This design comes from an exercise in tuning for a short achievable clock period and few clock cycles on the open sky130 flow, not from production work. RTL that was checked went through simulation tests only; none was proved equivalent to the original. Some runs may be left out. An edit can pass the tests and still lose a function that they never use. For run 1, only the layout was checked, not whether the RTL still works. Power and IR drop assume default switching activity.

<file path="flow/design.v">
module multiplier3 (
    input             clk,
    input      [15:0] A,
    input      [15:0] B,
    output     [15:0] product,      
    output            ovf           
);
    wire pp_0_0 = A[0] & B[0];
    wire pp_1_0 = A[1] & B[0];
    wire pp_2_0 = A[2] & B[0];
    wire pp_3_0 = A[3] & B[0];
    wire pp_4_0 = A[4] & B[0];
    wire pp_5_0 = A[5] & B[0];
    wire pp_6_0 = A[6] & B[0];
    wire pp_7_0 = A[7] & B[0];
    wire pp_8_0 = A[8] & B[0];
    wire pp_9_0 = A[9] & B[0];
    wire pp_10_0 = A[10] & B[0];
    wire pp_11_0 = A[11] & B[0];
    wire pp_12_0 = A[12] & B[0];
    wire pp_13_0 = A[13] & B[0];
    wire pp_14_0 = A[14] & B[0];
    wire pp_15_0 = A[15] & B[0];
    wire pp_0_1 = A[0] & B[1];
    wire pp_1_1 = A[1] & B[1];
    wire pp_2_1 = A[2] & B[1];
    wire pp_3_1 = A[3] & B[1];
    wire pp_4_1 = A[4] & B[1];
    wire pp_5_1 = A[5] & B[1];
    wire pp_6_1 = A[6] & B[1];
    wire pp_7_1 = A[7] & B[1];
    wire pp_8_1 = A[8] & B[1];
    wire pp_9_1 = A[9] & B[1];
    wire pp_10_1 = A[10] & B[1];
    wire pp_11_1 = A[11] & B[1];
    wire pp_12_1 = A[12] & B[1];
    wire pp_13_1 = A[13] & B[1];
    wire pp_14_1 = A[14] & B[1];
    wire pp_0_2 = A[0] & B[2];
    wire pp_1_2 = A[1] & B[2];
    wire pp_2_2 = A[2] & B[2];
    wire pp_3_2 = A[3] & B[2];
    wire pp_4_2 = A[4] & B[2];
    wire pp_5_2 = A[5] & B[2];
    wire pp_6_2 = A[6] & B[2];
    wire pp_7_2 = A[7] & B[2];
    wire pp_8_2 = A[8] & B[2];
    wire pp_9_2 = A[9] & B[2];
    wire pp_10_2 = A[10] & B[2];
    wire pp_11_2 = A[11] & B[2];
    wire pp_12_2 = A[12] & B[2];
    wire pp_13_2 = A[13] & B[2];
    wire pp_0_3 = A[0] & B[3];
    wire pp_1_3 = A[1] & B[3];
    wire pp_2_3 = A[2] & B[3];
    wire pp_3_3 = A[3] & B[3];
    wire pp_4_3 = A[4] & B[3];
    wire pp_5_3 = A[5] & B[3];
    wire pp_6_3 = A[6] & B[3];
    wire pp_7_3 = A[7] & B[3];
    wire pp_8_3 = A[8] & B[3];
    wire pp_9_3 = A[9] & B[3];
    wire pp_10_3 = A[10] & B[3];
    wire pp_11_3 = A[11] & B[3];
    wire pp_12_3 = A[12] & B[3];
    wire pp_0_4 = A[0] & B[4];
    wire pp_1_4 = A[1] & B[4];
    wire pp_2_4 = A[2] & B[4];
    wire pp_3_4 = A[3] & B[4];
    wire pp_4_4 = A[4] & B[4];
    wire pp_5_4 = A[5] & B[4];
    wire pp_6_4 = A[6] & B[4];
    wire pp_7_4 = A[7] & B[4];
    wire pp_8_4 = A[8] & B[4];
    wire pp_9_4 = A[9] & B[4];
    wire pp_10_4 = A[10] & B[4];
    wire pp_11_4 = A[11] & B[4];
    wire pp_0_5 = A[0] & B[5];
    wire pp_1_5 = A[1] & B[5];
    wire pp_2_5 = A[2] & B[5];
    wire pp_3_5 = A[3] & B[5];
    wire pp_4_5 = A[4] & B[5];
    wire pp_5_5 = A[5] & B[5];
    wire pp_6_5 = A[6] & B[5];
    wire pp_7_5 = A[7] & B[5];
    wire pp_8_5 = A[8] & B[5];
    wire pp_9_5 = A[9] & B[5];
    wire pp_10_5 = A[10] & B[5];
    wire pp_0_6 = A[0] & B[6];
    wire pp_1_6 = A[1] & B[6];
    wire pp_2_6 = A[2] & B[6];
    wire pp_3_6 = A[3] & B[6];
    wire pp_4_6 = A[4] & B[6];
    wire pp_5_6 = A[5] & B[6];
    wire pp_6_6 = A[6] & B[6];
    wire pp_7_6 = A[7] & B[6];
    wire pp_8_6 = A[8] & B[6];
    wire pp_9_6 = A[9] & B[6];
    wire pp_0_7 = A[0] & B[7];
    wire pp_1_7 = A[1] & B[7];
    wire pp_2_7 = A[2] & B[7];
    wire pp_3_7 = A[3] & B[7];
    wire pp_4_7 = A[4] & B[7];
    wire pp_5_7 = A[5] & B[7];
    wire pp_6_7 = A[6] & B[7];
    wire pp_7_7 = A[7] & B[7];
    wire pp_8_7 = A[8] & B[7];
    wire pp_0_8 = A[0] & B[8];
    wire pp_1_8 = A[1] & B[8];
    wire pp_2_8 = A[2] & B[8];
    wire pp_3_8 = A[3] & B[8];
    wire pp_4_8 = A[4] & B[8];
    wire pp_5_8 = A[5] & B[8];
    wire pp_6_8 = A[6] & B[8];
    wire pp_7_8 = A[7] & B[8];
    wire pp_0_9 = A[0] & B[9];
    wire pp_1_9 = A[1] & B[9];
    wire pp_2_9 = A[2] & B[9];
    wire pp_3_9 = A[3] & B[9];
    wire pp_4_9 = A[4] & B[9];
    wire pp_5_9 = A[5] & B[9];
    wire pp_6_9 = A[6] & B[9];
    wire pp_0_10 = A[0] & B[10];
    wire pp_1_10 = A[1] & B[10];
    wire pp_2_10 = A[2] & B[10];
    wire pp_3_10 = A[3] & B[10];
    wire pp_4_10 = A[4] & B[10];
    wire pp_5_10 = A[5] & B[10];
    wire pp_0_11 = A[0] & B[11];
    wire pp_1_11 = A[1] & B[11];
    wire pp_2_11 = A[2] & B[11];
    wire pp_3_11 = A[3] & B[11];
    wire pp_4_11 = A[4] & B[11];
    wire pp_0_12 = A[0] & B[12];
    wire pp_1_12 = A[1] & B[12];
    wire pp_2_12 = A[2] & B[12];
    wire pp_3_12 = A[3] & B[12];
    wire pp_0_13 = A[0] & B[13];
    wire pp_1_13 = A[1] & B[13];
    wire pp_2_13 = A[2] & B[13];
    wire pp_0_14 = A[0] & B[14];
    wire pp_1_14 = A[1] & B[14];
    wire pp_0_15 = A[0] & B[15];
    wire [15:0] aor;
    assign aor[15] = A[15];
    assign aor[0] = |A[15:0];
    assign aor[1] = |A[15:1];
    assign aor[2] = |A[15:2];
    assign aor[3] = |A[15:3];
    assign aor[4] = |A[15:4];
    assign aor[5] = |A[15:5];
    assign aor[6] = |A[15:6];
    assign aor[7] = |A[15:7];
    assign aor[8] = |A[15:8];
    assign aor[9] = |A[15:9];
    assign aor[10] = |A[15:10];
    assign aor[11] = |A[15:11];
    assign aor[12] = |A[15:12];
    assign aor[13] = |A[15:13];
    assign aor[14] = |A[15:14];
    wire hi_any = (B[1] & aor[15]) | (B[2] & aor[14]) | (B[3] & aor[13]) | (B[4] & aor[12]) | (B[5] & aor[11]) | (B[6] & aor[10]) | (B[7] & aor[9]) | (B[8] & aor[8]) | (B[9] & aor[7]) | (B[10] & aor[6]) | (B[11] & aor[5]) | (B[12] & aor[4]) | (B[13] & aor[3]) | (B[14] & aor[2]) | (B[15] & aor[1]);
    wire s1 = pp_13_0 ^ pp_12_1;
    wire c2 = pp_13_0 & pp_12_1;
    wire s3 = pp_14_0 ^ pp_13_1 ^ pp_12_2;
    wire c4 = (pp_14_0 & pp_13_1) | (pp_14_0 & pp_12_2) | (pp_13_1 & pp_12_2);
    wire s5 = pp_11_3 ^ pp_10_4;
    wire c6 = pp_11_3 & pp_10_4;
    wire s7 = pp_15_0 ^ pp_14_1 ^ pp_13_2;
    wire c8 = (pp_15_0 & pp_14_1) | (pp_15_0 & pp_13_2) | (pp_14_1 & pp_13_2);
    wire s9 = pp_12_3 ^ pp_11_4 ^ pp_10_5;
    wire c10 = (pp_12_3 & pp_11_4) | (pp_12_3 & pp_10_5) | (pp_11_4 & pp_10_5);
    wire s11 = pp_9_6 ^ pp_8_7;
    wire c12 = pp_9_6 & pp_8_7;
    wire s13 = pp_9_0 ^ pp_8_1;
    wire c14 = pp_9_0 & pp_8_1;
    wire s15 = pp_10_0 ^ pp_9_1 ^ pp_8_2;
    wire c16 = (pp_10_0 & pp_9_1) | (pp_10_0 & pp_8_2) | (pp_9_1 & pp_8_2);
    wire s17 = pp_7_3 ^ pp_6_4;
    wire c18 = pp_7_3 & pp_6_4;
    wire s19 = pp_11_0 ^ pp_10_1 ^ pp_9_2;
    wire c20 = (pp_11_0 & pp_10_1) | (pp_11_0 & pp_9_2) | (pp_10_1 & pp_9_2);
    wire s21 = pp_8_3 ^ pp_7_4 ^ pp_6_5;
    wire c22 = (pp_8_3 & pp_7_4) | (pp_8_3 & pp_6_5) | (pp_7_4 & pp_6_5);
    wire s23 = pp_5_6 ^ pp_4_7;
    wire c24 = pp_5_6 & pp_4_7;
    wire s25 = pp_12_0 ^ pp_11_1 ^ pp_10_2;
    wire c26 = (pp_12_0 & pp_11_1) | (pp_12_0 & pp_10_2) | (pp_11_1 & pp_10_2);
    wire s27 = pp_9_3 ^ pp_8_4 ^ pp_7_5;
    wire c28 = (pp_9_3 & pp_8_4) | (pp_9_3 & pp_7_5) | (pp_8_4 & pp_7_5);
    wire s29 = pp_6_6 ^ pp_5_7 ^ pp_4_8;
    wire c30 = (pp_6_6 & pp_5_7) | (pp_6_6 & pp_4_8) | (pp_5_7 & pp_4_8);
    wire s31 = pp_3_9 ^ pp_2_10;
    wire c32 = pp_3_9 & pp_2_10;
    wire s33 = s1 ^ pp_11_2 ^ pp_10_3;
    wire c34 = (s1 & pp_11_2) | (s1 & pp_10_3) | (pp_11_2 & pp_10_3);
    wire s35 = pp_9_4 ^ pp_8_5 ^ pp_7_6;
    wire c36 = (pp_9_4 & pp_8_5) | (pp_9_4 & pp_7_6) | (pp_8_5 & pp_7_6);
    wire s37 = pp_6_7 ^ pp_5_8 ^ pp_4_9;
    wire c38 = (pp_6_7 & pp_5_8) | (pp_6_7 & pp_4_9) | (pp_5_8 & pp_4_9);
    wire s39 = pp_3_10 ^ pp_2_11 ^ pp_1_12;
    wire c40 = (pp_3_10 & pp_2_11) | (pp_3_10 & pp_1_12) | (pp_2_11 & pp_1_12);
    wire s41 = s3 ^ s5 ^ pp_9_5;
    wire c42 = (s3 & s5) | (s3 & pp_9_5) | (s5 & pp_9_5);
    wire s43 = pp_8_6 ^ pp_7_7 ^ pp_6_8;
    wire c44 = (pp_8_6 & pp_7_7) | (pp_8_6 & pp_6_8) | (pp_7_7 & pp_6_8);
    wire s45 = pp_5_9 ^ pp_4_10 ^ pp_3_11;
    wire c46 = (pp_5_9 & pp_4_10) | (pp_5_9 & pp_3_11) | (pp_4_10 & pp_3_11);
    wire s47 = pp_2_12 ^ pp_1_13 ^ pp_0_14;
    wire c48 = (pp_2_12 & pp_1_13) | (pp_2_12 & pp_0_14) | (pp_1_13 & pp_0_14);
    wire s49 = s7 ^ s9 ^ s11;
    wire c50 = (s7 & s9) | (s7 & s11) | (s9 & s11);
    wire s51 = pp_7_8 ^ pp_6_9 ^ pp_5_10;
    wire c52 = (pp_7_8 & pp_6_9) | (pp_7_8 & pp_5_10) | (pp_6_9 & pp_5_10);
    wire s53 = pp_4_11 ^ pp_3_12 ^ pp_2_13;
    wire c54 = (pp_4_11 & pp_3_12) | (pp_4_11 & pp_2_13) | (pp_3_12 & pp_2_13);
    wire s55 = pp_1_14 ^ pp_0_15 ^ c4;
    wire c56 = (pp_1_14 & pp_0_15) | (pp_1_14 & c4) | (pp_0_15 & c4);
    wire s57 = pp_6_0 ^ pp_5_1;
    wire c58 = pp_6_0 & pp_5_1;
    wire s59 = pp_7_0 ^ pp_6_1 ^ pp_5_2;
    wire c60 = (pp_7_0 & pp_6_1) | (pp_7_0 & pp_5_2) | (pp_6_1 & pp_5_2);
    wire s61 = pp_4_3 ^ pp_3_4;
    wire c62 = pp_4_3 & pp_3_4;
    wire s63 = pp_8_0 ^ pp_7_1 ^ pp_6_2;
    wire c64 = (pp_8_0 & pp_7_1) | (pp_8_0 & pp_6_2) | (pp_7_1 & pp_6_2);
    wire s65 = pp_5_3 ^ pp_4_4 ^ pp_3_5;
    wire c66 = (pp_5_3 & pp_4_4) | (pp_5_3 & pp_3_5) | (pp_4_4 & pp_3_5);
    wire s67 = pp_2_6 ^ pp_1_7;
    wire c68 = pp_2_6 & pp_1_7;
    wire s69 = s13 ^ pp_7_2 ^ pp_6_3;
    wire c70 = (s13 & pp_7_2) | (s13 & pp_6_3) | (pp_7_2 & pp_6_3);
    wire s71 = pp_5_4 ^ pp_4_5 ^ pp_3_6;
    wire c72 = (pp_5_4 & pp_4_5) | (pp_5_4 & pp_3_6) | (pp_4_5 & pp_3_6);
    wire s73 = pp_2_7 ^ pp_1_8 ^ pp_0_9;
    wire c74 = (pp_2_7 & pp_1_8) | (pp_2_7 & pp_0_9) | (pp_1_8 & pp_0_9);
    wire s75 = s15 ^ s17 ^ pp_5_5;
    wire c76 = (s15 & s17) | (s15 & pp_5_5) | (s17 & pp_5_5);
    wire s77 = pp_4_6 ^ pp_3_7 ^ pp_2_8;
    wire c78 = (pp_4_6 & pp_3_7) | (pp_4_6 & pp_2_8) | (pp_3_7 & pp_2_8);
    wire s79 = pp_1_9 ^ pp_0_10 ^ c14;
    wire c80 = (pp_1_9 & pp_0_10) | (pp_1_9 & c14) | (pp_0_10 & c14);
    wire s81 = s19 ^ s21 ^ s23;
    wire c82 = (s19 & s21) | (s19 & s23) | (s21 & s23);
    wire s83 = pp_3_8 ^ pp_2_9 ^ pp_1_10;
    wire c84 = (pp_3_8 & pp_2_9) | (pp_3_8 & pp_1_10) | (pp_2_9 & pp_1_10);
    wire s85 = pp_0_11 ^ c16 ^ c18;
    wire c86 = (pp_0_11 & c16) | (pp_0_11 & c18) | (c16 & c18);
    wire s87 = s25 ^ s27 ^ s29;
    wire c88 = (s25 & s27) | (s25 & s29) | (s27 & s29);
    wire s89 = s31 ^ pp_1_11 ^ pp_0_12;
    wire c90 = (s31 & pp_1_11) | (s31 & pp_0_12) | (pp_1_11 & pp_0_12);
    wire s91 = c20 ^ c22 ^ c24;
    wire c92 = (c20 & c22) | (c20 & c24) | (c22 & c24);
    wire s93 = s33 ^ s35 ^ s37;
    wire c94 = (s33 & s35) | (s33 & s37) | (s35 & s37);
    wire s95 = s39 ^ pp_0_13 ^ c26;
    wire c96 = (s39 & pp_0_13) | (s39 & c26) | (pp_0_13 & c26);
    wire s97 = c28 ^ c30 ^ c32;
    wire c98 = (c28 & c30) | (c28 & c32) | (c30 & c32);
    wire s99 = s41 ^ s43 ^ s45;
    wire c100 = (s41 & s43) | (s41 & s45) | (s43 & s45);
    wire s101 = s47 ^ c2 ^ c34;
    wire c102 = (s47 & c2) | (s47 & c34) | (c2 & c34);
    wire s103 = c36 ^ c38 ^ c40;
    wire c104 = (c36 & c38) | (c36 & c40) | (c38 & c40);
    wire s105 = s49 ^ s51 ^ s53;
    wire c106 = (s49 & s51) | (s49 & s53) | (s51 & s53);
    wire s107 = s55 ^ c6 ^ c42;
    wire c108 = (s55 & c6) | (s55 & c42) | (c6 & c42);
    wire s109 = c44 ^ c46 ^ c48;
    wire c110 = (c44 & c46) | (c44 & c48) | (c46 & c48);
    wire s111 = pp_4_0 ^ pp_3_1;
    wire c112 = pp_4_0 & pp_3_1;
    wire s113 = pp_5_0 ^ pp_4_1 ^ pp_3_2;
    wire c114 = (pp_5_0 & pp_4_1) | (pp_5_0 & pp_3_2) | (pp_4_1 & pp_3_2);
    wire s115 = pp_2_3 ^ pp_1_4;
    wire c116 = pp_2_3 & pp_1_4;
    wire s117 = s57 ^ pp_4_2 ^ pp_3_3;
    wire c118 = (s57 & pp_4_2) | (s57 & pp_3_3) | (pp_4_2 & pp_3_3);
    wire s119 = pp_2_4 ^ pp_1_5 ^ pp_0_6;
    wire c120 = (pp_2_4 & pp_1_5) | (pp_2_4 & pp_0_6) | (pp_1_5 & pp_0_6);
    wire s121 = s59 ^ s61 ^ pp_2_5;
    wire c122 = (s59 & s61) | (s59 & pp_2_5) | (s61 & pp_2_5);
    wire s123 = pp_1_6 ^ pp_0_7 ^ c58;
    wire c124 = (pp_1_6 & pp_0_7) | (pp_1_6 & c58) | (pp_0_7 & c58);
    wire s125 = s63 ^ s65 ^ s67;
    wire c126 = (s63 & s65) | (s63 & s67) | (s65 & s67);
    wire s127 = pp_0_8 ^ c60 ^ c62;
    wire c128 = (pp_0_8 & c60) | (pp_0_8 & c62) | (c60 & c62);
    wire s129 = s69 ^ s71 ^ s73;
    wire c130 = (s69 & s71) | (s69 & s73) | (s71 & s73);
    wire s131 = c64 ^ c66 ^ c68;
    wire c132 = (c64 & c66) | (c64 & c68) | (c66 & c68);
    wire s133 = s75 ^ s77 ^ s79;
    wire c134 = (s75 & s77) | (s75 & s79) | (s77 & s79);
    wire s135 = c70 ^ c72 ^ c74;
    wire c136 = (c70 & c72) | (c70 & c74) | (c72 & c74);
    wire s137 = s81 ^ s83 ^ s85;
    wire c138 = (s81 & s83) | (s81 & s85) | (s83 & s85);
    wire s139 = c76 ^ c78 ^ c80;
    wire c140 = (c76 & c78) | (c76 & c80) | (c78 & c80);
    wire s141 = s87 ^ s89 ^ s91;
    wire c142 = (s87 & s89) | (s87 & s91) | (s89 & s91);
    wire s143 = c82 ^ c84 ^ c86;
    wire c144 = (c82 & c84) | (c82 & c86) | (c84 & c86);
    wire s145 = s93 ^ s95 ^ s97;
    wire c146 = (s93 & s95) | (s93 & s97) | (s95 & s97);
    wire s147 = c88 ^ c90 ^ c92;
    wire c148 = (c88 & c90) | (c88 & c92) | (c90 & c92);
    wire s149 = s99 ^ s101 ^ s103;
    wire c150 = (s99 & s101) | (s99 & s103) | (s101 & s103);
    wire s151 = c94 ^ c96 ^ c98;
    wire c152 = (c94 & c96) | (c94 & c98) | (c96 & c98);
    wire s153 = s105 ^ s107 ^ s109;
    wire c154 = (s105 & s107) | (s105 & s109) | (s107 & s109);
    wire s155 = c100 ^ c102 ^ c104;
    wire c156 = (c100 & c102) | (c100 & c104) | (c102 & c104);
    wire ovf1 = hi_any;
    reg ovf1_q;
    reg c8_q;
    reg c10_q;
    reg c12_q;
    reg c50_q;
    reg c52_q;
    reg c54_q;
    reg c56_q;
    reg c106_q;
    reg c108_q;
    reg c110_q;
    reg c154_q;
    reg c156_q;
    reg q0_0;
    reg q0_1;
    reg q1_1;
    reg q0_2;
    reg q1_2;
    reg q2_2;
    reg q0_3;
    reg q1_3;
    reg q2_3;
    reg q3_3;
    reg q0_4;
    reg q1_4;
    reg q2_4;
    reg q3_4;
    reg q0_5;
    reg q1_5;
    reg q2_5;
    reg q3_5;
    reg q0_6;
    reg q1_6;
    reg q2_6;
    reg q3_6;
    reg q0_7;
    reg q1_7;
    reg q2_7;
    reg q3_7;
    reg q0_8;
    reg q1_8;
    reg q2_8;
    reg q3_8;
    reg q0_9;
    reg q1_9;
    reg q2_9;
    reg q3_9;
    reg q0_10;
    reg q1_10;
    reg q2_10;
    reg q3_10;
    reg q0_11;
    reg q1_11;
    reg q2_11;
    reg q3_11;
    reg q0_12;
    reg q1_12;
    reg q2_12;
    reg q3_12;
    reg q0_13;
    reg q1_13;
    reg q2_13;
    reg q3_13;
    reg q0_14;
    reg q1_14;
    reg q2_14;
    reg q3_14;
    reg q0_15;
    reg q1_15;
    reg q2_15;
    reg q3_15;
    always @(posedge clk) begin
        ovf1_q <= ovf1;
        q0_0 <= pp_0_0;
        q0_1 <= pp_1_0;
        q1_1 <= pp_0_1;
        q0_2 <= pp_2_0;
        q1_2 <= pp_1_1;
        q2_2 <= pp_0_2;
        q0_3 <= pp_3_0;
        q1_3 <= pp_2_1;
        q2_3 <= pp_1_2;
        q3_3 <= pp_0_3;
        q0_4 <= s111;
        q1_4 <= pp_2_2;
        q2_4 <= pp_1_3;
        q3_4 <= pp_0_4;
        q0_5 <= s113;
        q1_5 <= s115;
        q2_5 <= pp_0_5;
        q3_5 <= c112;
        q0_6 <= s117;
        q1_6 <= s119;
        q2_6 <= c114;
        q3_6 <= c116;
        q0_7 <= s121;
        q1_7 <= s123;
        q2_7 <= c118;
        q3_7 <= c120;
        q0_8 <= s125;
        q1_8 <= s127;
        q2_8 <= c122;
        q3_8 <= c124;
        q0_9 <= s129;
        q1_9 <= s131;
        q2_9 <= c126;
        q3_9 <= c128;
        q0_10 <= s133;
        q1_10 <= s135;
        q2_10 <= c130;
        q3_10 <= c132;
        q0_11 <= s137;
        q1_11 <= s139;
        q2_11 <= c134;
        q3_11 <= c136;
        q0_12 <= s141;
        q1_12 <= s143;
        q2_12 <= c138;
        q3_12 <= c140;
        q0_13 <= s145;
        q1_13 <= s147;
        q2_13 <= c142;
        q3_13 <= c144;
        q0_14 <= s149;
        q1_14 <= s151;
        q2_14 <= c146;
        q3_14 <= c148;
        q0_15 <= s153;
        q1_15 <= s155;
        q2_15 <= c150;
        q3_15 <= c152;
        c8_q <= c8;
        c10_q <= c10;
        c12_q <= c12;
        c50_q <= c50;
        c52_q <= c52;
        c54_q <= c54;
        c56_q <= c56;
        c106_q <= c106;
        c108_q <= c108;
        c110_q <= c110;
        c154_q <= c154;
        c156_q <= c156;
    end
    wire s157 = q0_3 ^ q1_3;
    wire c158 = q0_3 & q1_3;
    wire s159 = q0_4 ^ q1_4 ^ q2_4;
    wire c160 = (q0_4 & q1_4) | (q0_4 & q2_4) | (q1_4 & q2_4);
    wire s161 = q0_5 ^ q1_5 ^ q2_5;
    wire c162 = (q0_5 & q1_5) | (q0_5 & q2_5) | (q1_5 & q2_5);
    wire s163 = q0_6 ^ q1_6 ^ q2_6;
    wire c164 = (q0_6 & q1_6) | (q0_6 & q2_6) | (q1_6 & q2_6);
    wire s165 = q0_7 ^ q1_7 ^ q2_7;
    wire c166 = (q0_7 & q1_7) | (q0_7 & q2_7) | (q1_7 & q2_7);
    wire s167 = q0_8 ^ q1_8 ^ q2_8;
    wire c168 = (q0_8 & q1_8) | (q0_8 & q2_8) | (q1_8 & q2_8);
    wire s169 = q0_9 ^ q1_9 ^ q2_9;
    wire c170 = (q0_9 & q1_9) | (q0_9 & q2_9) | (q1_9 & q2_9);
    wire s171 = q0_10 ^ q1_10 ^ q2_10;
    wire c172 = (q0_10 & q1_10) | (q0_10 & q2_10) | (q1_10 & q2_10);
    wire s173 = q0_11 ^ q1_11 ^ q2_11;
    wire c174 = (q0_11 & q1_11) | (q0_11 & q2_11) | (q1_11 & q2_11);
    wire s175 = q0_12 ^ q1_12 ^ q2_12;
    wire c176 = (q0_12 & q1_12) | (q0_12 & q2_12) | (q1_12 & q2_12);
    wire s177 = q0_13 ^ q1_13 ^ q2_13;
    wire c178 = (q0_13 & q1_13) | (q0_13 & q2_13) | (q1_13 & q2_13);
    wire s179 = q0_14 ^ q1_14 ^ q2_14;
    wire c180 = (q0_14 & q1_14) | (q0_14 & q2_14) | (q1_14 & q2_14);
    wire s181 = q0_15 ^ q1_15 ^ q2_15;
    wire c182 = (q0_15 & q1_15) | (q0_15 & q2_15) | (q1_15 & q2_15);
    wire s183 = q0_2 ^ q1_2;
    wire c184 = q0_2 & q1_2;
    wire s185 = s157 ^ q2_3 ^ q3_3;
    wire c186 = (s157 & q2_3) | (s157 & q3_3) | (q2_3 & q3_3);
    wire s187 = s159 ^ q3_4 ^ c158;
    wire c188 = (s159 & q3_4) | (s159 & c158) | (q3_4 & c158);
    wire s189 = s161 ^ q3_5 ^ c160;
    wire c190 = (s161 & q3_5) | (s161 & c160) | (q3_5 & c160);
    wire s191 = s163 ^ q3_6 ^ c162;
    wire c192 = (s163 & q3_6) | (s163 & c162) | (q3_6 & c162);
    wire s193 = s165 ^ q3_7 ^ c164;
    wire c194 = (s165 & q3_7) | (s165 & c164) | (q3_7 & c164);
    wire s195 = s167 ^ q3_8 ^ c166;
    wire c196 = (s167 & q3_8) | (s167 & c166) | (q3_8 & c166);
    wire s197 = s169 ^ q3_9 ^ c168;
    wire c198 = (s169 & q3_9) | (s169 & c168) | (q3_9 & c168);
    wire s199 = s171 ^ q3_10 ^ c170;
    wire c200 = (s171 & q3_10) | (s171 & c170) | (q3_10 & c170);
    wire s201 = s173 ^ q3_11 ^ c172;
    wire c202 = (s173 & q3_11) | (s173 & c172) | (q3_11 & c172);
    wire s203 = s175 ^ q3_12 ^ c174;
    wire c204 = (s175 & q3_12) | (s175 & c174) | (q3_12 & c174);
    wire s205 = s177 ^ q3_13 ^ c176;
    wire c206 = (s177 & q3_13) | (s177 & c176) | (q3_13 & c176);
    wire s207 = s179 ^ q3_14 ^ c178;
    wire c208 = (s179 & q3_14) | (s179 & c178) | (q3_14 & c178);
    wire s209 = s181 ^ q3_15 ^ c180;
    wire c210 = (s181 & q3_15) | (s181 & c180) | (q3_15 & c180);
    wire [15:0] ra = {s209, s207, s205, s203, s201, s199, s197, s195, s193, s191, s189, s187, s185, s183, q0_1, q0_0};
    wire [15:0] rb = {c208, c206, c204, c202, c200, c198, c196, c194, c192, c190, c188, c186, c184, q2_2, q1_1, 1'b0};
    wire [16:0] sum = {1'b0, ra} + {1'b0, rb};
    assign ovf = ovf1_q | sum[16] | c182 | c210 | c8_q | c10_q | c12_q | c50_q | c52_q | c54_q | c56_q | c106_q | c108_q | c110_q | c154_q | c156_q;
    assign product = sum[15:0];
endmodule
module alu (
    input      [15:0] A,
    input      [15:0] B,
    input      [3:0]  shamt,
    input      [15:0] pc1,
    input             op_add,     
    input             op_sub,
    input             op_and,
    input             op_or,
    input             op_xor,
    input             op_shl,
    input             op_shr,
    input             op_link,
    output     [15:0] sum,
    output     [15:0] out
);
    ks_add #(.W(16)) add (.a(A), .b(op_sub ? ~B : B), .cin(op_sub), .sum(sum), .cout());
    wire [15:0] shl = A << shamt;
    wire [15:0] shr = A >> shamt;
    wire [15:0] other = ({16{op_and}}  & (A & B))
               | ({16{op_or}}   & (A | B))
               | ({16{op_xor}}  & (A ^ B))
               | ({16{op_shl}}  & shl)
               | ({16{op_shr}}  & shr)
               | ({16{op_link}} & pc1);
    assign out = (op_add | op_sub) ? sum : other;
endmodule
module ks_add #(
    parameter W = 16
) (
    input  [W-1:0] a,
    input  [W-1:0] b,
    input          cin,
    output [W-1:0] sum,
    output         cout
);
    localparam L = $clog2(W);
    wire [W-1:0] g [0:L];
    wire [W-1:0] p [0:L];
    assign p[0] = a ^ b;
    assign g[0] = (a & b) | {{(W-1){1'b0}}, (a[0] ^ b[0]) & cin};
    genvar i, j;
    generate
        for (i = 0; i < L; i = i + 1) begin : lvl
            for (j = 0; j < W; j = j + 1) begin : bit_
                if (j >= (1 << i)) begin : comb
                    assign g[i+1][j] = g[i][j] | (p[i][j] & g[i][j - (1 << i)]);
                    assign p[i+1][j] = p[i][j] & p[i][j - (1 << i)];
                end else begin : pass
                    assign g[i+1][j] = g[i][j];
                    assign p[i+1][j] = p[i][j];
                end
            end
        end
    endgenerate
    assign sum  = p[0] ^ {g[L][W-2:0], cin};
    assign cout = g[L][W-1];
endmodule
module register_file (
    input             clk,
    input             rst,
    input      [3:0]  rd_1,
    input      [3:0]  rd_2,
    input      [3:0]  wr,
    input      [15:0] wr_data,
    input             wr_en,
    output     [15:0] rd_1_data,
    output     [15:0] rd_2_data
);
    reg [15:0] gpr [1:15];
    integer i;
    always @(posedge clk) begin
        if (rst) begin
            for (i = 1; i < 16; i = i + 1) gpr[i] <= 16'd0;
        end else if (wr_en && wr != 4'd0) begin
            gpr[wr] <= wr_data;
        end
    end
    assign rd_1_data = (rd_1 == 4'd0) ? 16'd0 : gpr[rd_1];
    assign rd_2_data = (rd_2 == 4'd0) ? 16'd0 : gpr[rd_2];
endmodule
module manta_style (
    input clk,
    input rst,
    output [15:0] imem_addr,
    input  [15:0] imem_rdata,
    output [15:0] dmem_addr,
    output        dmem_we,
    output [15:0] dmem_wdata,
    input  [15:0] dmem_rdata
);
    reg [15:0] fa;               
    reg        lr_v;             
    reg [3:0]  lr_rd;            
    reg [15:0] lr_q;
    assign imem_addr = fa;
    wire [3:0]  f_op     = imem_rdata[15:12];
    wire        f_bne_t  = (f_op == 4'hd) && (imem_rdata[11:8] != imem_rdata[3:0]);
    wire        f_jalr_p = (f_op == 4'hf) && lr_v && (imem_rdata[11:8] == lr_rd);
    wire        f_jmp    = f_bne_t || (f_op == 4'he) || f_jalr_p;
    wire [15:0] f_off4   = {{12{imem_rdata[7]}}, imem_rdata[7:4]};
    wire [15:0] f_off    = f_op[1] ? {{8{imem_rdata[11]}}, imem_rdata[11:4]} : f_off4;
    wire [15:0] f_seq    = fa + 16'd1;
    wire [15:0] f_tgt    = f_jalr_p ? lr_q + f_off4 : fa + f_off;
    reg        d_valid;
    reg [15:0] d_ir;
    reg [15:0] d_pc1;
    reg [3:0]  d_r1, d_r2;       
    reg        d_jp;             
    reg [15:0] d_pbase;
    wire [3:0] d_op = d_ir[15:12];
    wire [3:0] d_ra = d_ir[11:8];
    wire [3:0] d_rb = d_ir[7:4];
    wire [3:0] d_rc = d_ir[3:0];
    wire       d_uses_a = (d_op != 4'he);
    wire       d_rr     = (d_op < 4'h6);                     
    wire       d_cd     = (d_op == 4'hc) || (d_op == 4'hd);   
    wire       d_wr = !d_cd && (d_rc != 4'd0);
    wire       d_imm = !d_rr;                                
    wire [15:0] d_immv = (d_op == 4'hf) ? {{12{d_ir[7]}}, d_ir[7:4]} : {12'd0, d_ir[7:4]};
    reg        e_valid;
    reg        e_wr;
    reg [3:0]  e_rd;
    reg        e_late;           
    reg        e_load, e_store, e_mul, e_bne, e_jalr;
    reg        e_zcmp;           
    reg        e_add, e_sub, e_and, e_or, e_xor, e_shl, e_shr, e_link;
    reg [15:0] e_a, e_b, e_s, e_pc1;
    reg        e_fam, e_faw, e_fbm, e_fbw, e_fsm, e_fsw;
    reg        e_mfam, e_mfaw, e_mfbm, e_mfbw;
    reg        e_bt;             
    reg        e_jp;             
    reg [15:0] e_pbase;
    reg        m_wr;
    reg [3:0]  m_rd;
    reg        m_load, m_mul;
    reg        m_we;
    reg [15:0] m_res;
    reg [15:0] m_s;
    reg        m_jmiss;          
    reg [15:0] m_jt;
    reg        w_wr;
    reg [3:0]  w_rd;
    reg [15:0] w_res;
    wire [15:0] rf1, rf2;
    register_file rf (
        .clk(clk), .rst(rst),
        .rd_1(d_r1), .rd_2(d_r2),
        .wr(w_rd), .wr_data(w_res), .wr_en(w_wr),
        .rd_1_data(rf1), .rd_2_data(rf2)
    );
    wire [15:0] d_v1 = (w_wr && w_rd == d_r1) ? w_res : rf1;
    wire [15:0] d_v2 = (w_wr && w_rd == d_r2) ? w_res : rf2;
    wire d_he1 = e_wr && (e_rd == d_r1) && (d_r1 != 4'd0);
    wire d_he2 = e_wr && (e_rd == d_r2) && (d_r2 != 4'd0);
    wire d_hm1 = m_wr && (m_rd == d_r1) && (d_r1 != 4'd0);
    wire d_hm2 = m_wr && (m_rd == d_r2) && (d_r2 != 4'd0);
    wire d_stall = d_valid && e_late && (d_he1 || d_he2);
    wire [15:0] x_a = e_fam ? m_res : (e_faw ? w_res : e_a);
    wire [15:0] x_b = e_fbm ? m_res : (e_fbw ? w_res : e_b);
    wire [15:0] x_s = e_fsm ? m_res : (e_fsw ? w_res : e_s);
    wire [15:0] x_sum, x_out;
    alu alu (
        .A(x_a), .B(x_b), .shamt(e_b[3:0]), .pc1(e_pc1),
        .op_add(e_add), .op_sub(e_sub), .op_and(e_and), .op_or(e_or),
        .op_xor(e_xor), .op_shl(e_shl), .op_shr(e_shr), .op_link(e_link),
        .sum(x_sum), .out(x_out)
    );
    wire [15:0] mul_out;
    wire [15:0] x_ma = e_mfam ? m_res : (e_mfaw ? w_res : e_a);
    wire [15:0] x_mb = e_mfbm ? m_res : (e_mfbw ? w_res : e_b);
    wire        mul_ovf;
    multiplier3 mul (.clk(clk), .A(x_ma), .B(x_mb), .product(mul_out), .ovf(mul_ovf));
    wire x_bmiss = e_valid && e_bne && e_bt && (x_a == x_s);
    wire x_jmiss = e_valid && e_jalr && !(e_jp && (x_a == e_pbase));
    wire x_redir = x_bmiss || x_jmiss || m_jmiss;
    wire d_fuse = d_valid && (d_op == 4'hd) && e_valid && e_zcmp && e_wr &&
                  (((d_ra == e_rd) && (d_rc == 4'd0)) || ((d_rc == e_rd) && (d_ra == 4'd0)));
    wire d_early = d_fuse && (x_a == x_b);
    assign dmem_addr  = m_res;
    assign dmem_we    = m_we;
    assign dmem_wdata = m_s;
    always @(posedge clk) begin
        if (rst) begin
            fa <= 16'd0;
        end else if (m_jmiss) begin
            fa <= m_jt;
        end else if (x_bmiss) begin
            fa <= e_pc1;
        end else if (d_early) begin
            fa <= d_pc1;
        end else if (!d_stall) begin
            fa <= f_jmp ? f_tgt : f_seq;
        end
        if (rst) begin
            lr_v <= 1'b0;
        end else if (f_op == 4'he && imem_rdata[3:0] != 4'd0) begin
            lr_v  <= 1'b1;
            lr_rd <= imem_rdata[3:0];
            lr_q  <= f_seq;
        end
        if (rst || x_redir || d_early) begin
            d_valid <= 1'b0;
        end else if (!d_stall) begin
            d_valid <= 1'b1;
        end
        if (!d_stall) begin
            d_ir    <= imem_rdata;
            d_r1    <= (f_op != 4'he) ? imem_rdata[11:8] : 4'd0;
            d_r2    <= (f_op < 4'h6) ? imem_rdata[7:4] :
                       ((f_op == 4'hc) || (f_op == 4'hd)) ? imem_rdata[3:0] : 4'd0;
            d_pc1   <= f_seq;
            d_jp    <= f_jalr_p;
            d_pbase <= lr_q;
        end
        e_rd   <= d_rc;
        e_late <= (d_op == 4'hb) || (d_op == 4'h5);
        e_load <= (d_op == 4'hb);
        e_store <= (d_op == 4'hc);
        e_mul  <= (d_op == 4'h5);
        e_bne  <= (d_op == 4'hd);
        e_jalr <= (d_op == 4'hf);
        e_add  <= (d_op == 4'h0) || (d_op == 4'h6) || (d_op == 4'hb) || (d_op == 4'hc);
        e_sub  <= (d_op == 4'h1);
        e_zcmp <= (d_op == 4'h1) || (d_op == 4'h4);
        e_and  <= (d_op == 4'h2) || (d_op == 4'h7);
        e_or   <= (d_op == 4'h3) || (d_op == 4'h8);
        e_xor  <= (d_op == 4'h4);
        e_shl  <= (d_op == 4'h9);
        e_shr  <= (d_op == 4'ha);
        e_link <= (d_op == 4'he) || (d_op == 4'hf);
        e_a    <= d_v1;
        e_b    <= d_imm ? d_immv : d_v2;
        e_s    <= d_v2;
        e_pc1  <= d_pc1;
        e_fam  <= d_he1;
        e_faw  <= d_hm1;
        e_fbm  <= d_he2 && !d_imm;
        e_fbw  <= d_hm2 && !d_imm;
        e_fsm  <= d_he2;
        e_fsw  <= d_hm2;
        e_mfam <= d_he1 && (d_op == 4'h5);
        e_mfaw <= d_hm1 && (d_op == 4'h5);
        e_mfbm <= d_he2 && (d_op == 4'h5);
        e_mfbw <= d_hm2 && (d_op == 4'h5);
        e_bt   <= (d_ra != d_rc) && !d_early;
        e_jp   <= d_jp;
        e_pbase <= d_pbase;
        if (rst || x_redir || d_stall || !d_valid) begin
            e_valid <= 1'b0;
            e_wr    <= 1'b0;
        end else begin
            e_valid <= 1'b1;
            e_wr    <= d_wr;
        end
        m_rd    <= e_rd;
        m_load  <= e_load;
        m_mul   <= e_mul;
        m_res   <= x_out;
        m_s     <= x_s;
        m_jt    <= x_sum;
        if (rst) begin
            m_wr <= 1'b0;
            m_we <= 1'b0;
            m_jmiss <= 1'b0;
        end else begin
            m_jmiss <= x_jmiss;
            m_wr <= e_wr;
            m_we <= e_valid && e_store;
        end
        w_rd  <= m_rd;
        w_res <= m_load ? dmem_rdata : (m_mul ? (mul_out | {16{mul_ovf}}) : m_res);
        if (rst) begin
            w_wr <= 1'b0;
        end else begin
            w_wr <= m_wr;
        end
    end
endmodule
</file>
<file path="flow/flow/run.sh">
#!/bin/bash
set -euo pipefail
bash standard.sh SETUP_SLACK_MARGIN=5.7 "BUFFER_PORTS_ARGS=-buffer_cell sky130_fd_sc_hd__buf_4" finish > standard.log 2>&1
</file>
<file path="flow/standard.sh">
#!/bin/bash
# synth_recipe.tcl (not shown) runs the flow's synth.tcl, then flattens the netlist and writes it again
# the make line also repeats each setting of config.mk as NAME=value (left out here)
make -C /OpenROAD-flow-scripts/flow DESIGN_CONFIG=/design/flow/config.mk WORK_HOME=/design/flow/orfs CLKGATE_MAP_FILE= SYNTH_SCRIPT=/design/flow/synth_recipe.tcl "${@:-finish}"
</file>
<file path="flow/config.mk">
export PLATFORM = sky130hd
export DESIGN_NAME = manta_style
export DESIGN_NICKNAME = manta_style
export VERILOG_FILES = /design/flow/design.v
export SDC_FILE = /design/flow/constraint.sdc
export NUM_CORES = 4
export LEC_CHECK = 0
export CAP_MARGIN = 40
export CORE_MARGIN = 2
export CORE_UTILIZATION = 40
export PLACE_DENSITY = 0.6
export SETUP_SLACK_MARGIN = 5
export SLEW_MARGIN = 40
</file>
<file path="flow/constraint.sdc">
create_clock -name core_clock -period 8.5 [get_ports {clk}]
set_input_delay 1.7000 -clock core_clock [delete_from_list [all_inputs] [get_ports {clk}]]
set_output_delay 1.7000 -clock core_clock [all_outputs]
set_load 0.01 [all_outputs]
</file>
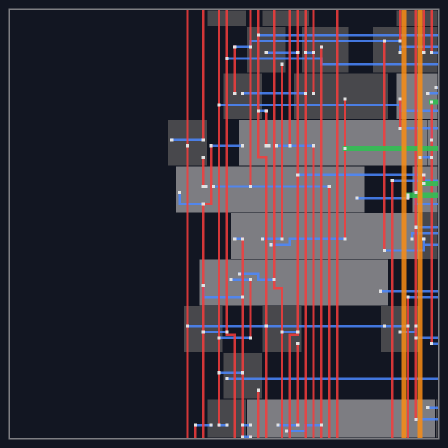
**Above:** run 1 (a small window of the routed layout).
Window x 63 to 88, y 63 to 88 um. Cells in gray, sequential cells in the stronger gray; small squares are vias.
Key: met2 = red; met4 = orange; met1 = blue; met3 = green
Sequential cells in the window: 5. Netlist names of flops here include `rf.gpr` (5). 16 logic cells have their middle in the window. Most frequent: and2_1 (8), edfxtp_1 (5).

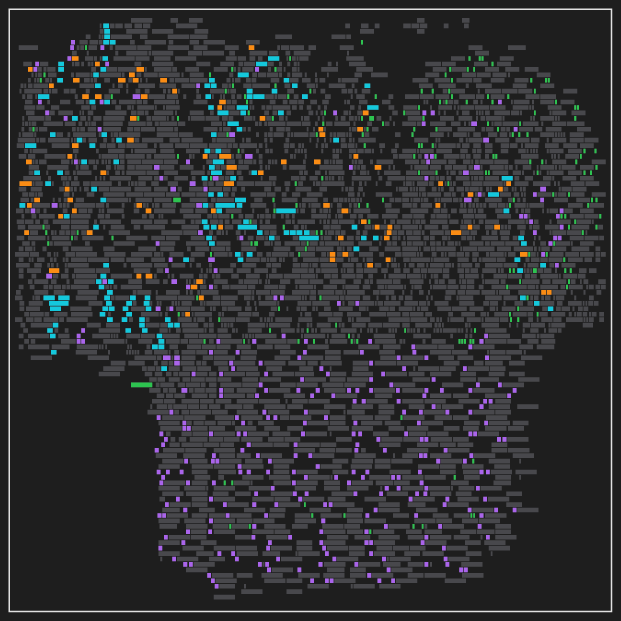
**Above:** run 1 (gate-type map).
Scale: 2 px per um.
Key: XOR/XNOR gates = cyan [cells 146]; AND-OR and OR-AND gates = orange [cells 81]; inverters = green [cells 195]; AND and OR gates = purple [cells 326]
commonest non-fill, non-tap cell in the layout: edfxtp_1
fraction of area in multi-input gates: 44.8%
fin cells: 4712

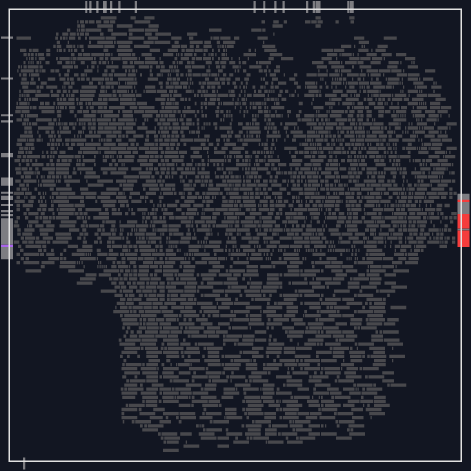
**Above:** run 1 (pin placement).
Scale: 1.5 px per um. Pins as bars across the die edge, other pins in gray.
Key: `dmem_we` = purple [pins 1, direction output, edge west]; `dmem_rdata` = red [pins 16, direction input, edge east]
Die Y-Extent: 300 um
port bufs: 82
Die Wd: 300 um

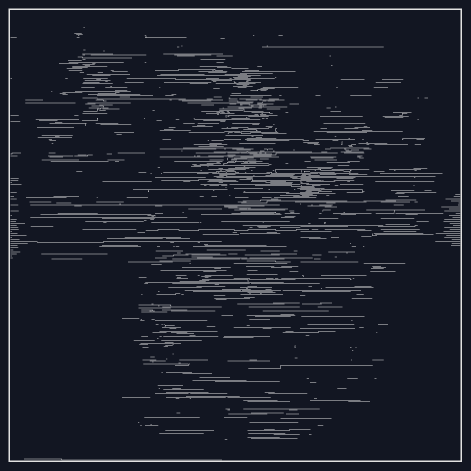
**Above:** run 1 (M3 wires).
Scale: 1.5 px per um.
The longest straight run is 166 um. The layer carries 12700 um of wire.
drt total wl: 124 mm
via count: 27600
GRT met3 Usage: 5.38%

-- run 1: synth_stat cells (29+ instances only) --
master / instances
xor2_1: 29
nor2_1: 281
nor3_1: 42
mux4_2: 168
clkbuf_1: 163
dfxtp_1: 288
ha_1: 106
mux2i_1: 100
inv_1: 187
and2_1: 260
edfxtp_1: 333
or2_2: 32
o21ai_0: 162
nand2_1: 246
a21oi_1: 134
fa_1: 95
xnor2_1: 117
-- run 1: timing repair --
item / in CTS / in global routing
resized for setup: 453 / 162
setup buffers: 235 / 45
setup endpoints to repair: 622 / 364
gates cloned: 9 / 2
pin swaps: 133 / 89
-- run 1: sequential cells by signal, summed over array words and instances, names as in the netlist, 4 cells and up, named ones only --
| signal | cells |
|---|---|
| e_b | 16 |
| w_rd | 4 |
| e_pbase | 16 |
| d_pbase | 16 |
| m_jt | 16 |
| d_pc1 | 16 |
| lr_q | 16 |
| lr_rd | 4 |
| e_pc1 | 16 |
| w_res | 16 |
| d_ir | 16 |
| d_r1 | 4 |
| d_r2 | 4 |
| m_s | 16 |
| e_a | 16 |
| e_s | 16 |
| m_rd | 4 |
| rf.gpr | 256 |
| fa | 16 |
| e_rd | 4 |
| m_res | 16 |
-- run 1: cells by family after synthesis --
| kind of cell | count (synthesis) | share of synthesized area [%] |
|---|---|---|
| buffers and inverters | 402 | 4.48 |
| flip-flops | 621 | 44.9 |
| other | 1 | 0.0107 |
| XOR/XNOR | 146 | 3.64 |
| AND/OR/NAND/NOR | 1009 | 14.2 |
| AO/OA/AOI/OAI | 533 | 9.62 |
| adder cells (fa/ha/maj) | 201 | 9.19 |
| multiplexers | 277 | 14.0 |
-- run 1: power by group --
part           internal [uW]  switching [uW]  total, uW
clock network           1850            1280       3140
registers               3460             352       3810
logic                   1400            1710       3110
total                   6710            3350      10100
-- run 1: metal layers --
layer	vias up	track usage [%]	share of wire, %
met5	-	0	0
met4	0	11.5	4.3
met3	334	5.38	10
met2	1602	41.2	44
met1	13700	38.6	41
li1	12000	-	-
-- run 1: through the flow --
stage,util (%),worst slack [ns]
2_1_floorplan,-,4.44
3_3_place_gp,43.2,4.01
3_5_place_dp,43.5,4.04
4_1_cts,51.1,4.99
5_1_grt,52.5,4.82
6_report,52.5,4.92
-- run 1: area by class of cell --
cell class	count	area (um2)	area share, %
clock inverter	29	333	0.729
tap	1155	1450	3.17
timing repair buffer	431	4660	10.2
multi-input combinational	2182	20400	44.8
timing repair inverter	1	11.3	0.0247
sequential	621	16000	35.0
clock buffer	99	2020	4.43
inverter	194	763	1.67
-- run 1: worst min-delay path by stage --
stage	endpoint	start	slack [ns]
floorplan	m_load	e_load	0.31
global placement	m_mul	e_mul	0.31
detailed placement	m_mul	e_mul	0.31
CTS	m_mul	e_mul	0.33
global route	m_mul	e_mul	0.34
finish	m_mul	e_mul	0.33
-- run 1: layout by cell type, fill, tap and decap left out, types with 17 or more instances in the layout --
cell         n
buf_12      51
o21ai_2     24
nor2_4      28
xor2_1      27
mux2i_1     78
a31oi_1     19
dfxtp_1    222
buf_6       93
dfxtp_4     56
o21ai_4     20
nand3_1     24
nand2b_1    17
nand4_1     19
fa_2        25
nor3_1      32
clkbuf_1    18
fa_1        70
or2_2       24
ha_4        24
edfxtp_1   333
and2_1     256
nand2_1    233
buf_4      254
clkbuf_16   76
mux4_2     168
o21ai_0     97
buf_8       18
xnor2_1     96
o21ai_1     28
nor2_1     234
ha_1        78
a21oi_2     41
nor2_2      19
inv_1      176
a21oi_1     78
==> out/metrics.yaml, run 1 <==
worst_setup_path:
  max_stage_delay_ns: 0.29
  critical_path_class: "in -> reg"
  crit_path_start_kind: "input port"
  cp.depth: 13
  slowest_stage: "o31a_1"
  critPathMaxFanout: 5
  ff2ff_path_depth: 15
  endpoint_kind: "register"
logic_synthesis:
  yosys.area.top_type_share_pct: 28.5
  synth_edf_count: 333
  synthArstFlopShare_pct: 0
  syn_avg_cell_area_um2: 11.0
  ys_types: 90
  ys_ff_latch: 621
run:
  cap_violations: 0
sta:
  skew_ns: 0.0327
  fin_crit_ns: 3.58
  setup_tns_ns: 0
  slew_violations: 0
  slew_headroom_pct: 43.0
clock_network:
  htreeDepth: 3
  clock_sinks: 621
  cts_buffers: 72
  path_clk_slew_ns: 0.06
  cts_tree: "done"
  clk_path_buf_depth: 3
  cts_hold_buf: 0
route:
  drt_iter0_drc: 3340
  drcViolationCount: 0
die:
  coreArea_um2: 86900
  row_count: 108
  ioPinCount: 83
final_layout:
  area_delta_synth_final_pct: 30.0
grt:
  track_usage_pct: 27.4
  antenna_found_initial: 4
hold_path:
  hold_depth: 0
  hp-class: "reg -> reg"
outcome:
  status: "timing/DRC/antenna clean"
placed_design:
  placedCellCount: 4293
pwr:
  total_power_uw: 10100
**Run 1: full-chip view from the flow's report step**

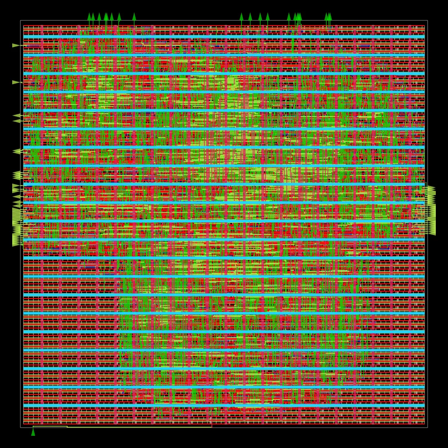

==> run 2: changes to the inputs <==
--- a/flow/design.v
+++ b/flow/design.v
@@ -538,3 +538,3 @@
 );
-    ks_add #(.W(16)) add (.a(A), .b(op_sub ? ~B : B), .cin(op_sub), .sum(sum), .cout());
+    ks_add #(.W(16), .L(4)) add (.a(A), .b(op_sub ? ~B : B), .cin(op_sub), .sum(sum), .cout());
     wire [15:0] shl = A << shamt;
@@ -550,3 +550,4 @@
 module ks_add #(
-    parameter W = 16
+    parameter W = 16,
+    parameter L = 4              
 ) (
@@ -558,3 +559,2 @@
 );
-    localparam L = $clog2(W);
     wire [W-1:0] g [0:L];
@@ -646,2 +646,6 @@
     reg        e_late;           
+    reg [15:0] e_addr;           
+    reg        e_we;             
+    reg [15:0] e_sd;             
+    reg        e_fdm;
     reg        e_load, e_store, e_mul, e_bne, e_jalr;
@@ -657,6 +661,4 @@
     reg [3:0]  m_rd;
-    reg        m_load, m_mul;
-    reg        m_we;
+    reg        m_mul;
     reg [15:0] m_res;
-    reg [15:0] m_s;
     reg        m_jmiss;          
@@ -679,3 +681,9 @@
     wire d_hm2 = m_wr && (m_rd == d_r2) && (d_r2 != 4'd0);
-    wire d_stall = d_valid && e_late && (d_he1 || d_he2);
+    wire d_ls = (d_op == 4'hb) || (d_op == 4'hc);
+    wire d_stall = d_valid && ((e_late && (d_he1 || d_he2)) ||
+                               (d_ls && (d_he1 || (d_hm1 && m_mul))) ||
+                               ((d_op == 4'hc) && d_hm2 && m_mul));
+    wire [15:0] d_sd = d_hm2 ? m_res : d_v2;
+    wire [15:0] d_base = d_hm1 ? m_res : d_v1;
+    wire [15:0] d_addr = d_base + {12'd0, d_ir[7:4]};
     wire [15:0] x_a = e_fam ? m_res : (e_faw ? w_res : e_a);
@@ -701,5 +709,5 @@
     wire d_early = d_fuse && (x_a == x_b);
-    assign dmem_addr  = m_res;
-    assign dmem_we    = m_we;
-    assign dmem_wdata = m_s;
+    assign dmem_addr  = e_addr;
+    assign dmem_we    = e_we;
+    assign dmem_wdata = e_fdm ? m_res : e_sd;
     always @(posedge clk) begin
@@ -738,3 +746,6 @@
         e_rd   <= d_rc;
-        e_late <= (d_op == 4'hb) || (d_op == 4'h5);
+        e_late <= (d_op == 4'h5);
+        e_addr <= d_addr;
+        e_sd   <= d_sd;
+        e_fdm  <= d_he2 && (d_op == 4'hc);
         e_load <= (d_op == 4'hb);
@@ -744,3 +755,3 @@
         e_jalr <= (d_op == 4'hf);
-        e_add  <= (d_op == 4'h0) || (d_op == 4'h6) || (d_op == 4'hb) || (d_op == 4'hc);
+        e_add  <= (d_op == 4'h0) || (d_op == 4'h6);
         e_sub  <= (d_op == 4'h1);
@@ -773,2 +784,3 @@
             e_wr    <= 1'b0;
+            e_we    <= 1'b0;
         end else begin
@@ -776,8 +788,7 @@
             e_wr    <= d_wr;
+            e_we    <= (d_op == 4'hc);
         end
         m_rd    <= e_rd;
-        m_load  <= e_load;
         m_mul   <= e_mul;
-        m_res   <= x_out;
-        m_s     <= x_s;
+        m_res   <= e_load ? dmem_rdata : x_out;
         m_jt    <= x_sum;
@@ -785,3 +796,2 @@
             m_wr <= 1'b0;
-            m_we <= 1'b0;
             m_jmiss <= 1'b0;
@@ -790,6 +800,5 @@
             m_wr <= e_wr;
-            m_we <= e_valid && e_store;
         end
         w_rd  <= m_rd;
-        w_res <= m_load ? dmem_rdata : (m_mul ? (mul_out | {16{mul_ovf}}) : m_res);
+        w_res <= m_mul ? (mul_out | {16{mul_ovf}}) : m_res;
         if (rst) begin
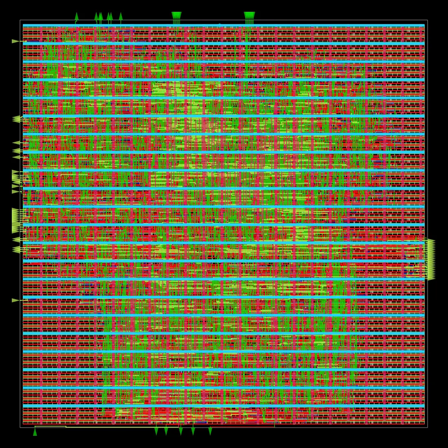
**Above:** run 2 (full-chip view from the flow's report step).
Die Wd: 306 um
Core Rows: 110
Core Util, Final: 52.6%
IO Pins: 83
drt total wl: 128 mm

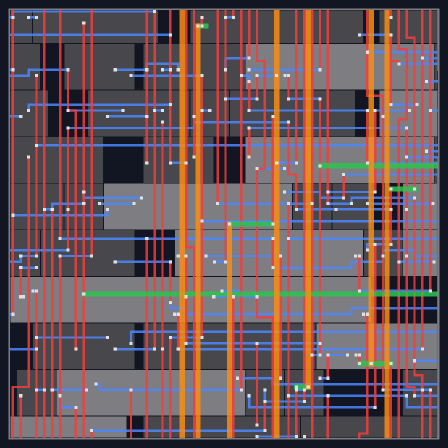
**Above:** run 2 (a small window of the routed layout).
Window x 64 to 89, y 64 to 89 um. Cells in gray, sequential cells in the stronger gray; small squares are vias.
Key: met4 = orange; met3 = green; met2 = red; met1 = blue
Sequential cells in the window: 8. Most frequent: and2_1 (10), edfxtp_1 (8). 31 logic cells have their middle in the window. Netlist names of flops here include `rf.gpr` (8).

==> run 2 against run 1 <==
Effect of this change: clock skew about the same; register-to-register slack got worse by 0.09 ns; die area increased by 3.8%; sequential power about the same; combinational power shrank 12%; highest routed layer unchanged; still clean on timing, DRC and antenna; critical path depth is 1 higher; critical path type is now reg -> reg.
==> out/metrics.yaml, run 2 <==
final_layout:
  area_delta_synth_final_pct: 30.0
  top_register: "rf.gpr"
  layout.cells.non_filler: 4858
  final_common_cell: "edfxtp_1"
logic_synthesis:
  synth_edf_count: 333
  synth.most_common_cell: "edfxtp_1"
  ys_types: 93
  yosys.area.top_type_share_pct: 27.4
  synthCells: 3277
  ys_ff_latch: 635
  ys_seq_area_share_pct: 44.0
  syn_avg_cell_area_um2: 11.1
  synth_common_cells: "edfxtp_1 (333), nor2_1 (305), dfxtp_1 (302), and2_1 (252), nand2_1 (211)"
  synthArstFlopShare_pct: 0
sta:
  setup_tns_ns: 0
  fin_crit_ns: 3.55
  slew_headroom_pct: 39.0
  skew_ns: 0.0324
  final-hold-violation-count: 0
  slew_violations: 0
clock_network:
  clk_path_buf_depth: 3
  cts_tree: "done"
  path_clk_slew_ns: 0.06
  clock_sinks: 635
  htreeDepth: 3
  cts_buffers: 73
  cts_hold_buf: 0
grt:
  track_usage_pct: 26.7
  grt_max_degree: 42
  grt_pass1_vias: 28400
  antenna_found_initial: 2
outcome:
  status: "timing/DRC/antenna clean"
run:
  cap_violations: 0
pwr:
  total_power_uw: 9730
  irDropWorstVdd_v: 0.000140
die:
  start_util_pct: 40.5
  die_area_um2: 93600
  coreArea_um2: 90100
placed_design:
  placedCellCount: 4372
  place.port_buffers: 82
hold_path:
  hp-class: "reg -> reg"
  hp-start: "d_pbase[12]"
  hold_depth: 0
  hold_end: "e_pbase[12]"
worst_setup_path:
  crit_path_start_kind: "register"
  rr_endpoint: "e_addr[9]"
  endpoint_kind: "register"
  critical_path_class: "reg -> reg"
  ff2ff_path_depth: 14
  critPathMaxFanout: 7
route:
  drcViolationCount: 0
  routed-via-count: 28500
Testbench counts for the RTL of run 2, summed over its fixed seeds: cycles 528,626.
[run 2: cell count changes after synthesis, sizes merged, moves of 10 or more]
cell and change:
nand3 +10, nand2 -35, clkbuf +10, xor2 +23, dfxtp +14, mux2i +10
inv -26, o21ai -10, nor2 +25, mux2 +50, a21oi -10, a31oi -13
buf +13, o22a +12
[run 2: per-stage QoR]
| stage | setup WS, ns | instance area, um2 | util [%] | hold slack (ns) |
|---|---|---|---|---|
| detailed placement | 4.10 | 39000 | 43.3 | 0.327 |
| global placement | 3.91 | 38700 | 43.0 | 0.325 |
| CTS | 4.96 | 46000 | 51.0 | 0.335 |
| finish | 4.95 | 47400 | 52.6 | 0.332 |
| floorplan | 4.50 | 37700 | - | 0.323 |
| global route | 4.85 | 47400 | 52.6 | 0.335 |
[run 2: area by class of cell]
| class | count | area, um2 | share of cell area, % |
|---|---|---|---|
| Clock inverter | 30 | 258 | 0.543 |
| Inverter | 169 | 682 | 1.44 |
| Sequential cell | 635 | 16300 | 34.3 |
| Timing Repair inverter | 1 | 11.3 | 0.0237 |
| Multi-Input combinational cell | 2259 | 21300 | 45.0 |
| Timing Repair Buffer | 488 | 5320 | 11.2 |
| Clock buffer | 100 | 2090 | 4.42 |
| Tap cell | 1176 | 1470 | 3.10 |
[run 2: worst max-delay path by stage]
stage | startpoint | to | cells past startpoint
finish | register | e_addr[9] | 14
global placement | register | e_addr[12] | 12
detailed placement | register | e_addr[12] | 12
floorplan | imem_rdata[13] | fa[15] | 13
CTS | register | e_addr[15] | 13
global route | d_r1[1] | e_addr[12] | 14
[run 2: cells by family after synthesis]
family / after synthesis / synth area share, %
buffers and inverters: 400 / 4.45
other: 1 / 0.0103
flip-flops: 635 / 44.0
AO/OA/AOI/OAI: 517 / 9.16
XOR/XNOR: 171 / 4.11
AND/OR/NAND/NOR: 1009 / 13.7
adder cells (fa/ha/maj): 206 / 9.04
multiplexers: 338 / 15.5
[run 2: routing by layer]
layer  wire, um  GRT usage, %
met1      52400          36.0
met2      58600          42.0
met3      11500          5.49
met4       5390          11.3
met5          0             0
[run 2: critical path, cell delays in order (launching register included)]
cell	delay [ns]
dfxtp_4	0.44
buf_16	0.16
buf_12	0.11
mux4_2	0.53
mux4_2	0.48
a22o_1	0.20
mux2_2	0.27
ha_1	0.33
a21oi_2	0.20
inv_2	0.06
a21oi_4	0.20
buf_6	0.15
nor4_4	0.04
nand2_1	0.11
xor2_1	0.18
[run 2: power breakdown]
group / internal, uW / switching [uW]
clock: 1820 / 1330
combinational: 1280 / 1460
sequential: 3510 / 331
total: 6610 / 3120
[run 2: timing repair]
item,in CTS,in global routing
setup buffers,260,79
pin swaps,167,109
setup endpoints to repair,563,294
gates cloned,13,3
resized for setup,520,157
**Run 2: M3 wires**

Scale: 1.5 px per um.
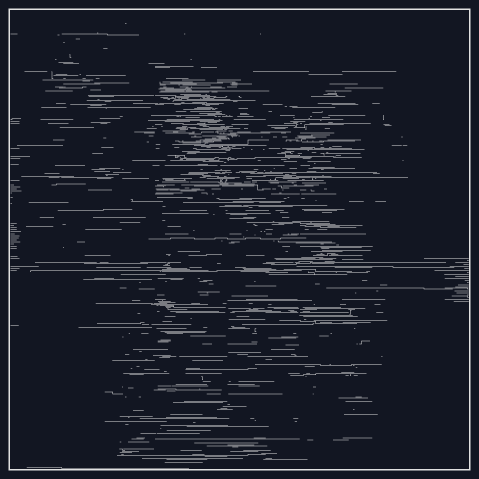

==> run 3: changes to the inputs <==
==> flow/run.sh (new file) <==
#!/bin/bash
# synth_recipe.tcl (not shown) runs the flow's synth.tcl, then flattens the netlist and writes it again
# the make line also repeats each setting of config.mk as NAME=value (left out here)
make -C /OpenROAD-flow-scripts/flow DESIGN_CONFIG=/design/flow/config.mk WORK_HOME=/design/flow/orfs CLKGATE_MAP_FILE= SYNTH_SCRIPT=/design/flow/synth_recipe.tcl finish
removed: flow/flow/run.sh
removed: flow/standard.sh
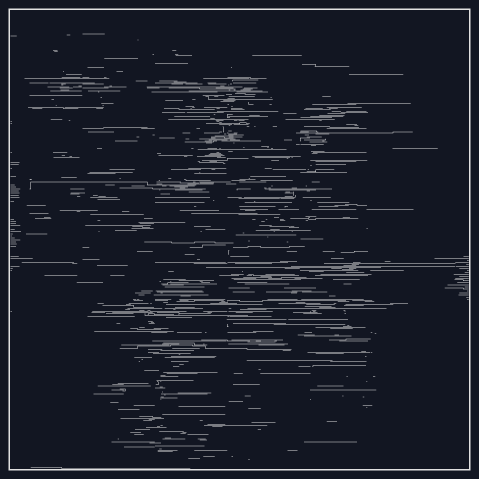
**Above:** run 3 (M3 wires).
Scale: 1.5 px per um.
The layer carries 9960 um of wire. The wires run mostly horizontal. 422 nets have wire on it. The longest straight run is 116 um.
drt total wl: 118 mm
GRT met3 Usage: 3.93%
via count: 26900

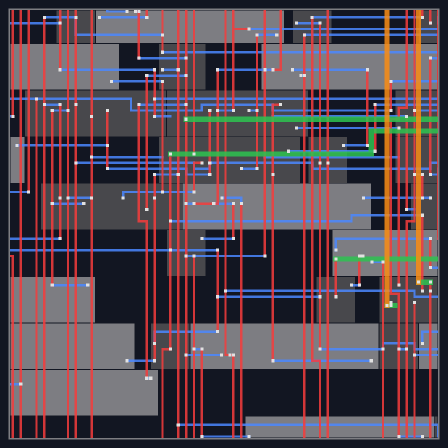
**Above:** run 3 (a small window of the routed layout).
Window x 64 to 89, y 64 to 89 um. Cells in gray, sequential cells in the stronger gray; small squares are vias.
Key: met1 = blue; met3 = green; met2 = red; met4 = orange
20 logic cells have their middle in the window. Sequential cells in the window: 8. Netlist names of flops here include `rf.gpr` (8). Most frequent: edfxtp_1 (8), and2_1 (7), mux4_2 (4).

==> run 3 against run 2 <==
Effect of this change: still clean on timing, DRC and antenna; clock skew rose by 0.00078 ns; non-clock buffer count fell by 219; clock power rose by 3%; flip-flop and latch count did not move; routed wire length fell by 8.0%; register-to-register slack got worse by 0.04 ns; combinational power fell by 18%; critical path depth fell by 2; global-route usage fell by 2.0 points; sequential power barely moved; total power fell by 4.2%; largest power group unchanged.
==> out/metrics.yaml, run 3 <==
outcome:
  status: "timing/DRC/antenna clean"
placed_design:
  placed_area_um2: 38800
  placedCellCount: 4382
  place.port_buffers: 82
worst_setup_path:
  path_cells: "buf_12 -> mux4_2 -> mux4_2 -> a22o_1 -> mux2_4 -> ha_4 -> fa_2 -> a21o_1 -> a21oi_4 -> nand4bb_4 -> nor3_1 -> xnor2_1"
  crit_path_start_kind: "register"
  worstPathRequired_ns: 9.05
  critical_path_class: "reg -> reg"
  critPathMaxFanout: 10
  endpoint_kind: "register"
  crit_buf_inv: 1
  worst_path_most_repeated_cell: "mux4_2"
  max_stage_delay_ns: 0.54
route:
  wl_per_cell_um: 25.3
  drt_iter0_drc: 2924
  postRouteAntennaNets: 0
  drcViolationCount: 0
final_layout:
  final_cell_mix: "edfxtp_1 (333), nor2_1 (294), and2_1 (251)"
  area_delta_synth_final_pct: 19.8
  final_common_cell: "edfxtp_1"
  layout.cells.non_filler: 4642
  fin_area_um2: 43700
  largest_register_ffs: 256
  top_register: "rf.gpr"
die:
  die-width_um: 306
  ioPinCount: 83
  die_area_um2: 93600
  die_y_um: 306
  coreArea_um2: 90100
  row_count: 110
  start_util_pct: 40.5
sta:
  setup_tns_ns: 0
  fin_crit_ns: 3.60
  skew_ns: 0.0331
  slew_violations: 0
  setup_viol: 0
clock_network:
  cts_tree: "done"
  path_clk_slew_ns: 0.07
  clock_sinks: 635
  cts_hold_buf: 0
  htreeDepth: 3
logic_synthesis:
  synth_common_cells: "edfxtp_1 (333), nor2_1 (305), dfxtp_1 (302), and2_1 (252), nand2_1 (211)"
  ys_types: 93
  ys_ff_latch: 635
  synthCells: 3277
  synth.most_common_cell: "edfxtp_1"
  ys_seq_area_share_pct: 44.0
  synthArstFlopShare_pct: 0
run:
  cap_violations: 0
grt:
  grt_max_degree: 65
  antenna_found_initial: 2
  grt_pass1_vias: 26500
  track_usage_pct: 24.7
hold_path:
  hp-class: "reg -> reg"
pwr:
  irDropWorstVdd_v: 0.000139
[run 3: cell counts after synthesis]
No cell type changed its count.
[run 3: cell families (layout without fill, tap and decap cells)]
family | after synthesis | count (layout) | share of synthesized area, %
AOI/OAI and AO/OA | 517 | 517 | 9.16
DFF | 635 | 635 | 44.0
muxes | 338 | 338 | 15.5
xor gates and xnor gates | 171 | 171 | 4.11
adders and majority gates | 206 | 206 | 9.04
buffers and inverters | 400 | 571 | 4.45
other | 1 | 19 | 0.0103
and+or+nand+nor | 1009 | 1009 | 13.7
[run 3: repair_timing]
action / in CTS / in global routing
pin swaps: 48 / 56
gates resized for setup: 246 / 126
cloned: 5 / 0
buffers inserted: 65 / 54
endpoints found under the setup margin: 496 / 227
[run 3: where the power goes]
part / internal [uW] / switching, uW
clock network: 1900 / 1340
registers: 3510 / 335
logic: 1000 / 1240
[run 3: worst register-to-register path, delay by kind of cell, from the launching register on]
family          cells  cell delay [ns]
simple gates        2             0.29
compound gates      3             0.71
mux                 3             1.33
flops               1             0.35
buf+inv             1             0.14
xor+xnor            1             0.19
fa+ha+maj           2             0.52
[run 3: final cells by class]
class                   instances  area [um2]  share of cell area [%]
multi-input cells            2257       20100                    46.1
flip-flops and latches        635       16200                    37.0
repair buffers                269        2780                    6.35
clock buffers                 101        2140                    4.90
well taps                    1176        1470                    3.37
inverters                     169         657                    1.50
clock inverters                32         320                   0.733
diodes                          3        7.51                  0.0172
[run 3: routing by layer]
metal	GRT usage (%)	wire length, um	vias to the layer above	part of all wire (%)
li1	-	-	11900	-
met1	34.8	50200	13400	43
met2	39.2	53600	1318	46
met3	3.93	9960	248	8.5
met4	7.90	3940	0	3.4
met5	0	0	-	0
[run 3: through the flow]
step	utilization (%)	worst slack [ns]	hold slack (ns)	total power, uW
finish	48.5	4.90	0.320	9330
global route	48.5	4.73	0.342	9680
CTS	47.4	4.91	0.324	9230
detailed placement	43.0	3.43	0.327	5860
global placement	42.8	3.49	0.325	5850
floorplan	-	4.43	0.323	5100
[run 3: final timing paths]
| path | from | endpoint | depth (start not counted) |
|---|---|---|---|
| worst max register to register | register | e_addr[12] | 12 |
| worst min-delay path | d_pbase[5] | e_pbase[5] | 0 |
| worst max-delay path | register | e_addr[12] | 12 |
| worst min register to register | d_pbase[5] | e_pbase[5] | 0 |
**Run 3: pin placement**

Scale: 1.5 px per um. Pins as bars across the die edge, other pins in gray.
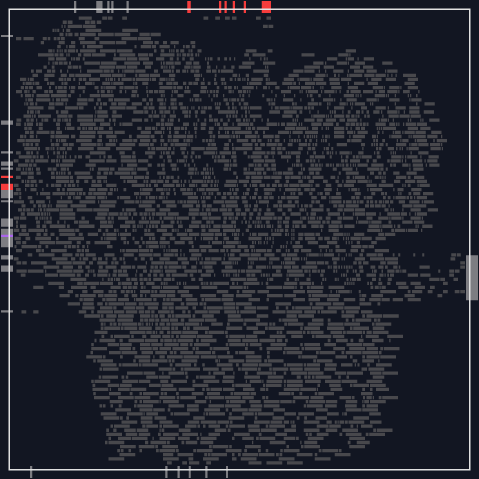

==> run 4: changes to the inputs <==
--- a/flow/design.v
+++ b/flow/design.v
@@ -518,3 +518,4 @@
     wire [15:0] rb = {c208, c206, c204, c202, c200, c198, c196, c194, c192, c190, c188, c186, c184, q2_2, q1_1, 1'b0};
-    wire [16:0] sum = {1'b0, ra} + {1'b0, rb};
+    wire [16:0] sum;
+    ks_add #(.W(16), .L(4)) cpa (.a(ra), .b(rb), .cin(1'b0), .sum(sum[15:0]), .cout(sum[16]));
     assign ovf = ovf1_q | sum[16] | c182 | c210 | c8_q | c10_q | c12_q | c50_q | c52_q | c54_q | c56_q | c106_q | c108_q | c110_q | c154_q | c156_q;
@@ -585,2 +586,3 @@
     input      [3:0]  rd_2,
+    input      [3:0]  rd_3,
     input      [3:0]  wr,
@@ -589,3 +591,4 @@
     output     [15:0] rd_1_data,
-    output     [15:0] rd_2_data
+    output     [15:0] rd_2_data,
+    output     [15:0] rd_3_data
 );
@@ -602,2 +605,3 @@
     assign rd_2_data = (rd_2 == 4'd0) ? 16'd0 : gpr[rd_2];
+    assign rd_3_data = (rd_3 == 4'd0) ? 16'd0 : gpr[rd_3];
 endmodule
@@ -625,3 +629,6 @@
     wire [15:0] f_seq    = fa + 16'd1;
-    wire [15:0] f_tgt    = f_jalr_p ? lr_q + f_off4 : fa + f_off;
+    wire [15:0] f_tgt_j, f_tgt_r;
+    ks_add #(.W(16), .L(4)) f_add (.a(fa), .b(f_off), .cin(1'b0), .sum(f_tgt_j), .cout());
+    ks_add #(.W(16), .L(4)) r_add (.a(lr_q), .b(f_off4), .cin(1'b0), .sum(f_tgt_r), .cout());
+    wire [15:0] f_tgt    = f_jalr_p ? f_tgt_r : f_tgt_j;
     reg        d_valid;
@@ -630,2 +637,4 @@
     reg [3:0]  d_r1, d_r2;       
+    reg [15:0] d_fb;             
+    reg        b_hm, b_hw, b_hz;  
     reg        d_jp;             
@@ -668,6 +677,10 @@
     reg [15:0] w_res;
-    wire [15:0] rf1, rf2;
+    reg        z_wr;             
+    reg [3:0]  z_rd;
+    reg [15:0] z_res;
+    wire [15:0] rf1, rf2, rf3;
+    wire [3:0]  f_r1 = (f_op != 4'he) ? imem_rdata[11:8] : 4'd0;
     register_file rf (
         .clk(clk), .rst(rst),
-        .rd_1(d_r1), .rd_2(d_r2),
+        .rd_1(d_r1), .rd_2(d_r2), .rd_3(f_r1), .rd_3_data(rf3),
         .wr(w_rd), .wr_data(w_res), .wr_en(w_wr),
@@ -686,4 +699,6 @@
     wire [15:0] d_sd = d_hm2 ? m_res : d_v2;
-    wire [15:0] d_base = d_hm1 ? m_res : d_v1;
-    wire [15:0] d_addr = d_base + {12'd0, d_ir[7:4]};
+    wire [15:0] d_base = b_hm ? m_res : (b_hw ? w_res : (b_hz ? z_res : d_fb));
+    wire [3:0]  b_r1n = d_stall ? d_r1 : f_r1;      
+    wire [15:0] d_addr;
+    ks_add #(.W(16), .L(4)) agu (.a(d_base), .b({12'd0, d_ir[7:4]}), .cin(1'b0), .sum(d_addr), .cout());
     wire [15:0] x_a = e_fam ? m_res : (e_faw ? w_res : e_a);
@@ -736,5 +751,9 @@
         end
+        d_fb <= d_stall ? d_base : rf3;
+        b_hm <= e_wr && (e_rd == b_r1n) && (b_r1n != 4'd0);
+        b_hw <= m_wr && (m_rd == b_r1n) && (b_r1n != 4'd0);
+        b_hz <= w_wr && (w_rd == b_r1n) && (b_r1n != 4'd0);
         if (!d_stall) begin
             d_ir    <= imem_rdata;
-            d_r1    <= (f_op != 4'he) ? imem_rdata[11:8] : 4'd0;
+            d_r1    <= f_r1;
             d_r2    <= (f_op < 4'h6) ? imem_rdata[7:4] :
@@ -802,2 +821,4 @@
         w_rd  <= m_rd;
+        z_rd  <= w_rd;
+        z_res <= w_res;
         w_res <= m_mul ? (mul_out | {16{mul_ovf}}) : m_res;
@@ -805,4 +826,6 @@
             w_wr <= 1'b0;
+            z_wr <= 1'b0;
         end else begin
             w_wr <= m_wr;
+            z_wr <= w_wr;
         end
==> flow/flow/run.sh (new file) <==
#!/bin/bash
set -euo pipefail
bash standard.sh SETUP_SLACK_MARGIN=5.7 "BUFFER_PORTS_ARGS=-buffer_cell sky130_fd_sc_hd__buf_4" finish > standard.log 2>&1
==> flow/standard.sh (new file) <==
#!/bin/bash
# synth_recipe.tcl (not shown) runs the flow's synth.tcl, then flattens the netlist and writes it again
# the make line also repeats each setting of config.mk as NAME=value (left out here)
make -C /OpenROAD-flow-scripts/flow DESIGN_CONFIG=/design/flow/config.mk WORK_HOME=/design/flow/orfs CLKGATE_MAP_FILE= SYNTH_SCRIPT=/design/flow/synth_recipe.tcl "${@:-finish}"
removed: flow/run.sh
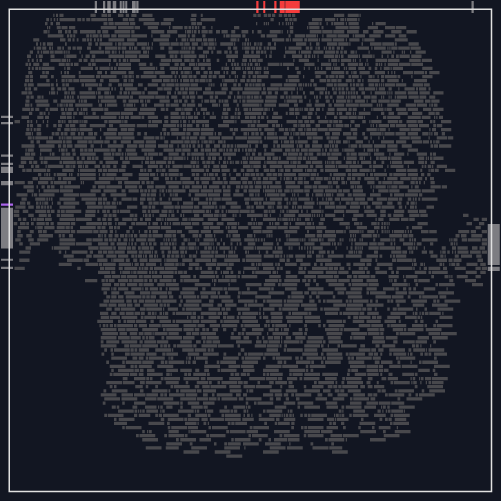
**Above:** run 4 (pin placement).
Scale: 1.5 px per um. Pins as bars across the die edge, other pins in gray.
Key: `dmem_we` = purple [pins 1, direction output, edge west]; `dmem_rdata` = red [pins 16, direction input, edge north]
All pins by edge: 32 west, 29 north, 22 east.
Die Wd: 321 um
Die Y-Extent: 321 um

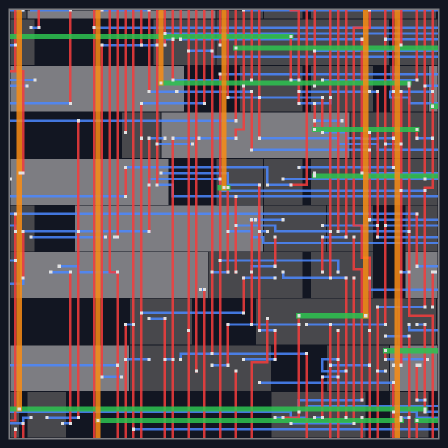
**Above:** run 4 (a small window of the routed layout).
Window x 68 to 93, y 68 to 93 um. Cells in gray, sequential cells in the stronger gray; small squares are vias.
Key: met4 = orange; met1 = blue; met3 = green; met2 = red
Netlist names of flops here include `rf.gpr` (6). Most frequent: and2_1 (8), mux2i_1 (6), edfxtp_1 (6). Sequential cells in the window: 6. 30 logic cells have their middle in the window.

==> run 4 against run 3 <==
Effect of this change: still clean; clock-buffer cell count shrank 7; via count grew 26%; routed wire length grew 31%; hold slack gained 0.0060 ns; synthesized cell count grew 14%; global-route usage grew 4.2 points; utilization grew 4.5 points; total power grew 19%; sequential share of layout area shrank 5.2 points; critical endpoint is now dmem_wdata[15].
==> out/metrics.yaml, run 4 <==
grt:
  track_usage_pct: 28.9
  met3_usage_pct: 6.06
  grt_pass1_vias: 32600
  grt.met1_usage_pct: 39.7
  top_usage_layer: "met2"
  use_met2_pct: 42.8
sta:
  slew_headroom_pct: 29.0
  skew_ns: 0.0336
  setup_tns_ns: 0
  fin_crit_ns: 3.40
  setup_viol: 0
  worst_slack_ns: 5.10
worst_setup_path:
  crit_path_start_kind: "register"
  critPathMaxFanout: 8
  worstPathRequired_ns: 6.80
  endpoint_kind: "primary output"
  critical_path_class: "reg -> out"
pwr:
  irDropWorstVdd_v: 0.000146
  power_frac_comb_pct: 31.2
  sw_frac_of_total_pct: 33.2
  p_sw_uw: 3700
route:
  routed_wl_mm: 155
  drt_iter0_drc: 4573
  drcViolationCount: 0
logic_synthesis:
  synth_edf_count: 329
  syn_avg_cell_area_um2: 10.7
  ys_ff_latch: 666
  synthArstFlopShare_pct: 0
  ys_types: 96
  synthCells: 3734
die:
  coreArea_um2: 99700
  die_area_um2: 103000
  start_util_pct: 40.2
placed_design:
  placed_area_um2: 42800
  pre_cts_slack_ns: 3.92
hold_path:
  hold_depth: 0
final_layout:
  final_cell_mix: "edfxtp_1 (329), buf_4 (305), nand2_1 (280)"
  final_common_cell: "edfxtp_1"
  final_core_util_pct: 53.0
  largest_register_ffs: 256
  area_delta_synth_final_pct: 31.8
clock_network:
  cts_buffers: 76
  cts_tree: "done"
outcome:
  status: "timing/DRC/antenna clean"
run:
  cap_violations: 0
Testbench counts for the RTL of run 4, summed over its fixed seeds: cycles 528,626.
-- run 4: layer usage --
layer / vias to the layer above / share of wire [%]
li1: 14300 / -
met1: 16700 / 40
met2: 2309 / 43
met3: 562 / 12
met4: 0 / 6.3
met5: - / 0
-- run 4: cell type report --
cell class | instances | area, um2 | share of cell area [%]
Timing Repair inverter | 1 | 8.76 | 0.0166
Inverter | 159 | 633 | 1.20
Clock buffer | 94 | 2160 | 4.08
Multi-Input combinational cell | 2641 | 24400 | 46.1
Tap cell | 1298 | 1620 | 3.08
Clock inverter | 47 | 609 | 1.15
Sequential cell | 666 | 16800 | 31.9
Timing Repair Buffer | 575 | 6570 | 12.4
-- run 4: kinds of logic after synthesis --
group	Yosys count	synth area share (%)
buffers and inverters	451	4.57
and+or+nand+nor	1150	14.4
other	1	0.00936
DFF	666	41.5
AOI/OAI and AO/OA	671	11.0
muxes	424	16.8
xor gates and xnor gates	165	3.61
adders and majority gates	206	8.23
-- run 4: stage by stage --
stage | instances | hold slack (ns) | total power (uW)
3_5_place_dp | 4916 | 0.327 | 6540
3_3_place_gp | 4898 | 0.324 | 6510
5_1_grt | 5481 | 0.341 | 11500
6_report | 5481 | 0.326 | 11100
2_1_floorplan | 3749 | 0.323 | 5650
4_1_cts | 5370 | 0.326 | 10800
-- run 4: final timing paths --
| kind | to | from | slack (ns) |
|---|---|---|---|
| worst min-delay path | e_pbase[3] | d_pbase[3] | 0.33 |
| worst max-delay path | dmem_wdata[15] | e_fdm | 5.10 |
| worst min register to register | e_pbase[3] | d_pbase[3] | 0.33 |
| worst max register to register | mul.q0_14 | e_mfbw | 5.12 |
-- run 4: power by group through the flow --
stage / registers (uW) / clock network [uW] / logic [uW]
finish: 4010 / 3650 / 3470
global route: 4030 / 3800 / 3660
CTS: 3990 / 3670 / 3140
detailed placement: 4080 / 0 / 2460
global placement: 4080 / 0 / 2430
floorplan: 3880 / 0 / 1770
-- run 4: critical path: stages (launching register included) --
cell and delay [ns]:
dfxtp_4 0.37, buf_12 0.15, mux2_4 0.37, buf_6 0.14
-- run 4: repair_timing --
item,CTS,global route
cloned,23,12
buffers inserted,290,98
resized for setup,543,203
hold buffers,0,0
endpoints found under the setup margin,621,288
pin swaps,169,148
**Run 4: full-chip view from the flow's report step**

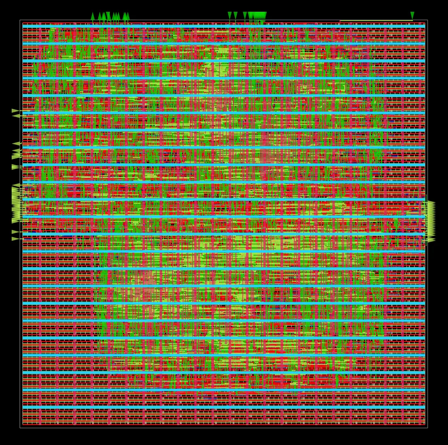

==> run 5: changes to the inputs <==
--- a/flow/config.mk
+++ b/flow/config.mk
@@ -9,4 +9,4 @@
 export CORE_MARGIN = 2
-export CORE_UTILIZATION = 40
-export PLACE_DENSITY = 0.6
+export CORE_UTILIZATION = 50
+export PLACE_DENSITY = 0.7
 export SETUP_SLACK_MARGIN = 5
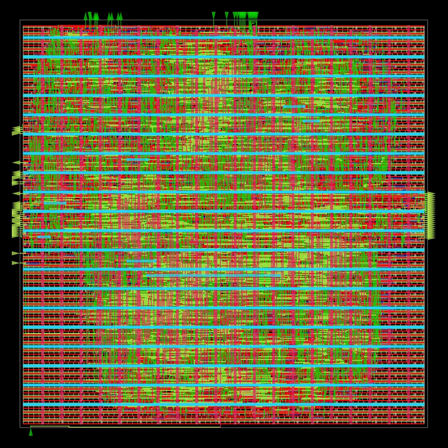
**Above:** run 5 (full-chip view from the flow's report step).
drt total wl: 150 mm
Core Util, Final: 64.7%
Core Rows: 103
fin cells: 5154

==> run 5 against run 4 <==
Effect of this change: critical path type is now reg -> reg; largest power group unchanged; fmax down 0.43%; highest routed layer is now met5; worst setup slack worse by 0.015 ns; utilization increased by 12 points; via count grew 1.3%; die area is 20% lower.
==> out/metrics.yaml, run 5 <==
logic_synthesis:
  synth_edf_count: 329
  synth_common_cells: "dfxtp_1 (337), edfxtp_1 (329), nand2_1 (295), nor2_1 (270), and2_1 (262)"
  synthCells: 3734
  synthArstFlopShare_pct: 0
  ys_seq_area_share_pct: 41.5
  syn_avg_cell_area_um2: 10.7
  synth.most_common_cell: "dfxtp_1"
worst_setup_path:
  worst_path_most_repeated_cell: "mux2i_1"
  worstPathRequired_ns: 9.01
  crit_path_start_kind: "register"
  path_cells: "buf_6 -> buf_16 -> mux2i_1 -> nor2_1 -> a21oi_2 -> xnor2_1 -> ha_1 -> o21a_1 -> o21ai_1 -> a211oi_2 -> o31ai_2 -> mux2i_1 -> nand4_1 -> o31a_1"
  critical_path_class: "reg -> reg"
  slowest_stage: "ha_1"
  endpoint_kind: "register"
pwr:
  total_power_uw: 10700
  irDropWorstVdd_v: 0.000152
  p_sw_uw: 3530
  power_frac_comb_pct: 31.0
  power_frac_clock_pct: 31.3
  pwr-share-seq_pct: 37.7
  internal_power_uw: 7140
final_layout:
  multiInputGateArea_um2: 24400
  area_delta_synth_final_pct: 27.8
  largest_register_ffs: 256
  top_register: "rf.gpr"
  final_common_cell: "edfxtp_1"
placed_design:
  pre_cts_slack_ns: 4.04
  placedCellCount: 4653
  place.port_buffers: 82
grt:
  track_usage_pct: 34.1
  grt_max_degree: 65
  grt_pass1_vias: 32500
route:
  postRouteAntennaNets: 0
  drt_iter0_drc: 5006
  routed-via-count: 34300
clock_network:
  cts_tree: "done"
  path_clk_slew_ns: 0.07
  htreeDepth: 3
  clk_path_buf_depth: 3
sta:
  slew_headroom_pct: 30.5
  skew_ns: 0.0424
  final-hold-violation-count: 0
  worst_slack_ns: 5.08
  fin_crit_ns: 3.42
  setup_viol: 0
  slew_violations: 0
die:
  die_area_um2: 82400
  coreArea_um2: 79100
  start_util_pct: 50.6
  ioPinCount: 83
outcome:
  status: "timing/DRC/antenna clean"
hold_path:
  hp-class: "reg -> reg"
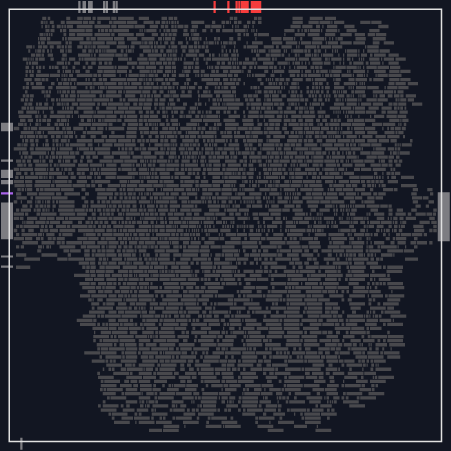
**Above:** run 5 (pin placement).
Scale: 1.5 px per um. Pins as bars across the die edge, other pins in gray.
Key: `dmem_rdata` = red [pins 16, direction input, edge north]; `dmem_we` = purple [pins 1, direction output, edge west]
All pins by edge: 32 west, 26 north, 24 east, 1 south.
Die Wd: 287 um
Die Y-Extent: 287 um

-- run 5: cell counts after synthesis --
No cell type changed its count.
-- run 5: timing repair --
action / in CTS / in global routing
pin swaps: 142 / 145
endpoints found under the setup margin: 641 / 351
buffers inserted: 222 / 108
cloned: 23 / 15
hold buffers: 0 / 0
gates resized for setup: 388 / 230
-- run 5: critical path: cells and delay by family, from the launching register on --
family,cells,cell delay [ns]
compound gates,6,1.50
mux,2,0.43
fa+ha+maj,1,0.42
flops,1,0.39
buf+inv,2,0.24
simple gates,2,0.21
xor+xnor,1,0.12
-- run 5: power by group through the flow --
stage	Sequential [uW]	Clock [uW]	Combinational [uW]
finish	4020	3340	3300
global route	4040	3460	3480
CTS	4000	3320	2940
detailed placement	4090	0	2410
global placement	4090	0	2360
floorplan	3880	0	1770
-- run 5: per-stage QoR --
stage	util [%]	hold WS, ns	instance area, um2
final	64.7	0.336	51200
after global routing	64.7	0.347	51200
after CTS	61.7	0.335	48800
after detailed placement	53.5	0.327	42300
after global placement	53.1	0.325	42000
after floorplan	-	0.323	41400
-- run 5: metal layers --
metal / wire, um / part of all wire (%) / GRT usage (%) / vias up
met2: 63400 / 42 / 49.8 / 2858
met1: 54500 / 36 / 45.6 / 16600
met4: 11200 / 7.4 / 19.6 / 14
li1: - / - / - / 14100
met5: 171 / 0.11 / 0 / -
met3: 21100 / 14 / 9.22 / 706
-- run 5: layout make-up --
class                           count  area share (%)
Clock buffer                      100            4.19
Clock inverter                     32           0.675
Inverter                          159            1.24
Multi-Input combinational cell   2647            47.6
Sequential cell                   666            32.9
Tap cell                         1050            2.57
Timing Repair Buffer              499            10.8
Timing Repair inverter              1          0.0171
-- run 5: final timing paths --
kind                            cells after the start          to  slack (ns)
worst max register to register                     14   m_res[15]        5.08
worst max-delay path                               14   m_res[15]        5.08
worst min register to register                      0  e_pbase[5]        0.34
worst min-delay path                                0  e_pbase[5]        0.34
-- run 5: cells by family after synthesis --
logic type,synth area share (%)
AOI/OAI and AO/OA,11.0
buffers and inverters,4.57
other,0.00936
and+or+nand+nor,14.4
DFF,41.5
muxes,16.8
adders and majority gates,8.23
xor gates and xnor gates,3.61
**Run 5: a small window of the routed layout**

Window x 59 to 84, y 59 to 84 um. Cells in gray, sequential cells in the stronger gray; small squares are vias.
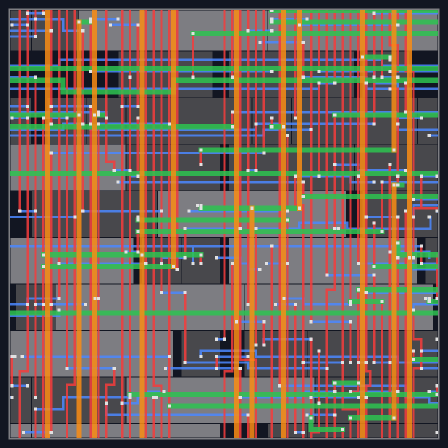

==> run 6: changes to the inputs <==
--- a/flow/config.mk
+++ b/flow/config.mk
@@ -9,4 +9,4 @@
 export CORE_MARGIN = 2
-export CORE_UTILIZATION = 50
-export PLACE_DENSITY = 0.7
+export CORE_UTILIZATION = 55
+export PLACE_DENSITY = 0.65
 export SETUP_SLACK_MARGIN = 5
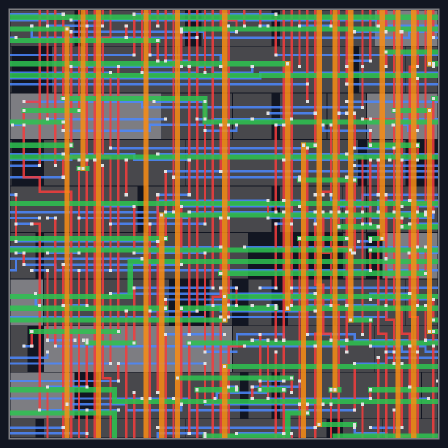
**Above:** run 6 (a small window of the routed layout).
Window x 56 to 81, y 56 to 81 um. Cells in gray, sequential cells in the stronger gray; small squares are vias.
Key: met4 = orange; met2 = red; met3 = green; met1 = blue
Most frequent: mux4_2 (5), nand2_1 (5). Sequential cells in the window: 4. 40 logic cells have their middle in the window. Netlist names of flops here include `d_fb` (2), `rf.gpr` (2).

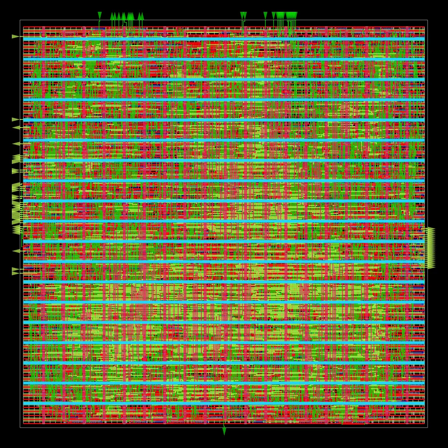
**Above:** run 6 (full-chip view from the flow's report step).
Core Rows: 98
die footprint: 75000 um2
drt total wl: 158 mm
Die Y-Extent: 274 um
fin cells: 5120

==> run 6 against run 5 <==
Effect of this change: routed wire length increased by 5.3%; highest routed layer is now met4; critical path type unchanged; worst setup slack improved by 0.012 ns; utilization increased by 8.5 points.
==> out/metrics.yaml, run 6 <==
logic_synthesis:
  ys_seq_area_share_pct: 41.5
  synth.most_common_cell: "dfxtp_1"
  synthCells: 3734
  syn_avg_cell_area_um2: 10.7
final_layout:
  ff_latch_area_um2: 16800
  multiInputGateArea_um2: 25000
clock_network:
  cts_tree: "done"
  clock_sinks: 666
  clk_path_buf_depth: 3
grt:
  antenna_found_initial: 7
  grt_pass1_vias: 33700
placed_design:
  place.port_buffers: 82
pwr:
  sw_frac_of_total_pct: 33.9
  irDropWorstVdd_v: 0.000231
  internal_power_uw: 7290
  total_power_uw: 11000
sta:
  setup_viol: 0
  slew_headroom_pct: 39.2
  slew_violations: 0
worst_setup_path:
  r2r_start: "e_faw"
  ff2ff_path_depth: 12
run:
  cap_violations: 0
route:
  drt_iter0_drc: 4895
hold_path:
  hp-class: "reg -> reg"
  hp-start: "d_pbase[3]"
outcome:
  status: "timing/DRC/antenna clean"
## run 6: changes by cell type in the layout (fill, tap and decap cells not counted), moves of 8 or more
cell / delta
fa_1: -16
nor2_4: +9
buf_6: +49
mux2i_1: -15
ha_1: -13
mux2i_2: +9
buf_16: +8
a21oi_4: +12
nor2_1: -15
fa_2: +16
ha_4: +12
## run 6: how the worst max path moves through the flow
| stage | end | slack [ns] | cells after the start |
|---|---|---|---|
| floorplan | fa[15] | 4.72 | 14 |
| global placement | d_fb[4] | 4.02 | 8 |
| detailed placement | d_fb[8] | 4.12 | 9 |
| CTS | dmem_wdata[12] | 5.16 | 3 |
| global route | m_res[15] | 5.03 | 13 |
| finish | m_res[15] | 5.10 | 12 |
## run 6: what timing repair did
| item | CTS | global route |
|---|---|---|
| pin swaps | 199 | 172 |
| hold buffers | 0 | 0 |
| gates cloned | 32 | 5 |
| setup endpoints to repair | 646 | 247 |
| setup buffers | 304 | 79 |
| resized for setup | 591 | 249 |
## run 6: power groups by stage
stage          clock, uW  combinational, uW  sequential, uW
2_1_floorplan          0               1770            3880
6_report            3380               3630            4020
3_5_place_dp           0               2540            4050
3_3_place_gp           0               2490            4040
5_1_grt             3510               3790            4030
4_1_cts             3370               3260            3980
## run 6: cell type report
type / count / area share, %
repair inverters: 1 / 0.0166
clock buffers: 104 / 4.15
flip-flops and latches: 666 / 32.0
multi-input cells: 2640 / 47.4
clock inverters: 36 / 0.694
diodes: 1 / 0.00476
well taps: 950 / 2.26
inverters: 159 / 1.22
repair buffers: 563 / 12.3
## run 6: per-stage QoR
step	hold WS (ns)	setup slack, ns	util, %	area (um2)	instances
after global placement	0.330	4.02	58.3	41900	4543
after floorplan	0.323	4.72	-	41400	3749
final	0.343	5.10	73.2	52600	5120
after global routing	0.353	5.03	73.2	52600	5119
after CTS	0.340	5.16	70.6	50700	5034
after detailed placement	0.327	4.12	58.8	42200	4558
## run 6: worst max-delay path: stages (launching register included)
cell and delay [ns]:
dfxtp_4 0.40, buf_12 0.13, mux2i_1 0.19, o21a_2 0.30, clkinvlp_4 0.20, ha_1 0.46, o21a_1 0.24, o21ai_1 0.25
a211oi_2 0.11, o31ai_4 0.34, mux2i_1 0.22, nand4_1 0.17, o31a_1 0.27
## run 6: kinds of logic after synthesis
family	Yosys count	synth area share (%)
simple gates	1150	14.4
compound gates	671	11.0
flops	666	41.5
buf+inv	451	4.57
mux	424	16.8
fa+ha+maj	206	8.23
xor+xnor	165	3.61
other cells	1	0.00936
## run 6: per-layer routing
metal	GRT usage, %	vias to the layer above	share of wire, %
met4	20.5	0	6.5
met5	0	-	0
li1	-	14300	-
met3	12.5	662	13
met2	61.0	2760	43
met1	55.0	17000	37
**Run 6: pin placement**

Scale: 1.5 px per um. Pins as bars across the die edge, other pins in gray.
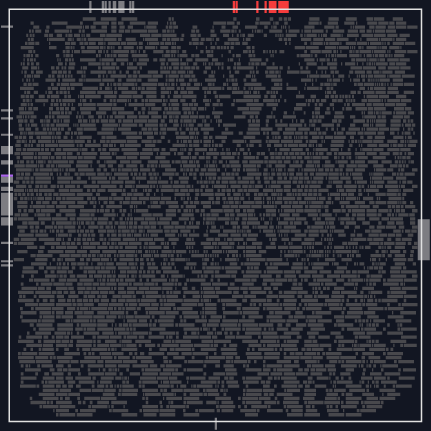

==> run 7: changes to the inputs <==
==> flow/flow/run.sh (replaced) <==
#!/bin/bash
set -euo pipefail
bash standard.sh SETUP_SLACK_MARGIN=6.0 "BUFFER_PORTS_ARGS=-buffer_cell sky130_fd_sc_hd__buf_4" finish > standard.log 2>&1
--- a/flow/config.mk
+++ b/flow/config.mk
@@ -9,3 +9,3 @@
 export CORE_MARGIN = 2
-export CORE_UTILIZATION = 55
+export CORE_UTILIZATION = 45
 export PLACE_DENSITY = 0.65
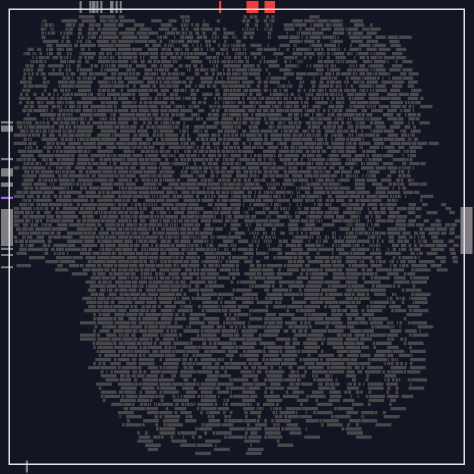
**Above:** run 7 (pin placement).
Scale: 1.5 px per um. Pins as bars across the die edge, other pins in gray.
Key: `dmem_we` = purple [pins 1, direction output, edge west]; `dmem_rdata` = red [pins 16, direction input, edge north]
All pins by edge: 33 west, 26 north, 23 east, 1 south.
Die Wd: 302 um
Die Y-Extent: 302 um

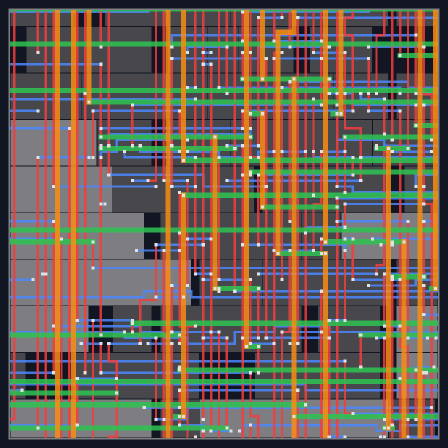
**Above:** run 7 (a small window of the routed layout).
Window x 63 to 88, y 63 to 88 um. Cells in gray, sequential cells in the stronger gray; small squares are vias.
Key: met3 = green; met2 = red; met4 = orange; met1 = blue
Sequential cells in the window: 6. Most frequent: buf_12 (7), edfxtp_1 (6). Netlist names of flops here include `rf.gpr` (6). 33 logic cells have their middle in the window.

==> run 7 against run 6 <==
Effect of this change: still clean; hold slack worse by 0.019 ns; fmax barely moved; combinational power decreased by 2%; critical path depth decreased by 8; clock power up 3%; clock skew decreased by 0.022 ns; critical endpoint is now dmem_wdata[6]; largest cell class unchanged; highest routed layer is now met5.
==> out/metrics.yaml, run 7 <==
pwr:
  internal_power_uw: 7360
  sw_frac_of_total_pct: 33.5
  irDropWorstVdd_v: 0.000150
  power_frac_comb_pct: 32.1
  total_power_uw: 11100
sta:
  setup_viol: 0
  slew_violations: 0
  skew_ns: 0.0218
  final-hold-violation-count: 0
  setup_tns_ns: 0
  fin_crit_ns: 3.41
route:
  routed-via-count: 34600
  drt_iter0_drc: 5036
  postRouteAntennaNets: 0
  wl_per_cell_um: 29.5
  routed_wl_mm: 158
logic_synthesis:
  yosys.area.top_type_share_pct: 24.7
  synthCells: 3734
  ys_ff_latch: 666
  syn_avg_cell_area_um2: 10.7
  synth_common_cells: "dfxtp_1 (337), edfxtp_1 (329), nand2_1 (295), nor2_1 (270), and2_1 (262)"
  synthArstFlopShare_pct: 0
final_layout:
  layout.cells.non_filler: 5376
  final_cell_mix: "edfxtp_1 (329), nand2_1 (273), buf_4 (271)"
  area_delta_synth_final_pct: 34.8
  top_register: "rf.gpr"
  largest_register_ffs: 256
  num_antenna_cells: 0
die:
  row_count: 109
  ioPinCount: 83
  die_area_um2: 91400
  start_util_pct: 45.3
worst_setup_path:
  ff2ff_path_depth: 9
  critical_path_class: "reg -> out"
  worstPathRequired_ns: 6.80
  cpLargestDelayFamily: "buffers and inverters"
  crit_buf_inv: 3
  endpoint_kind: "primary output"
  cp.depth: 4
  startpoint: "e_fdm"
  critPathMaxFanout: 7
  r2r_start: "d_ir[14]"
hold_path:
  hold_depth: 0
  hp-class: "reg -> reg"
grt:
  antenna_found_initial: 7
  use_met2_pct: 49.0
  grt_pass1_vias: 33300
clock_network:
  cts_buffers: 75
  htreeDepth: 3
  clk_path_buf_depth: 3
  cts_tree: "done"
  clock_sinks: 666
outcome:
  status: "timing/DRC/antenna clean"
placed_design:
  placedCellCount: 4766
  place.port_buffers: 82
run:
  cap_violations: 0
-- run 7: cell counts after synthesis --
Identical to the previous run, type by type.
-- run 7: power groups by stage --
stage	clock network (uW)	registers [uW]	logic, uW
after floorplan	0	3880	1840
after global placement	0	4100	2450
after detailed placement	0	4100	2480
after CTS	3470	4000	3180
after global routing	3620	4050	3720
final	3480	4040	3550
-- run 7: cell families after synthesis --
kind of cell / after synthesis / share of synthesized area [%]
flip-flops: 666 / 41.5
XOR/XNOR: 165 / 3.61
AO/OA/AOI/OAI: 671 / 11.0
AND/OR/NAND/NOR: 1150 / 14.4
other: 1 / 0.00936
adder cells (fa/ha/maj): 206 / 8.23
multiplexers: 424 / 16.8
buffers and inverters: 451 / 4.57
-- run 7: final cells by class --
type	count	area [um2]
tap	1165	1460
clock buffer	108	2270
timing repair buffer	608	7460
multi-input combinational	2641	25000
timing repair inverter	1	8.76
sequential	666	16800
inverter	159	633
fill	6584	34400
clock inverter	28	345
-- run 7: metrics by stage --
step	cell area [um2]	hold slack, ns
after floorplan	42000	0.323
after detailed placement	42700	0.327
after global placement	42400	0.326
final	54000	0.324
after global routing	54000	0.334
after CTS	51500	0.327
-- run 7: repair_timing --
item,in CTS,in global routing
buffers inserted,328,99
pin swaps,197,179
hold buffers,0,0
gates resized for setup,575,304
gates cloned,31,16
setup endpoints to repair,795,602
-- run 7: per-layer routing --
| layer | vias to the layer above | routed length [um] |
|---|---|---|
| li1 | 14300 | - |
| met1 | 17000 | 58600 |
| met2 | 2633 | 68400 |
| met3 | 637 | 20400 |
| met4 | 2 | 10900 |
| met5 | - | 13 |
-- run 7: worst max-delay path by stage --
stage / endpoint
after floorplan: fa[15]
after global placement: d_fb[9]
after detailed placement: fa[6]
after CTS: dmem_wdata[6]
after global routing: fa[15]
final: dmem_wdata[6]
**Run 7: full-chip view from the flow's report step**

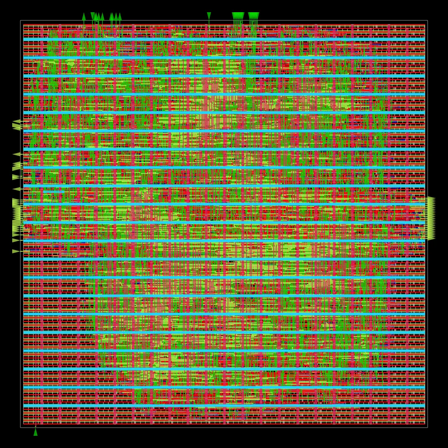

==> run 8: changes to the inputs <==
--- a/flow/design.v
+++ b/flow/design.v
@@ -536,2 +536,4 @@
     input             op_link,
+    input             ld,         
+    input      [15:0] ld_data,
     output     [15:0] sum,
@@ -547,3 +549,4 @@
                | ({16{op_shr}}  & shr)
-               | ({16{op_link}} & pc1);
+               | ({16{op_link}} & pc1)
+               | ({16{ld}}      & ld_data);
     assign out = (op_add | op_sub) ? sum : other;
@@ -673,3 +676,4 @@
     reg        m_jmiss;          
-    reg [15:0] m_jt;
+    reg [15:0] m_jb, m_joff;     
+    wire [15:0] m_jt = m_jb + m_joff;
     reg        w_wr;
@@ -711,2 +715,3 @@
         .op_xor(e_xor), .op_shl(e_shl), .op_shr(e_shr), .op_link(e_link),
+        .ld(e_load), .ld_data(dmem_rdata),
         .sum(x_sum), .out(x_out)
@@ -811,4 +816,5 @@
         m_mul   <= e_mul;
-        m_res   <= e_load ? dmem_rdata : x_out;
-        m_jt    <= x_sum;
+        m_res   <= x_out;
+        m_jb    <= x_a;
+        m_joff  <= e_b;
         if (rst) begin
==> flow/flow/run.sh (replaced) <==
#!/bin/bash
set -euo pipefail
bash standard.sh SETUP_SLACK_MARGIN=5.7 "BUFFER_PORTS_ARGS=-buffer_cell sky130_fd_sc_hd__buf_4" finish > standard.log 2>&1
--- a/flow/config.mk
+++ b/flow/config.mk
@@ -9,4 +9,4 @@
 export CORE_MARGIN = 2
-export CORE_UTILIZATION = 45
-export PLACE_DENSITY = 0.65
+export CORE_UTILIZATION = 40
+export PLACE_DENSITY = 0.6
 export SETUP_SLACK_MARGIN = 5
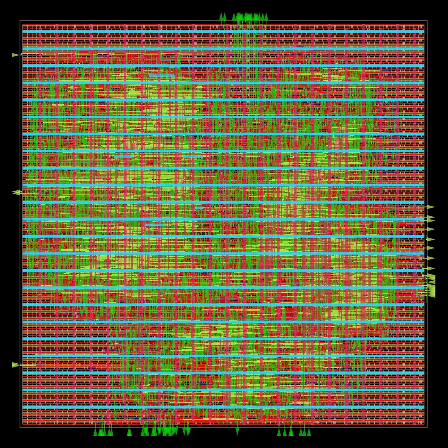
**Above:** run 8 (full-chip view from the flow's report step).
die footprint: 105000 um2
Core Util, Final: 52.8%
Core Rows: 117

==> run 8 against run 7 <==
Effect of this change: flip-flop and latch count up 16; global-route usage shrank 2.8 points; first-iteration DRC count fell by 5.0%; via count increased by 0.12%; sequential share of layout area up 0.76 points; routed wire length is 3.8% higher; combinational power is 3% higher; clock-buffer cell count grew 3; critical endpoint is now fa[13]; largest cell class unchanged; largest power group unchanged.
==> out/metrics.yaml, run 8 <==
sta:
  slew_headroom_pct: 36.7
  slew_violations: 0
  final-hold-violation-count: 0
  skew_ns: 0.0289
route:
  routed-via-count: 34700
  wl_per_cell_um: 29.1
  postRouteAntennaNets: 0
  drt_iter0_drc: 4784
  routed_wl_mm: 164
run:
  cap_violations: 0
worst_setup_path:
  slowest_stage: "a2111oi_4"
  max_stage_delay_ns: 0.43
  endpoint_kind: "register"
  worstPathRequired_ns: 9.02
  critPathMaxFanout: 7
  path_cells: "buf_12 -> nand2b_4 -> nand2_4 -> ha_4 -> a2111oi_4 -> o21ai_2 -> a41oi_2 -> buf_6 -> o21ai_1 -> and3b_1 -> o311ai_2 -> o2111ai_1 -> o2111a_1"
die:
  die-width_um: 324
  start_util_pct: 40.4
final_layout:
  area_delta_synth_final_pct: 30.7
  final_cell_mix: "edfxtp_1 (329), buf_4 (289), nand2_1 (275)"
  top_register: "rf.gpr"
  layout.cells.non_filler: 5642
grt:
  grt_max_degree: 77
  track_usage_pct: 30.0
hold_path:
  hp-class: "reg -> reg"
placed_design:
  placedCellCount: 5095
  place.port_buffers: 82
logic_synthesis:
  ys_ff_latch: 682
  synth_common_cells: "dfxtp_1 (353), edfxtp_1 (329), nand2_1 (290), nor2_1 (284), and2_1 (254)"
  yosys.area.top_type_share_pct: 24.1
  synthArstFlopShare_pct: 0
  synth.most_common_cell: "dfxtp_1"
  synth_edf_count: 329
  syn_avg_cell_area_um2: 10.6
pwr:
  p_sw_uw: 3880
  total_power_uw: 11500
  pwr-share-seq_pct: 36.2
  sw_frac_of_total_pct: 33.9
  power_frac_comb_pct: 31.9
outcome:
  status: "timing/DRC/antenna clean"
clock_network:
  clk_path_buf_depth: 3
  cts_tree: "done"
  path_clk_slew_ns: 0.05
  htreeDepth: 3
  cts_buffers: 80
  clock_sinks: 682
Testbench counts for the RTL of run 8, summed over its fixed seeds: cycles 528,626.
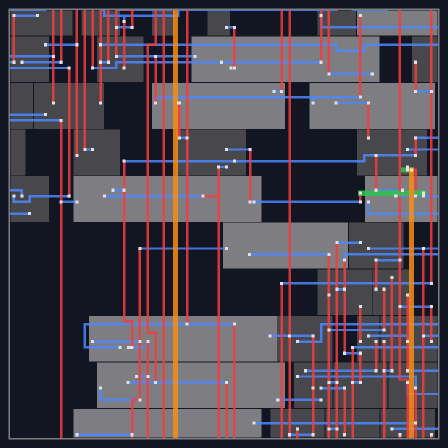
**Above:** run 8 (a small window of the routed layout).
Window x 69 to 94, y 69 to 94 um. Cells in gray, sequential cells in the stronger gray; small squares are vias.
Key: met4 = orange; met3 = green; met2 = red; met1 = blue
Most frequent: xnor2_1 (7), edfxtp_1 (5), buf_4 (3). Netlist names of flops here include `d_ir` (3). Sequential cells in the window: 8. 32 logic cells have their middle in the window.

-- run 8: layer usage --
metal  wire (um)  up-vias  track usage, %
met5          63        -               0
li1            -    14700               -
met2       71600     2321            45.1
met1       63000    17100            39.5
met3       20200      576            9.18
met4        9500       10            14.2
-- run 8: path summary, 6_finish.rpt --
| kind | startpoint | to | slack [ns] | cells after the start |
|---|---|---|---|---|
| worst min register to register | d_pbase[10] | e_pbase[10] | 0.34 | 0 |
| worst min-delay path | d_pbase[10] | e_pbase[10] | 0.34 | 0 |
| worst max register to register | e_faw | m_res[15] | 5.12 | 14 |
| worst max-delay path | imem_rdata[13] | fa[13] | 4.94 | 13 |
-- run 8: cell families (layout without fill, tap and decap cells) --
logic type / after synthesis / after routing / synth area share (%)
buffers and inverters: 457 / 847 / 4.42
and+or+nand+nor: 1195 / 1201 / 14.6
AOI/OAI and AO/OA: 705 / 707 / 11.5
adders and majority gates: 222 / 222 / 8.54
other: 1 / 19 / 0.00913
DFF: 682 / 682 / 41.3
xor gates and xnor gates: 180 / 180 / 3.84
muxes: 416 / 416 / 15.8
-- run 8: per-stage QoR --
stage	util, %	setup WS (ns)	area [um2]
finish	52.8	4.94	53700
global route	52.7	4.83	53700
CTS	50.9	4.99	51800
detailed placement	42.8	3.67	43600
global placement	42.6	3.71	43400
floorplan	-	4.29	42300
-- run 8: final cells by class --
class	instances	area, um2
fillers	8623	48100
repair buffers	528	5870
repair inverters	1	8.76
well taps	1368	1710
clock buffers	111	2300
multi-input cells	2742	25400
clock inverters	38	494
diodes	3	7.51
flip-flops and latches	682	17200
inverters	169	687
-- run 8: repair_timing --
action	in CTS	in global routing
gates resized for setup	586	208
hold buffers	0	0
buffers inserted	273	90
gates cloned	30	2
pin swaps	156	143
setup endpoints to repair	643	326
-- run 8: critical path: cells and delay by family --
family                   cells  cell delay [ns]
AND/OR/NAND/NOR              3             0.43
adder cells (fa/ha/maj)      1             0.20
AO/OA/AOI/OAI                7             1.46
buffers and inverters        2             0.27
-- run 8: power by group through the flow --
| stage | Clock, uW | Sequential (uW) | Combinational [uW] |
|---|---|---|---|
| 6_report | 3660 | 4140 | 3650 |
| 5_1_grt | 3840 | 4150 | 3870 |
| 4_1_cts | 3690 | 4110 | 3340 |
| 3_5_place_dp | 0 | 4220 | 2640 |
| 3_3_place_gp | 0 | 4210 | 2620 |
| 2_1_floorplan | 0 | 3950 | 1910 |
**Run 8: gate-type map**

Scale: 2 px per um.
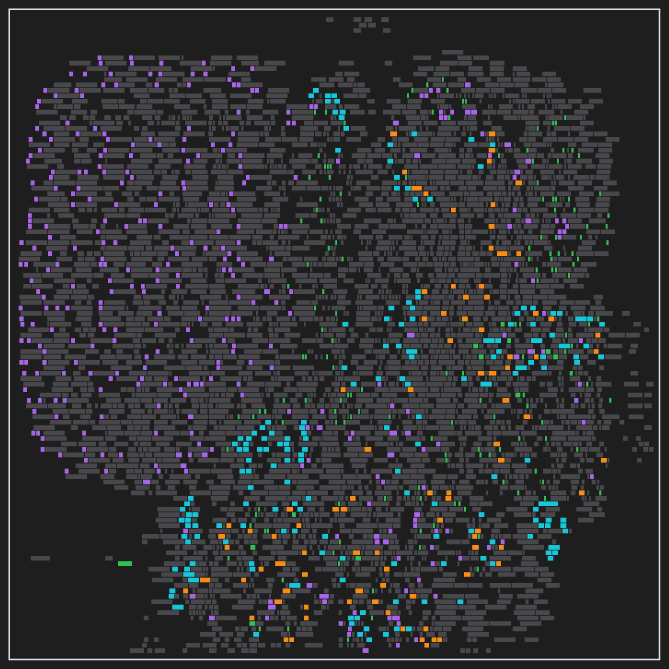

==> run 9: changes to the inputs <==
--- a/flow/design.v
+++ b/flow/design.v
@@ -590,2 +590,3 @@
     input      [3:0]  rd_3,
+    input      [3:0]  rd_4,
     input      [3:0]  wr,
@@ -595,3 +596,4 @@
     output     [15:0] rd_2_data,
-    output     [15:0] rd_3_data
+    output     [15:0] rd_3_data,
+    output     [15:0] rd_4_data
 );
@@ -609,2 +611,3 @@
     assign rd_3_data = (rd_3 == 4'd0) ? 16'd0 : gpr[rd_3];
+    assign rd_4_data = (rd_4 == 4'd0) ? 16'd0 : gpr[rd_4];
 endmodule
@@ -626,3 +629,4 @@
     wire [3:0]  f_op     = imem_rdata[15:12];
-    wire        f_bne_t  = (f_op == 4'hd) && (imem_rdata[11:8] != imem_rdata[3:0]);
+    wire        f_pnt;            
+    wire        f_bne_t  = (f_op == 4'hd) && (imem_rdata[11:8] != imem_rdata[3:0]) && !f_pnt;
     wire        f_jalr_p = (f_op == 4'hf) && lr_v && (imem_rdata[11:8] == lr_rd);
@@ -642,2 +646,6 @@
     reg        b_hm, b_hw, b_hz;  
+    reg        c_hm, c_hw, c_hz;  
+    reg        d_pnt;            
+    reg [15:0] d_fb2;            
+    reg        d_pok;            
     reg        d_jp;             
@@ -684,3 +692,3 @@
     reg [15:0] z_res;
-    wire [15:0] rf1, rf2, rf3;
+    wire [15:0] rf1, rf2, rf3, rf4;
     wire [3:0]  f_r1 = (f_op != 4'he) ? imem_rdata[11:8] : 4'd0;
@@ -689,2 +697,3 @@
         .rd_1(d_r1), .rd_2(d_r2), .rd_3(f_r1), .rd_3_data(rf3),
+        .rd_4(imem_rdata[7:4]), .rd_4_data(rf4),
         .wr(w_rd), .wr_data(w_res), .wr_en(w_wr),
@@ -705,2 +714,10 @@
     wire [3:0]  b_r1n = d_stall ? d_r1 : f_r1;      
+    wire [3:0]  c_r2n = d_stall ? d_rb : imem_rdata[7:4];
+    wire d_zc = d_valid && ((d_op == 4'h1) || (d_op == 4'h4)) && (d_rc != 4'd0) &&
+                !(e_wr && (((e_rd == d_ra) && (d_ra != 4'd0)) || ((e_rd == d_rb) && (d_rb != 4'd0)))) &&
+                !(m_mul && (b_hm || c_hm));
+    wire d_zeq = d_zc && d_pok && (d_fb == d_fb2) && !(b_hm || b_hw || b_hz || c_hm || c_hw || c_hz);
+    assign f_pnt = d_zeq && (f_op == 4'hd) &&
+                   (((imem_rdata[11:8] == d_rc) && (imem_rdata[3:0] == 4'd0)) ||
+                    ((imem_rdata[3:0] == d_rc) && (imem_rdata[11:8] == 4'd0)));
     wire [15:0] d_addr;
@@ -728,3 +745,3 @@
                   (((d_ra == e_rd) && (d_rc == 4'd0)) || ((d_rc == e_rd) && (d_ra == 4'd0)));
-    wire d_early = d_fuse && (x_a == x_b);
+    wire d_early = d_fuse && !d_pnt && (x_a == x_b);
     assign dmem_addr  = e_addr;
@@ -757,2 +774,7 @@
         d_fb <= d_stall ? d_base : rf3;
+        d_fb2 <= rf4;
+        d_pok <= !d_stall;
+        c_hm <= e_wr && (e_rd == c_r2n) && (c_r2n != 4'd0);
+        c_hw <= m_wr && (m_rd == c_r2n) && (c_r2n != 4'd0);
+        c_hz <= w_wr && (w_rd == c_r2n) && (c_r2n != 4'd0);
         b_hm <= e_wr && (e_rd == b_r1n) && (b_r1n != 4'd0);
@@ -767,2 +789,3 @@
             d_jp    <= f_jalr_p;
+            d_pnt   <= f_pnt;
             d_pbase <= lr_q;
@@ -802,3 +825,3 @@
         e_mfbw <= d_hm2 && (d_op == 4'h5);
-        e_bt   <= (d_ra != d_rc) && !d_early;
+        e_bt   <= (d_ra != d_rc) && !d_early && !d_pnt;
         e_jp   <= d_jp;
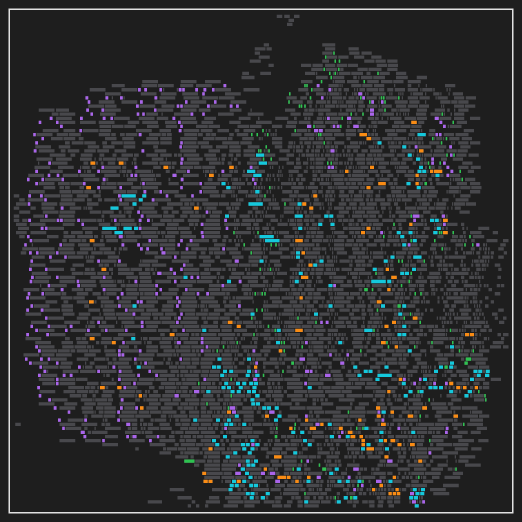
**Above:** run 9 (gate-type map).
Scale: 1.5 px per um.
Key: AND and OR gates = purple [cells 359, where widely spread]; inverters = green [cells 167]; AND-OR and OR-AND gates = orange [cells 109]; XOR/XNOR gates = cyan [cells 220]
fin cells: 5905
fraction of area in multi-input gates: 47.6%
commonest non-fill, non-tap cell in the layout: nor2_1

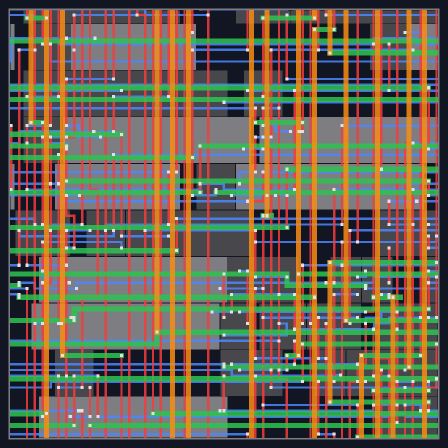
**Above:** run 9 (a small window of the routed layout).
Window x 71 to 96, y 71 to 96 um. Cells in gray, sequential cells in the stronger gray; small squares are vias.
Key: met3 = green; met4 = orange; met2 = red; met1 = blue
Most frequent: and2_1 (7), edfxtp_1 (6). Netlist names of flops here include `rf.gpr` (6). Sequential cells in the window: 8. 28 logic cells have their middle in the window.

==> run 9 against run 8 <==
Effect of this change: utilization increased by 0.34 points; fmax increased by 0.19%; clock skew increased by 0.00076 ns; clock-buffer cell count decreased by 6; critical path depth decreased by 2; synthesized area increased by 6.5%; sequential share of layout area decreased by 1.5 points; hold slack about the same; first-iteration DRC count increased by 9.4%; synthesized cell count increased by 5.0%; total power increased by 1.7%; critical path type unchanged; critical endpoint is now fa[15]; largest cell class unchanged.
==> out/metrics.yaml, run 9 <==
worst_setup_path:
  worstPathRequired_ns: 9.06
  path_cells: "buf_16 -> ha_4 -> and2_4 -> a31oi_4 -> nand3_2 -> a311o_1 -> a2111oi_4 -> nor4_1 -> nor4_1 -> a32oi_1 -> a211oi_1"
  endpoint_kind: "register"
  critPathMaxFanout: 10
  worst_path_most_repeated_cell: "nor4_1"
  cpLargestDelayFamily: "compound AO/OA/AOI/OAI gates"
  critical_path_class: "in -> reg"
  max_stage_delay_ns: 0.43
  crit_path_start_kind: "input port"
final_layout:
  final_cell_mix: "nor2_1 (340), edfxtp_1 (330), buf_4 (295)"
  largest_register_ffs: 256
  area_delta_synth_final_pct: 31.9
grt:
  grt_max_degree: 68
  antenna_found_initial: 11
  grt_pass1_vias: 35600
  track_usage_pct: 31.2
logic_synthesis:
  synth_edf_count: 330
  synth_common_cells: "nor2_1 (381), dfxtp_1 (373), edfxtp_1 (330), and2_1 (272), mux4_2 (250)"
  yosys.area.top_type_share_pct: 22.7
  syn_avg_cell_area_um2: 10.8
  ys_ff_latch: 703
  synthCells: 4049
  synthArstFlopShare_pct: 0
  ys_seq_area_share_pct: 39.7
clock_network:
  path_clk_slew_ns: 0.06
  cts_buffers: 81
  cts_tree: "done"
  clock_sinks: 703
  clk_path_buf_depth: 3
  cts_hold_buf: 0
sta:
  setup_viol: 0
  final-hold-violation-count: 0
  slew_violations: 0
  slew_headroom_pct: 20.6
  skew_ns: 0.0297
  worst_slack_ns: 4.94
placed_design:
  pre_cts_slack_ns: 3.50
  place.port_buffers: 82
pwr:
  irDropWorstVdd_v: 0.000137
outcome:
  status: "timing/DRC/antenna clean"
route:
  wl_per_cell_um: 30.8
  routed_wl_mm: 182
  drcViolationCount: 0
  drt_iter0_drc: 5232
die:
  ioPinCount: 83
  die_y_um: 335
  row_count: 121
Testbench counts for the RTL of run 9, summed over its fixed seeds: cycles 525,453.
## run 9: changes by cell type after synthesis, sizes merged, moves of 21 or more
cell    change
mux2i      +42
a211oi     -21
nand2      -72
nor2       +98
a31oi      -28
xor2       +26
mux4       +73
a21oi      +22
nor2b      -27
## run 9: what timing repair did
item / CTS / global route
endpoints found under the setup margin: 642 / 216
pin swaps: 136 / 158
endpoints found under the hold margin: 0 / 0
gates cloned: 37 / 8
setup buffers: 254 / 101
resized for setup: 605 / 291
## run 9: worst reg2reg max path, stage by stage (launching register included)
cell      delay [ns]
dfxtp_4         0.39
buf_12          0.14
mux2_2          0.36
mux2i_1         0.16
buf_6           0.20
ha_1            0.31
nor4_4          0.36
nand3_2         0.21
or3_4           0.49
buf_4           0.18
nand3_4         0.09
buf_4           0.15
nor2_1          0.04
a211oi_1        0.27
## run 9: report_power, final
part / internal, uW / switching [uW]
sequential: 3860 / 333
combinational: 1660 / 2050
clock: 2210 / 1530
total: 7730 / 3910
## run 9: final timing paths
check,startpoint,endpoint,depth (start not counted)
hold / removal,d_pbase[6],e_pbase[6],0
hold reg to reg,d_pbase[6],e_pbase[6],0
setup reg to reg,e_faw,fa[5],13
setup / recovery,imem_rdata[7],fa[15],11
## run 9: cell families (layout without fill, tap and decap cells)
group                      count (synthesis)  after routing  synth area share (%)
xor gates and xnor gates                 220            220                  4.41
muxes                                    515            515                  19.1
adders and majority gates                222            222                  8.02
AOI/OAI and AO/OA                        693            695                  10.5
DFF                                      703            703                  39.7
and+or+nand+nor                         1212           1215                  13.8
buffers and inverters                    483            900                  4.42
other                                      1             21               0.00857
## run 9: area by class of cell
| cell class | instances | area, um2 | share of cell area (%) |
|---|---|---|---|
| Antenna cell | 5 | 12.5 | 0.0217 |
| Clock buffer | 105 | 2200 | 3.81 |
| Clock inverter | 47 | 607 | 1.05 |
| Inverter | 167 | 681 | 1.18 |
| Multi-Input combinational cell | 2883 | 27500 | 47.6 |
| Sequential cell | 703 | 17600 | 30.5 |
| Tap cell | 1414 | 1770 | 3.07 |
| Timing Repair Buffer | 581 | 7360 | 12.8 |
## run 9: routing by layer
metal | vias up | track usage [%] | share of wire [%]
met5 | - | 0 | 0.015
met4 | 4 | 17.5 | 7.3
met3 | 748 | 8.29 | 12
met2 | 2802 | 48.1 | 44
met1 | 18300 | 39.8 | 37
li1 | 15500 | - | -
## run 9: per-stage QoR
stage | total power (uW) | cell area [um2] | instances | hold slack (ns)
2_1_floorplan | 5940 | 45100 | 4064 | 0.323
3_3_place_gp | 6900 | 46300 | 5329 | 0.326
3_5_place_dp | 6960 | 46800 | 5348 | 0.327
4_1_cts | 11300 | 55400 | 5791 | 0.342
5_1_grt | 12000 | 57700 | 5901 | 0.354
6_report | 11600 | 57700 | 5905 | 0.340
**Run 9: full-chip view from the flow's report step**

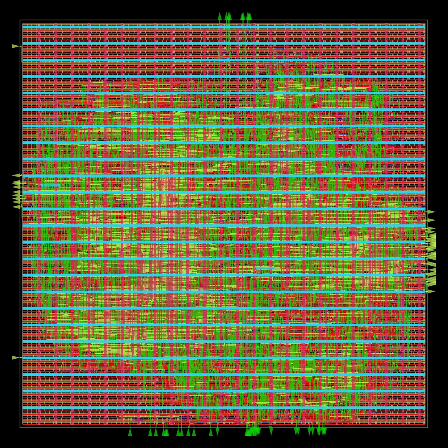

==> run 10: changes to the inputs <==
--- a/flow/design.v
+++ b/flow/design.v
@@ -536,4 +536,2 @@
     input             op_link,
-    input             ld,         
-    input      [15:0] ld_data,
     output     [15:0] sum,
@@ -549,4 +547,3 @@
                | ({16{op_shr}}  & shr)
-               | ({16{op_link}} & pc1)
-               | ({16{ld}}      & ld_data);
+               | ({16{op_link}} & pc1);
     assign out = (op_add | op_sub) ? sum : other;
@@ -646,6 +643,6 @@
     reg        b_hm, b_hw, b_hz;  
-    reg        c_hm, c_hw, c_hz;  
-    reg        d_pnt;            
     reg [15:0] d_fb2;            
     reg        d_pok;            
+    reg        c_hm, c_hw, c_hz;  
+    reg        d_pnt;            
     reg        d_jp;             
@@ -684,4 +681,3 @@
     reg        m_jmiss;          
-    reg [15:0] m_jb, m_joff;     
-    wire [15:0] m_jt = m_jb + m_joff;
+    reg [15:0] m_jt;
     reg        w_wr;
@@ -716,4 +712,3 @@
     wire d_zc = d_valid && ((d_op == 4'h1) || (d_op == 4'h4)) && (d_rc != 4'd0) &&
-                !(e_wr && (((e_rd == d_ra) && (d_ra != 4'd0)) || ((e_rd == d_rb) && (d_rb != 4'd0)))) &&
-                !(m_mul && (b_hm || c_hm));
+                !(e_wr && (((e_rd == d_ra) && (d_ra != 4'd0)) || ((e_rd == d_rb) && (d_rb != 4'd0))));
     wire d_zeq = d_zc && d_pok && (d_fb == d_fb2) && !(b_hm || b_hw || b_hz || c_hm || c_hw || c_hz);
@@ -732,3 +727,2 @@
         .op_xor(e_xor), .op_shl(e_shl), .op_shr(e_shr), .op_link(e_link),
-        .ld(e_load), .ld_data(dmem_rdata),
         .sum(x_sum), .out(x_out)
@@ -839,5 +833,4 @@
         m_mul   <= e_mul;
-        m_res   <= x_out;
-        m_jb    <= x_a;
-        m_joff  <= e_b;
+        m_res   <= e_load ? dmem_rdata : x_out;
+        m_jt    <= x_sum;
         if (rst) begin
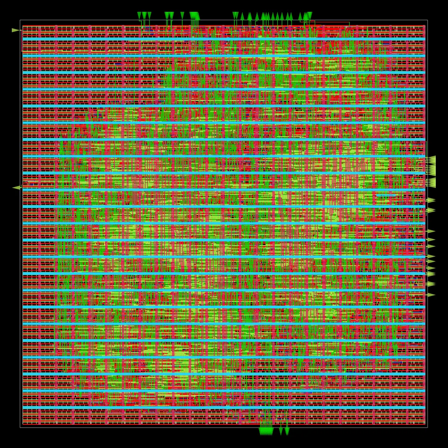
**Above:** run 10 (full-chip view from the flow's report step).
Core Rows: 119
drt total wl: 174 mm
die footprint: 110000 um2

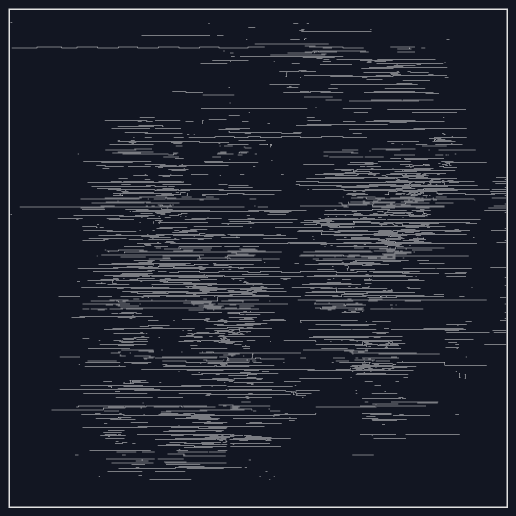
**Above:** run 10 (M3 wires).
Scale: 1.5 px per um.
The wires run mostly horizontal. 729 nets have wire on it. The longest straight run is 150 um. The layer holds 12% of the routed length. The layer carries 20.9 mm of wire.
via count: 36100
GRT met3 Usage: 8.69%

==> run 10 against run 9 <==
Effect of this change: clock power is 2% lower; still clean on timing, DRC and antenna; fmax is 1.4% higher; register-to-register slack better by 0.04 ns; critical endpoint is now dmem_wdata[0]; critical path depth is 8 lower.
==> out/metrics.yaml, run 10 <==
logic_synthesis:
  ys_types: 89
  muxShareOfSynthArea_pct: 20.5
  synth_top_family_by_area: "multiplexers"
  synth_compound_area_share_pct: 9.80
  synthXorXnorAreaFrac_pct: 4.46
  synth_common_cells: "nor2_1 (380), dfxtp_1 (357), edfxtp_1 (330), mux4_2 (261), and2_1 (252)"
  yosys.area.top_type_share_pct: 23.2
  synth-simple-area-share_pct: 13.3
  synth_edf_count: 330
worst_setup_path:
  ff2ff_path_depth: 14
  crit_path_start_kind: "register"
  startpoint: "e_fdm"
  rr_endpoint: "e_wr"
  r2r_slack_ns: 5.08
  worstPathRequired_ns: 6.80
  endpoint: "dmem_wdata[0]"
placed_design:
  placed_area_um2: 45500
  place.port_buffers: 82
sta:
  slew_violations: 0
  final-hold-violation-count: 0
  skew_ns: 0.0346
  setup_viol: 0
pwr:
  irDropWorstVdd_v: 0.000162
  pwr-share-seq_pct: 36.4
  sw_frac_of_total_pct: 33.4
  internal_power_uw: 7650
  power_frac_clock_pct: 32.0
die:
  ioPinCount: 83
clock_network:
  cts_tree: "done"
  htreeDepth: 3
  clock_sinks: 687
  cts_buffers: 79
  clk_path_buf_depth: 3
  path_clk_slew_ns: 0.06
  cts_hold_buf: 0
hold_path:
  hp-class: "reg -> reg"
final_layout:
  largest_register_ffs: 256
  area_delta_synth_final_pct: 32.3
  top_register: "rf.gpr"
  fillers: 8846
  final_cell_mix: "nor2_1 (346), edfxtp_1 (330), buf_4 (310)"
route:
  drt_iter0_drc: 4965
  postRouteAntennaNets: 0
  drcViolationCount: 0
outcome:
  status: "timing/DRC/antenna clean"
run:
  cap_violations: 0
grt:
  grt_pass1_vias: 34500
  grt_max_degree: 65
Testbench counts for the RTL of run 10, summed over its fixed seeds: cycles 525,453.
run 10: changes by cell type in the layout (fill, tap and decap cells not counted), moves of 20 or more:
cell | previous run | this run
buf_6 | 117 | 149
xnor2_1 | 130 | 106
mux2i_1 | 198 | 178
dfxtp_1 | 289 | 263
a21oi_2 | 37 | 61
buf_12 | 84 | 64
run 10: layout make-up:
| type | instances | area, um2 | share of cell area (%) |
|---|---|---|---|
| Antenna cell | 3 | 7.51 | 0.0133 |
| Inverter | 160 | 658 | 1.16 |
| Timing Repair inverter | 1 | 8.76 | 0.0155 |
| Clock inverter | 35 | 447 | 0.790 |
| Sequential cell | 687 | 17300 | 30.6 |
| Tap cell | 1391 | 1740 | 3.08 |
| Multi-Input combinational cell | 2792 | 27000 | 47.8 |
| Clock buffer | 110 | 2320 | 4.10 |
| Timing Repair Buffer | 597 | 7090 | 12.5 |
run 10: worst min path at each step:
stage / start / endpoint / cells past startpoint
2_1_floorplan: d_jp / e_jp / 0
3_3_place_gp: d_pbase[12] / e_pbase[12] / 0
3_5_place_dp: d_pbase[2] / e_pbase[2] / 0
4_1_cts: d_pbase[12] / e_pbase[12] / 0
5_1_grt: d_pbase[14] / e_pbase[14] / 0
6_report: d_pbase[2] / e_pbase[2] / 0
run 10: stage by stage:
stage / total power [uW] / util (%) / worst slack [ns] / std cells / hold slack (ns)
after global placement: 6760 / 42.8 / 3.69 / 5182 / 0.327
after detailed placement: 6780 / 43.1 / 3.72 / 5194 / 0.329
after floorplan: 5830 / - / 4.45 / 3948 / 0.323
after global routing: 11900 / 53.5 / 4.99 / 5774 / 0.344
final: 11500 / 53.5 / 4.99 / 5776 / 0.338
after CTS: 11100 / 51.4 / 5.01 / 5657 / 0.341
run 10: cells by family after synthesis:
| group | after synthesis |
|---|---|
| DFF | 687 |
| adders and majority gates | 206 |
| AOI/OAI and AO/OA | 662 |
| muxes | 529 |
| xor gates and xnor gates | 217 |
| buffers and inverters | 474 |
| and+or+nand+nor | 1157 |
| other | 1 |
run 10: power groups by stage:
stage | clock (uW) | combinational (uW) | sequential (uW)
finish | 3680 | 3630 | 4180
global route | 3850 | 3810 | 4200
CTS | 3700 | 3280 | 4150
detailed placement | 0 | 2540 | 4240
global placement | 0 | 2520 | 4240
floorplan | 0 | 1830 | 4000
run 10: repair_timing:
action / 4_1_cts / 5_1_grt
pin swaps: 160 / 174
buffers inserted: 280 / 112
endpoints found under the setup margin: 642 / 290
cloned: 38 / 4
resized for setup: 671 / 257
run 10: metal layers:
metal | global-route usage, % | share of wire [%]
met5 | 0 | 0.0075
met4 | 16.0 | 6.2
met3 | 8.69 | 12
met2 | 47.7 | 45
met1 | 40.1 | 37
run 10: critical path, cell delays in order (launching register included):
cell     delay [ns]
dfxtp_4        0.44
buf_16         0.20
mux2_4         0.36
buf_6          0.13
**Run 10: gate-type map**

Scale: 1.5 px per um.
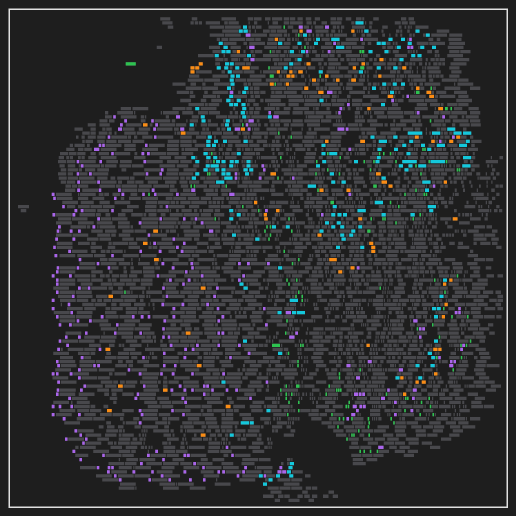

==> run 11: changes to the inputs <==
--- a/flow/config.mk
+++ b/flow/config.mk
@@ -9,4 +9,4 @@
 export CORE_MARGIN = 2
-export CORE_UTILIZATION = 40
-export PLACE_DENSITY = 0.6
+export CORE_UTILIZATION = 55
+export PLACE_DENSITY = 0.65
 export SETUP_SLACK_MARGIN = 5
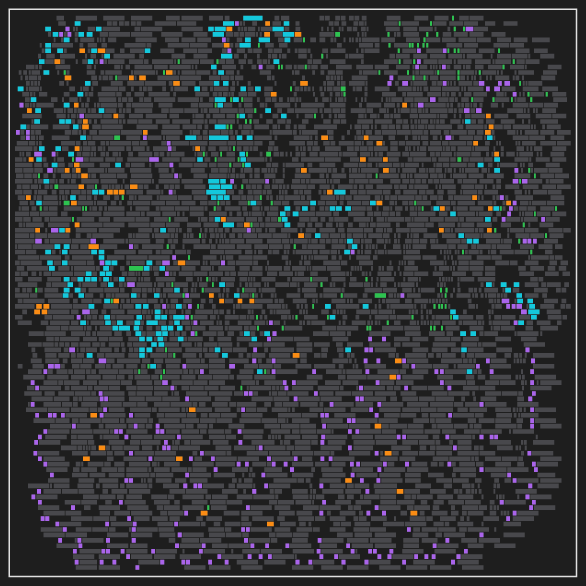
**Above:** run 11 (gate-type map).
Scale: 2 px per um.
Key: AND-OR and OR-AND gates = orange [cells 88, where widely spread]; XOR/XNOR gates = cyan [cells 217]; AND and OR gates = purple [cells 332, where widely spread]; inverters = green [cells 161]
fin cells: 5428
fraction of area in multi-input gates: 48.4%

==> run 11 against run 10 <==
Effect of this change: still clean; die area decreased by 27%; hold slack improved by 0.0039 ns; sequential power about the same; first-iteration DRC count increased by 27%; largest power group unchanged.
==> out/metrics.yaml, run 11 <==
clock_network:
  clk_path_buf_depth: 3
  cts_hold_buf: 0
  cts_tree: "done"
  cts_buffers: 78
  path_clk_slew_ns: 0.06
grt:
  antenna_found_initial: 8
  grt_pass1_vias: 34800
  track_usage_pct: 41.8
die:
  die-width_um: 283
  coreArea_um2: 77200
  ioPinCount: 83
  start_util_pct: 55.4
route:
  postRouteAntennaNets: 0
  drcViolationCount: 0
pwr:
  irDropWorstVdd_v: 0.000180
logic_synthesis:
  synth_common_cells: "nor2_1 (380), dfxtp_1 (357), edfxtp_1 (330), mux4_2 (261), and2_1 (252)"
  ys_ff_latch: 687
  syn_avg_cell_area_um2: 10.9
run:
  cap_violations: 0
worst_setup_path:
  r2r_slack_ns: 5.01
  endpoint_kind: "register"
  critical_path_class: "reg -> reg"
outcome:
  status: "timing/DRC/antenna clean"
placed_design:
  place.port_buffers: 82
hold_path:
  hp-class: "reg -> reg"
sta:
  fin_crit_ns: 3.49
  slew_violations: 0
  setup_viol: 0
  slew_headroom_pct: 41.9
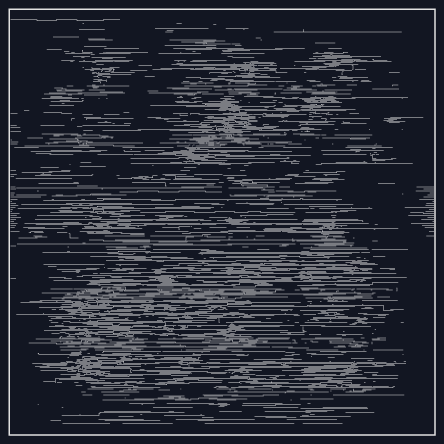
**Above:** run 11 (M3 wires).
Scale: 1.5 px per um.
The longest straight run is 125 um. The wires run mostly horizontal. The layer carries 26.9 mm of wire. 920 nets have wire on it. The layer holds 16% of the routed length.
GRT met3 Usage: 13.5%
via count: 37200
drt total wl: 172 mm

## run 11: cell counts after synthesis
Identical to the previous run, type by type.
## run 11: per-layer routing
| layer | global-route usage, % | wire, um | vias to the layer above |
|---|---|---|---|
| met5 | 0 | 170 | - |
| met4 | 21.5 | 11600 | 10 |
| met3 | 13.5 | 26900 | 763 |
| met2 | 59.1 | 71000 | 3322 |
| met1 | 57.4 | 62400 | 18000 |
| li1 | - | - | 15100 |
## run 11: where the power goes
group | switching (uW) | total [uW] | internal [uW]
combinational | 1970 | 3620 | 1650
clock | 1420 | 3360 | 1940
sequential | 375 | 4180 | 3800
## run 11: through the flow
stage          total power, uW  instances  hold slack, ns  cell area [um2]  setup slack, ns
6_report                 11200       5428           0.342            55600             5.01
2_1_floorplan             5830       3948           0.323            44300             4.45
3_3_place_gp              6720       4828           0.326            44800             3.78
4_1_cts                  10700       5285           0.340            53300             5.11
3_5_place_dp              6740       4847           0.329            45200             3.82
5_1_grt                  11400       5420           0.344            55600             4.92
## run 11: worst paths after layout
path / from / end / cells past startpoint
worst max-delay path: e_faw / e_we / 11
worst min-delay path: d_pbase[5] / e_pbase[5] / 0
worst max register to register: e_faw / e_we / 11
worst min register to register: d_pbase[5] / e_pbase[5] / 0
## run 11: kinds of logic (layout without fill, tap and decap cells)
| family | after synthesis | after routing | share of synthesized area (%) |
|---|---|---|---|
| flip-flops | 687 | 687 | 39.9 |
| multiplexers | 529 | 529 | 20.5 |
| AO/OA/AOI/OAI | 662 | 663 | 9.80 |
| XOR/XNOR | 217 | 217 | 4.46 |
| adder cells (fa/ha/maj) | 206 | 206 | 7.71 |
| AND/OR/NAND/NOR | 1157 | 1162 | 13.3 |
| other | 1 | 24 | 0.00877 |
| buffers and inverters | 474 | 900 | 4.33 |
## run 11: worst max-delay path, stage by stage (launching register included)
cell and delay, ns:
dfxtp_4 0.44, buf_16 0.15, mux2i_1 0.22, o21a_2 0.28
inv_2 0.18, xnor2_1 0.17, nand4_1 0.17, nor4_4 0.33
a31oi_2 0.17, or4b_4 0.53, or4_4 0.48, nor4_4 0.24
## run 11: cell type report
| cell class | count | area, um2 |
|---|---|---|
| diodes | 8 | 20.0 |
| clock buffers | 103 | 2200 |
| clock inverters | 38 | 284 |
| fillers | 5167 | 21600 |
| inverters | 160 | 652 |
| multi-input cells | 2793 | 26900 |
| flip-flops and latches | 687 | 17300 |
| well taps | 1040 | 1300 |
| repair buffers | 598 | 6960 |
| repair inverters | 1 | 8.76 |
## run 11: timing repair
item                                    in CTS  in global routing
gates resized for setup                    589                227
gates cloned                                33                  6
buffers inserted                           264                129
pin swaps                                  170                153
endpoints found under the setup margin     565                325
**Run 11: a small window of the routed layout**

Window x 58 to 83, y 58 to 83 um. Cells in gray, sequential cells in the stronger gray; small squares are vias.
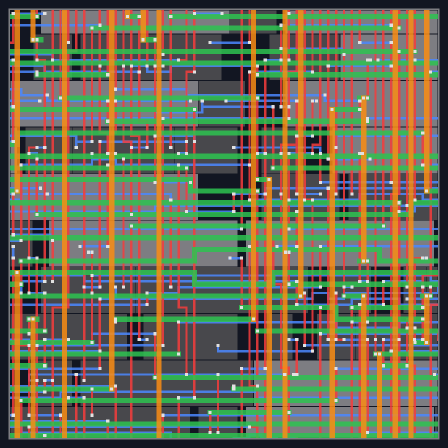

==> run 12: changes to the inputs <==
==> flow/flow/run.sh (replaced) <==
#!/bin/bash
set -euo pipefail
bash standard.sh SETUP_SLACK_MARGIN=6.0 "BUFFER_PORTS_ARGS=-buffer_cell sky130_fd_sc_hd__buf_4" finish > standard.log 2>&1
--- a/flow/config.mk
+++ b/flow/config.mk
@@ -9,3 +9,3 @@
 export CORE_MARGIN = 2
-export CORE_UTILIZATION = 55
+export CORE_UTILIZATION = 45
 export PLACE_DENSITY = 0.65
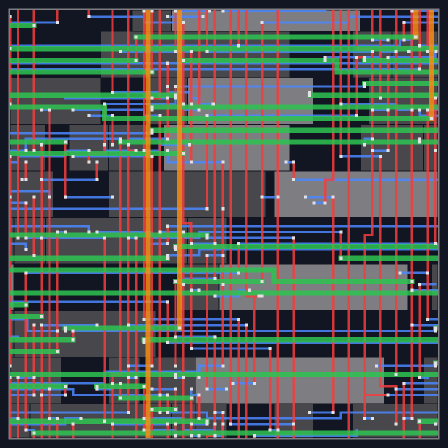
**Above:** run 12 (a small window of the routed layout).
Window x 66 to 91, y 66 to 91 um. Cells in gray, sequential cells in the stronger gray; small squares are vias.
Key: met3 = green; met1 = blue; met4 = orange; met2 = red
Sequential cells in the window: 5. Netlist names of flops here include `rf.gpr` (3). 29 logic cells have their middle in the window. Most frequent: mux4_2 (5), and2_1 (4).

==> run 12 against run 11 <==
Effect of this change: still clean; utilization decreased by 12 points; register-to-register slack gained 0.097 ns; clock-buffer cell count increased by 7; fmax is 0.28% lower; total power increased by 2.6%; critical path depth rose by 4; largest cell class unchanged.
==> out/metrics.yaml, run 12 <==
outcome:
  status: "timing/DRC/antenna clean"
grt:
  grt_pass1_vias: 35300
  antenna_found_initial: 6
pwr:
  internal_power_uw: 7570
  p_sw_uw: 3870
  power_frac_comb_pct: 32.6
  power_frac_clock_pct: 30.8
worst_setup_path:
  worstPathRequired_ns: 9.03
  crit_path_start_kind: "input port"
  critPathMaxFanout: 4
  endpoint_kind: "register"
logic_synthesis:
  synth_common_cells: "nor2_1 (380), dfxtp_1 (357), edfxtp_1 (330), mux4_2 (261), and2_1 (252)"
  ys_ff_latch: 687
  ys_types: 89
  ys_seq_area_share_pct: 39.9
  synthCells: 3933
clock_network:
  clk_path_buf_depth: 3
  htreeDepth: 3
  clock_sinks: 687
  cts_tree: "done"
sta:
  worst_slack_ns: 5.00
  setup_tns_ns: 0
  final-hold-violation-count: 0
  setup_viol: 0
  skew_ns: 0.0367
placed_design:
  pre_cts_slack_ns: 3.82
final_layout:
  final_cell_mix: "nor2_1 (339), edfxtp_1 (330), buf_4 (295)"
  largest_register_ffs: 256
route:
  postRouteAntennaNets: 0
  drcViolationCount: 0
hold_path:
  hp-class: "reg -> reg"
die:
  coreArea_um2: 94600
  start_util_pct: 45.2
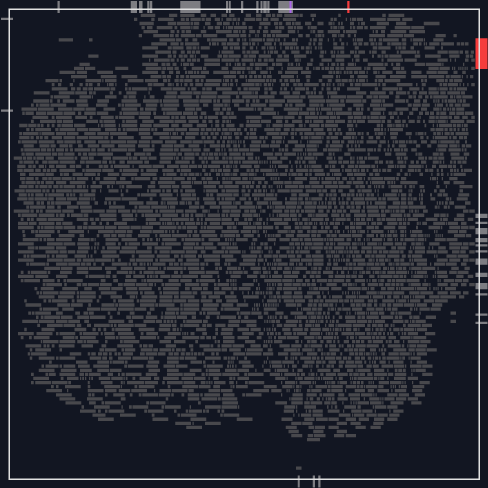
**Above:** run 12 (pin placement).
Scale: 1.5 px per um. Pins as bars across the die edge, other pins in gray.
Key: `dmem_we` = purple [pins 1, direction output, edge north]; `dmem_rdata` = red [pins 16, direction input, edge 15 east, 1 north]
Die Wd: 312 um
Die Y-Extent: 312 um

[run 12: cell counts after synthesis]
Identical to the previous run, type by type.
[run 12: worst max-delay path: stages]
cell,delay [ns]
buf_16,0.11
buf_16,0.13
ha_4,0.16
buf_6,0.11
inv_2,0.04
fa_2,0.21
nor2b_2,0.06
o31a_1,0.34
o211a_1,0.26
o21ai_2,0.20
nor2b_4,0.18
xor2_1,0.16
o221ai_1,0.12
o21ai_1,0.16
a31oi_1,0.09
[run 12: worst paths after layout]
| path | end | cells past startpoint | slack, ns | start |
|---|---|---|---|---|
| worst min register to register | e_pbase[15] | 0 | 0.32 | d_pbase[15] |
| worst max-delay path | fa[12] | 15 | 5.00 | imem_rdata[4] |
| worst min-delay path | e_pbase[15] | 0 | 0.32 | d_pbase[15] |
| worst max register to register | fa[4] | 13 | 5.11 | e_faw |
[run 12: power by group through the flow]
stage	combinational [uW]	sequential, uW	clock, uW
after global routing	3890	4210	3650
final	3720	4200	3520
after detailed placement	2530	4260	0
after CTS	3320	4160	3520
after floorplan	1850	4000	0
after global placement	2490	4260	0
[run 12: cell families (layout without fill, tap and decap cells)]
kind of cell    after synthesis  count (layout)  share of synthesized area, %
compound gates              662             662                          9.80
xor+xnor                    217             217                          4.46
fa+ha+maj                   206             206                          7.71
buf+inv                     474             934                          4.33
flops                       687             687                          39.9
mux                         529             529                          20.5
other cells                   1              25                       0.00877
simple gates               1157            1161                          13.3
[run 12: cell type report]
type                    instances  area [um2]
multi-input cells            2791       27100
clock inverters                35         327
flip-flops and latches        687       17300
clock buffers                 110        2310
diodes                          9        22.5
repair buffers                628        7760
inverters                     160         666
repair inverters                1        8.76
well taps                    1265        1580
fillers                      7170       37500
[run 12: stage by stage]
stage	total power, uW	instances	hold WS [ns]	utilization, %	instance area (um2)
floorplan	5850	3948	0.323	-	44700
global placement	6750	5045	0.324	47.8	45200
detailed placement	6790	5058	0.327	48.1	45500
CTS	11000	5562	0.315	57.8	54700
global route	11800	5679	0.329	60.3	57000
finish	11400	5686	0.319	60.3	57100
[run 12: timing repair]
item,in CTS,in global routing
buffers inserted,326,107
endpoints found under the setup margin,808,525
hold buffers,0,0
gates cloned,33,8
gates resized for setup,680,265
pin swaps,178,173
[run 12: layer usage]
| layer | global-route usage, % | routed length, um | vias to the layer above |
|---|---|---|---|
| met3 | 11.9 | 25600 | 748 |
| li1 | - | - | 15100 |
| met4 | 19.4 | 12700 | 2 |
| met1 | 45.8 | 63900 | 18300 |
| met5 | 0 | 18 | - |
| met2 | 51.5 | 76600 | 3045 |
**Run 12: full-chip view from the flow's report step**

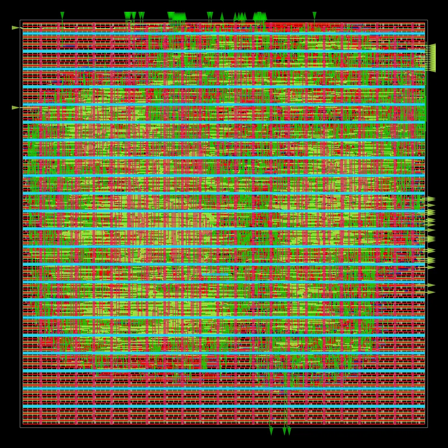

==> run 13: changes to the inputs <==
--- a/flow/design.v
+++ b/flow/design.v
@@ -536,2 +536,4 @@
     input             op_link,
+    input             ld,         
+    input      [15:0] ld_data,
     output     [15:0] sum,
@@ -547,3 +549,4 @@
                | ({16{op_shr}}  & shr)
-               | ({16{op_link}} & pc1);
+               | ({16{op_link}} & pc1)
+               | ({16{ld}}      & ld_data);
     assign out = (op_add | op_sub) ? sum : other;
@@ -631,8 +634,11 @@
     wire [15:0] f_off4   = {{12{imem_rdata[7]}}, imem_rdata[7:4]};
-    wire [15:0] f_off    = f_op[1] ? {{8{imem_rdata[11]}}, imem_rdata[11:4]} : f_off4;
+    wire [15:0] f_off8   = {{8{imem_rdata[11]}}, imem_rdata[11:4]};
     wire [15:0] f_seq    = fa + 16'd1;
-    wire [15:0] f_tgt_j, f_tgt_r;
-    ks_add #(.W(16), .L(4)) f_add (.a(fa), .b(f_off), .cin(1'b0), .sum(f_tgt_j), .cout());
+    wire [15:0] f_tgt_8, f_tgt_4, f_tgt_r;
+    ks_add #(.W(16), .L(4)) j_add (.a(fa), .b(f_off8), .cin(1'b0), .sum(f_tgt_8), .cout());
+    ks_add #(.W(16), .L(4)) b_add (.a(fa), .b(f_off4), .cin(1'b0), .sum(f_tgt_4), .cout());
     ks_add #(.W(16), .L(4)) r_add (.a(lr_q), .b(f_off4), .cin(1'b0), .sum(f_tgt_r), .cout());
-    wire [15:0] f_tgt    = f_jalr_p ? f_tgt_r : f_tgt_j;
+    wire        f_s8 = !f_jalr_p && f_op[1];
+    wire        f_s4 = !f_jalr_p && !f_op[1];
+    wire [15:0] f_tgt = ({16{f_jalr_p}} & f_tgt_r) | ({16{f_s8}} & f_tgt_8) | ({16{f_s4}} & f_tgt_4);
     reg        d_valid;
@@ -643,6 +649,6 @@
     reg        b_hm, b_hw, b_hz;  
-    reg [15:0] d_fb2;            
-    reg        d_pok;            
     reg        c_hm, c_hw, c_hz;  
     reg        d_pnt;            
+    reg [15:0] d_fb2;            
+    reg        d_pok;            
     reg        d_jp;             
@@ -681,3 +687,4 @@
     reg        m_jmiss;          
-    reg [15:0] m_jt;
+    reg [15:0] m_jb, m_joff;     
+    wire [15:0] m_jt = m_jb + m_joff;
     reg        w_wr;
@@ -712,3 +719,4 @@
     wire d_zc = d_valid && ((d_op == 4'h1) || (d_op == 4'h4)) && (d_rc != 4'd0) &&
-                !(e_wr && (((e_rd == d_ra) && (d_ra != 4'd0)) || ((e_rd == d_rb) && (d_rb != 4'd0))));
+                !(e_wr && (((e_rd == d_ra) && (d_ra != 4'd0)) || ((e_rd == d_rb) && (d_rb != 4'd0)))) &&
+                !(m_mul && (b_hm || c_hm));
     wire d_zeq = d_zc && d_pok && (d_fb == d_fb2) && !(b_hm || b_hw || b_hz || c_hm || c_hw || c_hz);
@@ -727,2 +735,3 @@
         .op_xor(e_xor), .op_shl(e_shl), .op_shr(e_shr), .op_link(e_link),
+        .ld(e_load), .ld_data(dmem_rdata),
         .sum(x_sum), .out(x_out)
@@ -734,4 +743,21 @@
     multiplier3 mul (.clk(clk), .A(x_ma), .B(x_mb), .product(mul_out), .ovf(mul_ovf));
-    wire x_bmiss = e_valid && e_bne && e_bt && (x_a == x_s);
-    wire x_jmiss = e_valid && e_jalr && !(e_jp && (x_a == e_pbase));
+    wire a_m = e_fam, a_w = !e_fam && e_faw, a_e = !e_fam && !e_faw;
+    wire b_m = e_fbm, b_w = !e_fbm && e_fbw, b_e = !e_fbm && !e_fbw;
+    wire s_m = e_fsm, s_w = !e_fsm && e_fsw, s_e = !e_fsm && !e_fsw;
+    wire eq_mw = (m_res == w_res);
+    wire eq_am = (e_a == m_res), eq_aw = (e_a == w_res);
+    wire eq_sm = (e_s == m_res), eq_sw = (e_s == w_res), eq_as = (e_a == e_s);
+    wire eq_bm = (e_b == m_res), eq_bw = (e_b == w_res), eq_ab = (e_a == e_b);
+    wire eq_pm = (e_pbase == m_res), eq_pw = (e_pbase == w_res), eq_pa = (e_pbase == e_a);
+    wire x_eq_as = (a_m && s_m) || (a_w && s_w) ||
+                   (a_m && s_w && eq_mw) || (a_w && s_m && eq_mw) ||
+                   (a_m && s_e && eq_sm) || (a_w && s_e && eq_sw) ||
+                   (a_e && s_m && eq_am) || (a_e && s_w && eq_aw) || (a_e && s_e && eq_as);
+    wire x_eq_ab = (a_m && b_m) || (a_w && b_w) ||
+                   (a_m && b_w && eq_mw) || (a_w && b_m && eq_mw) ||
+                   (a_m && b_e && eq_bm) || (a_w && b_e && eq_bw) ||
+                   (a_e && b_m && eq_am) || (a_e && b_w && eq_aw) || (a_e && b_e && eq_ab);
+    wire x_eq_ap = (a_m && eq_pm) || (a_w && eq_pw) || (a_e && eq_pa);
+    wire x_bmiss = e_valid && e_bne && e_bt && x_eq_as;
+    wire x_jmiss = e_valid && e_jalr && !(e_jp && x_eq_ap);
     wire x_redir = x_bmiss || x_jmiss || m_jmiss;
@@ -739,3 +765,3 @@
                   (((d_ra == e_rd) && (d_rc == 4'd0)) || ((d_rc == e_rd) && (d_ra == 4'd0)));
-    wire d_early = d_fuse && !d_pnt && (x_a == x_b);
+    wire d_early = d_fuse && !d_pnt && x_eq_ab;
     assign dmem_addr  = e_addr;
@@ -833,4 +859,5 @@
         m_mul   <= e_mul;
-        m_res   <= e_load ? dmem_rdata : x_out;
-        m_jt    <= x_sum;
+        m_res   <= x_out;
+        m_jb    <= x_a;
+        m_joff  <= e_b;
         if (rst) begin
==> flow/flow/run.sh (replaced) <==
#!/bin/bash
set -euo pipefail
bash standard.sh SETUP_SLACK_MARGIN=5.7 "BUFFER_PORTS_ARGS=-buffer_cell sky130_fd_sc_hd__buf_4" finish > standard.log 2>&1
--- a/flow/config.mk
+++ b/flow/config.mk
@@ -9,4 +9,4 @@
 export CORE_MARGIN = 2
-export CORE_UTILIZATION = 45
-export PLACE_DENSITY = 0.65
+export CORE_UTILIZATION = 40
+export PLACE_DENSITY = 0.6
 export SETUP_SLACK_MARGIN = 5
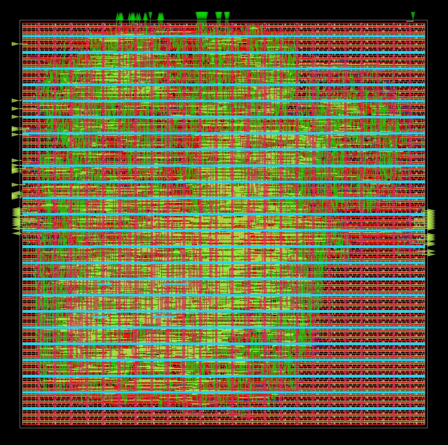
**Above:** run 13 (full-chip view from the flow's report step).
die footprint: 117000 um2
fin cells: 6278
Die Y-Extent: 343 um
Core Rows: 124

==> run 13 against run 12 <==
Effect of this change: via count is 7.6% higher; clock skew is 0.023 ns higher; design area rose by 4.7%; critical path depth decreased by 2; hold slack gained 0.020 ns.
==> out/metrics.yaml, run 13 <==
outcome:
  status: "timing/DRC/antenna clean"
worst_setup_path:
  endpoint_kind: "register"
  r2r_start: "e_faw"
  critPathMaxFanout: 3
  ff2ff_path_depth: 16
  critical_path_class: "in -> reg"
  worstPathRequired_ns: 9.07
  cp.depth: 13
  crit_path_start_kind: "input port"
  slowest_stage: "fa_2"
  max_stage_delay_ns: 0.37
  rr_endpoint: "m_res[13]"
route:
  routed_wl_mm: 194
  wl_per_cell_um: 30.9
  postRouteAntennaNets: 0
  drcViolationCount: 0
  routed-via-count: 40100
placed_design:
  place.port_buffers: 82
  pre_cts_slack_ns: 3.77
sta:
  skew_ns: 0.0598
  fin_crit_ns: 3.65
  setup_tns_ns: 0
  holdWs_ns: 0.339
logic_synthesis:
  synth.most_common_cell: "nor2_1"
  ys_ff_latch: 703
  synthArstFlopShare_pct: 0
  synth_edf_count: 330
  syn_avg_cell_area_um2: 10.6
  synth_common_cells: "nor2_1 (400), dfxtp_1 (373), edfxtp_1 (330), and2_1 (257), mux4_2 (257)"
  ys_seq_area_share_pct: 37.9
final_layout:
  top_register: "rf.gpr"
  final_core_util_pct: 52.4
  final_common_cell: "nor2_1"
  largest_register_ffs: 256
clock_network:
  clock_sinks: 703
  cts_tree: "done"
pwr:
  total_power_uw: 12000
run:
  cap_violations: 0
die:
  coreArea_um2: 114000
  ioPinCount: 83
grt:
  grt_max_degree: 66
  grt_pass1_vias: 38500
  antenna_found_initial: 14
hold_path:
  hp-class: "reg -> reg"
  hold_end: "e_pbase[5]"
Testbench counts for the RTL of run 13, summed over its fixed seeds: cycles 525,453.
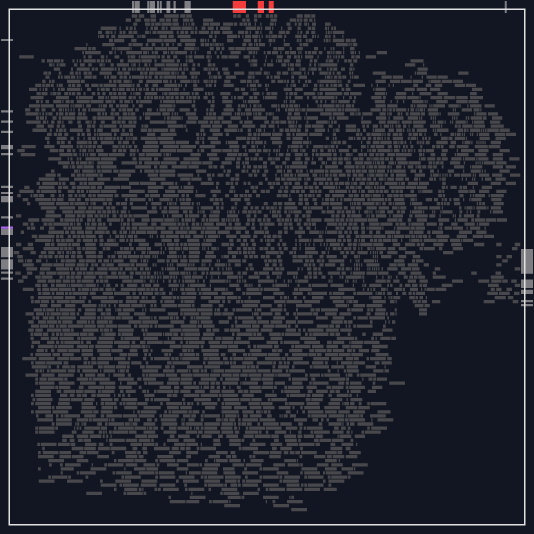
**Above:** run 13 (pin placement).
Scale: 1.5 px per um. Pins as bars across the die edge, other pins in gray.
Key: `dmem_rdata` = red [pins 16, direction input, edge north]; `dmem_we` = purple [pins 1, direction output, edge west]
All pins by edge: 34 north, 29 west, 20 east.
Die Wd: 343 um

==> run 13: routing by layer <==
layer | part of all wire [%] | track usage [%]
met1 | 38 | 42.4
met2 | 41 | 45.0
met3 | 15 | 10.9
met4 | 6.4 | 17.2
met5 | 0.028 | 0
==> run 13: worst max-delay path by stage <==
stage,start,to,slack (ns)
floorplan,imem_rdata[4],fa[10],4.50
CTS,imem_rdata[4],fa[10],4.96
global route,imem_rdata[4],fa[14],4.76
finish,imem_rdata[4],fa[14],4.85
detailed placement,imem_rdata[7],fa[14],3.77
global placement,imem_rdata[7],fa[14],3.54
==> run 13: power by group <==
group          internal (uW)  total [uW]  switching (uW)
Combinational           1800        4070            2270
Sequential              3870        4240             372
Clock                   2130        3720            1590
Total                   7790       12000            4230
==> run 13: through the flow <==
| step | cell area (um2) | cells |
|---|---|---|
| after floorplan | 47200 | 4350 |
| after global routing | 59700 | 6276 |
| final | 59700 | 6278 |
| after detailed placement | 48900 | 5721 |
| after CTS | 57500 | 6165 |
| after global placement | 48500 | 5699 |
==> run 13: cell families after synthesis <==
| family | after synthesis | share of synthesized area (%) |
|---|---|---|
| simple gates | 1281 | 13.9 |
| compound gates | 726 | 10.5 |
| flops | 703 | 37.9 |
| buf+inv | 515 | 4.52 |
| mux | 481 | 17.6 |
| xor+xnor | 395 | 7.54 |
| fa+ha+maj | 233 | 7.94 |
| other cells | 1 | 0.00817 |
==> run 13: area by class of cell <==
class	count	area [um2]
Timing Repair inverter	5	47.5
Fill cell	9573	54300
Clock inverter	47	492
Timing Repair Buffer	598	7310
Inverter	167	669
Antenna cell	3	7.51
Tap cell	1512	1890
Sequential cell	703	17600
Clock buffer	106	2320
Multi-Input combinational cell	3137	29400
==> run 13: timing repair <==
action | 4_1_cts | 5_1_grt
pin swaps | 149 | 173
gates cloned | 41 | 12
hold buffers | 0 | 0
setup endpoints to repair | 576 | 276
buffers inserted | 250 | 98
gates resized for setup | 609 | 252
**Run 13: gate-type map**

Scale: 1.5 px per um.
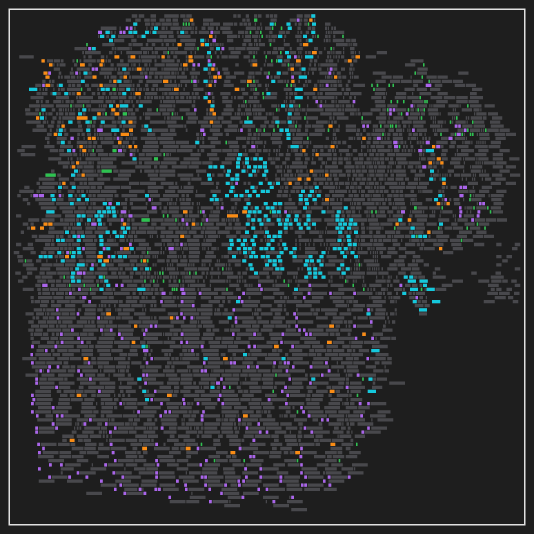

==> run 14: changes to the inputs <==
--- a/flow/design.v
+++ b/flow/design.v
@@ -687,4 +687,3 @@
     reg        m_jmiss;          
-    reg [15:0] m_jb, m_joff;     
-    wire [15:0] m_jt = m_jb + m_joff;
+    reg [15:0] m_jt;
     reg        w_wr;
@@ -770,5 +769,3 @@
     always @(posedge clk) begin
-        if (rst) begin
-            fa <= 16'd0;
-        end else if (m_jmiss) begin
+        if (m_jmiss) begin
             fa <= m_jt;
@@ -860,7 +857,6 @@
         m_res   <= x_out;
-        m_jb    <= x_a;
-        m_joff  <= e_b;
+        m_jt    <= rst ? 16'd0 : x_sum;
         if (rst) begin
             m_wr <= 1'b0;
-            m_jmiss <= 1'b0;
+            m_jmiss <= 1'b1;             
         end else begin
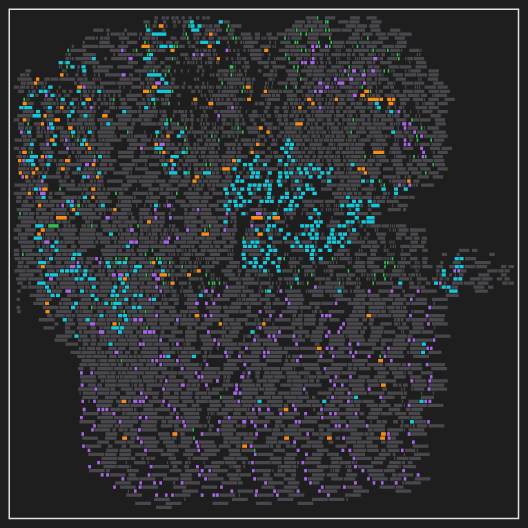
**Above:** run 14 (gate-type map).
Scale: 1.5 px per um.
Key: inverters = green [cells 170]; AND and OR gates = purple [cells 368, where widely spread]; AND-OR and OR-AND gates = orange [cells 111]; XOR/XNOR gates = cyan [cells 388]
fraction of area in multi-input gates: 48.1%
commonest non-fill, non-tap cell in the layout: buf_4
fin cells: 6201

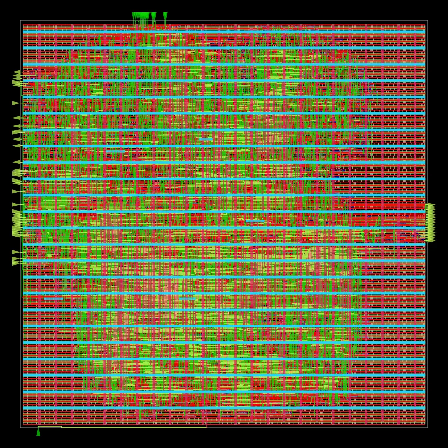
**Above:** run 14 (full-chip view from the flow's report step).
Core Util, Final: 54.1%
drt total wl: 191 mm

==> run 14 against run 13 <==
Effect of this change: critical path depth shrank 1; fmax grew 2.0%; first-iteration DRC count shrank 11%; synthesized area shrank 2.5%; sequential share of layout area shrank 0.43 points; highest routed layer unchanged; still clean; non-clock buffer count grew 80; cell count shrank 1.2%; total power grew 2.9%; synthesized cell count shrank 3.2%; clock power shrank 3%; combinational power grew 11%; largest cell class unchanged; utilization grew 1.7 points.
==> out/metrics.yaml, run 14 <==
clock_network:
  cts_tree: "done"
  cts_buffers: 81
  cts_hold_buf: 0
  clock_sinks: 687
  path_clk_slew_ns: 0.06
placed_design:
  place.port_buffers: 82
  pre_cts_slack_ns: 3.51
worst_setup_path:
  r2r_slack_ns: 5.13
  critical_path_class: "in -> reg"
  rr_endpoint: "fa[1]"
  endpoint_kind: "register"
  startpoint: "imem_rdata[4]"
  endpoint: "fa[14]"
  worstPathRequired_ns: 8.87
  ff2ff_path_depth: 11
  r2r_start: "d_fb[11]"
  crit_path_start_kind: "input port"
  critPathMaxFanout: 3
route:
  drt_iter0_drc: 5678
  wl_per_cell_um: 30.8
  routed-via-count: 39300
  drcViolationCount: 0
  postRouteAntennaNets: 0
logic_synthesis:
  synthArstFlopShare_pct: 0
  ys_ff_latch: 687
  synth.most_common_cell: "nor2_1"
  synth_common_cells: "nor2_1 (395), edfxtp_1 (346), dfxtp_1 (341), and2_1 (272), clkbuf_1 (256)"
  ys_seq_area_share_pct: 38.5
  yosys.area.top_type_share_pct: 23.2
  synth_edf_count: 346
final_layout:
  area_delta_synth_final_pct: 33.9
  final_cell_mix: "buf_4 (360), nor2_1 (353), edfxtp_1 (346)"
  largest_register_ffs: 256
  top_register: "rf.gpr"
sta:
  slew_headroom_pct: 32.2
  setup_viol: 0
  worst_slack_ns: 4.92
  fin_crit_ns: 3.58
  skew_ns: 0.0462
  final-hold-violation-count: 0
  setup_tns_ns: 0
pwr:
  sw_frac_of_total_pct: 35.0
  internal_power_uw: 8040
  pwr-share-seq_pct: 34.3
  power_frac_clock_pct: 29.2
grt:
  antenna_found_initial: 10
  grt_max_degree: 65
  track_usage_pct: 31.5
outcome:
  status: "timing/DRC/antenna clean"
die:
  die_y_um: 338
  die-width_um: 338
  coreArea_um2: 111000
  start_util_pct: 40.4
  die_area_um2: 115000
hold_path:
  hp-class: "reg -> reg"
Testbench counts for the RTL of run 14, summed over its fixed seeds: cycles 525,965.
-- run 14: cell count changes in the layout (fill, tap and decap cells not counted), sizes merged, moves of 21 or more --
| cell | previous run | this run |
|---|---|---|
| dfxtp | 373 | 341 |
| buf | 561 | 633 |
| xor2 | 200 | 154 |
| nor3 | 66 | 43 |
| xnor2 | 195 | 234 |
| mux2i | 189 | 210 |
-- run 14: per-stage QoR --
stage,instances,total power [uW],cell area [um2],hold slack (ns)
after CTS,6058,12000,57500,0.336
after floorplan,4212,6380,46100,0.323
after global placement,5538,7470,47500,0.326
after global routing,6193,12700,59900,0.343
final,6201,12400,59900,0.333
after detailed placement,5552,7510,47900,0.327
-- run 14: kinds of logic after synthesis --
group | after synthesis | synth area share [%]
AND/OR/NAND/NOR | 1215 | 13.7
AO/OA/AOI/OAI | 687 | 10.2
flip-flops | 687 | 38.5
buffers and inverters | 512 | 4.49
multiplexers | 490 | 17.8
XOR/XNOR | 388 | 7.60
adder cells (fa/ha/maj) | 217 | 7.68
other | 1 | 0.00838
-- run 14: area by class of cell --
cell class	count	area, um2
Multi-Input combinational cell	3021	28800
Inverter	170	663
Timing Repair Buffer	678	8420
Antenna cell	8	20.0
Tap cell	1488	1860
Clock buffer	109	2280
Sequential cell	687	17400
Clock inverter	40	428
Fill cell	9186	50900
-- run 14: how the worst min path moves through the flow --
stage / to / slack, ns / startpoint / depth (start not counted)
2_1_floorplan: e_jp / 0.32 / d_jp / 0
3_3_place_gp: e_pbase[0] / 0.33 / d_pbase[0] / 0
3_5_place_dp: e_pbase[0] / 0.33 / d_pbase[0] / 0
4_1_cts: e_pbase[4] / 0.34 / d_pbase[4] / 0
5_1_grt: e_pbase[15] / 0.34 / d_pbase[15] / 0
6_report: e_pbase[4] / 0.33 / d_pbase[4] / 0
-- run 14: power by group through the flow --
| stage | clock (uW) | combinational (uW) | sequential, uW |
|---|---|---|---|
| floorplan | 0 | 2270 | 4110 |
| global placement | 0 | 3180 | 4290 |
| detailed placement | 0 | 3220 | 4290 |
| CTS | 3630 | 4150 | 4220 |
| global route | 3760 | 4730 | 4260 |
| finish | 3610 | 4520 | 4240 |
-- run 14: metal layers --
layer | track usage [%] | part of all wire (%) | routed length (um)
met1 | 42.3 | 38 | 72100
met4 | 17.5 | 6.7 | 12900
met3 | 8.58 | 13 | 24900
met2 | 46.1 | 42 | 81000
met5 | 0 | 0.032 | 62
-- run 14: what timing repair did --
| item | 4_1_cts | 5_1_grt |
|---|---|---|
| buffers inserted | 310 | 123 |
| gates resized for setup | 626 | 260 |
| endpoints found under the setup margin | 619 | 260 |
| cloned | 47 | 12 |
| pin swaps | 169 | 152 |
-- run 14: critical path: stages --
cell and delay, ns:
buf_16 0.12, ha_4 0.16, fa_2 0.41, a211oi_2 0.25, o21bai_2 0.12, a31oi_2 0.22, o21ai_2 0.12, o31ai_4 0.25
o21ai_2 0.10, xor2_1 0.15, a211oi_2 0.23, o31ai_1 0.11
**Run 14: pin placement**

Scale: 1.5 px per um. Pins as bars across the die edge, other pins in gray.
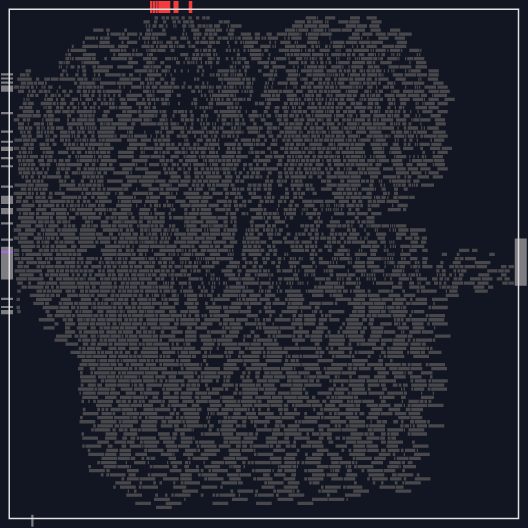

==> run 15: changes to the inputs <==
--- a/flow/design.v
+++ b/flow/design.v
@@ -536,4 +536,2 @@
     input             op_link,
-    input             ld,         
-    input      [15:0] ld_data,
     output     [15:0] sum,
@@ -549,4 +547,3 @@
                | ({16{op_shr}}  & shr)
-               | ({16{op_link}} & pc1)
-               | ({16{ld}}      & ld_data);
+               | ({16{op_link}} & pc1);
     assign out = (op_add | op_sub) ? sum : other;
@@ -590,3 +587,2 @@
     input      [3:0]  rd_3,
-    input      [3:0]  rd_4,
     input      [3:0]  wr,
@@ -596,4 +592,3 @@
     output     [15:0] rd_2_data,
-    output     [15:0] rd_3_data,
-    output     [15:0] rd_4_data
+    output     [15:0] rd_3_data
 );
@@ -611,3 +606,2 @@
     assign rd_3_data = (rd_3 == 4'd0) ? 16'd0 : gpr[rd_3];
-    assign rd_4_data = (rd_4 == 4'd0) ? 16'd0 : gpr[rd_4];
 endmodule
@@ -629,4 +623,3 @@
     wire [3:0]  f_op     = imem_rdata[15:12];
-    wire        f_pnt;            
-    wire        f_bne_t  = (f_op == 4'hd) && (imem_rdata[11:8] != imem_rdata[3:0]) && !f_pnt;
+    wire        f_bne_t  = (f_op == 4'hd) && (imem_rdata[11:8] != imem_rdata[3:0]);
     wire        f_jalr_p = (f_op == 4'hf) && lr_v && (imem_rdata[11:8] == lr_rd);
@@ -634,11 +627,8 @@
     wire [15:0] f_off4   = {{12{imem_rdata[7]}}, imem_rdata[7:4]};
-    wire [15:0] f_off8   = {{8{imem_rdata[11]}}, imem_rdata[11:4]};
+    wire [15:0] f_off    = f_op[1] ? {{8{imem_rdata[11]}}, imem_rdata[11:4]} : f_off4;
     wire [15:0] f_seq    = fa + 16'd1;
-    wire [15:0] f_tgt_8, f_tgt_4, f_tgt_r;
-    ks_add #(.W(16), .L(4)) j_add (.a(fa), .b(f_off8), .cin(1'b0), .sum(f_tgt_8), .cout());
-    ks_add #(.W(16), .L(4)) b_add (.a(fa), .b(f_off4), .cin(1'b0), .sum(f_tgt_4), .cout());
+    wire [15:0] f_tgt_j, f_tgt_r;
+    ks_add #(.W(16), .L(4)) f_add (.a(fa), .b(f_off), .cin(1'b0), .sum(f_tgt_j), .cout());
     ks_add #(.W(16), .L(4)) r_add (.a(lr_q), .b(f_off4), .cin(1'b0), .sum(f_tgt_r), .cout());
-    wire        f_s8 = !f_jalr_p && f_op[1];
-    wire        f_s4 = !f_jalr_p && !f_op[1];
-    wire [15:0] f_tgt = ({16{f_jalr_p}} & f_tgt_r) | ({16{f_s8}} & f_tgt_8) | ({16{f_s4}} & f_tgt_4);
+    wire [15:0] f_tgt    = f_jalr_p ? f_tgt_r : f_tgt_j;
     reg        d_valid;
@@ -649,6 +639,2 @@
     reg        b_hm, b_hw, b_hz;  
-    reg        c_hm, c_hw, c_hz;  
-    reg        d_pnt;            
-    reg [15:0] d_fb2;            
-    reg        d_pok;            
     reg        d_jp;             
@@ -694,3 +680,3 @@
     reg [15:0] z_res;
-    wire [15:0] rf1, rf2, rf3, rf4;
+    wire [15:0] rf1, rf2, rf3;
     wire [3:0]  f_r1 = (f_op != 4'he) ? imem_rdata[11:8] : 4'd0;
@@ -699,3 +685,2 @@
         .rd_1(d_r1), .rd_2(d_r2), .rd_3(f_r1), .rd_3_data(rf3),
-        .rd_4(imem_rdata[7:4]), .rd_4_data(rf4),
         .wr(w_rd), .wr_data(w_res), .wr_en(w_wr),
@@ -716,10 +701,2 @@
     wire [3:0]  b_r1n = d_stall ? d_r1 : f_r1;      
-    wire [3:0]  c_r2n = d_stall ? d_rb : imem_rdata[7:4];
-    wire d_zc = d_valid && ((d_op == 4'h1) || (d_op == 4'h4)) && (d_rc != 4'd0) &&
-                !(e_wr && (((e_rd == d_ra) && (d_ra != 4'd0)) || ((e_rd == d_rb) && (d_rb != 4'd0)))) &&
-                !(m_mul && (b_hm || c_hm));
-    wire d_zeq = d_zc && d_pok && (d_fb == d_fb2) && !(b_hm || b_hw || b_hz || c_hm || c_hw || c_hz);
-    assign f_pnt = d_zeq && (f_op == 4'hd) &&
-                   (((imem_rdata[11:8] == d_rc) && (imem_rdata[3:0] == 4'd0)) ||
-                    ((imem_rdata[3:0] == d_rc) && (imem_rdata[11:8] == 4'd0)));
     wire [15:0] d_addr;
@@ -734,3 +711,2 @@
         .op_xor(e_xor), .op_shl(e_shl), .op_shr(e_shr), .op_link(e_link),
-        .ld(e_load), .ld_data(dmem_rdata),
         .sum(x_sum), .out(x_out)
@@ -764,3 +740,3 @@
                   (((d_ra == e_rd) && (d_rc == 4'd0)) || ((d_rc == e_rd) && (d_ra == 4'd0)));
-    wire d_early = d_fuse && !d_pnt && x_eq_ab;
+    wire d_early = d_fuse && x_eq_ab;
     assign dmem_addr  = e_addr;
@@ -791,7 +767,2 @@
         d_fb <= d_stall ? d_base : rf3;
-        d_fb2 <= rf4;
-        d_pok <= !d_stall;
-        c_hm <= e_wr && (e_rd == c_r2n) && (c_r2n != 4'd0);
-        c_hw <= m_wr && (m_rd == c_r2n) && (c_r2n != 4'd0);
-        c_hz <= w_wr && (w_rd == c_r2n) && (c_r2n != 4'd0);
         b_hm <= e_wr && (e_rd == b_r1n) && (b_r1n != 4'd0);
@@ -806,3 +777,2 @@
             d_jp    <= f_jalr_p;
-            d_pnt   <= f_pnt;
             d_pbase <= lr_q;
@@ -842,3 +812,3 @@
         e_mfbw <= d_hm2 && (d_op == 4'h5);
-        e_bt   <= (d_ra != d_rc) && !d_early && !d_pnt;
+        e_bt   <= (d_ra != d_rc) && !d_early;
         e_jp   <= d_jp;
@@ -856,3 +826,3 @@
         m_mul   <= e_mul;
-        m_res   <= x_out;
+        m_res   <= e_load ? dmem_rdata : x_out;
         m_jt    <= rst ? 16'd0 : x_sum;
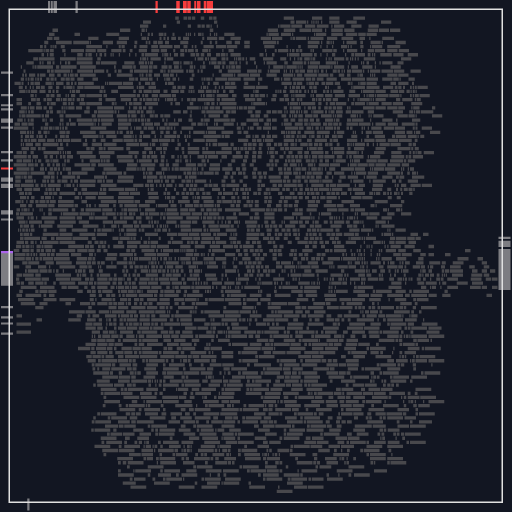
**Above:** run 15 (pin placement).
Scale: 1.5 px per um. Pins as bars across the die edge, other pins in gray.
Key: `dmem_rdata` = red [pins 16, direction input, edge 15 north, 1 west]; `dmem_we` = purple [pins 1, direction output, edge west]
Die Wd: 328 um
Die Y-Extent: 328 um

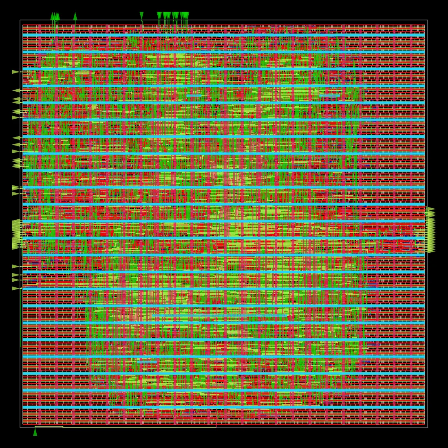
**Above:** run 15 (full-chip view from the flow's report step).
Core Util, Final: 52.1%
drt total wl: 163 mm
die footprint: 107000 um2
Core Rows: 118

==> run 15 against run 14 <==
Effect of this change: design area is 9.9% lower; total power is 6.6% lower; clock power is 5.8% lower; routed wire length is 15% lower; critical path depth is 3 higher; global-route usage is 2.2 points lower; clock skew is 0.023 ns lower; critical endpoint is now fa[8]; highest routed layer unchanged.
==> out/metrics.yaml, run 15 <==
sta:
  slew_violations: 0
  setup_tns_ns: 0
  final-hold-violation-count: 0
  slew_headroom_pct: 37.6
  setup_viol: 0
  holdWs_ns: 0.339
  fin_crit_ns: 3.62
final_layout:
  top_register: "rf.gpr"
  final_common_cell: "edfxtp_1"
  area_delta_synth_final_pct: 28.8
  fin_area_um2: 54000
  final_cell_mix: "edfxtp_1 (345), nor2_1 (300), nand2_1 (265)"
placed_design:
  place.port_buffers: 82
route:
  postRouteAntennaNets: 0
  wl_per_cell_um: 28.5
  routed-via-count: 35000
  drcViolationCount: 0
grt:
  grt_max_degree: 92
  antenna_found_initial: 7
  track_usage_pct: 29.3
clock_network:
  cts_buffers: 78
  cts_tree: "done"
  clk_path_buf_depth: 3
logic_synthesis:
  synthArstFlopShare_pct: 0
  syn_avg_cell_area_um2: 10.6
  ys_ff_latch: 666
  ys_types: 103
  synth_edf_count: 345
  ys_seq_area_share_pct: 40.1
outcome:
  status: "timing/DRC/antenna clean"
worst_setup_path:
  worstPathRequired_ns: 9.00
  critPathMaxFanout: 3
  ff2ff_path_depth: 10
  endpoint_kind: "register"
  critical_path_class: "in -> reg"
  crit_path_start_kind: "input port"
pwr:
  irDropWorstVdd_v: 0.000171
hold_path:
  hold_depth: 0
run:
  cap_violations: 0
die:
  start_util_pct: 40.4
  coreArea_um2: 104000
Testbench counts for the RTL of run 15, summed over its fixed seeds: cycles 529,138.
==> run 15: kinds of logic (layout without fill, tap and decap cells) <==
| family | Yosys count | in the layout | synth area share (%) |
|---|---|---|---|
| buffers and inverters | 472 | 830 | 4.88 |
| XOR/XNOR | 331 | 331 | 6.94 |
| multiplexers | 391 | 391 | 15.0 |
| flip-flops | 666 | 666 | 40.1 |
| adder cells (fa/ha/maj) | 206 | 206 | 7.87 |
| AND/OR/NAND/NOR | 1261 | 1263 | 15.0 |
| other | 1 | 20 | 0.00895 |
| AO/OA/AOI/OAI | 643 | 646 | 10.3 |
==> run 15: where the power goes <==
| part | internal [uW] | total [uW] | switching, uW |
|---|---|---|---|
| clock network | 1950 | 3400 | 1450 |
| registers | 3750 | 4110 | 353 |
| logic | 1830 | 4040 | 2210 |
| total | 7540 | 11600 | 4020 |
==> run 15: stage by stage <==
step	instances	util, %	power, uW	worst slack [ns]
2_1_floorplan	3986	-	6180	4.34
3_3_place_gp	5228	42.8	7150	3.65
3_5_place_dp	5239	43.0	7190	3.72
4_1_cts	5635	50.3	11200	4.90
5_1_grt	5729	52.1	12000	4.82
6_report	5733	52.1	11600	4.88
==> run 15: critical path, cell delays in order <==
cell	delay, ns
buf_8	0.10
ha_4	0.15
inv_2	0.06
fa_2	0.21
nand2b_4	0.14
a21oi_4	0.07
buf_6	0.12
buf_6	0.10
o21a_4	0.20
o41ai_4	0.36
xnor2_1	0.18
mux2i_1	0.10
o21a_1	0.24
a211o_1	0.26
a2bb2oi_1	0.12
==> run 15: routing by layer <==
metal  up-vias  global-route usage [%]  part of all wire (%)
met5         -                       0                 0.089
met4         9                    14.8                   5.6
met3       508                    7.85                    12
met2      2398                    43.2                    43
met1     17300                    39.7                    39
li1      14800                       -                     -
==> run 15: timing repair <==
action / 4_1_cts / 5_1_grt
pin swaps: 151 / 147
cloned: 28 / 6
endpoints found under the setup margin: 491 / 297
hold buffers: 0 / 0
resized for setup: 551 / 210
buffers inserted: 223 / 87
==> run 15: final cells by class <==
cell class / instances / area, um2
multi-input combinational: 2853 / 25700
clock inverter: 28 / 230
inverter: 163 / 628
sequential: 666 / 16900
fill: 8836 / 49700
tap: 1380 / 1730
antenna: 4 / 10.0
timing repair buffer: 522 / 6390
clock buffer: 117 / 2310
==> run 15: final timing paths <==
| path | slack, ns | end | from |
|---|---|---|---|
| min reg2reg | 0.34 | e_pbase[8] | d_pbase[8] |
| max | 4.88 | fa[8] | imem_rdata[4] |
| min | 0.34 | e_pbase[8] | d_pbase[8] |
| max reg2reg | 5.17 | mul.q0_15 | e_mfbw |

==> screenshots <==
Gate-type map.
(a)
Scale: 2 px per um.
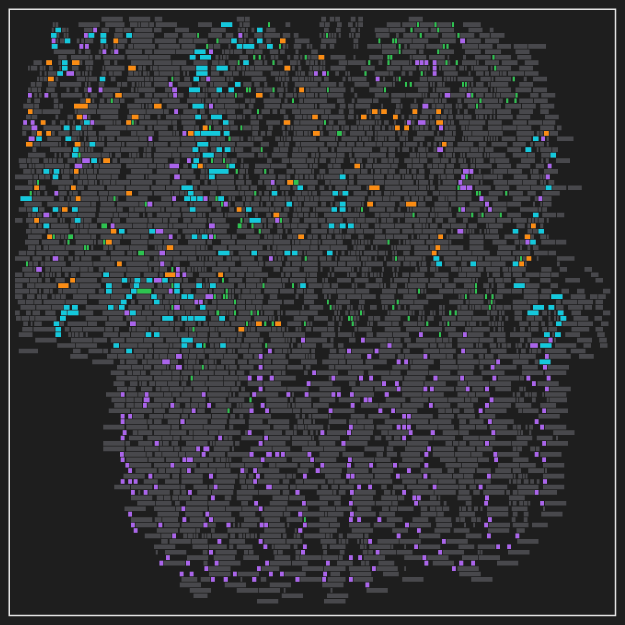
(b)
Scale: 1.5 px per um.
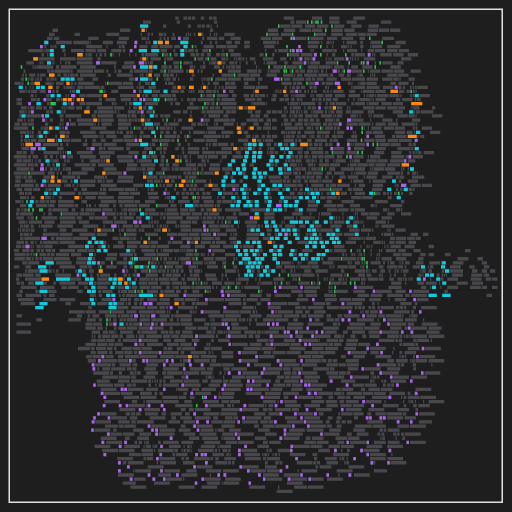
(c)
Scale: 2 px per um.
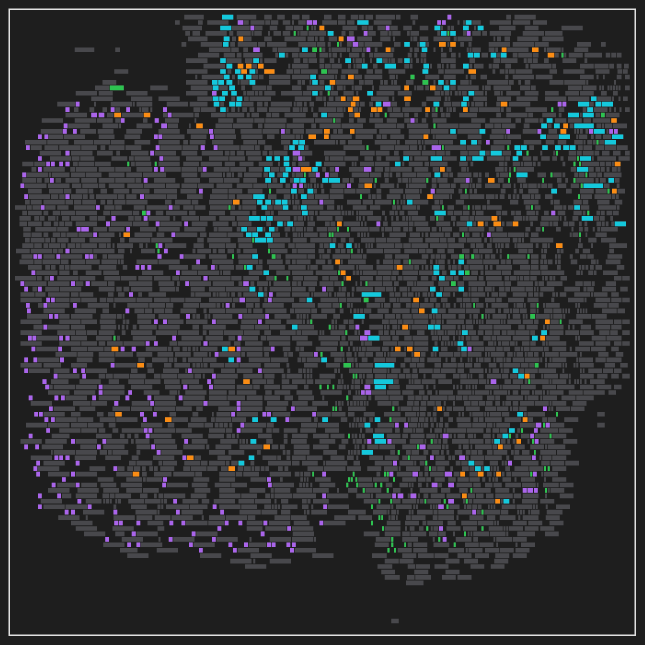
(d)
Scale: 2 px per um.
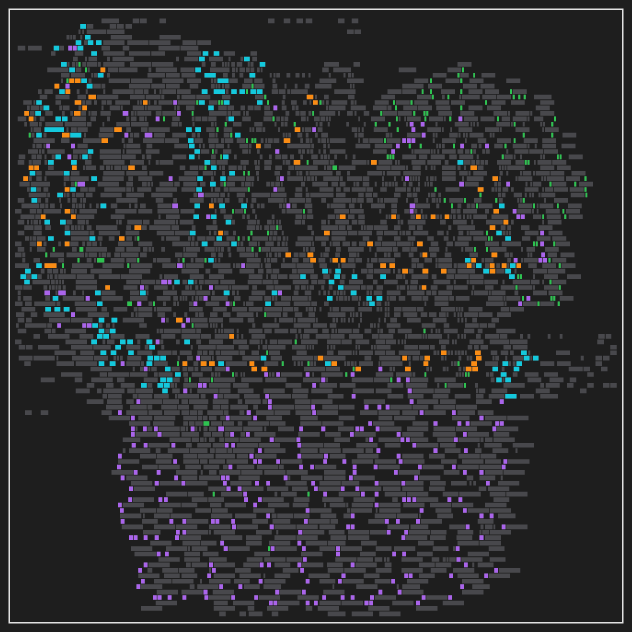
(e)
Scale: 2 px per um.
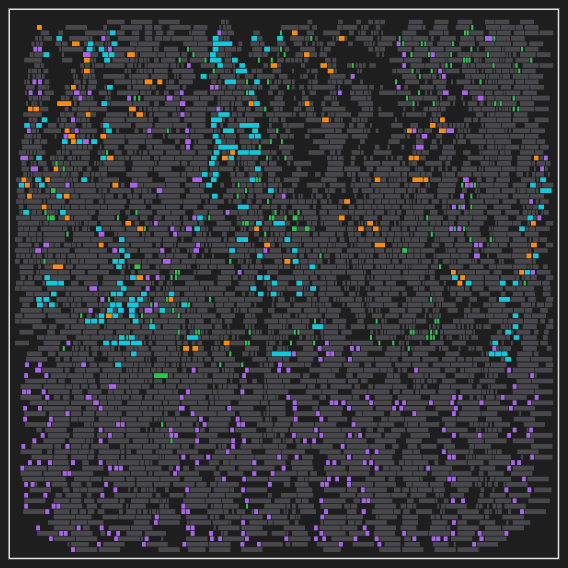
(b): run 15
(e): run 6
(a): run 7
(d): run 3
(c): run 12
The one with the smallest die is (e).

Key to (b):
Key: XOR/XNOR gates = cyan [cells 331]; inverters = green [cells 163]; AND-OR and OR-AND gates = orange [cells 82]; AND and OR gates = purple [cells 340]


==> layout pictures side by side <==
M3 wires.
Scale: 1.5 px per um.
Plate I
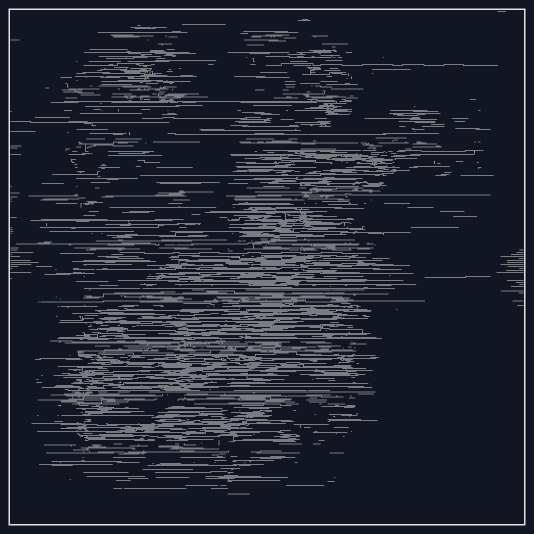
Plate II
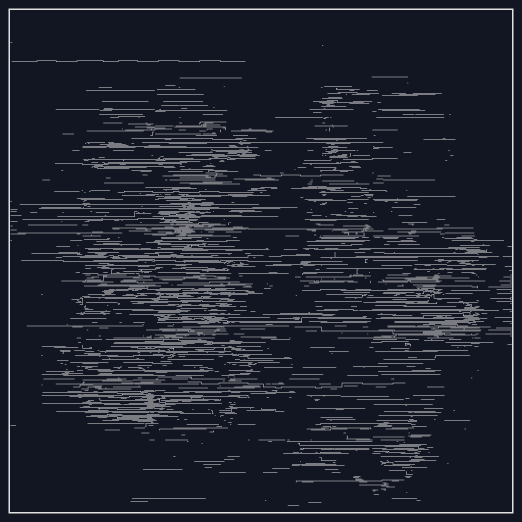
Plate III
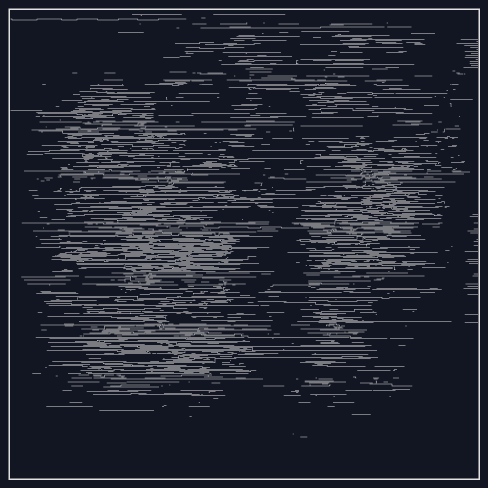
Plate IV
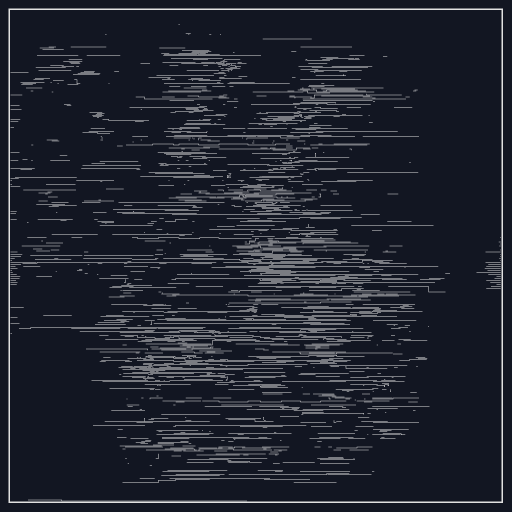
Plate V
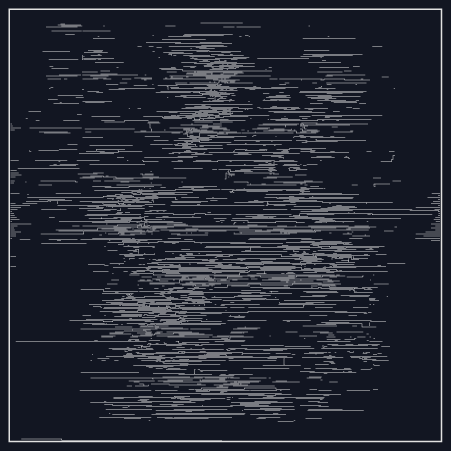
Plate VI
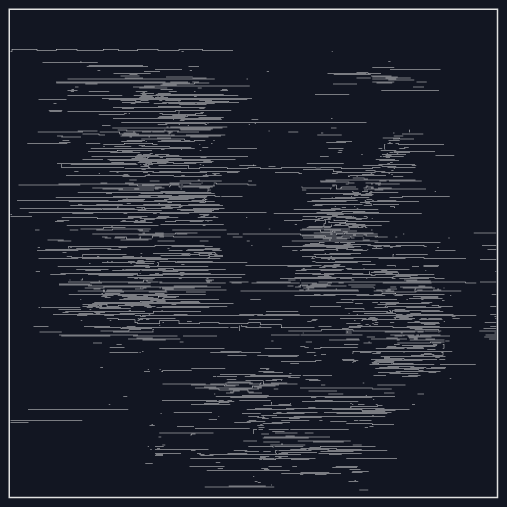
run 8: Plate VI
run 15: Plate IV
run 13: Plate I
run 5: Plate V
run 9: Plate II
run 12: Plate III
Of these, smallest die: Plate V

static timing again, ports no longer ideal:
Ports are ideal in the flow. The routed layouts listed here were re-timed in OpenROAD. Step 1 sets driving cells, clkbuf_16 on the clock port and buf_2 on the other inputs (assumed; they add their load-dependent delay and slew). Step 2 times the ports against the registers' clock, not the clock port: input delays grow and output delays shrink by t, the midpoint of the rising clock arrivals with the driver on. Slacks: no drivers / after step 1 / after step 2; pairs: no drivers / after step 1.
run | shift t [ns] | setup WS [ns] | pins driven straight from the clock port
run 1 | 0.672 | 4.925 / 4.945 / 4.272 | 1
run 2 | 0.683 | 4.946 / 4.946 / 4.314 | 1
run 3 | 0.692 | 4.903 / 4.903 / 4.257 | 1
run 4 | 0.730 | 5.098 / 5.025 / 4.397 | 1
run 5 | 0.690 | 5.083 / 5.083 / 4.458 | 1
run 6 | 0.692 | 5.095 / 5.089 / 4.436 | 1
run 7 | 0.692 | 5.094 / 5.025 / 4.409 | 1
run 8 | 0.703 | 4.937 / 4.846 / 4.143 | 1
run 9 | 0.724 | 4.944 / 4.758 / 4.034 | 1
run 10 | 0.748 | 4.991 / 4.904 / 4.156 | 1
run 11 | 0.690 | 5.013 / 4.936 / 4.246 | 1
run 12 | 0.716 | 5.004 / 4.877 / 4.162 | 1
run 13 | 0.745 | 4.854 / 4.808 / 4.063 | 1
run 14 | 0.719 | 4.924 / 4.816 / 4.097 | 1
run 15 | 0.720 | 4.883 / 4.800 / 4.080 | 1
After both steps setup and hold are still met in every run listed. The setup slack of run 9, which loses most, moves by -0.186 ns with the drivers and by -0.910 ns with both steps.
